Context: an optimization exercise on an open-source flow, tuned for small area. The choices shown serve that exercise and are no tape-out recipe. At most, simulation tests tie the RTL to the original design; equivalence was not proved. The series may have gaps, and a smaller design here may also do less where the tests do not look. Only the layout flow was run in runs 4 and 5; the RTL was not checked for function there.

`design.v`:
```
module ALU(input [31:0] val_A, input [31:0] val_B, input [2:0] ALU_op, output [31:0] ALU_out, output [31:0] flags);
  reg [31:0] out1;
  reg [31:0] out2;
  assign ALU_out = out1;
  assign flags = out2;
  always_comb begin
    out2 = 32'd0;
    case (ALU_op)
      3'b000: begin  
        out1 = $signed(val_A) + $signed(val_B);
        out2[28] = ((val_A[31] & val_B[31] & ~out1[31]) | (~val_A[31] & ~val_B[31] & out1[31]));
        out2[27:0] = 0;  
        out2[31:29] = 0;  
      end
      3'b001: begin  
        out1 = $signed(val_A) - $signed(val_B);
        out2[28] = ((val_A[31] ^ val_B[31] & out1[31]) != val_A[31]);
        out2[27:0] = 0;  
        out2[31:29] = 0;  
      end
      3'b010: begin  
        out1 = val_A & val_B;
        out2 = 0;
      end
      3'b011: begin  
        out1 = val_A | val_B;
        out2 = 0;
      end
      3'b110: begin  
        out1 = ~val_B;
        out2 = 0;
      end
      3'b111: begin  
        out1 = val_A ^ val_B;
        out2 = 0;
      end
      default: begin
        out1 = val_A;
        out2 = 0;
      end
    endcase
    out2[31] = out1[31];  
    out2[30] = (out1 == 0) ? 1'd1 : 1'd0;
  end
endmodule: ALU
module shifter(input [31:0] shift_in, input [1:0] shift_op, input [31:0] shift_amt, output [31:0] shift_out);
  reg[31:0] out1;
  assign shift_out = out1;
  always_comb begin
    case (shift_op)
      2'b00: begin   
        out1 <= shift_in << shift_amt;
      end
      2'b01: begin  
        out1 <= shift_in >> shift_amt;
      end
      2'b10: begin  
        out1 <= $signed(shift_in) >>> shift_amt;
      end
      2'b11: begin  
        out1 <= (shift_in >> shift_amt) | (shift_in << ($bits(shift_in) - shift_amt));
      end
      default:;
    endcase
  end
endmodule: shifter
module regfile(
    input clk, 
    input [31:0] w_data1, 
    input [3:0] w_addr1, 
    input w_en1,
    input [31:0] w_data_ldr, 
    input [3:0] w_addr_ldr, 
    input w_en_ldr,
    input [3:0] A_addr, 
    input [3:0] B_addr, 
    input [3:0] shift_addr, 
    input [3:0] str_addr,
    output [31:0] A_data, 
    output [31:0] B_data, 
    output [31:0] shift_data, 
    output [31:0] str_data,
    input [1:0] sel_pc, 
    input load_pc, 
    input [6:0] start_pc, 
    input [6:0] dp_pc,
    output [6:0] pc_out,
    input en_status,
    input [31:0] status_in,
    output [31:0] status_out,
    output [31:0] reg_output, 
    input [3:0] reg_addr
);
    reg [31:0] registeres[0:14];
    reg [6:0] pc_register;
    reg [31:0] status_reg;
    assign status_out = status_reg;
    wire [6:0] pc_in;
    assign A_data = (A_addr == 4'd15) ? 32'd0 : registeres[A_addr];
    assign B_data = (B_addr == 4'd15) ? 32'd0 : registeres[B_addr];
    assign shift_data = (shift_addr == 4'd15) ? 32'd0 : registeres[shift_addr];
    assign str_data = (str_addr == 4'd15) ? 32'd0 : registeres[str_addr];
    assign pc_out = pc_register;
    assign pc_in = pc_out + 7'd1;
    assign reg_output = (reg_addr == 4'd15)? pc_register : registeres[reg_addr];  
    integer i;
    always_ff @(posedge clk) begin
        for (i = 0; i < 15; i = i + 1) begin
            if (w_en_ldr == 1'b1 && w_addr_ldr == i[3:0]) begin
                registeres[i] <= w_data_ldr;
            end else if (w_en1 == 1'b1 && w_addr1 == i[3:0]) begin
                registeres[i] <= w_data1;
            end
        end
    end
    always_ff @(posedge clk) begin
        if (load_pc == 1'b1) begin
            case (sel_pc)
                2'b01: begin
                    pc_register <= start_pc;
                end
                2'b11: begin
                    pc_register <= dp_pc;
                end
                default: pc_register <= pc_in;
            endcase
        end
    end
    always_ff @(posedge clk) begin
        if (en_status == 1'b1) begin
            status_reg <= status_in;
        end
    end
endmodule: regfile
module idecoder(
    input [31:0] instr,      
    output [3:0] cond,       
    output [6:0] opcode,     
    output en_status,        
    output [3:0] rn,         
    output [3:0] rd,         
    output [3:0] rs,         
    output [3:0] rm,         
    output [1:0] shift_op,   
    output [4:0] imm5,       
    output [11:0] imm12,     
    output [31:0] imm_branch,     
    output P,
    output U,
    output W
);
    reg en_status_reg;
    reg [1:0] shift_op_reg;
    reg [3:0] cond_reg, rn_reg, rd_reg, rs_reg, rm_reg;
    reg [6:0] opcode_reg;
    reg [4:0] imm5_reg;
    reg [11:0] imm12_reg;
    reg signed [31:0] imm_branch_reg;
    assign en_status = en_status_reg;
    assign shift_op = shift_op_reg;
    assign cond = cond_reg;
    assign rn = rn_reg;
    assign rd = rd_reg;
    assign rs = rs_reg;
    assign rm = rm_reg;
    assign opcode = opcode_reg;
    assign imm5 = imm5_reg;
    assign imm12 = imm12_reg;
    assign imm_branch = imm_branch_reg;
    assign type_I = instr[25];
    assign type_RS = instr[4];
    assign P = instr[24];
    assign U = instr[23];
    assign W = instr[21];
    always_comb begin
        cond_reg = instr[31:28];
        rn_reg = instr[19:16];
        rd_reg = instr[15:12];
        rs_reg = instr[11:8];
        rm_reg = instr[3:0];
        shift_op_reg = instr[6:5];
        imm5_reg = instr[11:7];
        imm12_reg = instr[11:0];
        imm_branch_reg = {{8{instr[23]}}, instr[23:0]};     
        en_status_reg = instr[20];
        case (instr[27:26])
            2'b00: begin  
                if(instr[27:21] == 7'b0011001) begin  
                    opcode_reg = 7'b0100000; 
                end else if(instr[27:21] == 7'b0001000) begin  
                    opcode_reg = 7'b0101010;
                end else if(instr[27:21] == 7'b0001001) begin  
                    if(instr[5] == 1'b0) begin  
                        opcode_reg = 7'b1001001;
                    end else begin  
                        opcode_reg = 7'b1001011;
                    end
                end else begin
                    if(type_I) begin
                        case(instr[24:21])
                            4'b0100: begin  
                                opcode_reg = 7'b0001000;
                            end
                            4'b0010: begin  
                                opcode_reg = 7'b0001001;
                            end
                            4'b1010: begin  
                                opcode_reg = 7'b0001010;
                            end
                            4'b0000: begin  
                                opcode_reg = 7'b0001011;
                            end
                            4'b1100: begin  
                                opcode_reg = 7'b0001100;
                            end
                            4'b0001: begin  
                                opcode_reg = 7'b0001101;
                            end
                            4'b1101: begin  
                                opcode_reg = 7'b0000000;
                            end
                            default: begin  
                                opcode_reg = 7'b0100000;
                            end
                        endcase
                    end else if(type_RS) begin
                        case(instr[24:21])
                            4'b0100: begin  
                                opcode_reg = 7'b0111000;
                            end
                            4'b0010: begin  
                                opcode_reg = 7'b0111001;
                            end
                            4'b1010: begin  
                                opcode_reg = 7'b0111010;
                            end
                            4'b0000: begin  
                                opcode_reg = 7'b0111011;
                            end
                            4'b1100: begin  
                                opcode_reg = 7'b0111100;
                            end
                            4'b0001: begin  
                                opcode_reg = 7'b0111101;
                            end
                            4'b1101: begin  
                                opcode_reg = 7'b0110000;
                            end
                            default: begin  
                                opcode_reg = 7'b0100000;
                            end
                        endcase
                    end else begin
                        case(instr[24:21])
                            4'b0100: begin  
                                opcode_reg = 7'b0011000;
                            end
                            4'b0010: begin  
                                opcode_reg = 7'b0011001;
                            end
                            4'b1010: begin  
                                opcode_reg = 7'b0011010;
                            end
                            4'b0000: begin  
                                opcode_reg = 7'b0011011;
                            end
                            4'b1100: begin  
                                opcode_reg = 7'b0011100;
                            end
                            4'b0001: begin  
                                opcode_reg = 7'b0011101;
                            end
                            4'b1101: begin  
                                opcode_reg = 7'b0010000;
                            end
                            default: begin  
                                opcode_reg = 7'b0100000;
                            end
                        endcase
                    end 
                end
            end
            2'b10: begin  
                if(instr[25:24] == 4'b10) begin
                    case(instr[31:28])
                        default: begin  
                            opcode_reg = 7'b1001000;
                        end
                    endcase
                end else begin  
                    opcode_reg = 7'b1001010;
                end
            end
            2'b01: begin  
                opcode_reg = {4'b0000, P, U, W};
                if (instr[20] == 1'b1) begin  
                    case (instr[25])
                    1'b0: begin      
                        if (instr[19:16] == 4'b1111) begin
                            opcode_reg[6:3] = 4'b1000;
                        end else begin   
                            opcode_reg[6:3] = 4'b1100;
                        end
                    end
                    default: begin
                        opcode_reg[6:3] = 4'b1101;
                    end
                    endcase
                end else begin  
                    case (instr[25])
                    1'b0: begin      
                        opcode_reg[6:3] = 4'b1110;
                    end
                    default: begin
                        opcode_reg[6:3] = 4'b1111; 
                    end
                    endcase
                end
                end
            default: begin  
                opcode_reg = 7'b0100000;
            end
        endcase
    end
endmodule: idecoder
module datapath(
    input clk, 
    input [31:0] LR_in, 
    input [1:0] sel_w_addr1,
    input [3:0] rd_memory_unit, 
    input [3:0] rn_memory_unit, 
    input w_en1, 
    input [3:0] w_addr_ldr, 
    input w_en_ldr,
    input [31:0] w_data_ldr, 
    input [3:0] A_addr, 
    input [3:0] B_addr, 
    input [3:0] shift_addr, 
    input [3:0] str_addr,
    input [1:0] sel_pc, 
    input load_pc, 
    input [6:0] start_pc, 
    input [6:0] pc_execute_unit,
    input [1:0] sel_A_in, 
    input [1:0] sel_B_in, 
    input [1:0] sel_shift_in,
    input en_A, 
    input en_B, 
    input [31:0] shift_imm, 
    input sel_shift,
    input [1:0] shift_op, 
    input en_S,
    input sel_A, 
    input sel_B, 
    input sel_branch_imm, 
    input sel_pre_indexed, 
    input [31:0] imm12, 
    input [31:0] imm_branch,
    input [2:0] ALU_op, 
    input en_status,
    output [31:0] datapath_out, 
    output [31:0] status_out, 
    output [31:0] str_data, 
    output [6:0] PC,
    output [31:0] reg_output, 
    input [3:0] reg_addr
);
    wire [31:0] A_data, B_data, shift_data;
    reg [31:0] w_data1;
    reg [3:0] w_addr1;
    wire [6:0] pc_out;
    wire [31:0] reg_output_rf;
    assign PC = pc_out;
    assign reg_output = reg_output_rf;
    wire [31:0] shift_out;
    wire [31:0] val_A, val_B, ALU_out, shift_amt, status_in, imm_data;
    reg [31:0] A_in, B_in, shift_in;
    reg [31:0] A_reg, B_reg, S_reg, status_out_reg;
    assign status_out = status_out_reg;
    regfile regfile(
        .clk(clk), 
        .w_data1(w_data1), 
        .w_addr1(w_addr1), 
        .w_en1(w_en1),
        .w_data_ldr(w_data_ldr), 
        .w_addr_ldr(w_addr_ldr), 
        .w_en_ldr(w_en_ldr), 
        .A_addr(A_addr), 
        .B_addr(B_addr), 
        .shift_addr(shift_addr), 
        .str_addr(str_addr),
        .A_data(A_data), 
        .B_data(B_data), 
        .shift_data(shift_data), 
        .str_data(str_data), 
        .sel_pc(sel_pc), 
        .load_pc(load_pc), 
        .start_pc(start_pc), 
        .dp_pc(ALU_out[6:0]),
        .pc_out(pc_out),
        .en_status(en_status),
        .status_in(status_in),
        .status_out(status_out_reg),
        .reg_output(reg_output_rf), 
        .reg_addr(reg_addr)
    );
    shifter shifter(
        .shift_in(B_reg), 
        .shift_op(shift_op), 
        .shift_amt(S_reg), 
        .shift_out(shift_out)
    );
    ALU alu(
        .val_A(val_A), 
        .val_B(val_B), 
        .ALU_op(ALU_op), 
        .ALU_out(ALU_out), 
        .flags(status_in)
    );
    assign datapath_out = (sel_pre_indexed == 1'b1) ? val_A : ALU_out;
    assign val_A = (sel_A == 1'b1) ? 31'b0 : A_reg;
    assign val_B = (sel_B == 1'b1) ? imm_data : shift_out; 
    assign imm_data = (sel_branch_imm == 1'b1) ? imm_branch : imm12;
    assign shift_amt = (sel_shift == 1'b1) ? shift_in: shift_imm;
    always_comb begin
        case (sel_w_addr1)
        2'b01: w_data1 = LR_in;
        default: w_data1 = ALU_out;
        endcase
    end
    always_comb begin
        case (sel_w_addr1)
        2'b00: w_addr1 = rd_memory_unit;
        2'b01: w_addr1 = 4'd14;
        2'b10: w_addr1 = rn_memory_unit;
        default: w_addr1 = rd_memory_unit;
        endcase
    end
    always_comb begin
        case (sel_A_in)
            2'b00: A_in = A_data;
            2'b01: A_in = ALU_out;
            2'b10: A_in = w_data_ldr;
            2'b11: A_in = {25'd0, pc_execute_unit};
            default: A_in = A_data;
        endcase
    end
    always_comb begin
        case (sel_B_in)
            2'b00: B_in = B_data;
            2'b01: B_in = ALU_out;
            2'b10: B_in = w_data_ldr;
            2'b11: B_in = val_B;
            default: B_in = B_data;
        endcase
    end
    always_comb begin
        case (sel_shift_in)
            2'b00: shift_in = shift_data;
            2'b01: shift_in = ALU_out;
            2'b10: shift_in = w_data_ldr;
            2'b11: shift_in = 32'b0;
            default: shift_in = shift_data;
        endcase
    end
    always_ff @(posedge clk) begin
        if (en_A == 1'b1) begin
            A_reg <= A_in;
        end
    end
    always_ff @(posedge clk) begin
        if (en_B == 1'b1) begin
            B_reg <= B_in;
        end
    end
    always_ff @(posedge clk) begin
        if (en_S == 1'b1) begin
            S_reg <= shift_amt;
        end
    end
endmodule: datapath
module fetch_pipeline_unit(
    input clk,
    input rst_n,
    input branch_in,
    input [6:0] pc_in,
    output branch_value,
    output [6:0] pc_out
);
reg branch_value_reg;
reg [6:0] pc_reg;
assign branch_value = branch_value_reg;
assign pc_out = pc_reg;
always_ff @( posedge clk or negedge rst_n) begin
    if (~rst_n) begin
        branch_value_reg <= 1'b1;  
    end else begin
        branch_value_reg <= branch_in;
    end
end
always_ff @( posedge clk or negedge rst_n) begin
    if (~rst_n) begin
        pc_reg <= 7'd0;
    end else begin
        pc_reg <= pc_in;
    end
end
endmodule: fetch_pipeline_unit
module fetch_unit(
    input clk,
    input rst_n,
    input branch_in,
    input [6:0] pc_in,
    output branch_value,
    output [6:0] pc_out
);
fetch_pipeline_unit fetch_pipeline_unit(
    .clk(clk),
    .rst_n(rst_n),
    .branch_in(branch_in),
    .pc_in(pc_in),
    .branch_value(branch_value),
    .pc_out(pc_out)
);
endmodule: fetch_unit
module fetch_wait_unit(
    input clk,
    input rst_n,
    input branch_in,
    input [6:0] pc_in,
    output branch_value,
    output [6:0] pc_out
);
fetch_pipeline_unit fetch_pipeline_unit(
    .clk(clk),
    .rst_n(rst_n),
    .branch_in(branch_in),
    .pc_in(pc_in),
    .branch_value(branch_value),
    .pc_out(pc_out)
);
endmodule: fetch_wait_unit
module decoder_pipeline_unit(
    input clk,
    input rst_n,
    input [6:0] pc_in,
    input [31:0] instr_in,
    output [31:0] instr_out,
    output [6:0] pc_out,
    output [6:0] opcode_decode_unit
);
assign instr_out = instr_in;
assign pc_out = pc_in;
idecoder decoder(
    .instr(instr_in),
    .cond(),
    .opcode(opcode_decode_unit),
    .en_status(),
    .rn(),
    .rd(),
    .rs(),
    .rm(),
    .shift_op(),
    .imm5(),
    .imm12(),
    .imm_branch(),
    .P(),
    .U(),
    .W()
);
endmodule: decoder_pipeline_unit
module decoder_unit(
    input clk,
    input rst_n,
    input [6:0] pc_in,
    input [31:0] instr_in,
    output [31:0] instr_out,
    output [6:0] pc_out,
    output [6:0] opcode_decode_unit
);
decoder_pipeline_unit decoder_pipeline_unit(
    .clk(clk),
    .rst_n(rst_n),
    .pc_in(pc_in),
    .instr_in(instr_in),
    .instr_out(instr_out),
    .pc_out(pc_out),
    .opcode_decode_unit(opcode_decode_unit)
);
endmodule: decoder_unit
module execute_pipeline_unit(
    input clk,
    input rst_n,
    input [31:0] instr_in,
    input branch_in,
    input sel_stall,
    input [6:0] pc_in,
    output [3:0] cond,       
    output [6:0] opcode,     
    output [3:0] rn,         
    output [3:0] rs,         
    output [3:0] rm,         
    output [4:0] imm5,       
    output branch_value,
    output [31:0] instr_output,
    output [6:0] pc_out
);
localparam [31:0] NOP = 32'b1110_00110010_0000_11110000_00000000;
reg [31:0] instr_reg;
reg branch_value_reg;
wire [3:0] cond_out, rn_out, rs_out, rm_out;
wire [4:0] imm5_out;
wire [6:0] opcode_out;
wire [31:0] instr_decoder_in;
reg [6:0] pc_reg;
assign cond = cond_out;
assign opcode = opcode_out;
assign rn = rn_out; 
assign rs = rs_out;
assign rm = rm_out;
assign imm5 = imm5_out;
assign branch_value = branch_value_reg;
assign instr_output = instr_decoder_in;
assign pc_out = pc_reg; 
idecoder decoder(
    .instr(instr_decoder_in),
    .cond(cond_out),
    .opcode(opcode_out),
    .en_status(),
    .rn(rn_out),
    .rd(),
    .rs(rs_out),
    .rm(rm_out),
    .shift_op(),
    .imm5(imm5_out),
    .imm12(),
    .imm_branch(),
    .P(),
    .U(),
    .W()
);
assign instr_decoder_in = instr_reg;
always_ff @( posedge clk or negedge rst_n) begin
    if (~rst_n) begin
        instr_reg <= NOP;
    end else begin
        if (sel_stall == 1'b0) begin
            instr_reg <= instr_in;
        end
    end
end
always_ff @( posedge clk or negedge rst_n) begin
    if (~rst_n) begin
        branch_value_reg <= 0;
    end else begin
        if (sel_stall == 1'b1) begin
            branch_value_reg <= branch_value_reg;
        end else begin
            branch_value_reg <= branch_in;
        end
    end
end
always_ff @( posedge clk or negedge rst_n) begin
    if (~rst_n) begin
        pc_reg <= 7'd0;
    end else begin
        pc_reg <= pc_in;
    end
end
endmodule: execute_pipeline_unit
module execute_unit(
    input clk,
    input rst_n,
    input [31:0] instr_in,
    input branch_in,
    input [6:0] pc_in,
    output [6:0] opcode,     
    output [3:0] rn,         
    output [3:0] rs,         
    output [3:0] rm,         
    output [4:0] imm5,       
    output branch_value,
    output [31:0] instr_output,
    output [6:0] pc_out,
    input [3:0] rn_memory,                   
    input [3:0] rd_memory,                   
    input [6:0] opcode_memory,               
    input [1:0] sel_w_addr1_memory,                
    input [3:0] rt_memory_wait,              
    input [6:0] opcode_memory_wait,          
    input [3:0] rt_writeback,                
    input [6:0] opcode_writeback,            
    output [1:0] sel_A_in,
    output [1:0] sel_B_in,
    output [1:0] sel_shift_in,
    output sel_shift,
    output en_A,
    output en_B,
    output en_S,
    output stall_pc
);
localparam [6:0] opcode_NOP = 7'b0100000;
localparam [31:0] instr_NOP = 32'b1110_00110010_0000_11110000_00000000;
reg [1:0] sel_A_in_reg;
reg [1:0] sel_B_in_reg;
reg [1:0] sel_shift_in_reg;
reg sel_shift_reg;
reg en_A_reg;
reg en_B_reg;
reg en_S_reg;
reg stall_pc_reg;
assign sel_A_in = sel_A_in_reg;
assign sel_B_in = sel_B_in_reg;
assign sel_shift_in = sel_shift_in_reg;
assign sel_shift = sel_shift_reg;
assign en_A = en_A_reg;
assign en_B = en_B_reg;
assign en_S = en_S_reg;
assign stall_pc = stall_pc_reg;
wire [3:0] cond_out;
wire [6:0] opcode_out;
wire [3:0] rn_out;
wire [3:0] rs_out;
wire [3:0] rm_out;
wire [4:0] imm5_out;
wire branch_value_out;
wire [31:0] instr_out;
assign opcode = opcode_out;
assign rn = rn_out;
assign rs = rs_out;
assign rm = rm_out;
assign imm5 = imm5_out;
assign branch_value = branch_value_out;
assign instr_output = (stall_pc_reg == 1'b1)? instr_NOP : instr_out;    
execute_pipeline_unit execute_pipeline_unit(
    .clk(clk),
    .rst_n(rst_n),
    .instr_in(instr_in),
    .branch_in(branch_in),
    .sel_stall(stall_pc_reg),
    .pc_in(pc_in),
    .cond(cond_out),
    .opcode(opcode_out),
    .rn(rn_out),
    .rs(rs_out),  
    .rm(rm_out),
    .imm5(imm5_out),
    .branch_value(branch_value_out),
    .instr_output(instr_out),
    .pc_out(pc_out)
);
always_comb begin
    sel_A_in_reg = 2'b00;
    sel_B_in_reg = 2'b00;
    sel_shift_in_reg = 2'b00;
    sel_shift_reg = 1'b0;
    en_A_reg = 1'b0;
    en_B_reg = 1'b0;
    en_S_reg = 1'b0;     
    stall_pc_reg = 1'b0;
    if (opcode_out != opcode_NOP && ((!opcode_out[6] && opcode_out[3:0] != 4'b0000) || opcode_out[6:5] == 2'b11)) begin      
        if (opcode_memory != opcode_NOP                                                                                      
            && ((sel_w_addr1_memory == 2'b10 && rn_out == rn_memory)                                                         
            || (!opcode_memory[6] && rn_out == rd_memory))) begin                                                            
            sel_A_in_reg = 2'b01;     
        end else if (opcode_writeback != opcode_NOP                                                                         
            && (opcode_writeback[6:4] == 3'b110 || opcode_writeback[6:3] == 4'b1000)                                         
            && (rt_writeback == rn_out)) begin                                                                              
            sel_A_in_reg = 2'b10;     
        end
    end
    if ((!opcode_out[6] && opcode_out[4]) || (opcode_out[6:5] == 2'b11 && opcode_out[3]) || (opcode_out[6:2] == 5'b10010 && opcode_out[0])) begin    
        if (opcode_memory != opcode_NOP 
            && ((sel_w_addr1_memory == 2'b10 && rm_out == rn_memory)
            || (!opcode_memory[6] && rm_out == rd_memory))) begin
            sel_B_in_reg = 2'b01;     
        end else if (opcode_writeback != opcode_NOP                                                                    
            && (opcode_writeback[6:4] == 3'b110 || opcode_writeback[6:3] == 4'b1000)                                   
            && (rt_writeback == rm_out)) begin                                                                         
            sel_B_in_reg = 2'b10;     
        end
    end
    if (opcode_out[6:4] == 3'b011) begin
        if (opcode_memory != opcode_NOP
            && ((sel_w_addr1_memory == 2'b10 && rs_out == rn_memory) 
            || (!opcode_memory[6] && rs_out == rd_memory))) begin
            sel_shift_in_reg = 2'b01;    
        end else if (opcode_writeback != opcode_NOP                                                                    
            && (opcode_writeback[6:4] == 3'b110 || opcode_writeback[6:3] == 4'b1000)                                   
            && (rt_writeback == rs_out)) begin                                                                         
            sel_shift_in_reg = 2'b10;     
        end
    end
    if ((opcode_out != opcode_NOP && ((!opcode_out[6] && opcode_out[3:0] != 4'b0000) || opcode_out[6:5] == 2'b11)                                
            && (((opcode_memory[6:4] == 3'b110 || opcode_memory[6:3] == 4'b1000) && rd_memory == rn_out)                                         
                || ((opcode_memory_wait[6:4] == 3'b110 || opcode_memory_wait[6:3] == 4'b1000) && rt_memory_wait == rn_out)))                     
        || (((!opcode_out[6] && opcode_out[4]) || (opcode_out[6:5] == 2'b11 && opcode_out[3]) || (opcode_out[6:2] == 5'b10010 && opcode_out[0]))   
            && (((opcode_memory[6:4] == 3'b110 || opcode_memory[6:3] == 4'b1000) && rd_memory == rm_out)                                         
                || ((opcode_memory_wait[6:4] == 3'b110 || opcode_memory_wait[6:3] == 4'b1000) && rt_memory_wait == rm_out)))                     
        || ((opcode_out[6:4] == 3'b011)                                                                                                          
            && (((opcode_memory[6:4] == 3'b110 || opcode_memory[6:3] == 4'b1000) && rd_memory == rs_out)                                         
                || ((opcode_memory_wait[6:4] == 3'b110 || opcode_memory_wait[6:3] == 4'b1000) && rt_memory_wait == rs_out)))) begin              
        stall_pc_reg = 1'b1;             
    end
    if (opcode_out[6] == 0 && opcode_out[5:4] != 2'b10 && cond_out != 4'b1111)  begin
        if (opcode_out[4] == 1'b1) begin
            sel_shift_reg = opcode_out[5];
        end
        if (opcode_out[3] == 1'b1) begin
            en_A_reg = 1'b1;
        end
        if (opcode_out[4] == 1'b1) begin
            en_B_reg = 1'b1;
        end
        if (opcode_out[4] == 1'b1) begin
            en_S_reg = 1'b1;
        end
    end else if (opcode_out[6:5] == 2'b11 || opcode_out[6:3] == 4'b1000) begin  
        if (opcode_out[3] == 1'b0) begin
            if (opcode_out[6:4] == 3'b100) begin  
                sel_A_in_reg = 2'b11;        
            end  
            en_A_reg = 1'b1;
        end else begin   
            en_A_reg = 1'b1;
            en_B_reg = 1'b1;
            en_S_reg = 1'b1;
        end
    end else if (opcode_out[6:3] == 4'b1001) begin   
        if (opcode[0] == 1'b0) begin
            sel_A_in_reg = 2'b11;
        end
        sel_shift_reg = 1'b1;
        sel_shift_in_reg = 2'b11;
        if (opcode[0] == 1'b0) begin
            en_A_reg = 1'b1;
        end
        if (opcode_out[0] == 1'b1) begin
            en_B_reg = 1'b1;
        end
        en_S_reg = 1'b1;
    end
end
endmodule: execute_unit
module memory_pipeline_unit(
    input clk,
    input rst_n,
    input [31:0] instr_in,
    input branch_ref,
    input branch_in,
    input [6:0] pc_in,
    output [3:0] cond,       
    output [6:0] opcode,     
    output en_status,        
    output [3:0] rn,         
    output [3:0] rd,         
    output [1:0] shift_op,   
    output [11:0] imm12,     
    output [31:0] imm_branch,     
    output P,
    output U,
    output W,
    output [31:0] instr_output,
    output [6:0] pc_out
);
localparam [31:0] NOP = 32'b1110_00110010_0000_11110000_00000000;
reg [31:0] instr_reg;
reg branch_value_reg;
wire [3:0] cond_out, rn_out, rd_out, rs_out, rm_out;
wire [1:0] shift_op_out;
wire [4:0] imm5_out;
wire [11:0] imm12_out;
wire [31:0] imm_branch_out;
wire P_out, U_out, W_out;
wire en_status_out;
wire [6:0] opcode_out;
wire [31:0] instr_decoder_in;
reg [6:0] pc_reg;
assign cond = cond_out;
assign opcode = opcode_out;
assign en_status = en_status_out;
assign rn = rn_out; 
assign rd = rd_out;
assign shift_op = shift_op_out;
assign imm12 = imm12_out;
assign imm_branch = imm_branch_out;
assign P = P_out;
assign U = U_out;
assign W = W_out;
assign instr_output = instr_decoder_in;
assign pc_out = pc_reg;
idecoder decoder(
    .instr(instr_decoder_in),
    .cond(cond_out),
    .opcode(opcode_out),
    .en_status(en_status_out),
    .rn(rn_out),
    .rd(rd_out),
    .rs(),
    .rm(),
    .shift_op(shift_op_out),
    .imm5(),
    .imm12(imm12_out),
    .imm_branch(imm_branch_out),
    .P(P_out),
    .U(U_out),
    .W(W_out)
);
assign instr_decoder_in = (branch_ref == branch_value_reg) ? instr_reg : NOP;
always_ff @( posedge clk or negedge rst_n) begin
    if (~rst_n) begin
        instr_reg <= NOP;
    end else begin
        instr_reg <= instr_in;
    end
end
always_ff @( posedge clk or negedge rst_n) begin
    if (~rst_n) begin
        branch_value_reg <= 0;
    end else begin
        branch_value_reg <= branch_in;
    end
end
always_ff @( posedge clk or negedge rst_n) begin
    if (~rst_n) begin
        pc_reg <= 7'd0;
    end else begin
        pc_reg <= pc_in;
    end
end
endmodule: memory_pipeline_unit
module memory_unit(
    input clk,
    input rst_n,
    input [31:0] instr_in,
    input branch_in,
    input [6:0] pc_in,
    output [3:0] cond,       
    output [6:0] opcode,     
    output [3:0] rn,         
    output [3:0] rd,         
    output [1:0] shift_op,   
    output [11:0] imm12,     
    output [31:0] imm_branch,     
    output [31:0] instr_output,
    output [6:0] pc_out,
    input [31:0] status_reg,
    output [1:0] sel_pc,
    output sel_branch_imm,
    output sel_A,
    output sel_B,
    output [2:0] ALU_op,
    output sel_pre_indexed,
    output en_status,
    output [1:0] sel_w_addr1,
    output w_en1,
    output mem_w_en,
    output is_halt,
    output branch_ref_global
);
wire [3:0] cond_decoded;
wire [6:0] opcode_decoded;
wire en_status_decoded;
wire [3:0] rn_out;
wire [3:0] rd_out;
wire [1:0] shift_op_out;
wire [11:0] imm12_out;
wire [31:0] imm_branch_out;
wire P;
wire U;
wire W;
wire [31:0] instr_out;
assign cond = cond_decoded;
assign opcode = opcode_decoded;
assign rn = rn_out;
assign rd = rd_out;
assign shift_op = shift_op_out;
assign imm12 = imm12_out;
assign imm_branch = imm_branch_out;
assign instr_output = instr_out;
reg branch_ref_new;
assign branch_ref_global = branch_ref_new;
reg branch_ref_global_reg;
reg [1:0] sel_pc_reg;
reg sel_branch_imm_reg;
reg sel_A_reg;
reg sel_B_reg;
reg [2:0] ALU_op_reg;
reg en_status_reg;
reg sel_pre_indexed_reg;
reg [1:0] sel_w_addr1_reg;
reg w_en1_reg;
reg mem_w_en_reg;
reg is_halt_reg;
assign sel_pc = sel_pc_reg;
assign sel_branch_imm = sel_branch_imm_reg;
assign sel_A = sel_A_reg;
assign sel_B = sel_B_reg;
assign ALU_op = ALU_op_reg;
assign en_status = en_status_reg;
assign sel_pre_indexed = sel_pre_indexed_reg;
assign sel_w_addr1 = sel_w_addr1_reg;
assign w_en1 = w_en1_reg;
assign mem_w_en = mem_w_en_reg;
assign is_halt = is_halt_reg;
wire N;
wire Z;
wire C;
wire V;
assign N = status_reg[31];
assign Z = status_reg[30];
assign C = status_reg[29];
assign V = status_reg[28];
localparam [2:0] ADD = 3'b000;
localparam [2:0] SUB = 3'b001;
localparam [2:0] AND = 3'b010;
localparam [2:0] ORR = 3'b011;
localparam [2:0] XOR = 3'b111;
localparam [3:0] CMP = 4'b1010;  
localparam [6:0] HALT = 7'b0101010;
memory_pipeline_unit memory_pipeline_unit(
    .clk(clk),
    .rst_n(rst_n),
    .instr_in(instr_in),
    .branch_ref(branch_ref_global_reg),
    .branch_in(branch_in),
    .pc_in(pc_in),
    .cond(cond_decoded),
    .opcode(opcode_decoded),
    .en_status(en_status_decoded),
    .rn(rn_out),
    .rd(rd_out),
    .shift_op(shift_op_out),
    .imm12(imm12_out),
    .imm_branch(imm_branch_out),
    .P(P),
    .U(U),
    .W(W),
    .instr_output(instr_out),
    .pc_out(pc_out)
);
always_ff @(posedge clk or negedge rst_n) begin
    if (~rst_n) begin
        branch_ref_global_reg <= 1'b0;
    end else begin
        branch_ref_global_reg <= branch_ref_new;
    end
end
always_comb begin
    sel_pc_reg = 2'b00;
    sel_branch_imm_reg = 1'b0;
    sel_A_reg = 1'b0;
    sel_B_reg = 1'b0;
    ALU_op_reg = 3'b000;
    sel_pre_indexed_reg = 1'b0;
    en_status_reg = 1'b0;
    sel_w_addr1_reg = 2'b00;
    w_en1_reg = 1'b0;
    mem_w_en_reg = 1'b0;
    is_halt_reg = 1'b0;
    branch_ref_new = branch_ref_global_reg;
    if (opcode[6] == 0 && opcode[5:4] != 2'b10 && cond_decoded != 4'b1111)  begin
        if (opcode[3] == 1'b0) begin
            sel_A_reg = 1'b1;
        end  
        if (opcode[4] == 1'b0) begin
            sel_B_reg = 1'b1;
        end  
        case (opcode[2:0])
            3'b000: ALU_op_reg = ADD;
            3'b001: ALU_op_reg = SUB;
            3'b010: ALU_op_reg = SUB;
            3'b011: ALU_op_reg = AND;
            3'b100: ALU_op_reg = ORR;
            3'b101: ALU_op_reg = XOR;
            default: ALU_op_reg = ADD;
        endcase
        en_status_reg = en_status_decoded;
        if (opcode[3:0] != CMP) begin
            w_en1_reg = 1'b1;
        end
        mem_w_en_reg = 1'b0;
    end else if (opcode[6:5] == 2'b11 || opcode[6:3] == 4'b1000) begin  
        sel_A_reg = 1'b0;
        sel_pre_indexed_reg = P;
        if (opcode[3] == 1'b1) begin
            sel_B_reg = 1'b0;
        end else begin
            sel_B_reg = 1'b1;
        end
        case (U)
        1'b0: ALU_op_reg = SUB;
        default: ALU_op_reg = ADD;
        endcase
        en_status_reg = en_status_decoded;
        if (W) begin
            sel_w_addr1_reg = 2'b10;
        end  
        w_en1_reg = W;
        if (opcode[4] == 1'b1) begin     
            mem_w_en_reg = 1'b1;
        end  
    end else if (opcode[6:3] == 4'b1001) begin   
        if ((cond_decoded == 4'b0000 && Z) || 
            (cond_decoded == 4'b0001 && ~Z) || 
            (cond_decoded == 4'b0010 && C) || 
            (cond_decoded == 4'b0011 && ~C) || 
            (cond_decoded == 4'b0100 && N) || 
            (cond_decoded == 4'b0101 && ~N) || 
            (cond_decoded == 4'b0110 && V) || 
            (cond_decoded == 4'b0111 && ~V) || 
            (cond_decoded == 4'b1000 && C && ~Z) || 
            (cond_decoded == 4'b1001 && ~C || Z) || 
            (cond_decoded == 4'b1010 && N == V) || 
            (cond_decoded == 4'b1011 && N != V) || 
            (cond_decoded == 4'b1100 && (~Z && (N == V))) || 
            (cond_decoded == 4'b1101 && (Z || (N != V))) || 
            (cond_decoded == 4'b1110)) begin
            sel_pc_reg = 2'b11;
            branch_ref_new = ~branch_ref_global_reg;
        end else begin
            sel_pc_reg = 2'b00;
        end
        if (opcode[0] == 1'b1) begin
            sel_A_reg = 1'b1;
        end
        if (opcode[0] == 1'b1) begin
            sel_B_reg = 1'b0;
        end else begin
            sel_B_reg = 1'b1;
            sel_branch_imm_reg = 1'b1;
        end
        if (opcode[1] == 1'b1) begin
            sel_w_addr1_reg = 2'b01;
            w_en1_reg = 1'b1;
        end
    end else if (opcode == HALT) begin
        sel_pc_reg = 2'b01;
        is_halt_reg = 1'b1;
        branch_ref_new = ~branch_ref_global_reg;
    end
end
endmodule: memory_unit
module memory_wait_pipeline_unit(
    input clk,
    input rst_n,
    input [31:0] instr_in,
    input [6:0] pc_in,
    output [3:0] rt,
    output [6:0] opcode,
    output [31:0] instr_output,
    output [6:0] pc_out
);
localparam [31:0] NOP = 32'b1110_00110010_0000_11110000_00000000;
reg [31:0] instr_reg;
wire [3:0] rt_out;
wire [6:0] opcode_out;
reg [6:0] pc_reg;
assign instr_output = instr_reg;
assign rt = rt_out;
assign opcode = opcode_out;
assign pc_out = pc_reg;
idecoder decoder(
    .instr(instr_reg),
    .cond(),
    .opcode(opcode_out),
    .en_status(),
    .rn(),
    .rd(rt_out),
    .rs(),
    .rm(),
    .shift_op(),
    .imm5(),
    .imm12(),
    .imm_branch(),
    .P(),
    .U(),
    .W()
);
always_ff @( posedge clk or negedge rst_n) begin
    if (~rst_n) begin
        instr_reg <= NOP;
    end else begin
        instr_reg <= instr_in;
    end
end
always_ff @( posedge clk or negedge rst_n) begin
    if (~rst_n) begin
        pc_reg <= 7'd0;
    end else begin
        pc_reg <= pc_in;
    end
end
endmodule: memory_wait_pipeline_unit
module memory_wait_unit(
    input clk,
    input rst_n,
    input [31:0] instr_in,
    input [6:0] pc_in,
    output [3:0] rt,
    output [6:0] opcode,
    output [31:0] instr_output,
    output [6:0] pc_out
);
wire [31:0] instr_out;
wire [3:0] rt_out;
wire [6:0] opcode_out;
assign instr_output = instr_out;
assign rt = rt_out;
assign opcode = opcode_out;
memory_wait_pipeline_unit memory_wait_pipeline_unit(
    .clk(clk),
    .rst_n(rst_n),
    .instr_in(instr_in),
    .pc_in(pc_in),
    .rt(rt_out),
    .opcode(opcode_out),
    .instr_output(instr_out),
    .pc_out(pc_out)
);
endmodule: memory_wait_unit
module writeback_pipeline_unit(
    input clk,
    input rst_n,
    input [31:0] instr_in,
    input [6:0] pc_in,
    output [3:0] rt,         
    output [6:0] opcode,     
    output [6:0] pc_out
);
localparam [31:0] NOP = 32'b1110_00110010_0000_11110000_00000000;
reg [31:0] instr_reg;
reg [6:0] pc_reg;
assign pc_out = pc_reg;
wire [6:0] opcode_out;
wire [3:0] rt_out;
wire [31:0] instr_decoder_in;
assign rt = rt_out;
assign opcode = opcode_out;
idecoder decoder(
    .instr(instr_decoder_in),
    .cond(),
    .opcode(opcode_out),
    .en_status(),
    .rn(),
    .rd(rt_out),
    .rs(),
    .rm(),
    .shift_op(),
    .imm5(),
    .imm12(),
    .imm_branch(),
    .P(),
    .U(),
    .W()
);
assign instr_decoder_in = instr_reg;
always_ff @( posedge clk or negedge rst_n) begin
    if (~rst_n) begin
        instr_reg <= NOP;
    end else begin
        instr_reg <= instr_in;
    end
end
always_ff @( posedge clk or negedge rst_n) begin
    if (~rst_n) begin
        pc_reg <= 7'd0;
    end else begin
        pc_reg <= pc_in;
    end
end
endmodule: writeback_pipeline_unit
module ldr_writeback_unit(
    input clk,
    input rst_n,
    input [31:0] instr_in,
    input [6:0] pc_in,
    output [3:0] rt,
    output [6:0] opcode,
    output w_en_ldr,
    output [6:0] pc_out
);
wire [3:0] rt_out;
wire [6:0] opcode_out;
assign rt = rt_out;
assign opcode = opcode_out;
reg w_en_ldr_reg;
assign w_en_ldr = w_en_ldr_reg;
writeback_pipeline_unit writeback_pipeline_unit(
    .clk(clk),
    .rst_n(rst_n),
    .instr_in(instr_in),
    .pc_in(pc_in),
    .rt(rt_out),
    .opcode(opcode_out),
    .pc_out(pc_out)
);
always_comb begin
    w_en_ldr_reg = 1'b0;
    if (opcode_out[6:4] == 3'b110 || opcode_out[6:3] == 4'b1000) begin
        w_en_ldr_reg = 1'b1;
    end
end
endmodule: ldr_writeback_unit
module controller(
    input clk, 
    input rst_n,
    input [31:0] instr_in,
    input [31:0] status_reg,
    input [6:0] pc_in,
    output [6:0] pc_fetch_unit,
    output [6:0] opcode_fetch_unit,
    output [6:0] pc_fetch_wait_unit,
    output [6:0] opcode_fetch_wait_unit,
    output [6:0] pc_decode_unit,
    output [6:0] opcode_decode_unit,
    output [6:0] pc_execute_unit,
    output [6:0] opcode_execute_unit,
    output [3:0] rn_execute_unit,
    output [3:0] rm_execute_unit,
    output [3:0] rs_execute_unit,
    output [4:0] imm5_execute_unit,
    output [1:0] sel_A_in,
    output [1:0] sel_B_in,
    output [1:0] sel_shift_in,
    output sel_shift,
    output en_A,
    output en_B,
    output en_S,
    output load_pc,
    output [3:0] cond_memory_unit,                       
    output [6:0] pc_memory_unit,
    output [6:0] opcode_memory_unit,
    output [3:0] rn_memory_unit,
    output [3:0] rd_memory_unit,
    output [1:0] shift_op_memory_unit,
    output [11:0] imm12_memory_unit,
    output [31:0] imm_branch_memory_unit,
    output [1:0] sel_pc,
    output sel_branch_imm,
    output sel_A,
    output sel_B,
    output [2:0] ALU_op,
    output sel_pre_indexed,
    output en_status,
    output [1:0] sel_w_addr1,
    output w_en1,
    output mem_w_en,
    output [6:0] start_pc,
    output [6:0] pc_memory_wait_unit,
    output [6:0] opcode_memory_wait_unit,
    output [6:0] pc_writeback_unit,
    output [6:0] opcode_writeback_unit,
    output w_en_ldr,
    output [3:0] rt_writeback_unit
);
    reg cpu_stopped;
    wire [6:0] pc_fetch_unit_out;
    assign pc_fetch_unit = pc_fetch_unit_out;
    assign opcode_fetch_unit = 7'b0100000;
    wire branch_value_fetch_unit;
    wire [6:0] pc_fetch_wait_unit_out;
    assign pc_fetch_wait_unit = pc_fetch_wait_unit_out;
    assign opcode_fetch_wait_unit = 7'b0100000;
    wire branch_value_fetch_wait_unit;
    wire [6:0] pc_decode_unit_out;
    wire [31:0] instr_decode_unit;
    wire [6:0] opcode_decode_unit_out;
    assign pc_decode_unit = pc_decode_unit_out;
    assign opcode_decode_unit = opcode_decode_unit_out;      
    wire [6:0] opcode_execute_unit_out;
    wire [3:0] rn_execute_unit_out;
    wire [3:0] rs_execute_unit_out;
    wire [3:0] rm_execute_unit_out;
    wire [4:0] imm5_execute_unit_out;
    wire branch_value_execute_unit;
    wire [31:0] instr_execute_unit;
    wire [6:0] pc_execute_unit_out;
    assign opcode_execute_unit = opcode_execute_unit_out;
    assign rn_execute_unit = rn_execute_unit_out;
    assign rs_execute_unit = rs_execute_unit_out;
    assign rm_execute_unit = rm_execute_unit_out;
    assign imm5_execute_unit = imm5_execute_unit_out;
    assign pc_execute_unit = pc_execute_unit_out;
    wire [1:0] sel_A_in_out;
    wire [1:0] sel_B_in_out;
    wire [1:0] sel_shift_in_out;
    wire sel_shift_out;
    wire en_A_out;
    wire en_B_out;
    wire en_S_out;
    wire stall_pc;
    assign sel_A_in = sel_A_in_out;
    assign sel_B_in = sel_B_in_out;
    assign sel_shift_in = sel_shift_in_out;
    assign sel_shift = sel_shift_out;
    assign en_A = en_A_out;
    assign en_B = en_B_out;
    assign en_S = en_S_out;
    assign load_pc = (cpu_stopped == 1'b1) ? 1'b0 : ~stall_pc;
    wire [3:0] cond_memory_unit_out;
    wire [6:0] opcode_memory_unit_out;
    wire [3:0] rn_memory_unit_out;
    wire [3:0] rd_memory_unit_out;
    wire [1:0] shift_op_memory_unit_out;
    wire [11:0] imm12_memory_unit_out;
    wire [31:0] imm_branch_memory_unit_out;
    wire branch_value_memory_unit;
    wire [31:0] instr_memory_unit;
    wire [6:0] pc_memory_unit_out;
    assign cond_memory_unit = cond_memory_unit_out;
    assign opcode_memory_unit = opcode_memory_unit_out;
    assign rn_memory_unit = rn_memory_unit_out;
    assign rd_memory_unit = rd_memory_unit_out;
    assign shift_op_memory_unit = shift_op_memory_unit_out;
    assign imm12_memory_unit = imm12_memory_unit_out;
    assign imm_branch_memory_unit = imm_branch_memory_unit_out;
    assign pc_memory_unit = pc_memory_unit_out;
    reg [1:0] sel_pc_out;
    wire [1:0] sel_pc_memory_unit_out;   
    wire sel_branch_imm_out;
    wire sel_A_out;
    wire sel_B_out;
    wire [2:0] ALU_op_out;
    wire sel_pre_indexed_out;
    wire en_status_out;
    wire [1:0] sel_w_addr1_out;
    wire w_en1_out;
    wire mem_w_en_out;
    wire is_halt;
    reg [6:0] start_pc_out;
    assign sel_pc = sel_pc_out;
    assign sel_branch_imm = sel_branch_imm_out;
    assign sel_A = sel_A_out;
    assign sel_B = sel_B_out;
    assign ALU_op = ALU_op_out;
    assign sel_pre_indexed = sel_pre_indexed_out;
    assign en_status = en_status_out;
    assign sel_w_addr1 = sel_w_addr1_out;
    assign w_en1 = w_en1_out;
    assign mem_w_en = mem_w_en_out;
    assign start_pc_out = (is_halt == 1'b1) ? pc_memory_unit_out : 7'd0;
    assign start_pc = start_pc_out;
    reg branch_ref_global;
    wire [3:0] rt_memory_wait_unit;
    wire [6:0] opcode_memory_wait_unit_out;
    wire [31:0] instr_memory_wait_unit;
    wire [6:0] pc_memory_wait_unit_out;
    assign opcode_memory_wait_unit = opcode_memory_wait_unit_out;
    assign pc_memory_wait_unit = pc_memory_wait_unit_out;
    wire [3:0] rt_writeback_unit_out;
    wire [6:0] opcode_writeback_unit_out;
    wire [6:0] pc_writeback_unit_out;
    assign rt_writeback_unit = rt_writeback_unit_out;
    assign opcode_writeback_unit = opcode_writeback_unit_out;
    assign pc_writeback_unit = pc_writeback_unit_out;
    wire w_en_ldr_out;
    assign w_en_ldr = w_en_ldr_out;
    fetch_unit fetch_unit(
        .clk(clk),
        .rst_n(rst_n),
        .pc_in(pc_in),
        .branch_in(branch_ref_global),
        .branch_value(branch_value_fetch_unit),
        .pc_out(pc_fetch_unit_out)
    );
    fetch_wait_unit fetch_wait_unit(
        .clk(clk),
        .rst_n(rst_n),
        .branch_in(branch_value_fetch_unit),
        .pc_in(pc_fetch_unit_out),
        .branch_value(branch_value_fetch_wait_unit),
        .pc_out(pc_fetch_wait_unit_out)
    );
    decoder_unit decoder_unit(
        .clk(clk),
        .rst_n(rst_n),
        .instr_in(instr_in),
        .pc_in(pc_fetch_wait_unit_out),
        .instr_out(instr_decode_unit),
        .pc_out(pc_decode_unit_out),
        .opcode_decode_unit(opcode_decode_unit_out)
    );
    execute_unit execute_unit(
        .clk(clk),
        .rst_n(rst_n),
        .instr_in(instr_decode_unit),
        .pc_in(pc_decode_unit_out),              
        .branch_in(branch_value_fetch_wait_unit),
        .opcode(opcode_execute_unit_out),
        .rn(rn_execute_unit_out),
        .rs(rs_execute_unit_out),
        .rm(rm_execute_unit_out),
        .imm5(imm5_execute_unit_out),
        .branch_value(branch_value_execute_unit),
        .instr_output(instr_execute_unit),
        .pc_out(pc_execute_unit_out),
        .rn_memory(rn_memory_unit_out),
        .rd_memory(rd_memory_unit_out),
        .opcode_memory(opcode_memory_unit_out),
        .sel_w_addr1_memory(sel_w_addr1_out),
        .rt_memory_wait(rt_memory_wait_unit),
        .opcode_memory_wait(opcode_memory_wait_unit_out),
        .rt_writeback(rt_writeback_unit_out),
        .opcode_writeback(opcode_writeback_unit_out),
        .sel_A_in(sel_A_in_out),
        .sel_B_in(sel_B_in_out),
        .sel_shift_in(sel_shift_in_out),
        .sel_shift(sel_shift_out),
        .en_A(en_A_out),
        .en_B(en_B_out),
        .en_S(en_S_out),
        .stall_pc(stall_pc)
    );
    memory_unit memory_unit(
        .clk(clk),
        .rst_n(rst_n),
        .instr_in(instr_execute_unit),
        .branch_in(branch_value_execute_unit),
        .pc_in(pc_execute_unit_out),
        .cond(cond_memory_unit_out),
        .opcode(opcode_memory_unit_out),
        .rn(rn_memory_unit_out),
        .rd(rd_memory_unit_out),
        .shift_op(shift_op_memory_unit_out),
        .imm12(imm12_memory_unit_out),
        .imm_branch(imm_branch_memory_unit_out),
        .instr_output(instr_memory_unit),
        .pc_out(pc_memory_unit_out),
        .status_reg(status_reg),
        .sel_pc(sel_pc_memory_unit_out),
        .sel_branch_imm(sel_branch_imm_out),
        .sel_A(sel_A_out),
        .sel_B(sel_B_out),
        .ALU_op(ALU_op_out),
        .sel_pre_indexed(sel_pre_indexed_out),
        .en_status(en_status_out),
        .sel_w_addr1(sel_w_addr1_out),
        .w_en1(w_en1_out),
        .mem_w_en(mem_w_en_out),
        .is_halt(is_halt),
        .branch_ref_global(branch_ref_global)
    );
    memory_wait_unit memory_wait_unit(
        .clk(clk),
        .rst_n(rst_n),
        .instr_in(instr_memory_unit),
        .pc_in(pc_memory_unit_out),
        .rt(rt_memory_wait_unit),
        .opcode(opcode_memory_wait_unit_out),
        .instr_output(instr_memory_wait_unit),
        .pc_out(pc_memory_wait_unit_out)
    );
    ldr_writeback_unit ldr_writeback_unit(
        .clk(clk),
        .rst_n(rst_n),
        .instr_in(instr_memory_wait_unit),
        .pc_in(pc_memory_wait_unit_out),
        .rt(rt_writeback_unit_out),
        .opcode(opcode_writeback_unit_out),
        .w_en_ldr(w_en_ldr_out),
        .pc_out(pc_writeback_unit_out)
    );
    reg [1:0] state;
    reg [1:0] next_state;
    localparam load_pc_start = 2'b00;
    localparam run_cpu = 2'b01;
    localparam stop_cpu = 2'b10;
    always_ff @(posedge clk or negedge rst_n) begin
        if (rst_n == 1'b0) begin
            state <= load_pc_start;
        end else begin
            state <= next_state;
        end
    end
    always_comb begin
        if (is_halt == 1'b1) begin
            next_state <= stop_cpu;
        end else begin
            case (state)
                load_pc_start: begin
                    next_state <= run_cpu;
                end
                run_cpu: begin
                    next_state <= run_cpu;
                end
                stop_cpu: begin
                    next_state <= stop_cpu;
                end
                default: begin
                    next_state <= stop_cpu;
                end
            endcase
        end
    end
    always_comb begin
        case (state)
            load_pc_start: begin
                sel_pc_out <= 2'b01;
                cpu_stopped <= 1'b0;
            end
            stop_cpu: begin
                sel_pc_out <= sel_pc_memory_unit_out;
                cpu_stopped <= 1'b1;
            end
            default: begin
                sel_pc_out <= sel_pc_memory_unit_out;
                cpu_stopped <= 1'b0;
            end
        endcase
    end
endmodule: controller
module cpu (
    input clk, 
    input rst_n, 
    input [31:0] instr, 
    input [31:0] ram_data2, 
    output mem_w_en, 
    output [6:0] ram_addr2, 
    output [31:0] ram_in2,
    output [31:0] status, 
    output [6:0] pc, 
    output load_pc,
    output [6:0] pc_fetch_unit,
    output [6:0] pc_fetch_wait_unit,
    output [6:0] pc_decode_unit,
    output [6:0] pc_execute_unit,
    output [6:0] pc_memory_unit,
    output [6:0] pc_memory_wait_unit,
    output [6:0] pc_writeback_unit,
    output [6:0] opcode_fetch_unit,
    output [6:0] opcode_fetch_wait_unit,
    output [6:0] opcode_decode_unit,
    output [6:0] opcode_execute_unit,
    output [6:0] opcode_memory_unit,
    output [6:0] opcode_memory_wait_unit,
    output [6:0] opcode_writeback_unit,
    output [31:0] reg_output, 
    input [3:0] reg_addr
);
    wire [31:0] status_out;
    wire [31:0] datapath_out;
    wire [31:0] str_data;
    wire [6:0] pc_out;
    wire [31:0] reg_output_out;
    assign status = status_out;
    assign pc = pc_out;
    assign ram_addr2 = datapath_out[6:0];
    assign ram_in2 = str_data;
    assign reg_output = reg_output_out;
    reg [6:0] start_pc;
    wire [6:0] pc_fetch_unit_out;
    wire [6:0] opcode_fetch_unit_out;
    assign pc_fetch_unit = pc_fetch_unit_out;
    assign opcode_fetch_unit = opcode_fetch_unit_out;
    wire [6:0] pc_fetch_wait_unit_out;
    wire [6:0] opcode_fetch_wait_unit_out;
    assign pc_fetch_wait_unit = pc_fetch_wait_unit_out;
    assign opcode_fetch_wait_unit = opcode_fetch_wait_unit_out;
    wire [6:0] pc_decode_unit_out;
    wire [6:0] opcode_decode_unit_out;
    assign pc_decode_unit = pc_decode_unit_out;
    assign opcode_decode_unit = opcode_decode_unit_out;
    wire [3:0] rn, rm, rs;
    wire [4:0] imm5;
    wire [1:0] sel_A_in, sel_B_in, sel_shift_in;
    wire sel_shift, en_A, en_B, en_S;
    wire [6:0] pc_execute_unit_out;
    wire [6:0] opcode_execute_unit_out;
    assign pc_execute_unit = pc_execute_unit_out;
    assign opcode_execute_unit = opcode_execute_unit_out;
    wire [3:0] cond;
    wire [6:0] pc_memory_unit_out;
    wire [6:0] opcode_memory_unit_out;
    wire [3:0] rd;
    wire [3:0] rn_memory_unit;
    wire [1:0] shift_op;
    wire [11:0] imm12;
    wire [31:0] imm_branch;
    wire [1:0] sel_pc;
    wire load_pc_out, sel_branch_imm, sel_A, sel_B;
    wire [2:0] ALU_op;
    wire sel_pre_indexed, en_status;
    wire [1:0] sel_w_addr1;
    wire w_en1, mem_w_en_out;
    assign load_pc = load_pc_out;
    assign pc_memory_unit = pc_memory_unit_out;
    assign opcode_memory_unit = opcode_memory_unit_out;
    wire [6:0] pc_memory_wait_unit_out;
    wire [6:0] opcode_memory_wait_unit_out;
    assign pc_memory_wait_unit = pc_memory_wait_unit_out;
    assign opcode_memory_wait_unit = opcode_memory_wait_unit_out;
    wire w_en_ldr;
    wire [6:0] pc_writeback_unit_out;
    wire [6:0] opcode_writeback_unit_out;
    assign pc_writeback_unit = pc_writeback_unit_out;
    assign opcode_writeback_unit = opcode_writeback_unit_out;
    assign mem_w_en = mem_w_en_out;
    wire [3:0] rt;
    wire [3:0] rt_writeback_unit;
    assign rt = rd;
    datapath datapath(
        .clk(clk),
        .LR_in(ram_data2),
        .sel_w_addr1(sel_w_addr1),
        .rd_memory_unit(rd),
        .rn_memory_unit(rn_memory_unit),
        .w_en1(w_en1),
        .w_addr_ldr(rt_writeback_unit),    
        .w_en_ldr(w_en_ldr),
        .w_data_ldr(ram_data2),   
        .A_addr(rn),
        .B_addr(rm),
        .shift_addr(rs),
        .str_addr(rt),
        .sel_pc(sel_pc),
        .load_pc(load_pc_out),
        .start_pc(start_pc),
        .pc_execute_unit(pc_execute_unit_out),
        .sel_A_in(sel_A_in),
        .sel_B_in(sel_B_in),
        .sel_shift_in(sel_shift_in),
        .en_A(en_A),
        .en_B(en_B),
        .shift_imm({27'd0, imm5}),
        .sel_shift(sel_shift),
        .shift_op(shift_op),
        .en_S(en_S),
        .sel_A(sel_A),
        .sel_B(sel_B),
        .sel_branch_imm(sel_branch_imm),
        .sel_pre_indexed(sel_pre_indexed),
        .imm12({20'd0, imm12}),
        .imm_branch(imm_branch),
        .ALU_op(ALU_op),
        .en_status(en_status),
        .datapath_out(datapath_out),
        .status_out(status_out),
        .str_data(str_data),
        .PC(pc_out),
        .reg_output(reg_output_out), 
        .reg_addr(reg_addr)
    );
    controller controller(
        .clk(clk),
        .rst_n(rst_n),
        .instr_in(instr),
        .status_reg(status_out),
        .pc_in(pc_out),
        .pc_fetch_unit(pc_fetch_unit_out),
        .opcode_fetch_unit(opcode_fetch_unit_out),
        .pc_fetch_wait_unit(pc_fetch_wait_unit_out),
        .opcode_fetch_wait_unit(opcode_fetch_wait_unit_out),
        .pc_decode_unit(pc_decode_unit_out),
        .opcode_decode_unit(opcode_decode_unit_out),
        .pc_execute_unit(pc_execute_unit_out),
        .opcode_execute_unit(opcode_execute_unit_out),
        .rn_execute_unit(rn),
        .rm_execute_unit(rm),
        .rs_execute_unit(rs),
        .imm5_execute_unit(imm5),
        .sel_A_in(sel_A_in),
        .sel_B_in(sel_B_in),
        .sel_shift_in(sel_shift_in),
        .sel_shift(sel_shift),
        .en_A(en_A),
        .en_B(en_B),
        .en_S(en_S),
        .load_pc(load_pc_out),
        .cond_memory_unit(cond),
        .pc_memory_unit(pc_memory_unit_out),
        .opcode_memory_unit(opcode_memory_unit_out),
        .rn_memory_unit(rn_memory_unit),
        .rd_memory_unit(rd),
        .shift_op_memory_unit(shift_op),
        .imm12_memory_unit(imm12),
        .imm_branch_memory_unit(imm_branch),
        .sel_pc(sel_pc),
        .sel_branch_imm(sel_branch_imm),
        .sel_A(sel_A),
        .sel_B(sel_B),
        .ALU_op(ALU_op),
        .sel_pre_indexed(sel_pre_indexed),
        .en_status(en_status),
        .sel_w_addr1(sel_w_addr1),
        .w_en1(w_en1),
        .mem_w_en(mem_w_en_out),
        .start_pc(start_pc),
        .pc_memory_wait_unit(pc_memory_wait_unit_out),
        .opcode_memory_wait_unit(opcode_memory_wait_unit_out),
        .pc_writeback_unit(pc_writeback_unit_out),
        .opcode_writeback_unit(opcode_writeback_unit_out),
        .w_en_ldr(w_en_ldr),
        .rt_writeback_unit(rt_writeback_unit)
    );
endmodule: cpu
module instruction_queue(
    input clk,
    input rst_n,
    input [31:0] instr_in,
    input is_enqueue,
    output [31:0] instr_out,
    output is_empty
);
reg [31:0] q1_reg, q2_reg;
reg q1_filled_reg, q2_filled_reg;
wire sel_q1;
assign sel_q1 = q1_filled_reg & ~q2_filled_reg;
assign instr_out = (sel_q1 == 1'b1) ? q1_reg : q2_reg;
assign is_empty = ~(q1_filled_reg | q2_filled_reg);
always_ff@(posedge clk or negedge rst_n) begin
    if (~rst_n) begin
        q1_reg <= 32'h0;
        q1_filled_reg <= 1'b0;
    end else begin
        q1_reg <= instr_in;
        q1_filled_reg <= 1'b1;
        q1_filled_reg <= is_enqueue;
    end
end
always_ff@(posedge clk or negedge rst_n) begin
    if (~rst_n) begin
        q2_reg <= 32'h0;
        q2_filled_reg <= 1'b0;
    end else begin
        q2_reg <= q1_reg;
        q2_filled_reg <= q1_filled_reg & (is_enqueue | ~sel_q1);
    end
end
endmodule: instruction_queue
module arm_pipe_top (
    input clk,
    input rst_n,
    output [6:0] imem_addr,
    input [31:0] imem_rdata,
    output dmem_we,
    output [6:0] dmem_addr,
    output [31:0] dmem_wdata,
    input [31:0] dmem_rdata,
    output [31:0] status,
    input [3:0] reg_addr,
    output [31:0] reg_output
);
    wire load_pc;
    wire [31:0] instr_queued;
    wire is_empty;
    wire [31:0] instr_in;
    assign instr_in = (is_empty) ? imem_rdata : instr_queued;
    cpu cpu(
        .clk(clk),
        .rst_n(rst_n),
        .instr(instr_in),
        .ram_data2(dmem_rdata),
        .mem_w_en(dmem_we),
        .ram_addr2(dmem_addr),
        .ram_in2(dmem_wdata),
        .status(status),
        .pc(imem_addr),
        .load_pc(load_pc),
        .pc_fetch_unit(),
        .pc_fetch_wait_unit(),
        .pc_decode_unit(),
        .pc_execute_unit(),
        .pc_memory_unit(),
        .pc_memory_wait_unit(),
        .pc_writeback_unit(),
        .opcode_fetch_unit(),
        .opcode_fetch_wait_unit(),
        .opcode_decode_unit(),
        .opcode_execute_unit(),
        .opcode_memory_unit(),
        .opcode_memory_wait_unit(),
        .opcode_writeback_unit(),
        .reg_output(reg_output),
        .reg_addr(reg_addr)
    );
    instruction_queue instruction_queue(
        .clk(clk),
        .rst_n(rst_n),
        .instr_in(imem_rdata),
        .is_enqueue(~load_pc),
        .instr_out(instr_queued),
        .is_empty(is_empty)
    );
endmodule
```
`run.sh`:
```
#!/bin/bash
# synth_recipe.tcl (not shown) runs the flow's synth.tcl, then flattens the netlist and writes it again
# the make line also repeats each setting of config.mk as NAME=value (left out here)
make -C /OpenROAD-flow-scripts/flow DESIGN_CONFIG=/design/flow/config.mk WORK_HOME=/design/flow/orfs CLKGATE_MAP_FILE= SYNTH_SCRIPT=/design/flow/synth_recipe.tcl finish
```
`config.mk`:
```
export PLATFORM = sky130hd
export DESIGN_NAME = arm_pipe_top
export DESIGN_NICKNAME = arm_pipe_top
export VERILOG_FILES = /design/flow/design.v
export SDC_FILE = /design/flow/constraint.sdc
export NUM_CORES = 4
export LEC_CHECK = 0
export CAP_MARGIN = 20
export CELL_PAD_IN_SITES_DETAIL_PLACEMENT = 2
export CELL_PAD_IN_SITES_GLOBAL_PLACEMENT = 2
export CORE_MARGIN = 2
export CORE_UTILIZATION = 30
export PLACE_DENSITY = 0.5
export SLEW_MARGIN = 20
```
`constraint.sdc`:
```
create_clock -name core_clock -period 15.0 [get_ports {clk}]
set_input_delay 3.0000 -clock core_clock [delete_from_list [all_inputs] [get_ports {clk}]]
set_output_delay 3.0000 -clock core_clock [all_outputs]
set_load 0.01 [all_outputs]
```
Run 1, CTS result over the die:
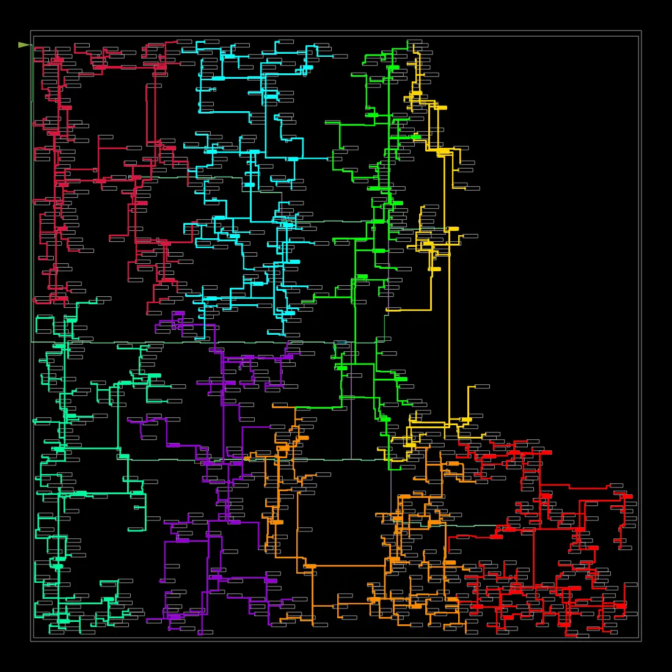
clock sink total: 785
number of H-tree levels: 3

Run 1, hierarchy map of the flops:
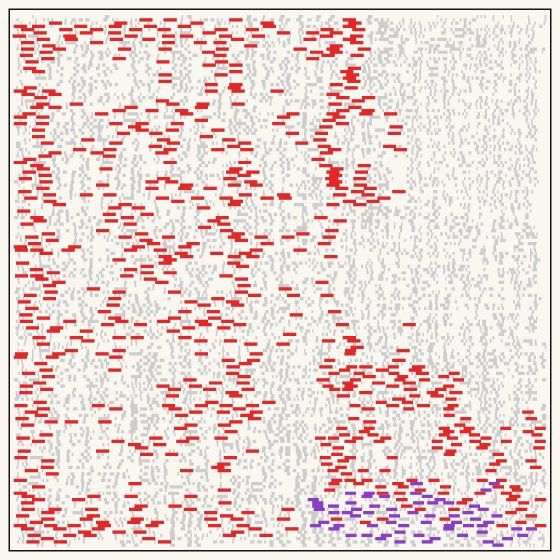
legend:
  red:
    scope: cpu
    flops: 719
    where: widely spread
  purple:
    scope: instruction_queue
    flops: 66
    where: south-east
post-layout utilization of the core: 34.6%
die area: 205000 sq um

Run 1, I/O nets highlighted:
The bar under the picture is 100 microns long.
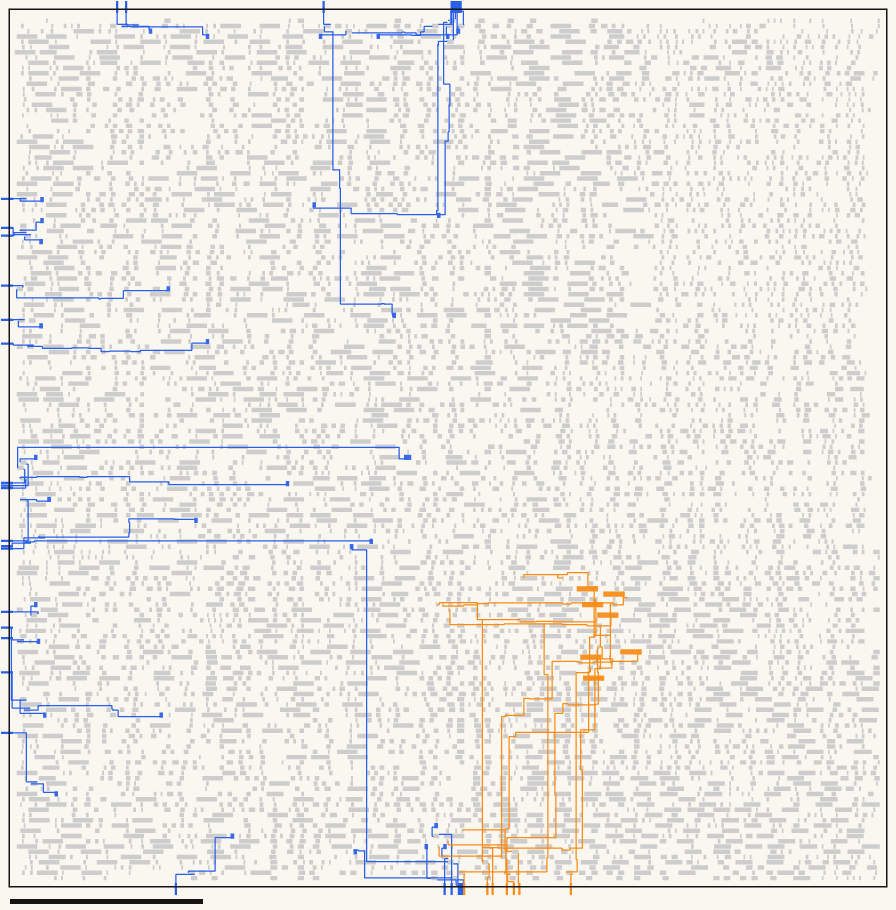
legend:
  orange:
    port: imem_addr
    bits: 7
    direction: output
    edge: south
    end_cells: 7
    buffers: 7
    wire: 1760 microns
  blue:
    port: dmem_wdata
    bits: 32
    direction: output
    edge: 17 west, 9 north, 6 south
    end_cells: 32
    buffers: 32
    wire: 2520 microns

==> notes.md, run 1 <==
* Outcome: complete, no violations
* Most common library cells after synthesis: 825 x a22oi_1, 784 x nor2_1, 725 x nand2_1
* Skew final at 0.0620 ns
* Worst-margin pin slew at 1.33 ns
* GP Congestion at 0.969
* Starting density of the core at 30.2%
* Critical path depth at 27
* Worst path most repeated cell: nor2_1
* Routed Antenna Nets at 0
* Skew-Pair Late Insertion Delay at 0.80 ns
* Worst path slowest cell: ha_1
* Dominant cells by area after synthesis: edfxtp_1 29%, a22oi_1 10%, dfrtp_1 6.7%
* Pin count of the biggest net entering global routing at 99
* Kind of critical path: flop to primary output
* Initial antenna violation count at 29
* Dpl ws at 3.88 ns
* Final Non-Filler Cells at 9903
* Die width at 453 microns
* Resized cells post-CTS at 0
* CP endpoint kind: primary output
* First-pass GRT wire length at 622000 microns
* Global route overflow at 0
* Worst hold slack at 0.324 ns
* Final setup margin at 3.07 ns
* Max-Cap Viols at 0
* Syn-to-layout area delta at 14.6%
* CP arrival at 8.93 ns
* WL final at 463000 microns
* Synth Flop Type: edfxtp_1
* CTS Buf Count at 102
* Final Cell Area at 69300 sq um
* Post-DP HPWL at 298000 microns
* Worst hold path class: flop to flop
* Via-per-instance ratio at 7.32
[run 1: metal layers]
layer / share of wire [%] / wire length, microns / vias to the layer above / GRT usage [%]
li1: - / - / 27700 / -
met4: 8.4 / 39100 / 24 / 31.0
met5: 0.057 / 265 / - / 0.163
met2: 42 / 196000 / 5602 / 64.3
met1: 38 / 174000 / 37300 / 52.9
met3: 12 / 53700 / 1844 / 14.7
[run 1: area by class of cell]
class / count / area, sq um / share of cell area (%)
multi-input combinational: 5646 / 35500 / 51.3
sequential: 785 / 22600 / 32.7
timing repair buffer: 434 / 3690 / 5.33
tap: 2656 / 3320 / 4.80
clock buffer: 129 / 2740 / 3.95
clock inverter: 63 / 713 / 1.03
inverter: 164 / 616 / 0.889
antenna: 26 / 65.1 / 0.0939
[run 1: worst paths after layout]
kind / slack [ns] / to
setup reg to reg: 4.63 / cpu.datapath.regfile.status_reg[30]
hold / removal: 0.32 / flop
max in group asynchronous: 11.44 / async pin
setup / recovery: 3.07 / dmem_addr[6]
hold reg to reg: 0.32 / flop
min in group asynchronous: 2.23 / instruction_queue.q2_reg[30]
[run 1: layout by cell type, fill, tap and decap left out, types with 44 or more instances in the layout]
cell | synthesis | final
a22oi_1 | 825 | 824
nor2_1 | 784 | 727
nand2_1 | 725 | 721
a21oi_1 | 654 | 649
edfxtp_1 | 586 | 586
o21ai_0 | 577 | 559
buf_4 | 35 | 278
nand3_1 | 222 | 221
nand4_1 | 192 | 192
a222oi_1 | 181 | 181
dfrtp_1 | 163 | 161
inv_1 | 161 | 160
nor3_1 | 195 | 156
clkdlybuf4s50_1 | 0 | 147
ha_1 | 117 | 117
mux2i_1 | 125 | 116
clkbuf_16 | 0 | 104
xnor2_1 | 63 | 60
a211oi_1 | 59 | 59
o221a_2 | 53 | 53
nor2_4 | 0 | 53
o221ai_1 | 52 | 52
and2_1 | 47 | 46
a21o_1 | 45 | 44
[run 1: cell families after synthesis]
kind of cell    after synthesis  synth area share [%]
fa+ha+maj                   119                  2.49
compound gates             2861                  32.1
xor+xnor                     87                  1.27
flops                       785                  37.4
other cells                   1               0.00620
mux                         164                  3.11
simple gates               2386                  17.8
buf+inv                     887                  5.77
Run 1, sequential cells grouped by signal name:
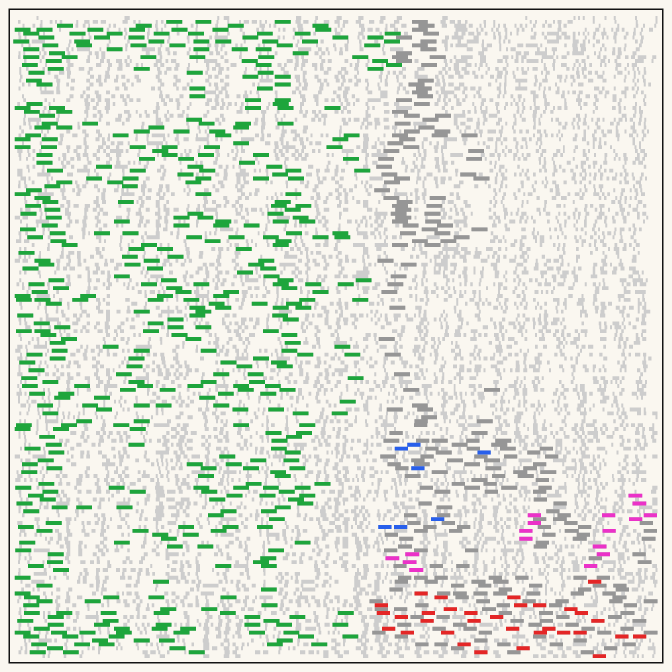

==> run 2: a larger rewrite; changed files in full <==
removed: run.sh
==> design.v <==
module arm_pipe_top (
    input clk,
    input rst_n,
    output [6:0] imem_addr,
    input [31:0] imem_rdata,
    output dmem_we,
    output [6:0] dmem_addr,
    output [31:0] dmem_wdata,
    input [31:0] dmem_rdata,
    output [31:0] status,
    input [3:0] reg_addr,
    output [31:0] reg_output
);
    localparam [6:0] OP_NOP  = 7'b0100000;
    localparam [6:0] OP_HALT = 7'b0101010;
    function automatic [6:0] dec_op(input [31:0] i);
        reg [3:0] o4;
        reg ok;
        begin
            dec_op = OP_NOP;
            case (i[27:26])
                2'b00: begin
                    if (i[27:21] == 7'b0011001) dec_op = OP_NOP;
                    else if (i[27:21] == 7'b0001000) dec_op = OP_HALT;
                    else if (i[27:21] == 7'b0001001) dec_op = i[5] ? 7'b1001011 : 7'b1001001;
                    else begin
                        ok = 1'b1;
                        case (i[24:21])
                            4'b0100: o4 = 4'b1000;
                            4'b0010: o4 = 4'b1001;
                            4'b1010: o4 = 4'b1010;
                            4'b0000: o4 = 4'b1011;
                            4'b1100: o4 = 4'b1100;
                            4'b0001: o4 = 4'b1101;
                            4'b1101: o4 = 4'b0000;
                            default: begin o4 = 4'b0000; ok = 1'b0; end
                        endcase
                        if (!ok) dec_op = OP_NOP;
                        else if (i[25]) dec_op = {3'b000, o4};
                        else if (i[4]) dec_op = {3'b011, o4};
                        else dec_op = {3'b001, o4};
                    end
                end
                2'b10: dec_op = (i[25:24] == 2'b10) ? 7'b1001000 : 7'b1001010;
                2'b01: begin
                    if (i[20]) begin
                        if (i[25]) dec_op = {4'b1101, i[24], i[23], i[21]};
                        else if (i[19:16] == 4'b1111) dec_op = {4'b1000, i[24], i[23], i[21]};
                        else dec_op = {4'b1100, i[24], i[23], i[21]};
                    end else begin
                        dec_op = {i[25] ? 4'b1111 : 4'b1110, i[24], i[23], i[21]};
                    end
                end
                default: dec_op = OP_NOP;
            endcase
        end
    endfunction
    function automatic is_ldr_op(input [6:0] o);
        is_ldr_op = (o[6:4] == 3'b110) || (o[6:3] == 4'b1000);
    endfunction
    reg st_run, st_stop;                 
    reg [6:0] pc;                        
    reg bv_f, bv_fw;                     
    reg [6:0] pc_f, pc_fw;
    reg [31:0] q1, q2;                   
    reg q1f, q2f;
    reg [31:0] instr_e;                  
    reg nop_e, bv_e;
    reg [6:0] pc_e;
    reg [31:0] instr_m;                  
    reg nop_m, bv_m, bref;
    reg [6:0] pc_m;
    reg ldr_w, ldr_b;                    
    reg [3:0] rt_w, rt_b;
    reg [31:0] A_reg, B_reg;             
    reg [5:0] S_amt;                     
    reg S_big;                           
    reg [31:0] SD;                       
    reg fN, fZ, fV;                      
    reg [31:0] rf [0:14];
    wire sel_q1 = q1f & ~q2f;
    wire is_empty = ~(q1f | q2f);
    wire [31:0] instr_d = is_empty ? imem_rdata : (sel_q1 ? q1 : q2);
    wire v_m = (bref == bv_m) & ~nop_m;
    wire [6:0] op_m = v_m ? dec_op(instr_m) : OP_NOP;
    wire [3:0] cond_m = instr_m[31:28];
    wire [3:0] rn_m = instr_m[19:16];
    wire [3:0] rd_m = instr_m[15:12];
    wire [1:0] shop_m = v_m ? instr_m[6:5] : 2'b00;
    wire P_m = instr_m[24], U_m = instr_m[23], W_m = instr_m[21], Sb_m = instr_m[20];
    reg [1:0] sel_pc_m;
    reg sel_bimm, sel_A, sel_B, sel_pre;
    reg [2:0] alu_op;
    reg en_status;
    reg [1:0] sel_w1;
    reg w_en1, mem_we, is_halt, bref_new;
    wire bc_taken =
        (cond_m == 4'b0000 && fZ) ||
        (cond_m == 4'b0001 && ~fZ) ||
        (cond_m == 4'b0011) ||
        (cond_m == 4'b0100 && fN) ||
        (cond_m == 4'b0101 && ~fN) ||
        (cond_m == 4'b0110 && fV) ||
        (cond_m == 4'b0111 && ~fV) ||
        (cond_m == 4'b1001) || fZ ||
        (cond_m == 4'b1010 && fN == fV) ||
        (cond_m == 4'b1011 && fN != fV) ||
        (cond_m == 4'b1100 && (~fZ && (fN == fV))) ||
        (cond_m == 4'b1101 && (fZ || (fN != fV))) ||
        (cond_m == 4'b1110);
    always @* begin
        sel_pc_m = 2'b00;
        sel_bimm = 1'b0;
        sel_A = 1'b0;
        sel_B = 1'b0;
        alu_op = 3'b000;
        sel_pre = 1'b0;
        en_status = 1'b0;
        sel_w1 = 2'b00;
        w_en1 = 1'b0;
        mem_we = 1'b0;
        is_halt = 1'b0;
        bref_new = bref;
        if (op_m[6] == 1'b0 && op_m[5:4] != 2'b10 && cond_m != 4'b1111) begin
            sel_A = ~op_m[3];
            sel_B = ~op_m[4];
            case (op_m[2:0])
                3'b001, 3'b010: alu_op = 3'b001;
                3'b011: alu_op = 3'b010;
                3'b100: alu_op = 3'b011;
                3'b101: alu_op = 3'b111;
                default: alu_op = 3'b000;
            endcase
            en_status = Sb_m;
            w_en1 = (op_m[3:0] != 4'b1010);
        end else if (op_m[6:5] == 2'b11 || op_m[6:3] == 4'b1000) begin
            sel_pre = P_m;
            sel_B = ~op_m[3];
            alu_op = U_m ? 3'b000 : 3'b001;
            en_status = Sb_m;
            if (W_m) sel_w1 = 2'b10;
            w_en1 = W_m;
            mem_we = op_m[4];
        end else if (op_m[6:3] == 4'b1001) begin
            if (bc_taken) begin
                sel_pc_m = 2'b11;
                bref_new = ~bref;
            end
            sel_A = op_m[0];
            sel_B = ~op_m[0];
            sel_bimm = ~op_m[0];
            if (op_m[1]) begin
                sel_w1 = 2'b01;
                w_en1 = 1'b1;
            end
        end else if (op_m == OP_HALT) begin
            sel_pc_m = 2'b01;
            is_halt = 1'b1;
            bref_new = ~bref;
        end
    end
    wire [31:0] Bs = B_reg;
    wire s_ge32 = S_big | S_amt[5];
    wire s_ror0 = S_big | (S_amt[5] & (S_amt[4:0] != 5'd0));
    wire signed [31:0] Bsg = B_reg;
    wire [31:0] asr_out = Bsg >>> S_amt[4:0];
    reg [31:0] shift_out;
    always @* begin
        case (shop_m)
            2'b00: shift_out = s_ge32 ? 32'd0 : (Bs << S_amt[4:0]);
            2'b01: shift_out = s_ge32 ? 32'd0 : (Bs >> S_amt[4:0]);
            2'b10: shift_out = s_ge32 ? {32{Bs[31]}} : asr_out;
            default: shift_out = s_ror0 ? 32'd0 : ((Bs >> S_amt[4:0]) | (Bs << (6'd32 - {1'b0, S_amt[4:0]})));
        endcase
    end
    wire [31:0] imm_data = sel_bimm ? {{8{instr_m[23]}}, instr_m[23:0]} : {20'd0, instr_m[11:0]};
    wire [31:0] val_A = sel_A ? 32'd0 : A_reg;
    wire [31:0] val_B = sel_B ? imm_data : shift_out;
    reg [31:0] alu_out;
    reg alu_v;
    always @* begin
        alu_v = 1'b0;
        case (alu_op)
            3'b000: begin
                alu_out = val_A + val_B;
                alu_v = (val_A[31] & val_B[31] & ~alu_out[31]) | (~val_A[31] & ~val_B[31] & alu_out[31]);
            end
            3'b001: begin
                alu_out = val_A - val_B;
                alu_v = val_B[31] & alu_out[31];
            end
            3'b010: alu_out = val_A & val_B;
            3'b011: alu_out = val_A | val_B;
            default: alu_out = val_A ^ val_B;
        endcase
    end
    wire alu_z = (alu_out == 32'd0);
    wire [3:0] w_addr1 = (sel_w1 == 2'b01) ? 4'd14 : (sel_w1 == 2'b10) ? rn_m : rd_m;
    wire [31:0] w_data1 = (sel_w1 == 2'b01) ? dmem_rdata : alu_out;
    integer k;
    always @(posedge clk) begin
        for (k = 0; k < 15; k = k + 1) begin
            if (ldr_b && rt_b == k[3:0]) rf[k] <= dmem_rdata;
            else if (w_en1 && w_addr1 == k[3:0]) rf[k] <= w_data1;
        end
    end
    wire [6:0] op_e = nop_e ? OP_NOP : dec_op(instr_e);
    wire [3:0] cond_e = instr_e[31:28];
    wire [3:0] rn_e = instr_e[19:16];
    wire [3:0] rm_e = instr_e[3:0];
    wire [3:0] rs_e = instr_e[11:8];
    wire [3:0] rd_e = instr_e[15:12];
    wire [4:0] imm5_e = instr_e[11:7];
    wire uses_rn = (op_e != OP_NOP) && ((!op_e[6] && op_e[3:0] != 4'b0000) || op_e[6:5] == 2'b11);
    wire uses_rm = (!op_e[6] && op_e[4]) || (op_e[6:5] == 2'b11 && op_e[3]) || (op_e[6:2] == 5'b10010 && op_e[0]);
    wire uses_rs = (op_e[6:4] == 3'b011);
    wire mem_ok = (op_m != OP_NOP);
    wire fwd_alu_n = mem_ok && ((sel_w1 == 2'b10 && rn_e == rn_m) || (!op_m[6] && rn_e == rd_m));
    wire fwd_alu_m = mem_ok && ((sel_w1 == 2'b10 && rm_e == rn_m) || (!op_m[6] && rm_e == rd_m));
    wire fwd_alu_s = mem_ok && ((sel_w1 == 2'b10 && rs_e == rn_m) || (!op_m[6] && rs_e == rd_m));
    wire fwd_ldr_n = ldr_b && (rt_b == rn_e);
    wire fwd_ldr_m = ldr_b && (rt_b == rm_e);
    wire fwd_ldr_s = ldr_b && (rt_b == rs_e);
    wire ldr_m = is_ldr_op(op_m);
    wire stall = (uses_rn && ((ldr_m && rd_m == rn_e) || (ldr_w && rt_w == rn_e)))
              || (uses_rm && ((ldr_m && rd_m == rm_e) || (ldr_w && rt_w == rm_e)))
              || (uses_rs && ((ldr_m && rd_m == rs_e) || (ldr_w && rt_w == rs_e)));
    reg [1:0] sel_A_in, sel_B_in, sel_s_in;
    reg sel_shift, en_A, en_B, en_S;
    always @* begin
        sel_A_in = 2'b00;
        sel_B_in = 2'b00;
        sel_s_in = 2'b00;
        sel_shift = 1'b0;
        en_A = 1'b0;
        en_B = 1'b0;
        en_S = 1'b0;
        if (uses_rn) sel_A_in = fwd_alu_n ? 2'b01 : fwd_ldr_n ? 2'b10 : 2'b00;
        if (uses_rm) sel_B_in = fwd_alu_m ? 2'b01 : fwd_ldr_m ? 2'b10 : 2'b00;
        if (uses_rs) sel_s_in = fwd_alu_s ? 2'b01 : fwd_ldr_s ? 2'b10 : 2'b00;
        if (op_e[6] == 1'b0 && op_e[5:4] != 2'b10 && cond_e != 4'b1111) begin
            if (op_e[4]) sel_shift = op_e[5];
            en_A = op_e[3];
            en_B = op_e[4];
            en_S = op_e[4];
        end else if (op_e[6:5] == 2'b11 || op_e[6:3] == 4'b1000) begin
            if (op_e[3] == 1'b0) begin
                if (op_e[6:4] == 3'b100) sel_A_in = 2'b11;
                en_A = 1'b1;
            end else begin
                en_A = 1'b1;
                en_B = 1'b1;
                en_S = 1'b1;
            end
        end else if (op_e[6:3] == 4'b1001) begin
            if (op_e[0] == 1'b0) begin
                sel_A_in = 2'b11;
                en_A = 1'b1;
            end
            sel_shift = 1'b1;
            sel_s_in = 2'b11;
            en_S = 1'b1;
            en_B = op_e[0];
        end
    end
    wire is_str_e = (op_e[6:5] == 2'b11) && op_e[4];
    wire [3:0] s_addr = is_str_e ? rd_e : rs_e;
    wire [31:0] A_data = (rn_e == 4'd15) ? 32'd0 : rf[rn_e];
    wire [31:0] B_data = (rm_e == 4'd15) ? 32'd0 : rf[rm_e];
    wire [31:0] S_data = (s_addr == 4'd15) ? 32'd0 : rf[s_addr];
    reg [31:0] A_in, B_in, S_in;
    always @* begin
        case (sel_A_in)
            2'b00: A_in = A_data;
            2'b01: A_in = alu_out;
            2'b10: A_in = dmem_rdata;
            default: A_in = {25'd0, pc_e};
        endcase
        case (sel_B_in)
            2'b01: B_in = alu_out;
            2'b10: B_in = dmem_rdata;
            default: B_in = B_data;
        endcase
        case (sel_s_in)
            2'b00: S_in = S_data;
            2'b01: S_in = alu_out;
            2'b10: S_in = dmem_rdata;
            default: S_in = 32'd0;
        endcase
    end
    wire [31:0] shift_amt = sel_shift ? S_in : {27'd0, imm5_e};
    wire [31:0] SD_next = (s_addr == 4'd15) ? 32'd0 :
                          (ldr_b && rt_b == s_addr) ? dmem_rdata :
                          (w_en1 && w_addr1 == s_addr) ? w_data1 : S_data;
    always @(posedge clk) begin
        if (en_A) A_reg <= A_in;
        if (en_B) B_reg <= B_in;
        if (en_S) begin
            S_amt <= shift_amt[5:0];
            S_big <= |shift_amt[31:6];
        end
        SD <= SD_next;
        if (en_status) begin
            fN <= alu_out[31];
            fZ <= alu_z;
            fV <= alu_v;
        end
        rt_w <= rd_m;
        rt_b <= rt_w;
    end
    wire load_pc = ~st_stop & ~stall;
    wire [1:0] sel_pc = st_run ? sel_pc_m : 2'b01;
    wire [6:0] start_pc = is_halt ? pc_m : 7'd0;
    always @(posedge clk) begin
        if (load_pc) begin
            case (sel_pc)
                2'b01: pc <= start_pc;
                2'b11: pc <= alu_out[6:0];
                default: pc <= pc + 7'd1;
            endcase
        end
    end
    always @(posedge clk or negedge rst_n) begin
        if (~rst_n) begin
            st_run <= 1'b0;
            st_stop <= 1'b0;
            bv_f <= 1'b1;
            bv_fw <= 1'b1;
            pc_f <= 7'd0;
            pc_fw <= 7'd0;
            q1f <= 1'b0;
            q2f <= 1'b0;
            nop_e <= 1'b1;
            bv_e <= 1'b0;
            pc_e <= 7'd0;
            nop_m <= 1'b1;
            bv_m <= 1'b0;
            pc_m <= 7'd0;
            bref <= 1'b0;
            ldr_w <= 1'b0;
            ldr_b <= 1'b0;
        end else begin
            st_run <= 1'b1;
            st_stop <= st_stop | is_halt;
            bv_f <= bref_new;
            bv_fw <= bv_f;
            pc_f <= pc;
            pc_fw <= pc_f;
            q1f <= ~load_pc;
            q2f <= q1f & (~load_pc | ~sel_q1);
            if (~stall) begin
                nop_e <= 1'b0;
                bv_e <= bv_fw;
            end
            pc_e <= pc_fw;
            nop_m <= stall | nop_e;
            bv_m <= bv_e;
            pc_m <= pc_e;
            bref <= bref_new;
            ldr_w <= ldr_m;
            ldr_b <= ldr_w;
        end
    end
    always @(posedge clk) begin
        q1 <= imem_rdata;
        q2 <= q1;
        if (~stall) instr_e <= instr_d;
        instr_m <= instr_e;
    end
    assign imem_addr = pc;
    assign dmem_we = mem_we;
    assign dmem_addr = sel_pre ? val_A[6:0] : alu_out[6:0];
    assign dmem_wdata = SD;
    assign status = {fN, fZ, 1'b0, fV, 28'd0};
    assign reg_output = (reg_addr == 4'd15) ? {25'd0, pc} : rf[reg_addr];
endmodule
==> flow/run.sh <==
#!/bin/bash
set -euo pipefail
here=$(pwd)
rm -rf "$here/scripts_area"
cp -r "$FLOW_HOME/scripts" "$here/scripts_area"
cp "$here/flow/abc.script" "$here/scripts_area/abc_speed.script"
bash standard.sh SCRIPTS_DIR="$here/scripts_area" finish > "$here/flow_make.log" 2>&1
==> flow/abc.script <==
strash
&get -n
&fraig -x
&put
scorr
dc2
strash
dch -f
dc2
strash
&get -n
&dch -f
&nf
&put
==> standard.sh <==
#!/bin/bash
# synth_recipe.tcl (not shown) runs the flow's synth.tcl, then flattens the netlist and writes it again
# the make line also repeats each setting of config.mk as NAME=value (left out here)
make -C /OpenROAD-flow-scripts/flow DESIGN_CONFIG=/design/flow/config.mk WORK_HOME=/design/flow/orfs CLKGATE_MAP_FILE= SYNTH_SCRIPT=/design/flow/synth_recipe.tcl "${@:-finish}"
Run 2, sequential cells grouped by signal name:
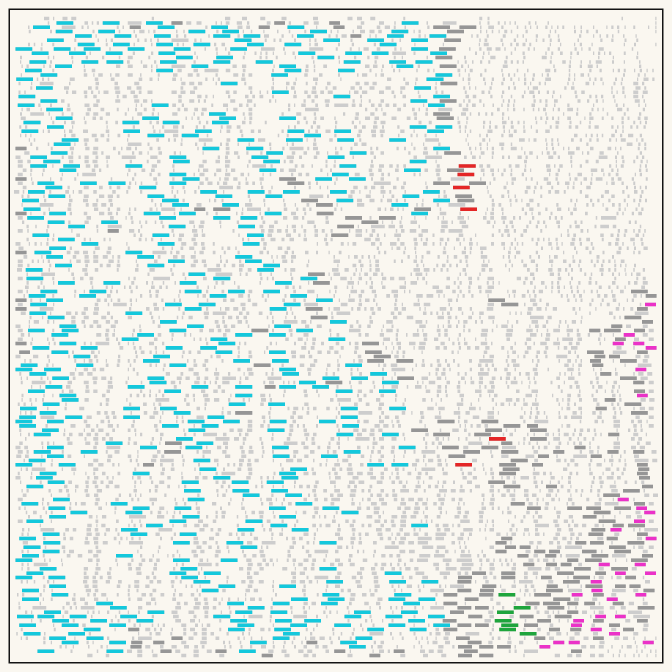
legend:
  red:
    netlist_name: S_amt
    flops: 6
  green:
    netlist_name: pc
    flops: 7
    where: south-east
  magenta:
    netlist_name: q2
    flops: 32
  cyan:
    netlist_name: rf
    flops: 480

==> run 2 against run 1 <==
Effect of this change:
- final cell count decreased by 17%
- synthesized cell count decreased by 25%
- via count decreased by 18%
- non-clock buffer count decreased by 16
- sequential share of layout area increased by 3.6 points
- critical path depth increased by 18
- first-iteration DRC count decreased by 1.1%
- critical path type is now flop to flop
- critical endpoint is now fZ
- largest cell class unchanged
==> notes.md, run 2 <==
* Global route overflow at 0
* First-pass GRT wire length at 497000 microns
* Outcome: complete, no violations
* CTS tree: yes
* Top reg by flops: rf
* Most frequent cells in the layout: 691 x nand2_1, 662 x a21oi_1, 648 x o21ai_0
* Via count at 59600
* Placed inst area at 56300 sq um
* Clock sink total at 770
* Std-Cell Core Area at 163000 sq um
* Max_slew headroom at 15.6%
* CP arrival at 11.65 ns
* Worst path most repeated cell: o21ai_0
* WL final at 367000 microns
* Skew-Pair Late Insertion Delay at 0.77 ns
* GP Congestion at 0.952
* Starting density of the core at 30.2%
* Dominant cells by area after synthesis: edfxtp_1 36%, a21oi_1 6.7%, o21ai_0 6.7%
* Pin count of the biggest net entering global routing at 92
* Resized cells post-CTS at 0
* Initial antenna violation count at 20
* Number of H-tree levels at 3
* Skew final at 0.0624 ns
* Footprint of the multi-input gates at 27800 sq um
* Total setup buffers inserted after CTS at 0
* Worst path required time at 15.55 ns
* Fillers at 18100
* Via-per-instance ratio at 7.22
* Synthesized instance count at 5479
* CP endpoint kind: flop
* Commonest non-fill, non-tap cell in the layout: nand2_1
* Max FO, Critical Path at 22
* Most common library cells after synthesis: 696 x nand2_1, 664 x a21oi_1, 657 x o21ai_0
* Drc violations at 0
* Die area at 168000 sq um
* Synth Flop Type: edfxtp_1
* Max-Cap Viols at 0
* Minimum clock period at 11.11 ns
* Routed Antenna Nets at 0
* Worst path slowest cell: clkinv_1
* Final Cell Area at 59500 sq um
* CTS Buf Count at 95
* Die width at 409 microns
* Longest Clk Path Bufs at 3
* Worst-margin pin slew at 1.25 ns
* Post-DP HPWL at 233000 microns
* Syn-to-layout area delta at 20.8%
* Reg area at 21600 sq um
* Worst hold path class: flop to flop
* Kind of critical path: flop to flop
Run 2, congestion heat map:
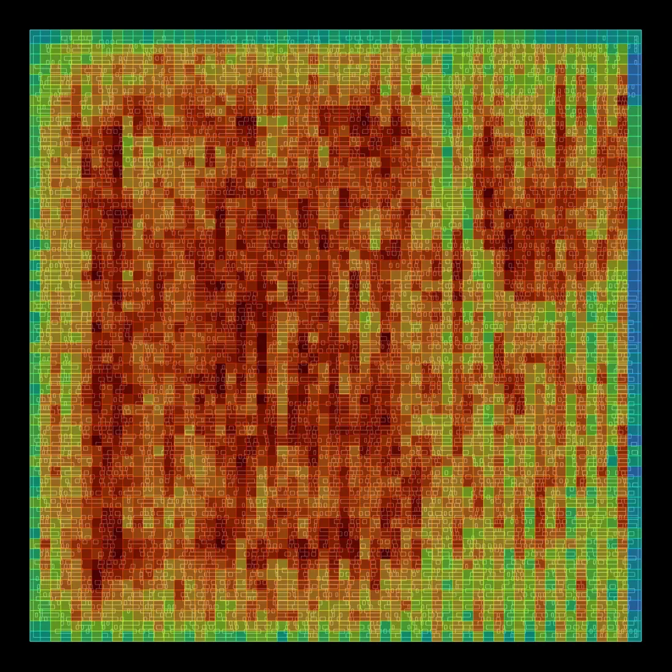
wire per inst: 44.5 microns
met1 Usage GRT: 53.5%
post-layout utilization of the core: 36.5%
met3 Track Usage GR: 10.3%
busiest metal layer after global routing: met2

==> run 2: worst paths after layout <==
check | cells past startpoint | to | slack (ns) | from
max | 45 | fZ | 3.89 | S_amt[0]
min reg2reg | 0 | instr_m[6] | 0.34 | instr_e[6]
max in group asynchronous | 1 | bv_e | 11.99 | rst_n
max reg2reg | 45 | fZ | 3.89 | S_amt[0]
min | 0 | instr_m[6] | 0.34 | instr_e[6]
min in group asynchronous | 1 | pc_fw[4] | 2.40 | rst_n
==> run 2: layout make-up <==
class,instances,area share [%]
multi-input combinational,4513,46.7
sequential,770,36.2
timing repair buffer,418,5.90
tap,2175,4.57
clock buffer,127,4.49
inverter,193,1.22
clock inverter,50,0.879
antenna,8,0.0336
==> run 2: logic make-up (layout without fill, tap and decap cells) <==
family                     Yosys count  count (layout)  share of synthesized area (%)
and+or+nand+nor                   1697            1697                           14.9
adders and majority gates          110             110                           2.82
buffers and inverters              225             788                           1.96
other                                2              39                         0.0152
DFF                                770             770                           43.7
xor gates and xnor gates            64              64                           1.14
AOI/OAI and AO/OA                 2548            2548                           34.1
muxes                               63              63                           1.30
==> run 2: critical path, delay by kind of cell, from the launching register on <==
kind                       cells  cell delay (ns)
AOI/OAI and AO/OA             30             5.59
and+or+nand+nor                9             2.61
adders and majority gates      4             1.63
buffers and inverters          2             0.74
DFF                            1             0.35
==> run 2: through the flow <==
| stage | utilization (%) | hold slack, ns | std cells | setup WS, ns |
|---|---|---|---|---|
| after floorplan | - | 0.323 | 5508 | 3.41 |
| after global placement | 34.5 | 0.328 | 8067 | 4.16 |
| after detailed placement | 34.5 | 0.336 | 8067 | 4.06 |
| after CTS | 36.5 | 0.342 | 8244 | 4.00 |
| after global routing | 36.5 | 0.353 | 8246 | 2.89 |
| final | 36.5 | 0.340 | 8254 | 3.89 |
==> run 2: per-layer routing <==
layer / vias up / track usage [%] / share of wire, %
met5: - / 0 / 0.030
met4: 16 / 29.0 / 8.6
met1: 30200 / 53.5 / 38
met3: 1503 / 10.3 / 11
li1: 23100 / - / -
met2: 4660 / 63.1 / 42
## Run 3: what changed since run 2
==> run.sh (new file) <==
#!/bin/bash
# synth_recipe.tcl (not shown) runs the flow's synth.tcl, then flattens the netlist and writes it again
# the make line also repeats each setting of config.mk as NAME=value (left out here)
make -C /OpenROAD-flow-scripts/flow DESIGN_CONFIG=/design/flow/config.mk WORK_HOME=/design/flow/orfs CLKGATE_MAP_FILE= SYNTH_SCRIPT=/design/flow/synth_recipe.tcl finish
removed: flow/run.sh
removed: flow/abc.script
removed: standard.sh
==> run 3 against run 2 <==
Effect of this change:
- utilization is 1.6 points lower
- non-clock buffer count is 36 higher
- critical path type is now flop to primary output
- critical endpoint is now dmem_addr[6]
==> notes.md, run 3 <==
* Outcome: complete, no violations
* Max_slew headroom at 10.7%
* Most common library cells after synthesis: 726 x nand2_1, 679 x a22oi_1, 657 x o21ai_0
* WL final at 398000 microns
* Worst path required time at 12.00 ns
* Reg2reg setup slack at 5.16 ns
* Final Non-Filler Cells at 8963
* Most frequent cells in the layout: 723 x nand2_1, 679 x a22oi_1, 638 x o21ai_0
* Placed inst area at 60600 sq um
* Skew final at 0.0639 ns
* Initial antenna violation count at 35
* Worst hold slack at 0.341 ns
* CP endpoint kind: primary output
* Fillers at 20400
* Post-DP HPWL at 264000 microns
* Wire per inst at 44.4 microns
* Synth Flop Type: edfxtp_1
* GP Congestion at 0.950
* Total setup buffers inserted after CTS at 0
* Synth unique cells at 104
* Synthesized instance count at 6485
* Skew-Pair Late Insertion Delay at 0.79 ns
* Minimum clock period at 11.32 ns
* Syn-to-layout area delta at 15.6%
* Worst R2R Path Depth at 25
* Worst-margin pin slew at 1.33 ns
* Clock sink total at 770
* Number of H-tree levels at 3
* Reg2reg end: S_big
* Dpl ws at 4.52 ns
* Via-per-instance ratio at 7.01
* Dominant cells by area after synthesis: edfxtp_1 32%, a22oi_1 9.2%, o21ai_0 5.9%
* Placed cell count at 8775
* Via count at 62800
* Die area at 188000 sq um
* CP arrival at 8.32 ns
* Worst r2r src: instr_m[26]
* Kind of critical path: flop to primary output
* Resized cells post-CTS at 0
* Top reg by flops: rf
* CTS Buf Count at 96
* Pin count of the biggest net entering global routing at 67
* Share of cells above drive strength 1 at 11.2%
* Part of the Yosys area used for sequential elements at 39.0%
* Hold Path Depth at 0
* Global route overflow at 0
* Starting density of the core at 30.2%
* CTS tree: yes
* Final setup margin at 3.68 ns
* Post-layout utilization of the core at 34.9%
* Max-Cap Viols at 0
* Final hold vios at 0
* Max FO, Critical Path at 22
* WHS Endpoint: pc_e[2]
* Die width at 433 microns
* Final Cell Area at 63900 sq um
* Worst hold path class: flop to flop
-- run 3: changes by cell type after synthesis, sizes merged, moves of 134 or more --
cell and change:
clkbuf +543, a22oi +337, clkinv -191, a21oi -161, a222oi -148, mux2i +141
inv +134
-- run 3: logic make-up after synthesis --
family | Yosys count | share of synthesized area, %
AOI/OAI and AO/OA | 2561 | 30.9
xor gates and xnor gates | 79 | 1.25
adders and majority gates | 110 | 2.52
buffers and inverters | 792 | 5.84
DFF | 770 | 39.0
muxes | 243 | 4.79
other | 2 | 0.0136
and+or+nand+nor | 1928 | 15.7
-- run 3: worst max-delay path by stage --
stage	from	end	slack [ns]	cells past startpoint
after floorplan	S_amt[1]	dmem_addr[6]	6.76	26
after global placement	instr_m[26]	dmem_addr[6]	4.73	20
after detailed placement	instr_m[26]	dmem_addr[6]	4.52	20
after CTS	instr_m[26]	dmem_addr[6]	3.72	20
after global routing	instr_m[26]	dmem_addr[6]	3.06	20
final	instr_m[26]	dmem_addr[6]	3.68	20
-- run 3: routing by layer --
metal  up-vias  track usage (%)  wire [microns]
met5         -            0.364             198
met4        18             24.0           28000
met3      1330             11.9           42400
met2      4370             62.9          173000
met1     32400             51.4          154000
li1      24700                -               -
-- run 3: critical path: stages, from the launching register on --
cell and delay, ns:
dfxtp_1 0.35, inv_1 0.09, ha_1 0.30, nor2b_1 0.46, and4_1 0.28, o21a_1 0.46
a41oi_1 0.19, o21ai_1 0.61, nor2_1 0.09, o32ai_1 0.35, nand2b_1 0.61, o31ai_1 0.77
ha_1 0.39, nor2_1 0.10, o311ai_0 0.69, nand2_1 0.18, a2bb2oi_1 0.18, o2111ai_1 0.27
o21ai_0 0.38, o21ai_0 0.28, clkdlybuf4s50_1 0.56
-- run 3: layout make-up --
cell class                      count  area, sq um  share of cell area [%]
Clock buffer                      124         2650                    4.15
Clock inverter                     54          637                   0.996
Tap cell                         2464         3080                    4.82
Inverter                          136          510                   0.798
Sequential cell                   770        21600                    33.7
Multi-Input combinational cell   4952        31600                    49.5
Timing Repair Buffer              454         3820                    5.98
Antenna cell                        9         22.5                  0.0352
Run 3, sequential cells grouped by signal name:
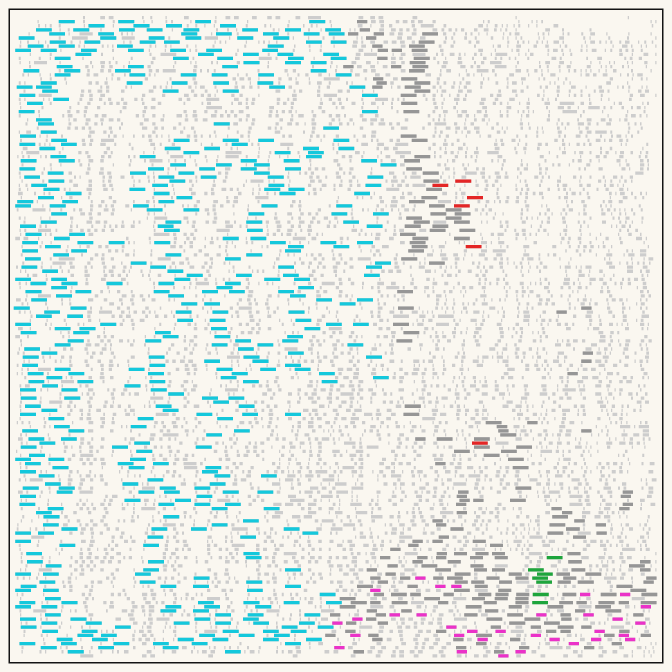
legend:
  cyan:
    netlist_name: rf
    flops: 480
  red:
    netlist_name: S_amt
    flops: 6
  magenta:
    netlist_name: q2
    flops: 32
  green:
    netlist_name: pc
    flops: 7
    where: south-east
not colored: 245

Run 3, congestion heat map:
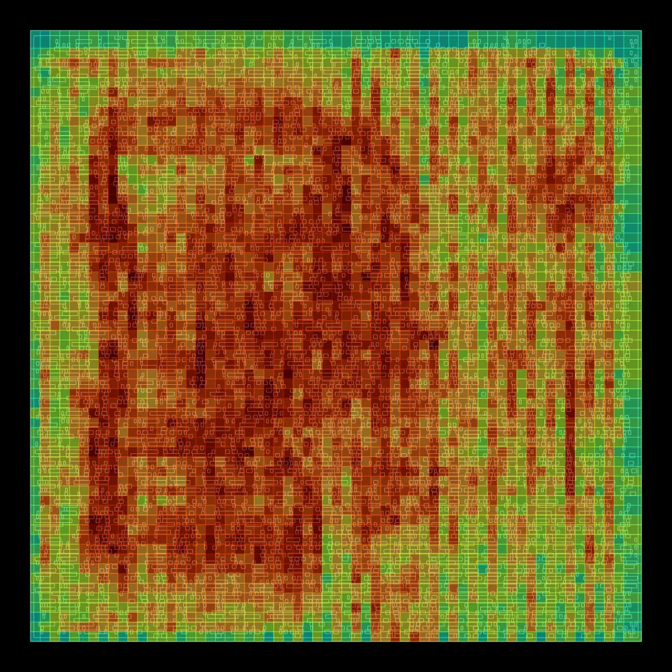
gr usage total: 41.1%
met1 Usage GRT: 51.4%
grt met2 use: 62.9%

## Run 4: what changed since run 3
--- a/design.v
+++ b/design.v
@@ -162,32 +162,52 @@
     wire [31:0] Bs = B_reg;
     wire s_ge32 = S_big | S_amt[5];
     wire s_ror0 = S_big | (S_amt[5] & (S_amt[4:0] != 5'd0));
-    wire signed [31:0] Bsg = B_reg;
-    wire [31:0] asr_out = Bsg >>> S_amt[4:0];
+    wire sh_lsl = (shop_m == 2'b00);
+    wire sh_asr = (shop_m == 2'b10);
+    wire sh_ror = (shop_m == 2'b11);
+    wire [4:0] rot_n = sh_lsl ? (5'd0 - S_amt[4:0]) : S_amt[4:0];
+    wire [31:0] rot0 = rot_n[0] ? {Bs[0], Bs[31:1]} : Bs;
+    wire [31:0] rot1 = rot_n[1] ? {rot0[1:0], rot0[31:2]} : rot0;
+    wire [31:0] rot2 = rot_n[2] ? {rot1[3:0], rot1[31:4]} : rot1;
+    wire [31:0] rot3 = rot_n[3] ? {rot2[7:0], rot2[31:8]} : rot2;
+    wire [31:0] rot4 = rot_n[4] ? {rot3[15:0], rot3[31:16]} : rot3;
+    wire sh_fill = sh_asr & Bs[31];
+    wire sh_big = sh_ror ? s_ror0 : s_ge32;
+    reg [31:0] therm;                    
     reg [31:0] shift_out;
+    integer si;
     always @* begin
-        case (shop_m)
-            2'b00: shift_out = s_ge32 ? 32'd0 : (Bs << S_amt[4:0]);
-            2'b01: shift_out = s_ge32 ? 32'd0 : (Bs >> S_amt[4:0]);
-            2'b10: shift_out = s_ge32 ? {32{Bs[31]}} : asr_out;
-            default: shift_out = s_ror0 ? 32'd0 : ((Bs >> S_amt[4:0]) | (Bs << (6'd32 - {1'b0, S_amt[4:0]})));
-        endcase
+        for (si = 0; si < 32; si = si + 1) therm[si] = (S_amt[4:0] <= si);
+        for (si = 0; si < 32; si = si + 1)
+            shift_out[si] = (~sh_big & (sh_ror | (sh_lsl ? therm[si] : therm[31-si]))) ? rot4[si] : sh_fill;
     end
     wire [31:0] imm_data = sel_bimm ? {{8{instr_m[23]}}, instr_m[23:0]} : {20'd0, instr_m[11:0]};
     wire [31:0] val_A = sel_A ? 32'd0 : A_reg;
     wire [31:0] val_B = sel_B ? imm_data : shift_out;
+    wire alu_sub = (alu_op == 3'b001);
+    wire [31:0] add_b = val_B ^ {32{alu_sub}};
+    wire [32:0] add_c;
+    wire [31:0] add_s;
+    assign add_c[0] = alu_sub;
+    genvar ga;
+    generate
+        for (ga = 0; ga < 32; ga = ga + 1) begin : g_add
+            assign add_s[ga] = val_A[ga] ^ add_b[ga] ^ add_c[ga];
+            assign add_c[ga+1] = (val_A[ga] & add_b[ga]) | (add_c[ga] & (val_A[ga] ^ add_b[ga]));
+        end
+    endgenerate
     reg [31:0] alu_out;
     reg alu_v;
     always @* begin
         alu_v = 1'b0;
         case (alu_op)
             3'b000: begin
-                alu_out = val_A + val_B;
-                alu_v = (val_A[31] & val_B[31] & ~alu_out[31]) | (~val_A[31] & ~val_B[31] & alu_out[31]);
+                alu_out = add_s;
+                alu_v = (val_A[31] & val_B[31] & ~add_s[31]) | (~val_A[31] & ~val_B[31] & add_s[31]);
             end
             3'b001: begin
-                alu_out = val_A - val_B;
-                alu_v = val_B[31] & alu_out[31];
+                alu_out = add_s;
+                alu_v = val_B[31] & add_s[31];
             end
             3'b010: alu_out = val_A & val_B;
             3'b011: alu_out = val_A | val_B;
@@ -197,13 +217,17 @@
     wire alu_z = (alu_out == 32'd0);
     wire [3:0] w_addr1 = (sel_w1 == 2'b01) ? 4'd14 : (sel_w1 == 2'b10) ? rn_m : rd_m;
     wire [31:0] w_data1 = (sel_w1 == 2'b01) ? dmem_rdata : alu_out;
-    integer k;
-    always @(posedge clk) begin
-        for (k = 0; k < 15; k = k + 1) begin
-            if (ldr_b && rt_b == k[3:0]) rf[k] <= dmem_rdata;
-            else if (w_en1 && w_addr1 == k[3:0]) rf[k] <= w_data1;
+    wire [14:0] wl, ww, wh;
+    genvar gi;
+    generate
+        for (gi = 0; gi < 15; gi = gi + 1) begin : g_rf
+            assign wl[gi] = ldr_b & (rt_b == gi);
+            assign ww[gi] = w_en1 & (w_addr1 == gi) & ~wl[gi];
+            assign wh[gi] = ~(wl[gi] | ww[gi]);
+            always @(posedge clk)
+                rf[gi] <= ({32{wl[gi]}} & dmem_rdata) | ({32{ww[gi]}} & w_data1) | ({32{wh[gi]}} & rf[gi]);
         end
-    end
+    endgenerate
     wire [6:0] op_e = nop_e ? OP_NOP : dec_op(instr_e);
     wire [3:0] cond_e = instr_e[31:28];
     wire [3:0] rn_e = instr_e[19:16];
==> flow/run.sh (new file) <==
#!/bin/bash
# The standard layout (standard.sh), with three changes to how it is made:
#  - ABC maps the logic with an area-oriented script (flow/abc.script) instead
#    of the delay-oriented one, without buffering or sizing at synthesis;
#    placement and CTS repair still fix slew, capacitance and timing;
#  - port buffers use the smallest buffer cell;
#  - CTS does not insert dummy loads.
set -euo pipefail
here=$(pwd)
rm -rf "$here/scripts_area"
cp -r "$FLOW_HOME/scripts" "$here/scripts_area"
cp "$here/flow/abc.script" "$here/scripts_area/abc_speed.script"
bash standard.sh SCRIPTS_DIR="$here/scripts_area" \
  BUFFER_PORTS_ARGS="-buffer_cell sky130_fd_sc_hd__buf_1" \
  CTS_ARGS="-sink_clustering_enable -repair_clock_nets -dont_use_dummy_load" \
  finish > "$here/flow_make.log" 2>&1
==> flow/abc.script (new file) <==
strash
&get -n
&fraig -x
&put
scorr
dc2
strash
dch -f
dc2
strash
&get -n
&dch -f
&nf -R 2000 -a
&put
==> standard.sh (new file) <==
#!/bin/bash
# synth_recipe.tcl (not shown) runs the flow's synth.tcl, then flattens the netlist and writes it again
# the make line also repeats each setting of config.mk as NAME=value (left out here)
make -C /OpenROAD-flow-scripts/flow DESIGN_CONFIG=/design/flow/config.mk WORK_HOME=/design/flow/orfs CLKGATE_MAP_FILE= SYNTH_SCRIPT=/design/flow/synth_recipe.tcl "${@:-finish}"
removed: run.sh
Run 4, sequential cells grouped by signal name:
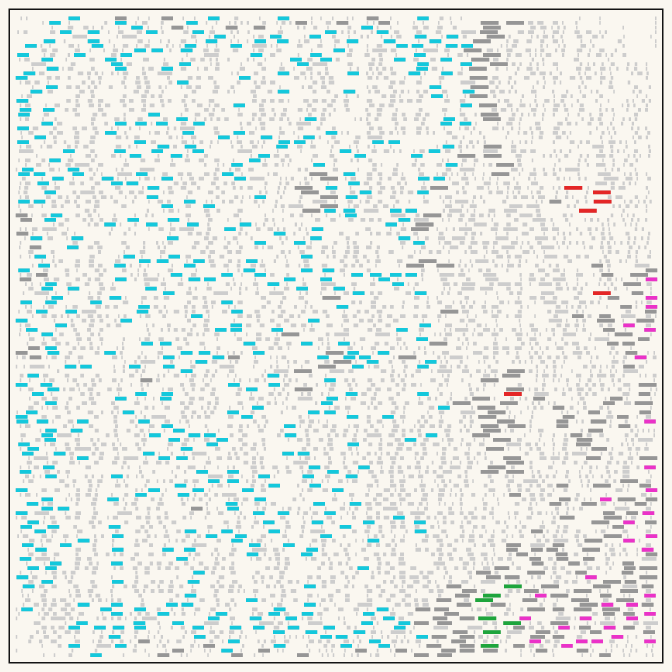
fraction of area in registers: 31.7%
post-layout utilization of the core: 36.2%
Reg area: 16800 sq um

==> run 4 against run 3 <==
Effect of this change:
- still clean
- non-clock buffer count rose by 22
- synthesized area fell by 20%
- flip-flop and latch count did not move
- synthesized cell count fell by 25%
- critical path depth rose by 38
- die area fell by 20%
- worst hold slack got worse by 0.025 ns
- count of clock-buffer cells in the layout fell by 29
- sequential share of layout area fell by 2.0 points
==> notes.md, run 4 <==
* Synth Flop Type: dfxtp_1
* Wire per inst at 49.4 microns
* Max_slew headroom at 13.8%
* Worst path slowest cell: dfrtp_1
* Met3 Track Usage GR at 19.3%
* Pin count of the biggest net entering global routing at 54
* CP endpoint kind: flop
* CP arrival at 15.10 ns
* Outcome: complete, no violations
* Final setup margin at 0.429 ns
* Post-DP HPWL at 215000 microns
* Share of cells above drive strength 1 at 11.3%
* Most frequent cells in the layout: 712 x a222oi_1, 614 x dfxtp_1, 607 x clkinv_1
* Final Non-Filler Cells at 7377
* WL final at 364000 microns
* First-pass GRT wire length at 487000 microns
* Grt met2 use at 65.8%
* Max-Cap Viols at 0
* GP Congestion at 0.928
* Busiest metal layer after global routing: met2
* Drc violations at 0
* Dominant cells by area after synthesis: dfxtp_1 28%, a222oi_1 16%, edfxtp_1 7.7%
* Via-per-instance ratio at 7.86
Run 4, signal wires by layer:
The bar under the picture is 100 microns long. Only two layers are drawn.
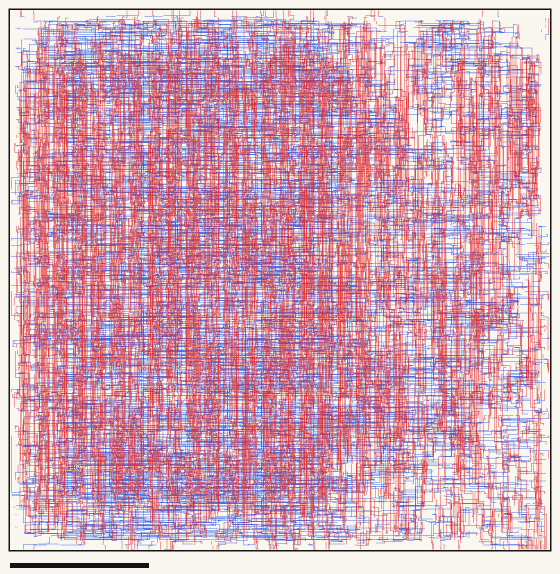
legend:
  red:
    layer: metal 2
    wire_length: 147 mm
  blue:
    layer: metal 1
    wire_length: 133 mm

[run 4: area by class of cell]
type	count	area [sq um]
Clock buffer	95	2380
Inverter	612	2300
Fill cell	16200	92900
Sequential cell	770	16800
Antenna cell	20	50.0
Multi-Input combinational cell	3487	25900
Timing Repair Buffer	476	3060
Tap cell	1917	2400
[run 4: what timing repair did]
| item | 4_1_cts | 5_1_grt |
|---|---|---|
| buffers inserted | 4 | 4 |
| resized for setup | 1 | 21 |
| endpoints found under the setup margin | 16 | 54 |
| pin swaps | 0 | 1 |
[run 4: routing by layer]
metal  routed length [microns]  vias up
li1                          -    21400
met1                    133000    29400
met2                    147000     5427
met3                     51900     1744
met4                     32000       28
met5                       422        -
[run 4: cell families (layout without fill, tap and decap cells)]
logic type,after synthesis,in the layout,share of synthesized area [%]
AOI/OAI and AO/OA,2164,2164,38.5
adders and majority gates,108,108,3.58
buffers and inverters,644,1183,5.76
DFF,770,770,38.1
and+or+nand+nor,1023,1023,10.6
xor gates and xnor gates,78,78,1.55
other,2,51,0.0171
muxes,83,83,1.94
[run 4: path summary, 6_finish.rpt]
check | start | to | slack, ns | cells after the start
setup / recovery | bref | SD[31] | 0.43 | 58
hold / removal | pc_f[0] | pc_fw[0] | 0.32 | 0
setup reg to reg | bref | SD[31] | 0.43 | 58
hold reg to reg | pc_f[0] | pc_fw[0] | 0.32 | 0
max in group asynchronous | rst_n | pc_m[2] | 11.96 | 1
min in group asynchronous | rst_n | pc_m[1] | 2.40 | 1
[run 4: per-stage QoR]
step	utilization [%]	setup TNS [ns]	hold WS, ns	cell area (sq um)
after floorplan	-	-139.83	0.323	44300
after global placement	34.4	0	0.331	50200
after detailed placement	34.5	-0.633	0.336	50200
after CTS	36.1	0	0.315	52700
after global routing	36.2	0	0.310	52800
final	36.2	0	0.316	52800
[run 4: critical path: cells and delay by family, from the launching register on]
kind | cells | cell delay [ns]
AOI/OAI and AO/OA | 8 | 1.53
xor gates and xnor gates | 4 | 0.63
adders and majority gates | 30 | 9.73
buffers and inverters | 7 | 0.85
DFF | 1 | 0.40
muxes | 4 | 0.74
and+or+nand+nor | 5 | 0.47
## Run 5: what changed since run 4
--- a/config.mk
+++ b/config.mk
@@ -5,10 +5,11 @@
 export SDC_FILE = /design/flow/constraint.sdc
 export NUM_CORES = 4
 export LEC_CHECK = 0
-export CAP_MARGIN = 20
+export CAP_MARGIN = 0
 export CELL_PAD_IN_SITES_DETAIL_PLACEMENT = 2
 export CELL_PAD_IN_SITES_GLOBAL_PLACEMENT = 2
 export CORE_MARGIN = 2
 export CORE_UTILIZATION = 30
+export CTS_BUF_LIST = sky130_fd_sc_hd__clkbuf_8
 export PLACE_DENSITY = 0.5
-export SLEW_MARGIN = 20
+export SLEW_MARGIN = 0
Run 5, signal wires by layer:
The bar under the picture is 100 microns long. Only two layers are drawn.
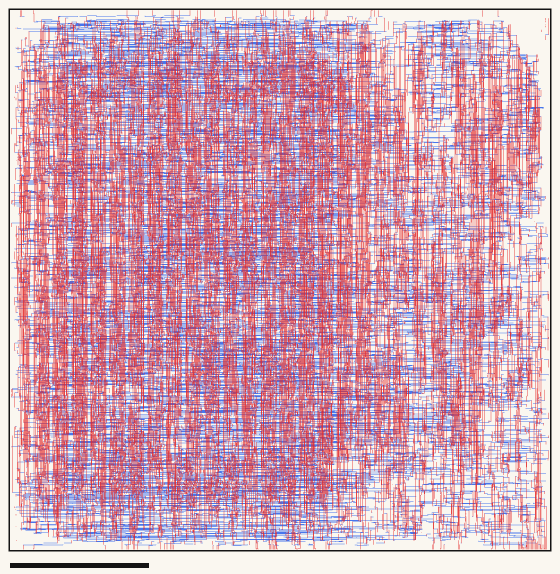
gr usage total: 46.4%
WL final: 364000 microns
via count: 57900
wire per inst: 49.3 microns

==> run 5 against run 4 <==
Effect of this change:
- count of clock-buffer cells in the layout rose by 2
- final cell count rose by 0.11%
- now fails the layout checks on max-capacitance violations, max-slew violations
- non-clock buffer count did not move
==> notes.md, run 5 <==
* Setup_tns at 0 ns
* Kind of critical path: flop to flop
* Crit path launch: instr_m[21]
* CP endpoint kind: flop
* Minimum clock period at 14.50 ns
* Worst r2r src: instr_m[21]
* Slowest cell delay on critical path at 0.41 ns
* CP arrival at 15.05 ns
* First-pass GRT wire length at 487000 microns
* Reg2reg end: SD[31]
* Reg2reg setup slack at 0.50 ns
* Global route overflow at 0
* Max-Cap Viols at 2
* Reg area at 16800 sq um
* Max FO, Critical Path at 8
* Post-Synth Adder-Cell Area at 3.58%
* Syn-to-layout area delta at 20.0%
* Dpl ws at -0.00854 ns
* Worst path most repeated cell: fa_2
* Fillers at 16200
* Largest family of logic cells by synthesized area: compound AO/OA/AOI/OAI gates
* Placed cell count at 7253
* Critical path depth at 58
* Die area at 150000 sq um
* Synthesized instance count at 4872
* Synth Flop Type: dfxtp_1
* Mux cell area share after synthesis at 1.94%
* GP Congestion at 0.928
* Final hold vios at 0
* Outcome: finished with violations
* Failed layout checks: max-capacitance violations, max-slew violations
* Std-Cell Core Area at 146000 sq um
* Number of H-tree levels at 3
* Most frequent cells in the layout: 712 x a222oi_1, 614 x dfxtp_1, 607 x clkinv_1
* Worst hold path class: flop to flop
* Worst-margin pin slew at 1.57 ns
* Part of the Yosys area used for sequential elements at 38.1%
* Worst setup path end: SD[31]
* Share of cells above drive strength 1 at 11.3%
* Largest delay share family, worst path: adder cells
* Max Slew Vio Count at 24
Run 5, CTS result over the die:
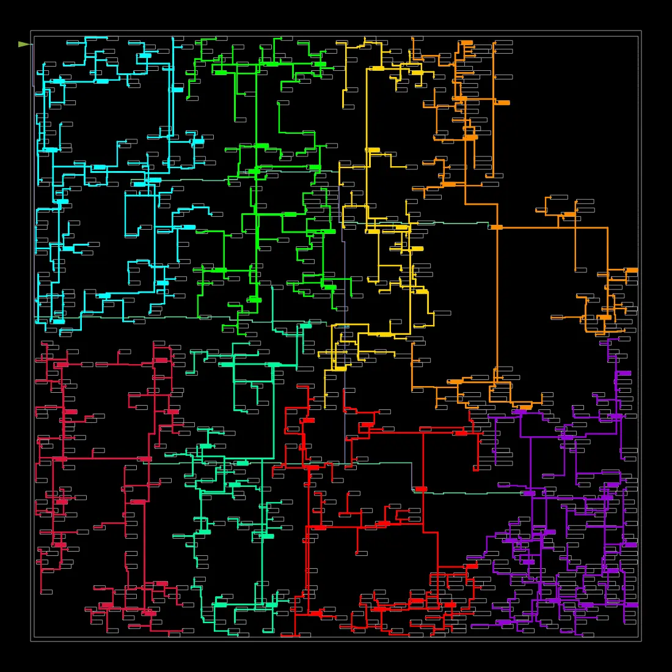
root buf cell: clkbuf_16
FFs & Latches: 770
clock sink total: 770

## run 5: timing repair
action / in CTS / in global routing
resized for setup: 1 / 19
pin swaps: 0 / 2
endpoints found under the setup margin: 16 / 52
buffers inserted: 4 / 5
cloned: 0 / 0
## run 5: final cells by class
type                       count  area share [%]
antenna                       26           0.123
clock buffer                  97            4.59
inverter                     612            4.36
multi-input combinational   3487            48.9
sequential                   770            31.7
tap                         1917            4.54
timing repair buffer         476            5.75
## run 5: through the flow
stage,utilization (%),hold slack [ns],instance area [sq um]
floorplan,-,0.323,44300
global placement,34.4,0.331,50200
detailed placement,34.4,0.334,50200
CTS,36.1,0.334,52700
global route,36.2,0.350,52800
finish,36.3,0.338,52800
## run 5: kinds of logic (layout without fill, tap and decap cells)
| group | after synthesis | after routing |
|---|---|---|
| buf+inv | 644 | 1185 |
| mux | 83 | 83 |
| flops | 770 | 770 |
| compound gates | 2164 | 2164 |
| other cells | 2 | 57 |
| xor+xnor | 78 | 78 |
| fa+ha+maj | 108 | 108 |
| simple gates | 1023 | 1023 |
## run 5: layer usage
metal,share of wire [%],vias up,track usage (%)
met5,0.045,-,0.0319
met4,8.9,26,33.2
met3,14,1774,19.8
met2,40,5386,65.5
met1,37,29300,56.2
li1,-,21400,-
## run 5: worst min-delay path by stage
| stage | start | to | cells past startpoint |
|---|---|---|---|
| 5_1_grt | bv_f | bv_fw | 0 |
| 3_3_place_gp | pc_f[2] | pc_fw[2] | 0 |
| 6_report | pc_fw[6] | pc_e[6] | 0 |
| 2_1_floorplan | instr_e[5] | instr_m[5] | 0 |
| 3_5_place_dp | instr_e[6] | instr_m[6] | 0 |
| 4_1_cts | pc_fw[6] | pc_e[6] | 0 |
## Run 6: what changed since run 5
--- a/design.v
+++ b/design.v
@@ -68,7 +68,8 @@
     reg nop_e, bv_e;
     reg [6:0] pc_e;
     reg [31:0] instr_m;                  
-    reg nop_m, bv_m, bref;
+    reg pm_selA, pm_selB, pm_sub;        
+    reg v_m, bref;                       
     reg [6:0] pc_m;
     reg ldr_w, ldr_b;                    
     reg [3:0] rt_w, rt_b;
@@ -81,7 +82,6 @@
     wire sel_q1 = q1f & ~q2f;
     wire is_empty = ~(q1f | q2f);
     wire [31:0] instr_d = is_empty ? imem_rdata : (sel_q1 ? q1 : q2);
-    wire v_m = (bref == bv_m) & ~nop_m;
     wire [6:0] op_m = v_m ? dec_op(instr_m) : OP_NOP;
     wire [3:0] cond_m = instr_m[31:28];
     wire [3:0] rn_m = instr_m[19:16];
@@ -89,7 +89,7 @@
     wire [1:0] shop_m = v_m ? instr_m[6:5] : 2'b00;
     wire P_m = instr_m[24], U_m = instr_m[23], W_m = instr_m[21], Sb_m = instr_m[20];
     reg [1:0] sel_pc_m;
-    reg sel_bimm, sel_A, sel_B, sel_pre;
+    reg sel_bimm, sel_pre;
     reg [2:0] alu_op;
     reg en_status;
     reg [1:0] sel_w1;
@@ -111,8 +111,6 @@
     always @* begin
         sel_pc_m = 2'b00;
         sel_bimm = 1'b0;
-        sel_A = 1'b0;
-        sel_B = 1'b0;
         alu_op = 3'b000;
         sel_pre = 1'b0;
         en_status = 1'b0;
@@ -122,8 +120,6 @@
         is_halt = 1'b0;
         bref_new = bref;
         if (op_m[6] == 1'b0 && op_m[5:4] != 2'b10 && cond_m != 4'b1111) begin
-            sel_A = ~op_m[3];
-            sel_B = ~op_m[4];
             case (op_m[2:0])
                 3'b001, 3'b010: alu_op = 3'b001;
                 3'b011: alu_op = 3'b010;
@@ -135,7 +131,6 @@
             w_en1 = (op_m[3:0] != 4'b1010);
         end else if (op_m[6:5] == 2'b11 || op_m[6:3] == 4'b1000) begin
             sel_pre = P_m;
-            sel_B = ~op_m[3];
             alu_op = U_m ? 3'b000 : 3'b001;
             en_status = Sb_m;
             if (W_m) sel_w1 = 2'b10;
@@ -146,8 +141,6 @@
                 sel_pc_m = 2'b11;
                 bref_new = ~bref;
             end
-            sel_A = op_m[0];
-            sel_B = ~op_m[0];
             sel_bimm = ~op_m[0];
             if (op_m[1]) begin
                 sel_w1 = 2'b01;
@@ -182,9 +175,11 @@
             shift_out[si] = (~sh_big & (sh_ror | (sh_lsl ? therm[si] : therm[31-si]))) ? rot4[si] : sh_fill;
     end
     wire [31:0] imm_data = sel_bimm ? {{8{instr_m[23]}}, instr_m[23:0]} : {20'd0, instr_m[11:0]};
+    wire sel_A = v_m & pm_selA;
+    wire sel_B = v_m & pm_selB;
     wire [31:0] val_A = sel_A ? 32'd0 : A_reg;
     wire [31:0] val_B = sel_B ? imm_data : shift_out;
-    wire alu_sub = (alu_op == 3'b001);
+    wire alu_sub = v_m & pm_sub;
     wire [31:0] add_b = val_B ^ {32{alu_sub}};
     wire [32:0] add_c;
     wire [31:0] add_s;
@@ -216,16 +211,18 @@
     end
     wire alu_z = (alu_out == 32'd0);
     wire [3:0] w_addr1 = (sel_w1 == 2'b01) ? 4'd14 : (sel_w1 == 2'b10) ? rn_m : rd_m;
-    wire [31:0] w_data1 = (sel_w1 == 2'b01) ? dmem_rdata : alu_out;
-    wire [14:0] wl, ww, wh;
+    wire w1_lr = (sel_w1 == 2'b01);      
+    wire [14:0] wl, ww, wr, wa, wh;
     genvar gi;
     generate
         for (gi = 0; gi < 15; gi = gi + 1) begin : g_rf
             assign wl[gi] = ldr_b & (rt_b == gi);
-            assign ww[gi] = w_en1 & (w_addr1 == gi) & ~wl[gi];
+            assign ww[gi] = w_en1 & (w_addr1 == gi);
+            assign wr[gi] = wl[gi] | (ww[gi] & w1_lr);
+            assign wa[gi] = ww[gi] & ~w1_lr & ~wl[gi];
             assign wh[gi] = ~(wl[gi] | ww[gi]);
             always @(posedge clk)
-                rf[gi] <= ({32{wl[gi]}} & dmem_rdata) | ({32{ww[gi]}} & w_data1) | ({32{wh[gi]}} & rf[gi]);
+                rf[gi] <= ({32{wr[gi]}} & dmem_rdata) | ({32{wa[gi]}} & alu_out) | ({32{wh[gi]}} & rf[gi]);
         end
     endgenerate
     wire [6:0] op_e = nop_e ? OP_NOP : dec_op(instr_e);
@@ -287,6 +284,23 @@
             en_B = op_e[0];
         end
     end
+    reg pe_selA, pe_selB, pe_sub;
+    always @* begin
+        pe_selA = 1'b0;
+        pe_selB = 1'b0;
+        pe_sub = 1'b0;
+        if (op_e[6] == 1'b0 && op_e[5:4] != 2'b10 && cond_e != 4'b1111) begin
+            pe_selA = ~op_e[3];
+            pe_selB = ~op_e[4];
+            pe_sub = (op_e[2:0] == 3'b001) || (op_e[2:0] == 3'b010);
+        end else if (op_e[6:5] == 2'b11 || op_e[6:3] == 4'b1000) begin
+            pe_selB = ~op_e[3];
+            pe_sub = ~instr_e[23];
+        end else if (op_e[6:3] == 4'b1001) begin
+            pe_selA = op_e[0];
+            pe_selB = ~op_e[0];
+        end
+    end
     wire is_str_e = (op_e[6:5] == 2'b11) && op_e[4];
     wire [3:0] s_addr = is_str_e ? rd_e : rs_e;
     wire [31:0] A_data = (rn_e == 4'd15) ? 32'd0 : rf[rn_e];
@@ -313,9 +327,13 @@
         endcase
     end
     wire [31:0] shift_amt = sel_shift ? S_in : {27'd0, imm5_e};
-    wire [31:0] SD_next = (s_addr == 4'd15) ? 32'd0 :
-                          (ldr_b && rt_b == s_addr) ? dmem_rdata :
-                          (w_en1 && w_addr1 == s_addr) ? w_data1 : S_data;
+    wire sd_l = ldr_b && (rt_b == s_addr);
+    wire sd_w = w_en1 && (w_addr1 == s_addr);
+    wire sd_ok = (s_addr != 4'd15);
+    wire sd_r = sd_ok & (sd_l | (sd_w & w1_lr));
+    wire sd_a = sd_ok & sd_w & ~w1_lr & ~sd_l;
+    wire sd_h = ~(sd_l | sd_w);
+    wire [31:0] SD_next = ({32{sd_r}} & dmem_rdata) | ({32{sd_a}} & alu_out) | ({32{sd_h}} & S_data);
     always @(posedge clk) begin
         if (en_A) A_reg <= A_in;
         if (en_B) B_reg <= B_in;
@@ -330,6 +348,9 @@
             fV <= alu_v;
         end
         rt_w <= rd_m;
+        pm_selA <= pe_selA;
+        pm_selB <= pe_selB;
+        pm_sub <= pe_sub;
         rt_b <= rt_w;
     end
     wire load_pc = ~st_stop & ~stall;
@@ -357,8 +378,7 @@
             nop_e <= 1'b1;
             bv_e <= 1'b0;
             pc_e <= 7'd0;
-            nop_m <= 1'b1;
-            bv_m <= 1'b0;
+            v_m <= 1'b0;
             pc_m <= 7'd0;
             bref <= 1'b0;
             ldr_w <= 1'b0;
@@ -377,8 +397,7 @@
                 bv_e <= bv_fw;
             end
             pc_e <= pc_fw;
-            nop_m <= stall | nop_e;
-            bv_m <= bv_e;
+            v_m <= (bref_new == bv_e) & ~stall & ~nop_e;
             pc_m <= pc_e;
             bref <= bref_new;
             ldr_w <= ldr_m;
==> flow/run.sh (replaced) <==
#!/bin/bash
# The standard layout (standard.sh), with these changes to how it is made:
#  - ABC maps the logic with an area-oriented script (flow/abc.script) instead
#    of the delay-oriented one, without buffering or sizing at synthesis;
#    placement, CTS and global-route repair still fix slew, capacitance and timing;
#  - port buffers use the smallest buffer cell (every port is still buffered);
#  - CTS clusters more sinks per buffer and inserts no dummy loads.
set -euo pipefail
here=$(pwd)
rm -rf "$here/scripts_area"
cp -r "$FLOW_HOME/scripts" "$here/scripts_area"
cp "$here/flow/abc.script" "$here/scripts_area/abc_speed.script"
bash standard.sh SCRIPTS_DIR="$here/scripts_area" \
  BUFFER_PORTS_ARGS="-buffer_cell sky130_fd_sc_hd__buf_1" \
  CTS_ARGS="-sink_clustering_enable -repair_clock_nets -dont_use_dummy_load -sink_clustering_size 25 -sink_clustering_max_diameter 80" \
  finish > "$here/flow_make.log" 2>&1
==> config.mk (replaced) <==
export PLATFORM = sky130hd
export DESIGN_NAME = arm_pipe_top
export DESIGN_NICKNAME = arm_pipe_top
export VERILOG_FILES = /design/flow/design.v
export SDC_FILE = /design/flow/constraint.sdc
export NUM_CORES = 4
export LEC_CHECK = 0
export CAP_MARGIN = 20
export CELL_PAD_IN_SITES_DETAIL_PLACEMENT = 2
export CELL_PAD_IN_SITES_GLOBAL_PLACEMENT = 2
export CORE_MARGIN = 2
export CORE_UTILIZATION = 30
export PLACE_DENSITY = 0.5
export SLEW_MARGIN = 20
==> run 6 against run 5 <==
Effect of this change:
- now clean on timing, DRC and antenna
- die area down 0.54%
- non-clock buffer count down 42
- final cell count up 1.9%
- first-iteration DRC count down 7.7%
- wire length down 0.28%
- worst setup slack better by 0.15 ns
- critical path depth up 5
- critical endpoint is now A_reg[31]
- highest routed layer unchanged
==> notes.md, run 6 <==
* Outcome: complete, no violations
* Mux cell area share after synthesis at 1.19%
* CP endpoint kind: flop
* Syn-to-layout area delta at 18.2%
* Minimum clock period at 14.35 ns
* Routed Antenna Nets at 0
* Pin count of the biggest net entering global routing at 54
* Worst r2r src: instr_m[6]
* WL met3 at 52200 microns
* Kind of critical path: flop to flop
* Worst path most repeated cell: fa_2
* Most common library cells after synthesis: 1062 x nand2_1, 684 x a22oi_1, 619 x dfxtp_1
* Initial antenna violation count at 34
* Largest family of logic cells by synthesized area: compound AO/OA/AOI/OAI gates
* Most frequent cells in the layout: 1056 x nand2_1, 684 x a22oi_1, 619 x dfxtp_1
* Synth Area in Simple Gates at 16.4%
* Gr usage total at 46.9%
* Slowest cell delay on critical path at 0.43 ns
* Max_slew headroom at 7.13%
* Largest delay share family, worst path: adder cells
* Final Cell Area at 51800 sq um
* CTS tree: yes
* Top reg by flops: rf
* Worst path slowest cell: fa_1
* Skew final at 0.0924 ns
* Wire per inst at 48.2 microns
* Skew-Pair Late Insertion Delay at 0.74 ns
* Post-DP HPWL at 211000 microns
* GP Congestion at 0.930
* Metal-1 WL at 135000 microns
* Setup_tns at 0 ns
* Synth Flop Type: dfxtp_1
* Part of the Yosys area used for sequential elements at 38.3%
* Starting density of the core at 30.2%
* Global route overflow at 0
* WL final at 363000 microns
* Dpl ws at 0.113 ns
## run 6: cell count changes after synthesis, sizes merged, moves of 39 or more
cell / before / now
a22oi: 324 / 684
a21oi: 331 / 249
clkinv: 612 / 289
nor2: 289 / 250
a222oi: 712 / 461
nand2: 326 / 1062
## run 6: cell families after synthesis
group,Yosys count
xor+xnor,78
buf+inv,321
fa+ha+maj,108
mux,50
simple gates,1700
flops,772
other cells,2
compound gates,2052
## run 6: stage by stage
stage,std cells,util (%),hold slack (ns)
floorplan,5112,-,0.323
global placement,7424,34.3,0.334
detailed placement,7424,34.3,0.337
CTS,7492,35.5,0.334
global route,7502,35.6,0.343
finish,7522,35.7,0.336
## run 6: final timing paths
check,to,slack (ns),cells past startpoint
setup / recovery,A_reg[31],0.65,63
hold reg to reg,q2[1],0.34,0
min in group asynchronous,pc_m[2],2.36,2
setup reg to reg,A_reg[31],0.65,63
max in group asynchronous,v_m,12.15,2
hold / removal,q2[1],0.34,0
## run 6: area by class of cell
class                   count  area, sq um
multi-input cells        4021        27000
flip-flops and latches    772        16800
inverters                 289         1090
repair buffers            434         2790
fillers                 16400        93400
well taps                1917         2400
clock buffers              68         1700
diodes                     21         52.6
## run 6: repair_timing
action	4_1_cts	5_1_grt
endpoints found under the setup margin	0	30
setup buffers	0	4
resized for setup	0	10
## run 6: worst register-to-register path: cells and delay by family (launching register included)
family / cells / cell delay (ns)
xor gates and xnor gates: 4 / 0.66
AOI/OAI and AO/OA: 12 / 2.18
buffers and inverters: 14 / 1.48
DFF: 1 / 0.36
adders and majority gates: 30 / 8.99
and+or+nand+nor: 3 / 0.38
## run 6: layer usage
| metal | global-route usage, % | vias up |
|---|---|---|
| li1 | - | 21500 |
| met1 | 57.5 | 29100 |
| met2 | 65.7 | 5237 |
| met3 | 19.5 | 1658 |
| met4 | 33.0 | 42 |
| met5 | 1.30 | - |
Run 6, signal wires by layer:
The bar under the picture is 100 microns long. Only two layers are drawn.
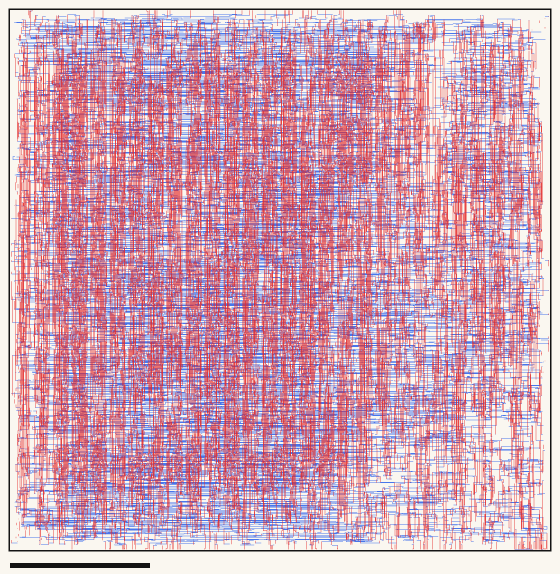
legend:
  red:
    layer: metal 2
    wire_length: 145 mm
  blue:
    layer: metal 1
    wire_length: 135 mm

Run 6, sequential cells grouped by signal name:
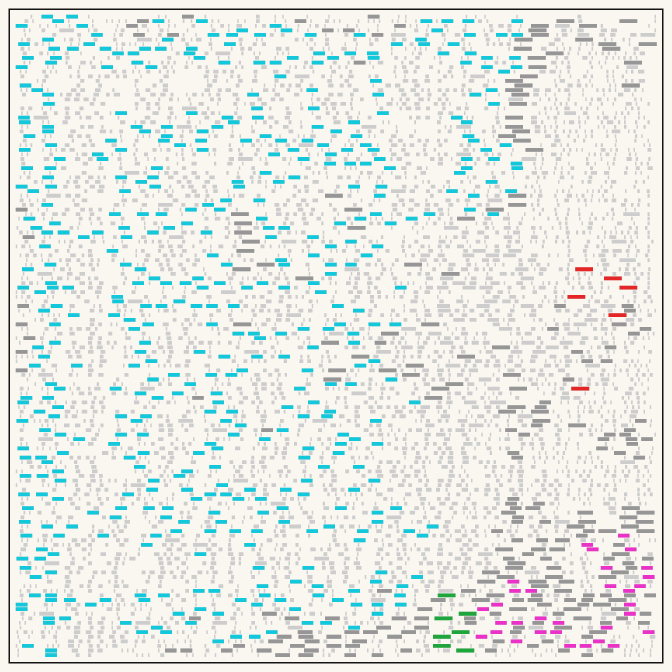
post-layout utilization of the core: 35.7%
Reg area: 16800 sq um
fraction of area in registers: 32.4%

## Run 7: what changed since run 6
--- a/flow/run.sh
+++ b/flow/run.sh
@@ -12,5 +12,5 @@
 cp "$here/flow/abc.script" "$here/scripts_area/abc_speed.script"
 bash standard.sh SCRIPTS_DIR="$here/scripts_area" \
   BUFFER_PORTS_ARGS="-buffer_cell sky130_fd_sc_hd__buf_1" \
-  CTS_ARGS="-sink_clustering_enable -repair_clock_nets -dont_use_dummy_load -sink_clustering_size 25 -sink_clustering_max_diameter 80" \
+  CTS_ARGS="-sink_clustering_enable -repair_clock_nets -dont_use_dummy_load -buf_list sky130_fd_sc_hd__clkbuf_8 -sink_clustering_size 16 -sink_clustering_max_diameter 50" \
   finish > "$here/flow_make.log" 2>&1
Run 7, signal wires by layer:
The bar under the picture is 100 microns long. Only two layers are drawn.
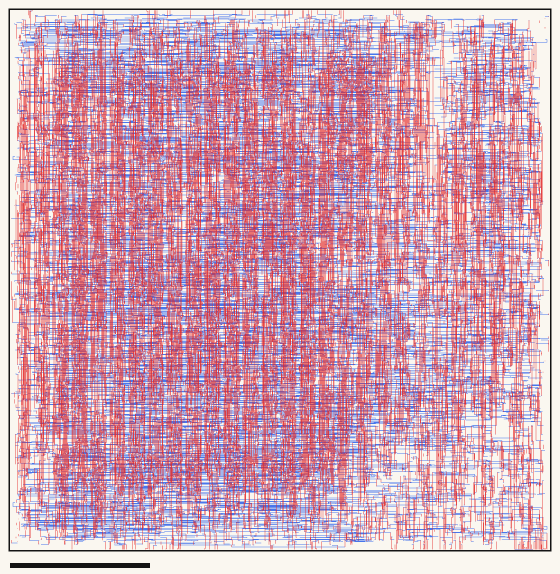
WL final: 364000 microns
wire per inst: 48.0 microns
via count: 57900
gr usage total: 47.0%

Run 7, cells colored by class:
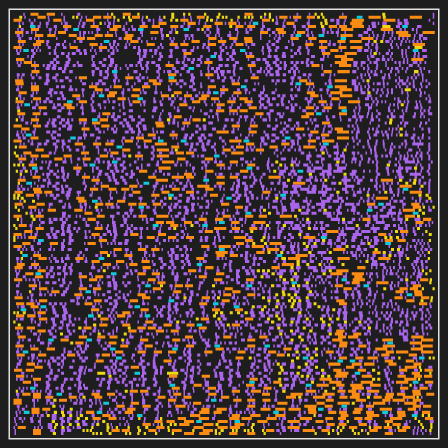
legend:
  cyan:
    class: clock drivers
    cells: 118
    share_of_their_area: 3.3%
  yellow:
    class: remaining buffers and delay cells
    cells: 436
    share_of_their_area: 5.6%
  orange:
    class: sequential cells
    cells: 772
    share_of_their_area: 34%
  purple:
    class: combinational and other logic
    cells: 4310
    share_of_their_area: 57%

==> run 7 against run 6 <==
Effect of this change:
- still clean
- non-clock buffer count rose by 2
- synthesized cell count did not move
- register-to-register slack got worse by 0.06 ns
- global-route usage rose by 0.089 points
- die area did not move
- wire length rose by 0.28%
==> notes.md, run 7 <==
* Clock sink total at 772
* Placed inst area at 49800 sq um
* CTS tree: yes
* Dpl ws at 0.113 ns
* Most frequent cells in the layout: 1056 x nand2_1, 684 x a22oi_1, 619 x dfxtp_1
* Commonest non-fill, non-tap cell in the layout: nand2_1
* Longest Clk Path Bufs at 3
* Root buf cell: clkbuf_8
* Drc violations at 0
* Final hold vios at 0
* Via-per-instance ratio at 7.64
* Syn-to-layout area delta at 18.0%
* Post-DP HPWL at 211000 microns
* Skew-Pair Late Insertion Delay at 0.92 ns
* Placed cell count at 7424
* Std-Cell Core Area at 145000 sq um
* Starting density of the core at 30.2%
* Worst-margin pin slew at 1.33 ns
* Most common library cells after synthesis: 1062 x nand2_1, 684 x a22oi_1, 619 x dfxtp_1
* Final setup margin at 0.591 ns
* Synthesized instance count at 5083
* Skew final at 0.120 ns
* Worst path required time at 15.71 ns
* Max Slew Vio Count at 0
* Number of H-tree levels at 3
* Top reg by flops: rf
* GP Congestion at 0.930
* Footprint of the multi-input gates at 27000 sq um
* Pin count of the biggest net entering global routing at 54
* Die width at 386 microns
* CP arrival at 15.12 ns
* Part of the Yosys area used for sequential elements at 38.3%
* Global route overflow at 0
* Minimum clock period at 14.41 ns
* Worst path slowest cell: dfxtp_1
* Outcome: complete, no violations
-- run 7: worst paths after layout --
kind	startpoint	to	slack (ns)	cells past startpoint
min in group asynchronous	rst_n	pc_m[2]	2.17	2
max reg2reg	instr_m[6]	S_big	0.59	65
min	q1[10]	q2[10]	0.33	0
max in group asynchronous	rst_n	v_m	12.28	2
min reg2reg	q1[10]	q2[10]	0.33	0
max	instr_m[6]	S_big	0.59	65
-- run 7: area by class of cell --
| class | instances | share of cell area [%] |
|---|---|---|
| Multi-Input combinational cell | 4021 | 52.1 |
| Sequential cell | 772 | 32.5 |
| Timing Repair Buffer | 436 | 5.38 |
| Tap cell | 1917 | 4.64 |
| Clock buffer | 118 | 3.14 |
| Inverter | 289 | 2.11 |
| Antenna cell | 24 | 0.116 |
-- run 7: cells by family (layout without fill, tap and decap cells) --
family,count (synthesis),count (layout),share of synthesized area (%)
other,2,55,0.0171
buffers and inverters,321,843,3.03
flip-flops,772,772,38.3
multiplexers,50,50,1.19
adder cells (fa/ha/maj),108,108,3.60
XOR/XNOR,78,78,1.56
AO/OA/AOI/OAI,2052,2054,35.9
AND/OR/NAND/NOR,1700,1700,16.4
-- run 7: what timing repair did --
item,in CTS,in global routing
resized for setup,0,10
hold buffers,0,0
buffers inserted,0,4
endpoints found under the setup margin,0,25
hold endpoints to repair,0,0
-- run 7: routing by layer --
metal / global-route usage (%) / routed length (microns)
met1: 57.7 / 135000
met2: 66.1 / 146000
met3: 19.7 / 52000
met4: 32.2 / 30100
met5: 0.942 / 378
-- run 7: stage by stage --
step	utilization, %	hold slack [ns]
5_1_grt	35.6	0.324
2_1_floorplan	-	0.323
6_report	35.6	0.325
3_3_place_gp	34.3	0.334
4_1_cts	35.4	0.329
3_5_place_dp	34.3	0.337
-- run 7: critical path: cells and delay by family, from the launching register on --
kind | cells | cell delay, ns
XOR/XNOR | 4 | 0.76
AND/OR/NAND/NOR | 8 | 0.65
adder cells (fa/ha/maj) | 30 | 9.02
buffers and inverters | 12 | 1.37
AO/OA/AOI/OAI | 11 | 2.01
flip-flops | 1 | 0.43
## Run 8: what changed since run 7
--- a/design.v
+++ b/design.v
@@ -170,7 +170,7 @@
     reg [31:0] shift_out;
     integer si;
     always @* begin
-        for (si = 0; si < 32; si = si + 1) therm[si] = (S_amt[4:0] <= si);
+        therm = 32'hffffffff << S_amt[4:0];
         for (si = 0; si < 32; si = si + 1)
             shift_out[si] = (~sh_big & (sh_ror | (sh_lsl ? therm[si] : therm[31-si]))) ? rot4[si] : sh_fill;
     end
@@ -377,9 +377,7 @@
             q2f <= 1'b0;
             nop_e <= 1'b1;
             bv_e <= 1'b0;
-            pc_e <= 7'd0;
             v_m <= 1'b0;
-            pc_m <= 7'd0;
             bref <= 1'b0;
             ldr_w <= 1'b0;
             ldr_b <= 1'b0;
@@ -396,9 +394,7 @@
                 nop_e <= 1'b0;
                 bv_e <= bv_fw;
             end
-            pc_e <= pc_fw;
             v_m <= (bref_new == bv_e) & ~stall & ~nop_e;
-            pc_m <= pc_e;
             bref <= bref_new;
             ldr_w <= ldr_m;
             ldr_b <= ldr_w;
@@ -409,6 +405,8 @@
         q2 <= q1;
         if (~stall) instr_e <= instr_d;
         instr_m <= instr_e;
+        pc_e <= pc_fw;
+        pc_m <= pc_e;
     end
     assign imem_addr = pc;
     assign dmem_we = mem_we;
--- a/flow/run.sh
+++ b/flow/run.sh
@@ -4,7 +4,7 @@
 #    of the delay-oriented one, without buffering or sizing at synthesis;
 #    placement, CTS and global-route repair still fix slew, capacitance and timing;
 #  - port buffers use the smallest buffer cell (every port is still buffered);
-#  - CTS clusters more sinks per buffer and inserts no dummy loads.
+#  - CTS uses clkbuf_8 with small sink clusters and inserts no dummy loads.
 set -euo pipefail
 here=$(pwd)
 rm -rf "$here/scripts_area"
==> flow/abc.script (replaced) <==
strash
&get -n
&fraig -x
&put
scorr
dc2
strash
dch -f
dc2
strash
&get -n
&synch2
&nf -R 2000
&put
strash
&get -n
&synch2
&nf -R 2000
&put
strash
&get -n
&synch2
&nf -R 2000
&put
--- a/config.mk
+++ b/config.mk
@@ -9,6 +9,6 @@
 export CELL_PAD_IN_SITES_DETAIL_PLACEMENT = 2
 export CELL_PAD_IN_SITES_GLOBAL_PLACEMENT = 2
 export CORE_MARGIN = 2
-export CORE_UTILIZATION = 30
+export CORE_UTILIZATION = 33
 export PLACE_DENSITY = 0.5
 export SLEW_MARGIN = 20
Run 8, cells colored by class:
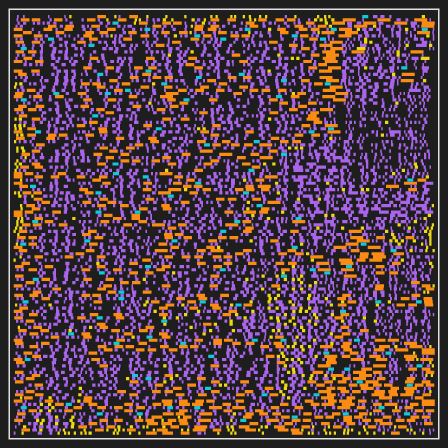
post-layout utilization of the core: 38.9%
Std-Cell Core Area: 128000 sq um
Final Cell Area: 49800 sq um
standard-cell row count: 131
fraction of area in registers: 33.6%

Run 8, signal wires by layer:
The bar under the picture is 100 microns long. Only two layers are drawn.
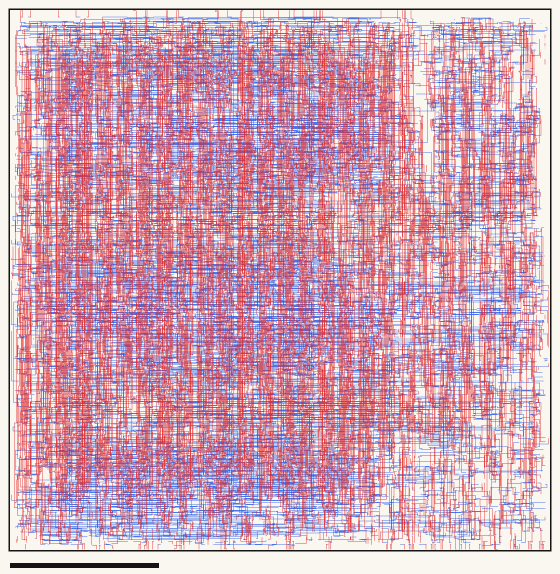
legend:
  red:
    layer: metal 2
    wire_length: 136 mm
  blue:
    layer: metal 1
    wire_length: 123 mm
WL final: 344000 microns
gr usage total: 50.2%

==> run 8 against run 7 <==
Effect of this change:
- clock skew increased by 0.020 ns
- flip-flop and latch count unchanged
- largest cell class unchanged
- first-iteration DRC count decreased by 7.1%
- final area decreased by 3.7%
- still clean
- die area decreased by 11%
- worst hold slack got worse by 0.0013 ns
==> notes.md, run 8 <==
* Outcome: complete, no violations
* Commonest non-fill, non-tap cell in the layout: a22oi_1
* Routed Antenna Nets at 0
* Fillers at 14200
* Via count at 56600
* Max_slew headroom at 7.26%
* Max FO, Critical Path at 28
* Synthesized instance count at 4711
* Longest Clk Path Bufs at 3
* Largest delay share family, worst path: adder cells
* Final Non-Filler Cells at 6925
* Placed inst area at 48100 sq um
* Dpl ws at 0.231 ns
* Most common library cells after synthesis: 842 x a22oi_1, 685 x o21ai_0, 633 x dfxtp_1
* Final hold vios at 0
* Via-per-instance ratio at 8.17
* Synth unique cells at 60
* Max-Cap Viols at 0
* CP endpoint kind: flop
* Skew-Pair Late Insertion Delay at 0.93 ns
* First-pass GRT wire length at 460000 microns
* Slowest cell delay on critical path at 0.41 ns
* Root buf cell: clkbuf_8
* Syn-to-layout area delta at 16.8%
* Skew final at 0.140 ns
run 8: final timing paths:
path	startpoint	to	slack [ns]	depth (start not counted)
worst min-delay path	q1[14]	q2[14]	0.32	0
min in group asynchronous	rst_n	st_stop	2.20	1
max in group asynchronous	rst_n	v_m	12.22	1
worst max-delay path	S_amt[0]	S_big	0.42	55
worst max register to register	S_amt[0]	S_big	0.42	55
worst min register to register	q1[14]	q2[14]	0.32	0
run 8: what timing repair did:
| item | CTS | global route |
|---|---|---|
| setup endpoints to repair | 0 | 21 |
| setup buffers | 0 | 8 |
| resized for setup | 0 | 1 |
run 8: cell type report:
cell class / instances / area [sq um] / area share, %
Multi-Input combinational cell: 3834 / 26400 / 53.1
Clock buffer: 108 / 1490 / 2.99
Inverter: 102 / 392 / 0.787
Timing Repair Buffer: 415 / 2580 / 5.18
Antenna cell: 32 / 80.1 / 0.161
Tap cell: 1662 / 2080 / 4.18
Sequential cell: 772 / 16700 / 33.6
run 8: worst reg2reg max path, delay by kind of cell, from the launching register on:
family | cells | cell delay (ns)
buffers and inverters | 7 | 1.09
adders and majority gates | 31 | 10.03
muxes | 3 | 0.60
xor gates and xnor gates | 1 | 0.18
DFF | 1 | 0.41
AOI/OAI and AO/OA | 6 | 1.00
and+or+nand+nor | 7 | 0.98
run 8: kinds of logic (layout without fill, tap and decap cells):
group	after synthesis	after routing	synth area share, %
AOI/OAI and AO/OA	2472	2472	40.3
xor gates and xnor gates	102	102	2.10
adders and majority gates	108	108	3.70
buffers and inverters	134	625	1.46
DFF	772	772	39.2
muxes	98	98	2.35
other	2	63	0.0176
and+or+nand+nor	1023	1023	10.8
run 8: per-layer routing:
layer	global-route usage (%)	wire length, microns
met1	59.0	123000
met5	1.63	477
met4	36.5	31200
met2	69.7	136000
met3	25.1	54100
## Run 9: what changed since run 8
==> flow/run.sh (replaced) <==
#!/bin/bash
# The standard layout (standard.sh), with these changes to how it is made:
#  - ABC maps the logic with an area-oriented script (flow/abc.script) instead
#    of the delay-oriented one, without buffering or sizing at synthesis;
#    placement, CTS and global-route repair still fix slew, capacitance and timing;
#  - port buffers use the smallest buffer cell (every port is still buffered);
#  - CTS clusters more sinks per buffer and inserts no dummy loads.
set -euo pipefail
here=$(pwd)
rm -rf "$here/scripts_area"
cp -r "$FLOW_HOME/scripts" "$here/scripts_area"
cp "$here/flow/abc.script" "$here/scripts_area/abc_speed.script"
bash standard.sh SCRIPTS_DIR="$here/scripts_area" \
  BUFFER_PORTS_ARGS="-buffer_cell sky130_fd_sc_hd__buf_1" \
  CTS_ARGS="-sink_clustering_enable -repair_clock_nets -dont_use_dummy_load -sink_clustering_size 25 -sink_clustering_max_diameter 80" \
  finish > "$here/flow_make.log" 2>&1
--- a/config.mk
+++ b/config.mk
@@ -9,6 +9,6 @@
 export CELL_PAD_IN_SITES_DETAIL_PLACEMENT = 2
 export CELL_PAD_IN_SITES_GLOBAL_PLACEMENT = 2
 export CORE_MARGIN = 2
-export CORE_UTILIZATION = 33
-export PLACE_DENSITY = 0.5
+export CORE_UTILIZATION = 45
+export PLACE_DENSITY = 0.6
 export SLEW_MARGIN = 20
==> run 9 against run 8 <==
Effect of this change:
- the run now fails in global routing (5_1_grt)
- synthesized area did not move
- synthesized cell count is the same
==> notes.md, run 9 <==
* Outcome: stopped before the end
* Failing step: global routing (5_1_grt)
* Stop Error: [ERROR GRT-0232] Routing congestion too high. Check the congestion heatmap in the GUI.
* Most common library cells after synthesis: 842 x a22oi_1, 685 x o21ai_0, 633 x dfxtp_1
* Synth warn at 2
* Post-DP HPWL at 194000 microns
* Synthesized instance count at 4711
* Post-GRT worst EP: B_reg[31]$_DFFE_PP_/D
* Die H at 312 microns
* GP Congestion at 1.06
* Cell Area, Synth at 42600 sq um
* Worst ep type: register input
* Port Buffers at 151
* Io pins at 181
* EDFF count, synth at 113
* Root buf cell: clkbuf_16
* Pin count of the biggest net entering global routing at 51
* Dpl ws at -0.356 ns
* Share of the synthesized area in the top cell type at 29.7%
* Mean Syn Cell Area at 9.04 sq um
* Starting density of the core at 45.5%
* Number of H-tree levels at 2
* Count leader, synth: a22oi_1
* Async S/R FF share, synth at 3.37%
* Part of the Yosys area used for sequential elements at 39.2%
* Synth unique cells at 60
* CTS Buf Count at 46
* Global route overflow at 33
* Cell taking the most area after synthesis: dfxtp_1
* Post-synthesis register bit count at 772
* Die width at 312 microns
* Synth Flop Type: dfxtp_1
* Gr usage total at 82.9%
* Dominant cells by area after synthesis: dfxtp_1 30%, a22oi_1 15%, o21ai_0 8.0%
* Standard-cell row count at 112
* Longest Clk Path Bufs at 3
* Clock sink total at 772
==> run 9: layer usage <==
layer | GRT overflow | GRT usage, %
met5 | 1 | 49.5
met2 | 6 | 93.8
met1 | 3 | 84.8
met3 | 11 | 72.7
met4 | 12 | 78.2
==> run 9: repair_timing <==
action | in CTS
cloned | 2
buffers inserted | 5
pin swaps | 1
hold buffers | 0
setup endpoints to repair | 24
gates resized for setup | 19
==> run 9: worst min-delay path by stage <==
stage	startpoint	to	slack (ns)	cells after the start
after floorplan	instr_e[6]	instr_m[6]	0.32	0
after detailed placement	pc_fw[4]	pc_e[4]	0.33	0
after global placement	pc_fw[5]	pc_e[5]	0.33	0
after CTS	pc_fw[4]	pc_e[4]	0.34	0
==> run 9: through the flow <==
stage	TNS [ns]	hold slack, ns	std cells	cell area [sq um]
floorplan	0	0.323	4740	42900
detailed placement	-1.16	0.334	6357	47500
CTS	0	0.343	6410	48800
global placement	0	0.328	6357	47500
==> run 9: cell families after synthesis <==
group / synth area share, %
xor+xnor: 2.10
simple gates: 10.8
flops: 39.2
buf+inv: 1.46
compound gates: 40.3
mux: 2.35
other cells: 0.0176
fa+ha+maj: 3.70
## Run 10: what changed since run 9
--- a/config.mk
+++ b/config.mk
@@ -9,6 +9,6 @@
 export CELL_PAD_IN_SITES_DETAIL_PLACEMENT = 2
 export CELL_PAD_IN_SITES_GLOBAL_PLACEMENT = 2
 export CORE_MARGIN = 2
-export CORE_UTILIZATION = 45
-export PLACE_DENSITY = 0.6
+export CORE_UTILIZATION = 30
+export PLACE_DENSITY = 0.5
 export SLEW_MARGIN = 20
Run 10, CTS result over the die:
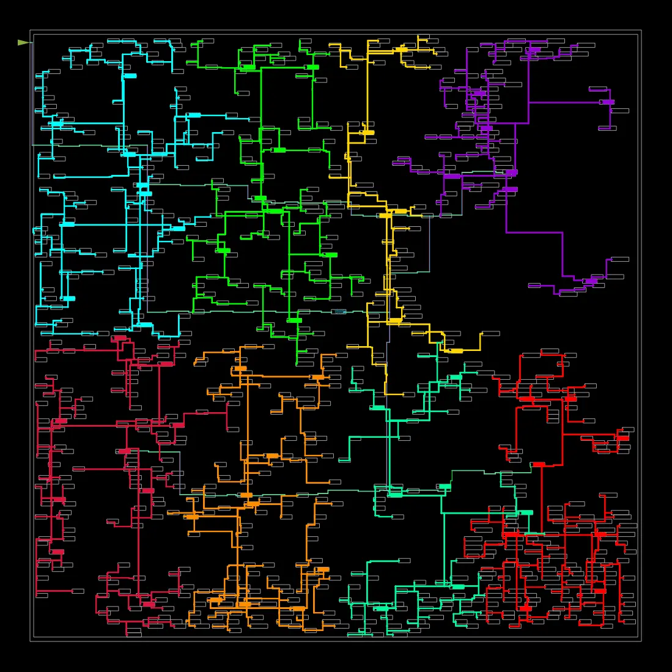
CTS Buf Count: 67
clock sink total: 772
FFs & Latches: 772

==> run 10 against run 9 <==
Effect of this change:
- now clean on timing, DRC and antenna
- synthesized area did not move
- synthesized cell count did not move
==> notes.md, run 10 <==
* Mean Syn Cell Area at 9.04 sq um
* Worst-margin pin slew at 1.34 ns
* Synth warn at 2
* Starting density of the core at 30.2%
* Placed inst area at 48500 sq um
* Max Slew Vio Count at 0
* Worst hold path class: flop to flop
* Cell taking the most area after synthesis: dfxtp_1
* Worst path most repeated cell: fa_2
* Count leader, synth: a22oi_1
* Final setup margin at 0.527 ns
* Skew-Pair Late Insertion Delay at 0.75 ns
* Longest Clk Path Bufs at 3
* Post-synthesis register bit count at 772
* Synth unique cells at 60
* Max_slew headroom at 10.2%
* Minimum clock period at 14.47 ns
* Standard-cell row count at 138
* Share of the synthesized area in the top cell type at 29.7%
* Global route overflow at 0
* Worst path required time at 15.40 ns
* Synth Flop Type: dfxtp_1
* Outcome: complete, no violations
* CTS tree: yes
* CP endpoint kind: flop
* Routed Antenna Nets at 0
* Die area at 145000 sq um
* Dpl ws at -0.0180 ns
* Share of cells above drive strength 1 at 10.2%
* Synthesized instance count at 4711
* Gr usage total at 46.9%
* Part of the Yosys area used for sequential elements at 39.2%
* Fillers at 15800
* Wire per inst at 50.0 microns
* Via-per-instance ratio at 7.83
* Top reg by flops: rf
* Port Buffers at 151
* Slowest cell delay on critical path at 0.41 ns
* Die H at 381 microns
* Kind of critical path: flop to flop
* Root buf cell: clkbuf_16
* Pin count of the biggest net entering global routing at 36
* Setup_tns at 0 ns
* Io pins at 181
* Worst path slowest cell: edfxtp_1
* Cell Area, Synth at 42600 sq um
* Footprint of the multi-input gates at 26500 sq um
* Most frequent cells in the layout: 842 x a22oi_1, 655 x o21ai_0, 633 x dfxtp_1
* Max FO, Critical Path at 34
Run 10, sequential cells grouped by signal name:
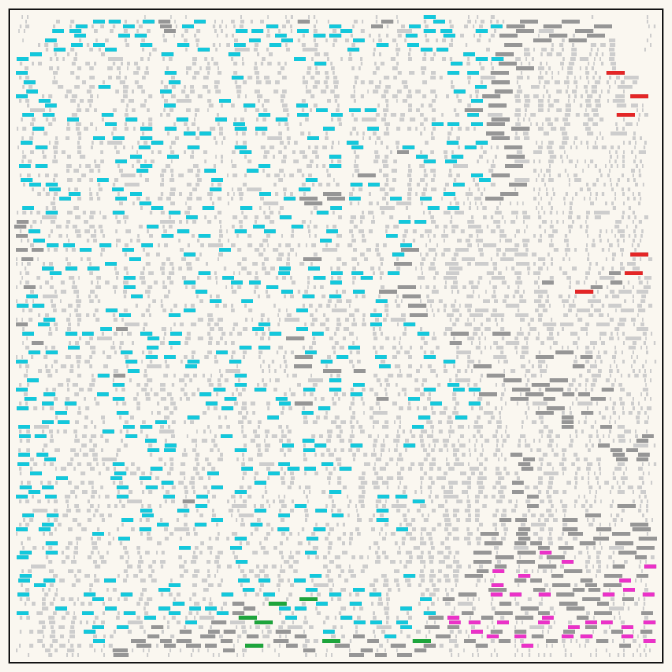
legend:
  red:
    netlist_name: S_amt
    flops: 6
  green:
    netlist_name: pc
    flops: 7
    where: south
  magenta:
    netlist_name: q2
    flops: 32
    where: south-east
  cyan:
    netlist_name: rf
    flops: 480
Reg area: 16700 sq um
fraction of area in registers: 33.2%
post-layout utilization of the core: 35.6%

[run 10: cell counts after synthesis]
No cell type changed its count.
[run 10: routing by layer]
metal | routed length, microns | vias to the layer above | track usage [%]
met5 | 655 | - | 0.562
met4 | 30500 | 62 | 31.3
met3 | 53500 | 1749 | 20.5
met2 | 140000 | 5346 | 65.8
met1 | 130000 | 28000 | 57.4
li1 | - | 20500 | -
[run 10: cell type report]
cell class,instances,share of cell area (%)
Timing Repair Buffer,423,5.22
Multi-Input combinational cell,3835,52.7
Tap cell,1890,4.70
Clock buffer,67,3.33
Sequential cell,772,33.2
Inverter,102,0.779
Antenna cell,13,0.0647
[run 10: timing repair]
item	CTS	global route
gates resized for setup	0	7
setup endpoints to repair	1	23
buffers inserted	0	6
cloned	0	1
pin swaps	1	1
[run 10: cells by family (layout without fill, tap and decap cells)]
group / Yosys count / count (layout) / synth area share, %
simple gates: 1023 / 1023 / 10.8
other cells: 2 / 44 / 0.0176
xor+xnor: 102 / 102 / 2.10
fa+ha+maj: 108 / 108 / 3.70
buf+inv: 134 / 592 / 1.46
mux: 98 / 98 / 2.35
compound gates: 2472 / 2473 / 40.3
flops: 772 / 772 / 39.2
[run 10: worst paths after layout]
kind,from,end,depth (start not counted)
min reg2reg,pc_fw[0],pc_e[0],0
min in group asynchronous,rst_n,pc_fw[1],1
max in group asynchronous,rst_n,st_stop,1
max,S_amt[1],S_big,53
min,pc_fw[0],pc_e[0],0
max reg2reg,S_amt[1],S_big,53
[run 10: critical path, delay by kind of cell, from the launching register on]
| family | cells | cell delay, ns |
|---|---|---|
| mux | 3 | 0.66 |
| buf+inv | 5 | 0.62 |
| compound gates | 6 | 1.22 |
| xor+xnor | 4 | 0.74 |
| simple gates | 4 | 0.47 |
| flops | 1 | 0.41 |
| fa+ha+maj | 31 | 10.03 |

==> notes/layouts.md <==
Pictures saved along the way, in no particular order.

Signal wires by layer.
The bar under the picture is 100 microns long. Only two layers are drawn.
panel A
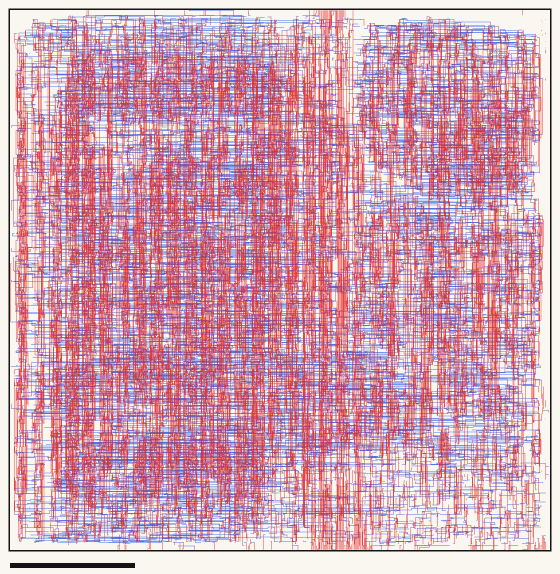
panel B
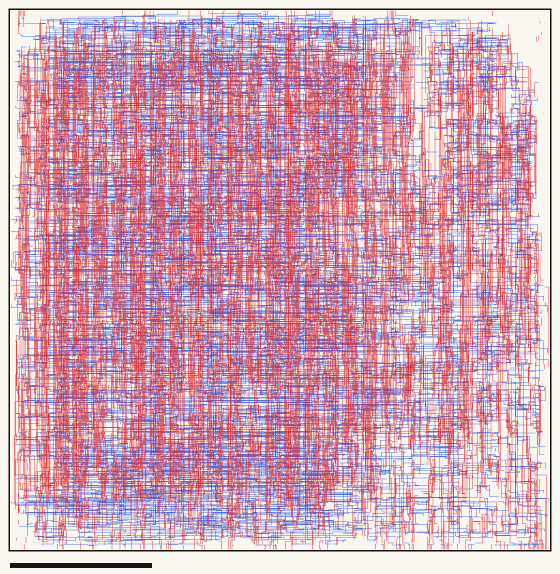
Panel B is run 10.
Panel A is run 3.
Of these, largest die: panel A

Key to panel B:
legend:
  blue:
    layer: metal 1
    wire_length: 130 mm
  red:
    layer: metal 2
    wire_length: 140 mm


==> gallery <==
Sequential cells grouped by signal name.
(a)
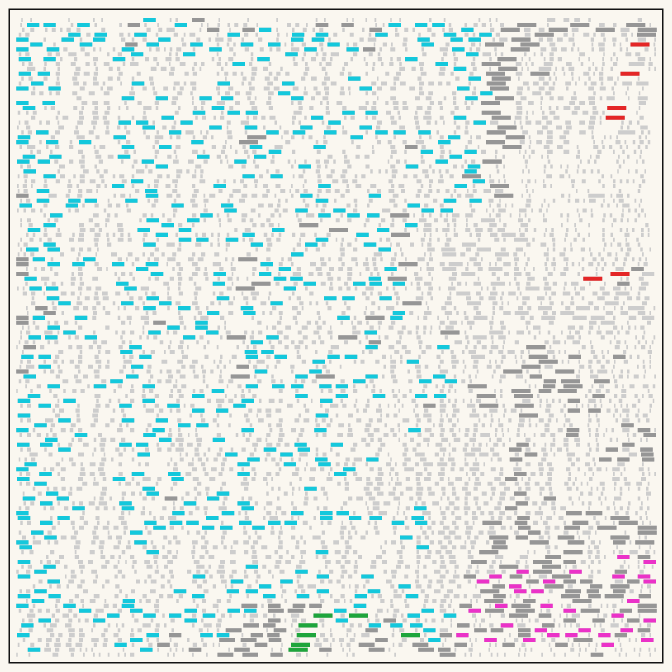
(b)
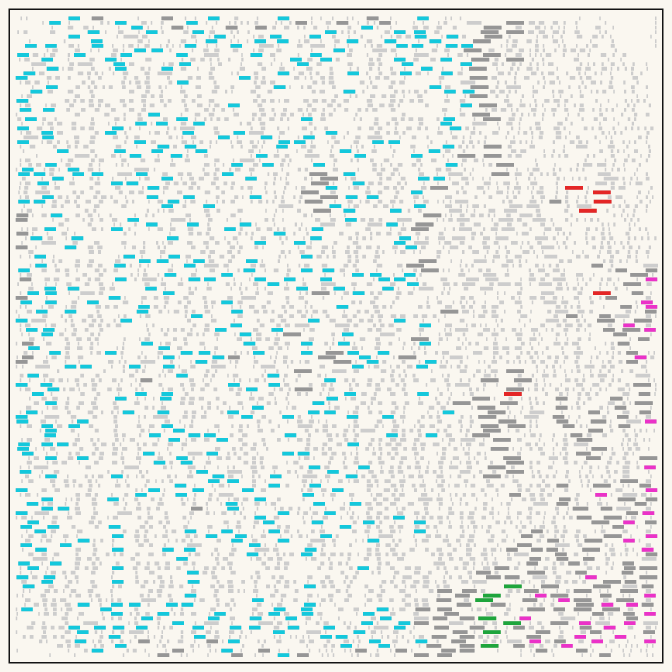
(a) comes from run 8.
(b) comes from run 5.

Key to (b):
legend:
  red:
    netlist_name: S_amt
    flops: 6
  green:
    netlist_name: pc
    flops: 7
    where: south-east
  cyan:
    netlist_name: rf
    flops: 480
  magenta:
    netlist_name: q2
    flops: 32

[port drivers added, routing unchanged]
How much do the figures lean on ideal ports? The routed layouts below were timed once more, with nothing changed but the port constraints. Step 1, drivers: a clkbuf_16 drives clk and a buf_2 each remaining input, both assumed. Step 2 adds t to the input delays and takes it off the output delays; t is the mean of the earliest and latest rising clock arrival at the registers after step 1. Input paths then give back, and output paths get back, about the clock's delay inside the block. a / b / c = ideal ports / drivers / drivers and shift; a / b = the first two.
run	t, ns	setup WS [ns]	worst register clock-pin slew, ns	worst data-port slew with drivers (ns)
run 1	0.854	3.073 / 2.990 / 3.844	0.07 / 0.07	0.19
run 2	0.826	3.892 / 3.892 / 3.892	0.07 / 0.07	0.09
run 3	0.842	3.678 / 3.589 / 4.431	0.07 / 0.07	0.12
run 4	0.797	0.429 / 0.429 / 0.429	0.07 / 0.07	0.10
run 5	0.798	0.498 / 0.498 / 0.498	0.07 / 0.07	0.12
run 6	0.773	0.651 / 0.651 / 0.651	0.10 / 0.10	0.06
run 7	0.941	0.591 / 0.591 / 0.591	0.10 / 0.10	0.06
run 8	0.940	0.419 / 0.419 / 0.419	0.11 / 0.11	0.04
run 10	0.784	0.527 / 0.527 / 0.527	0.10 / 0.10	0.11
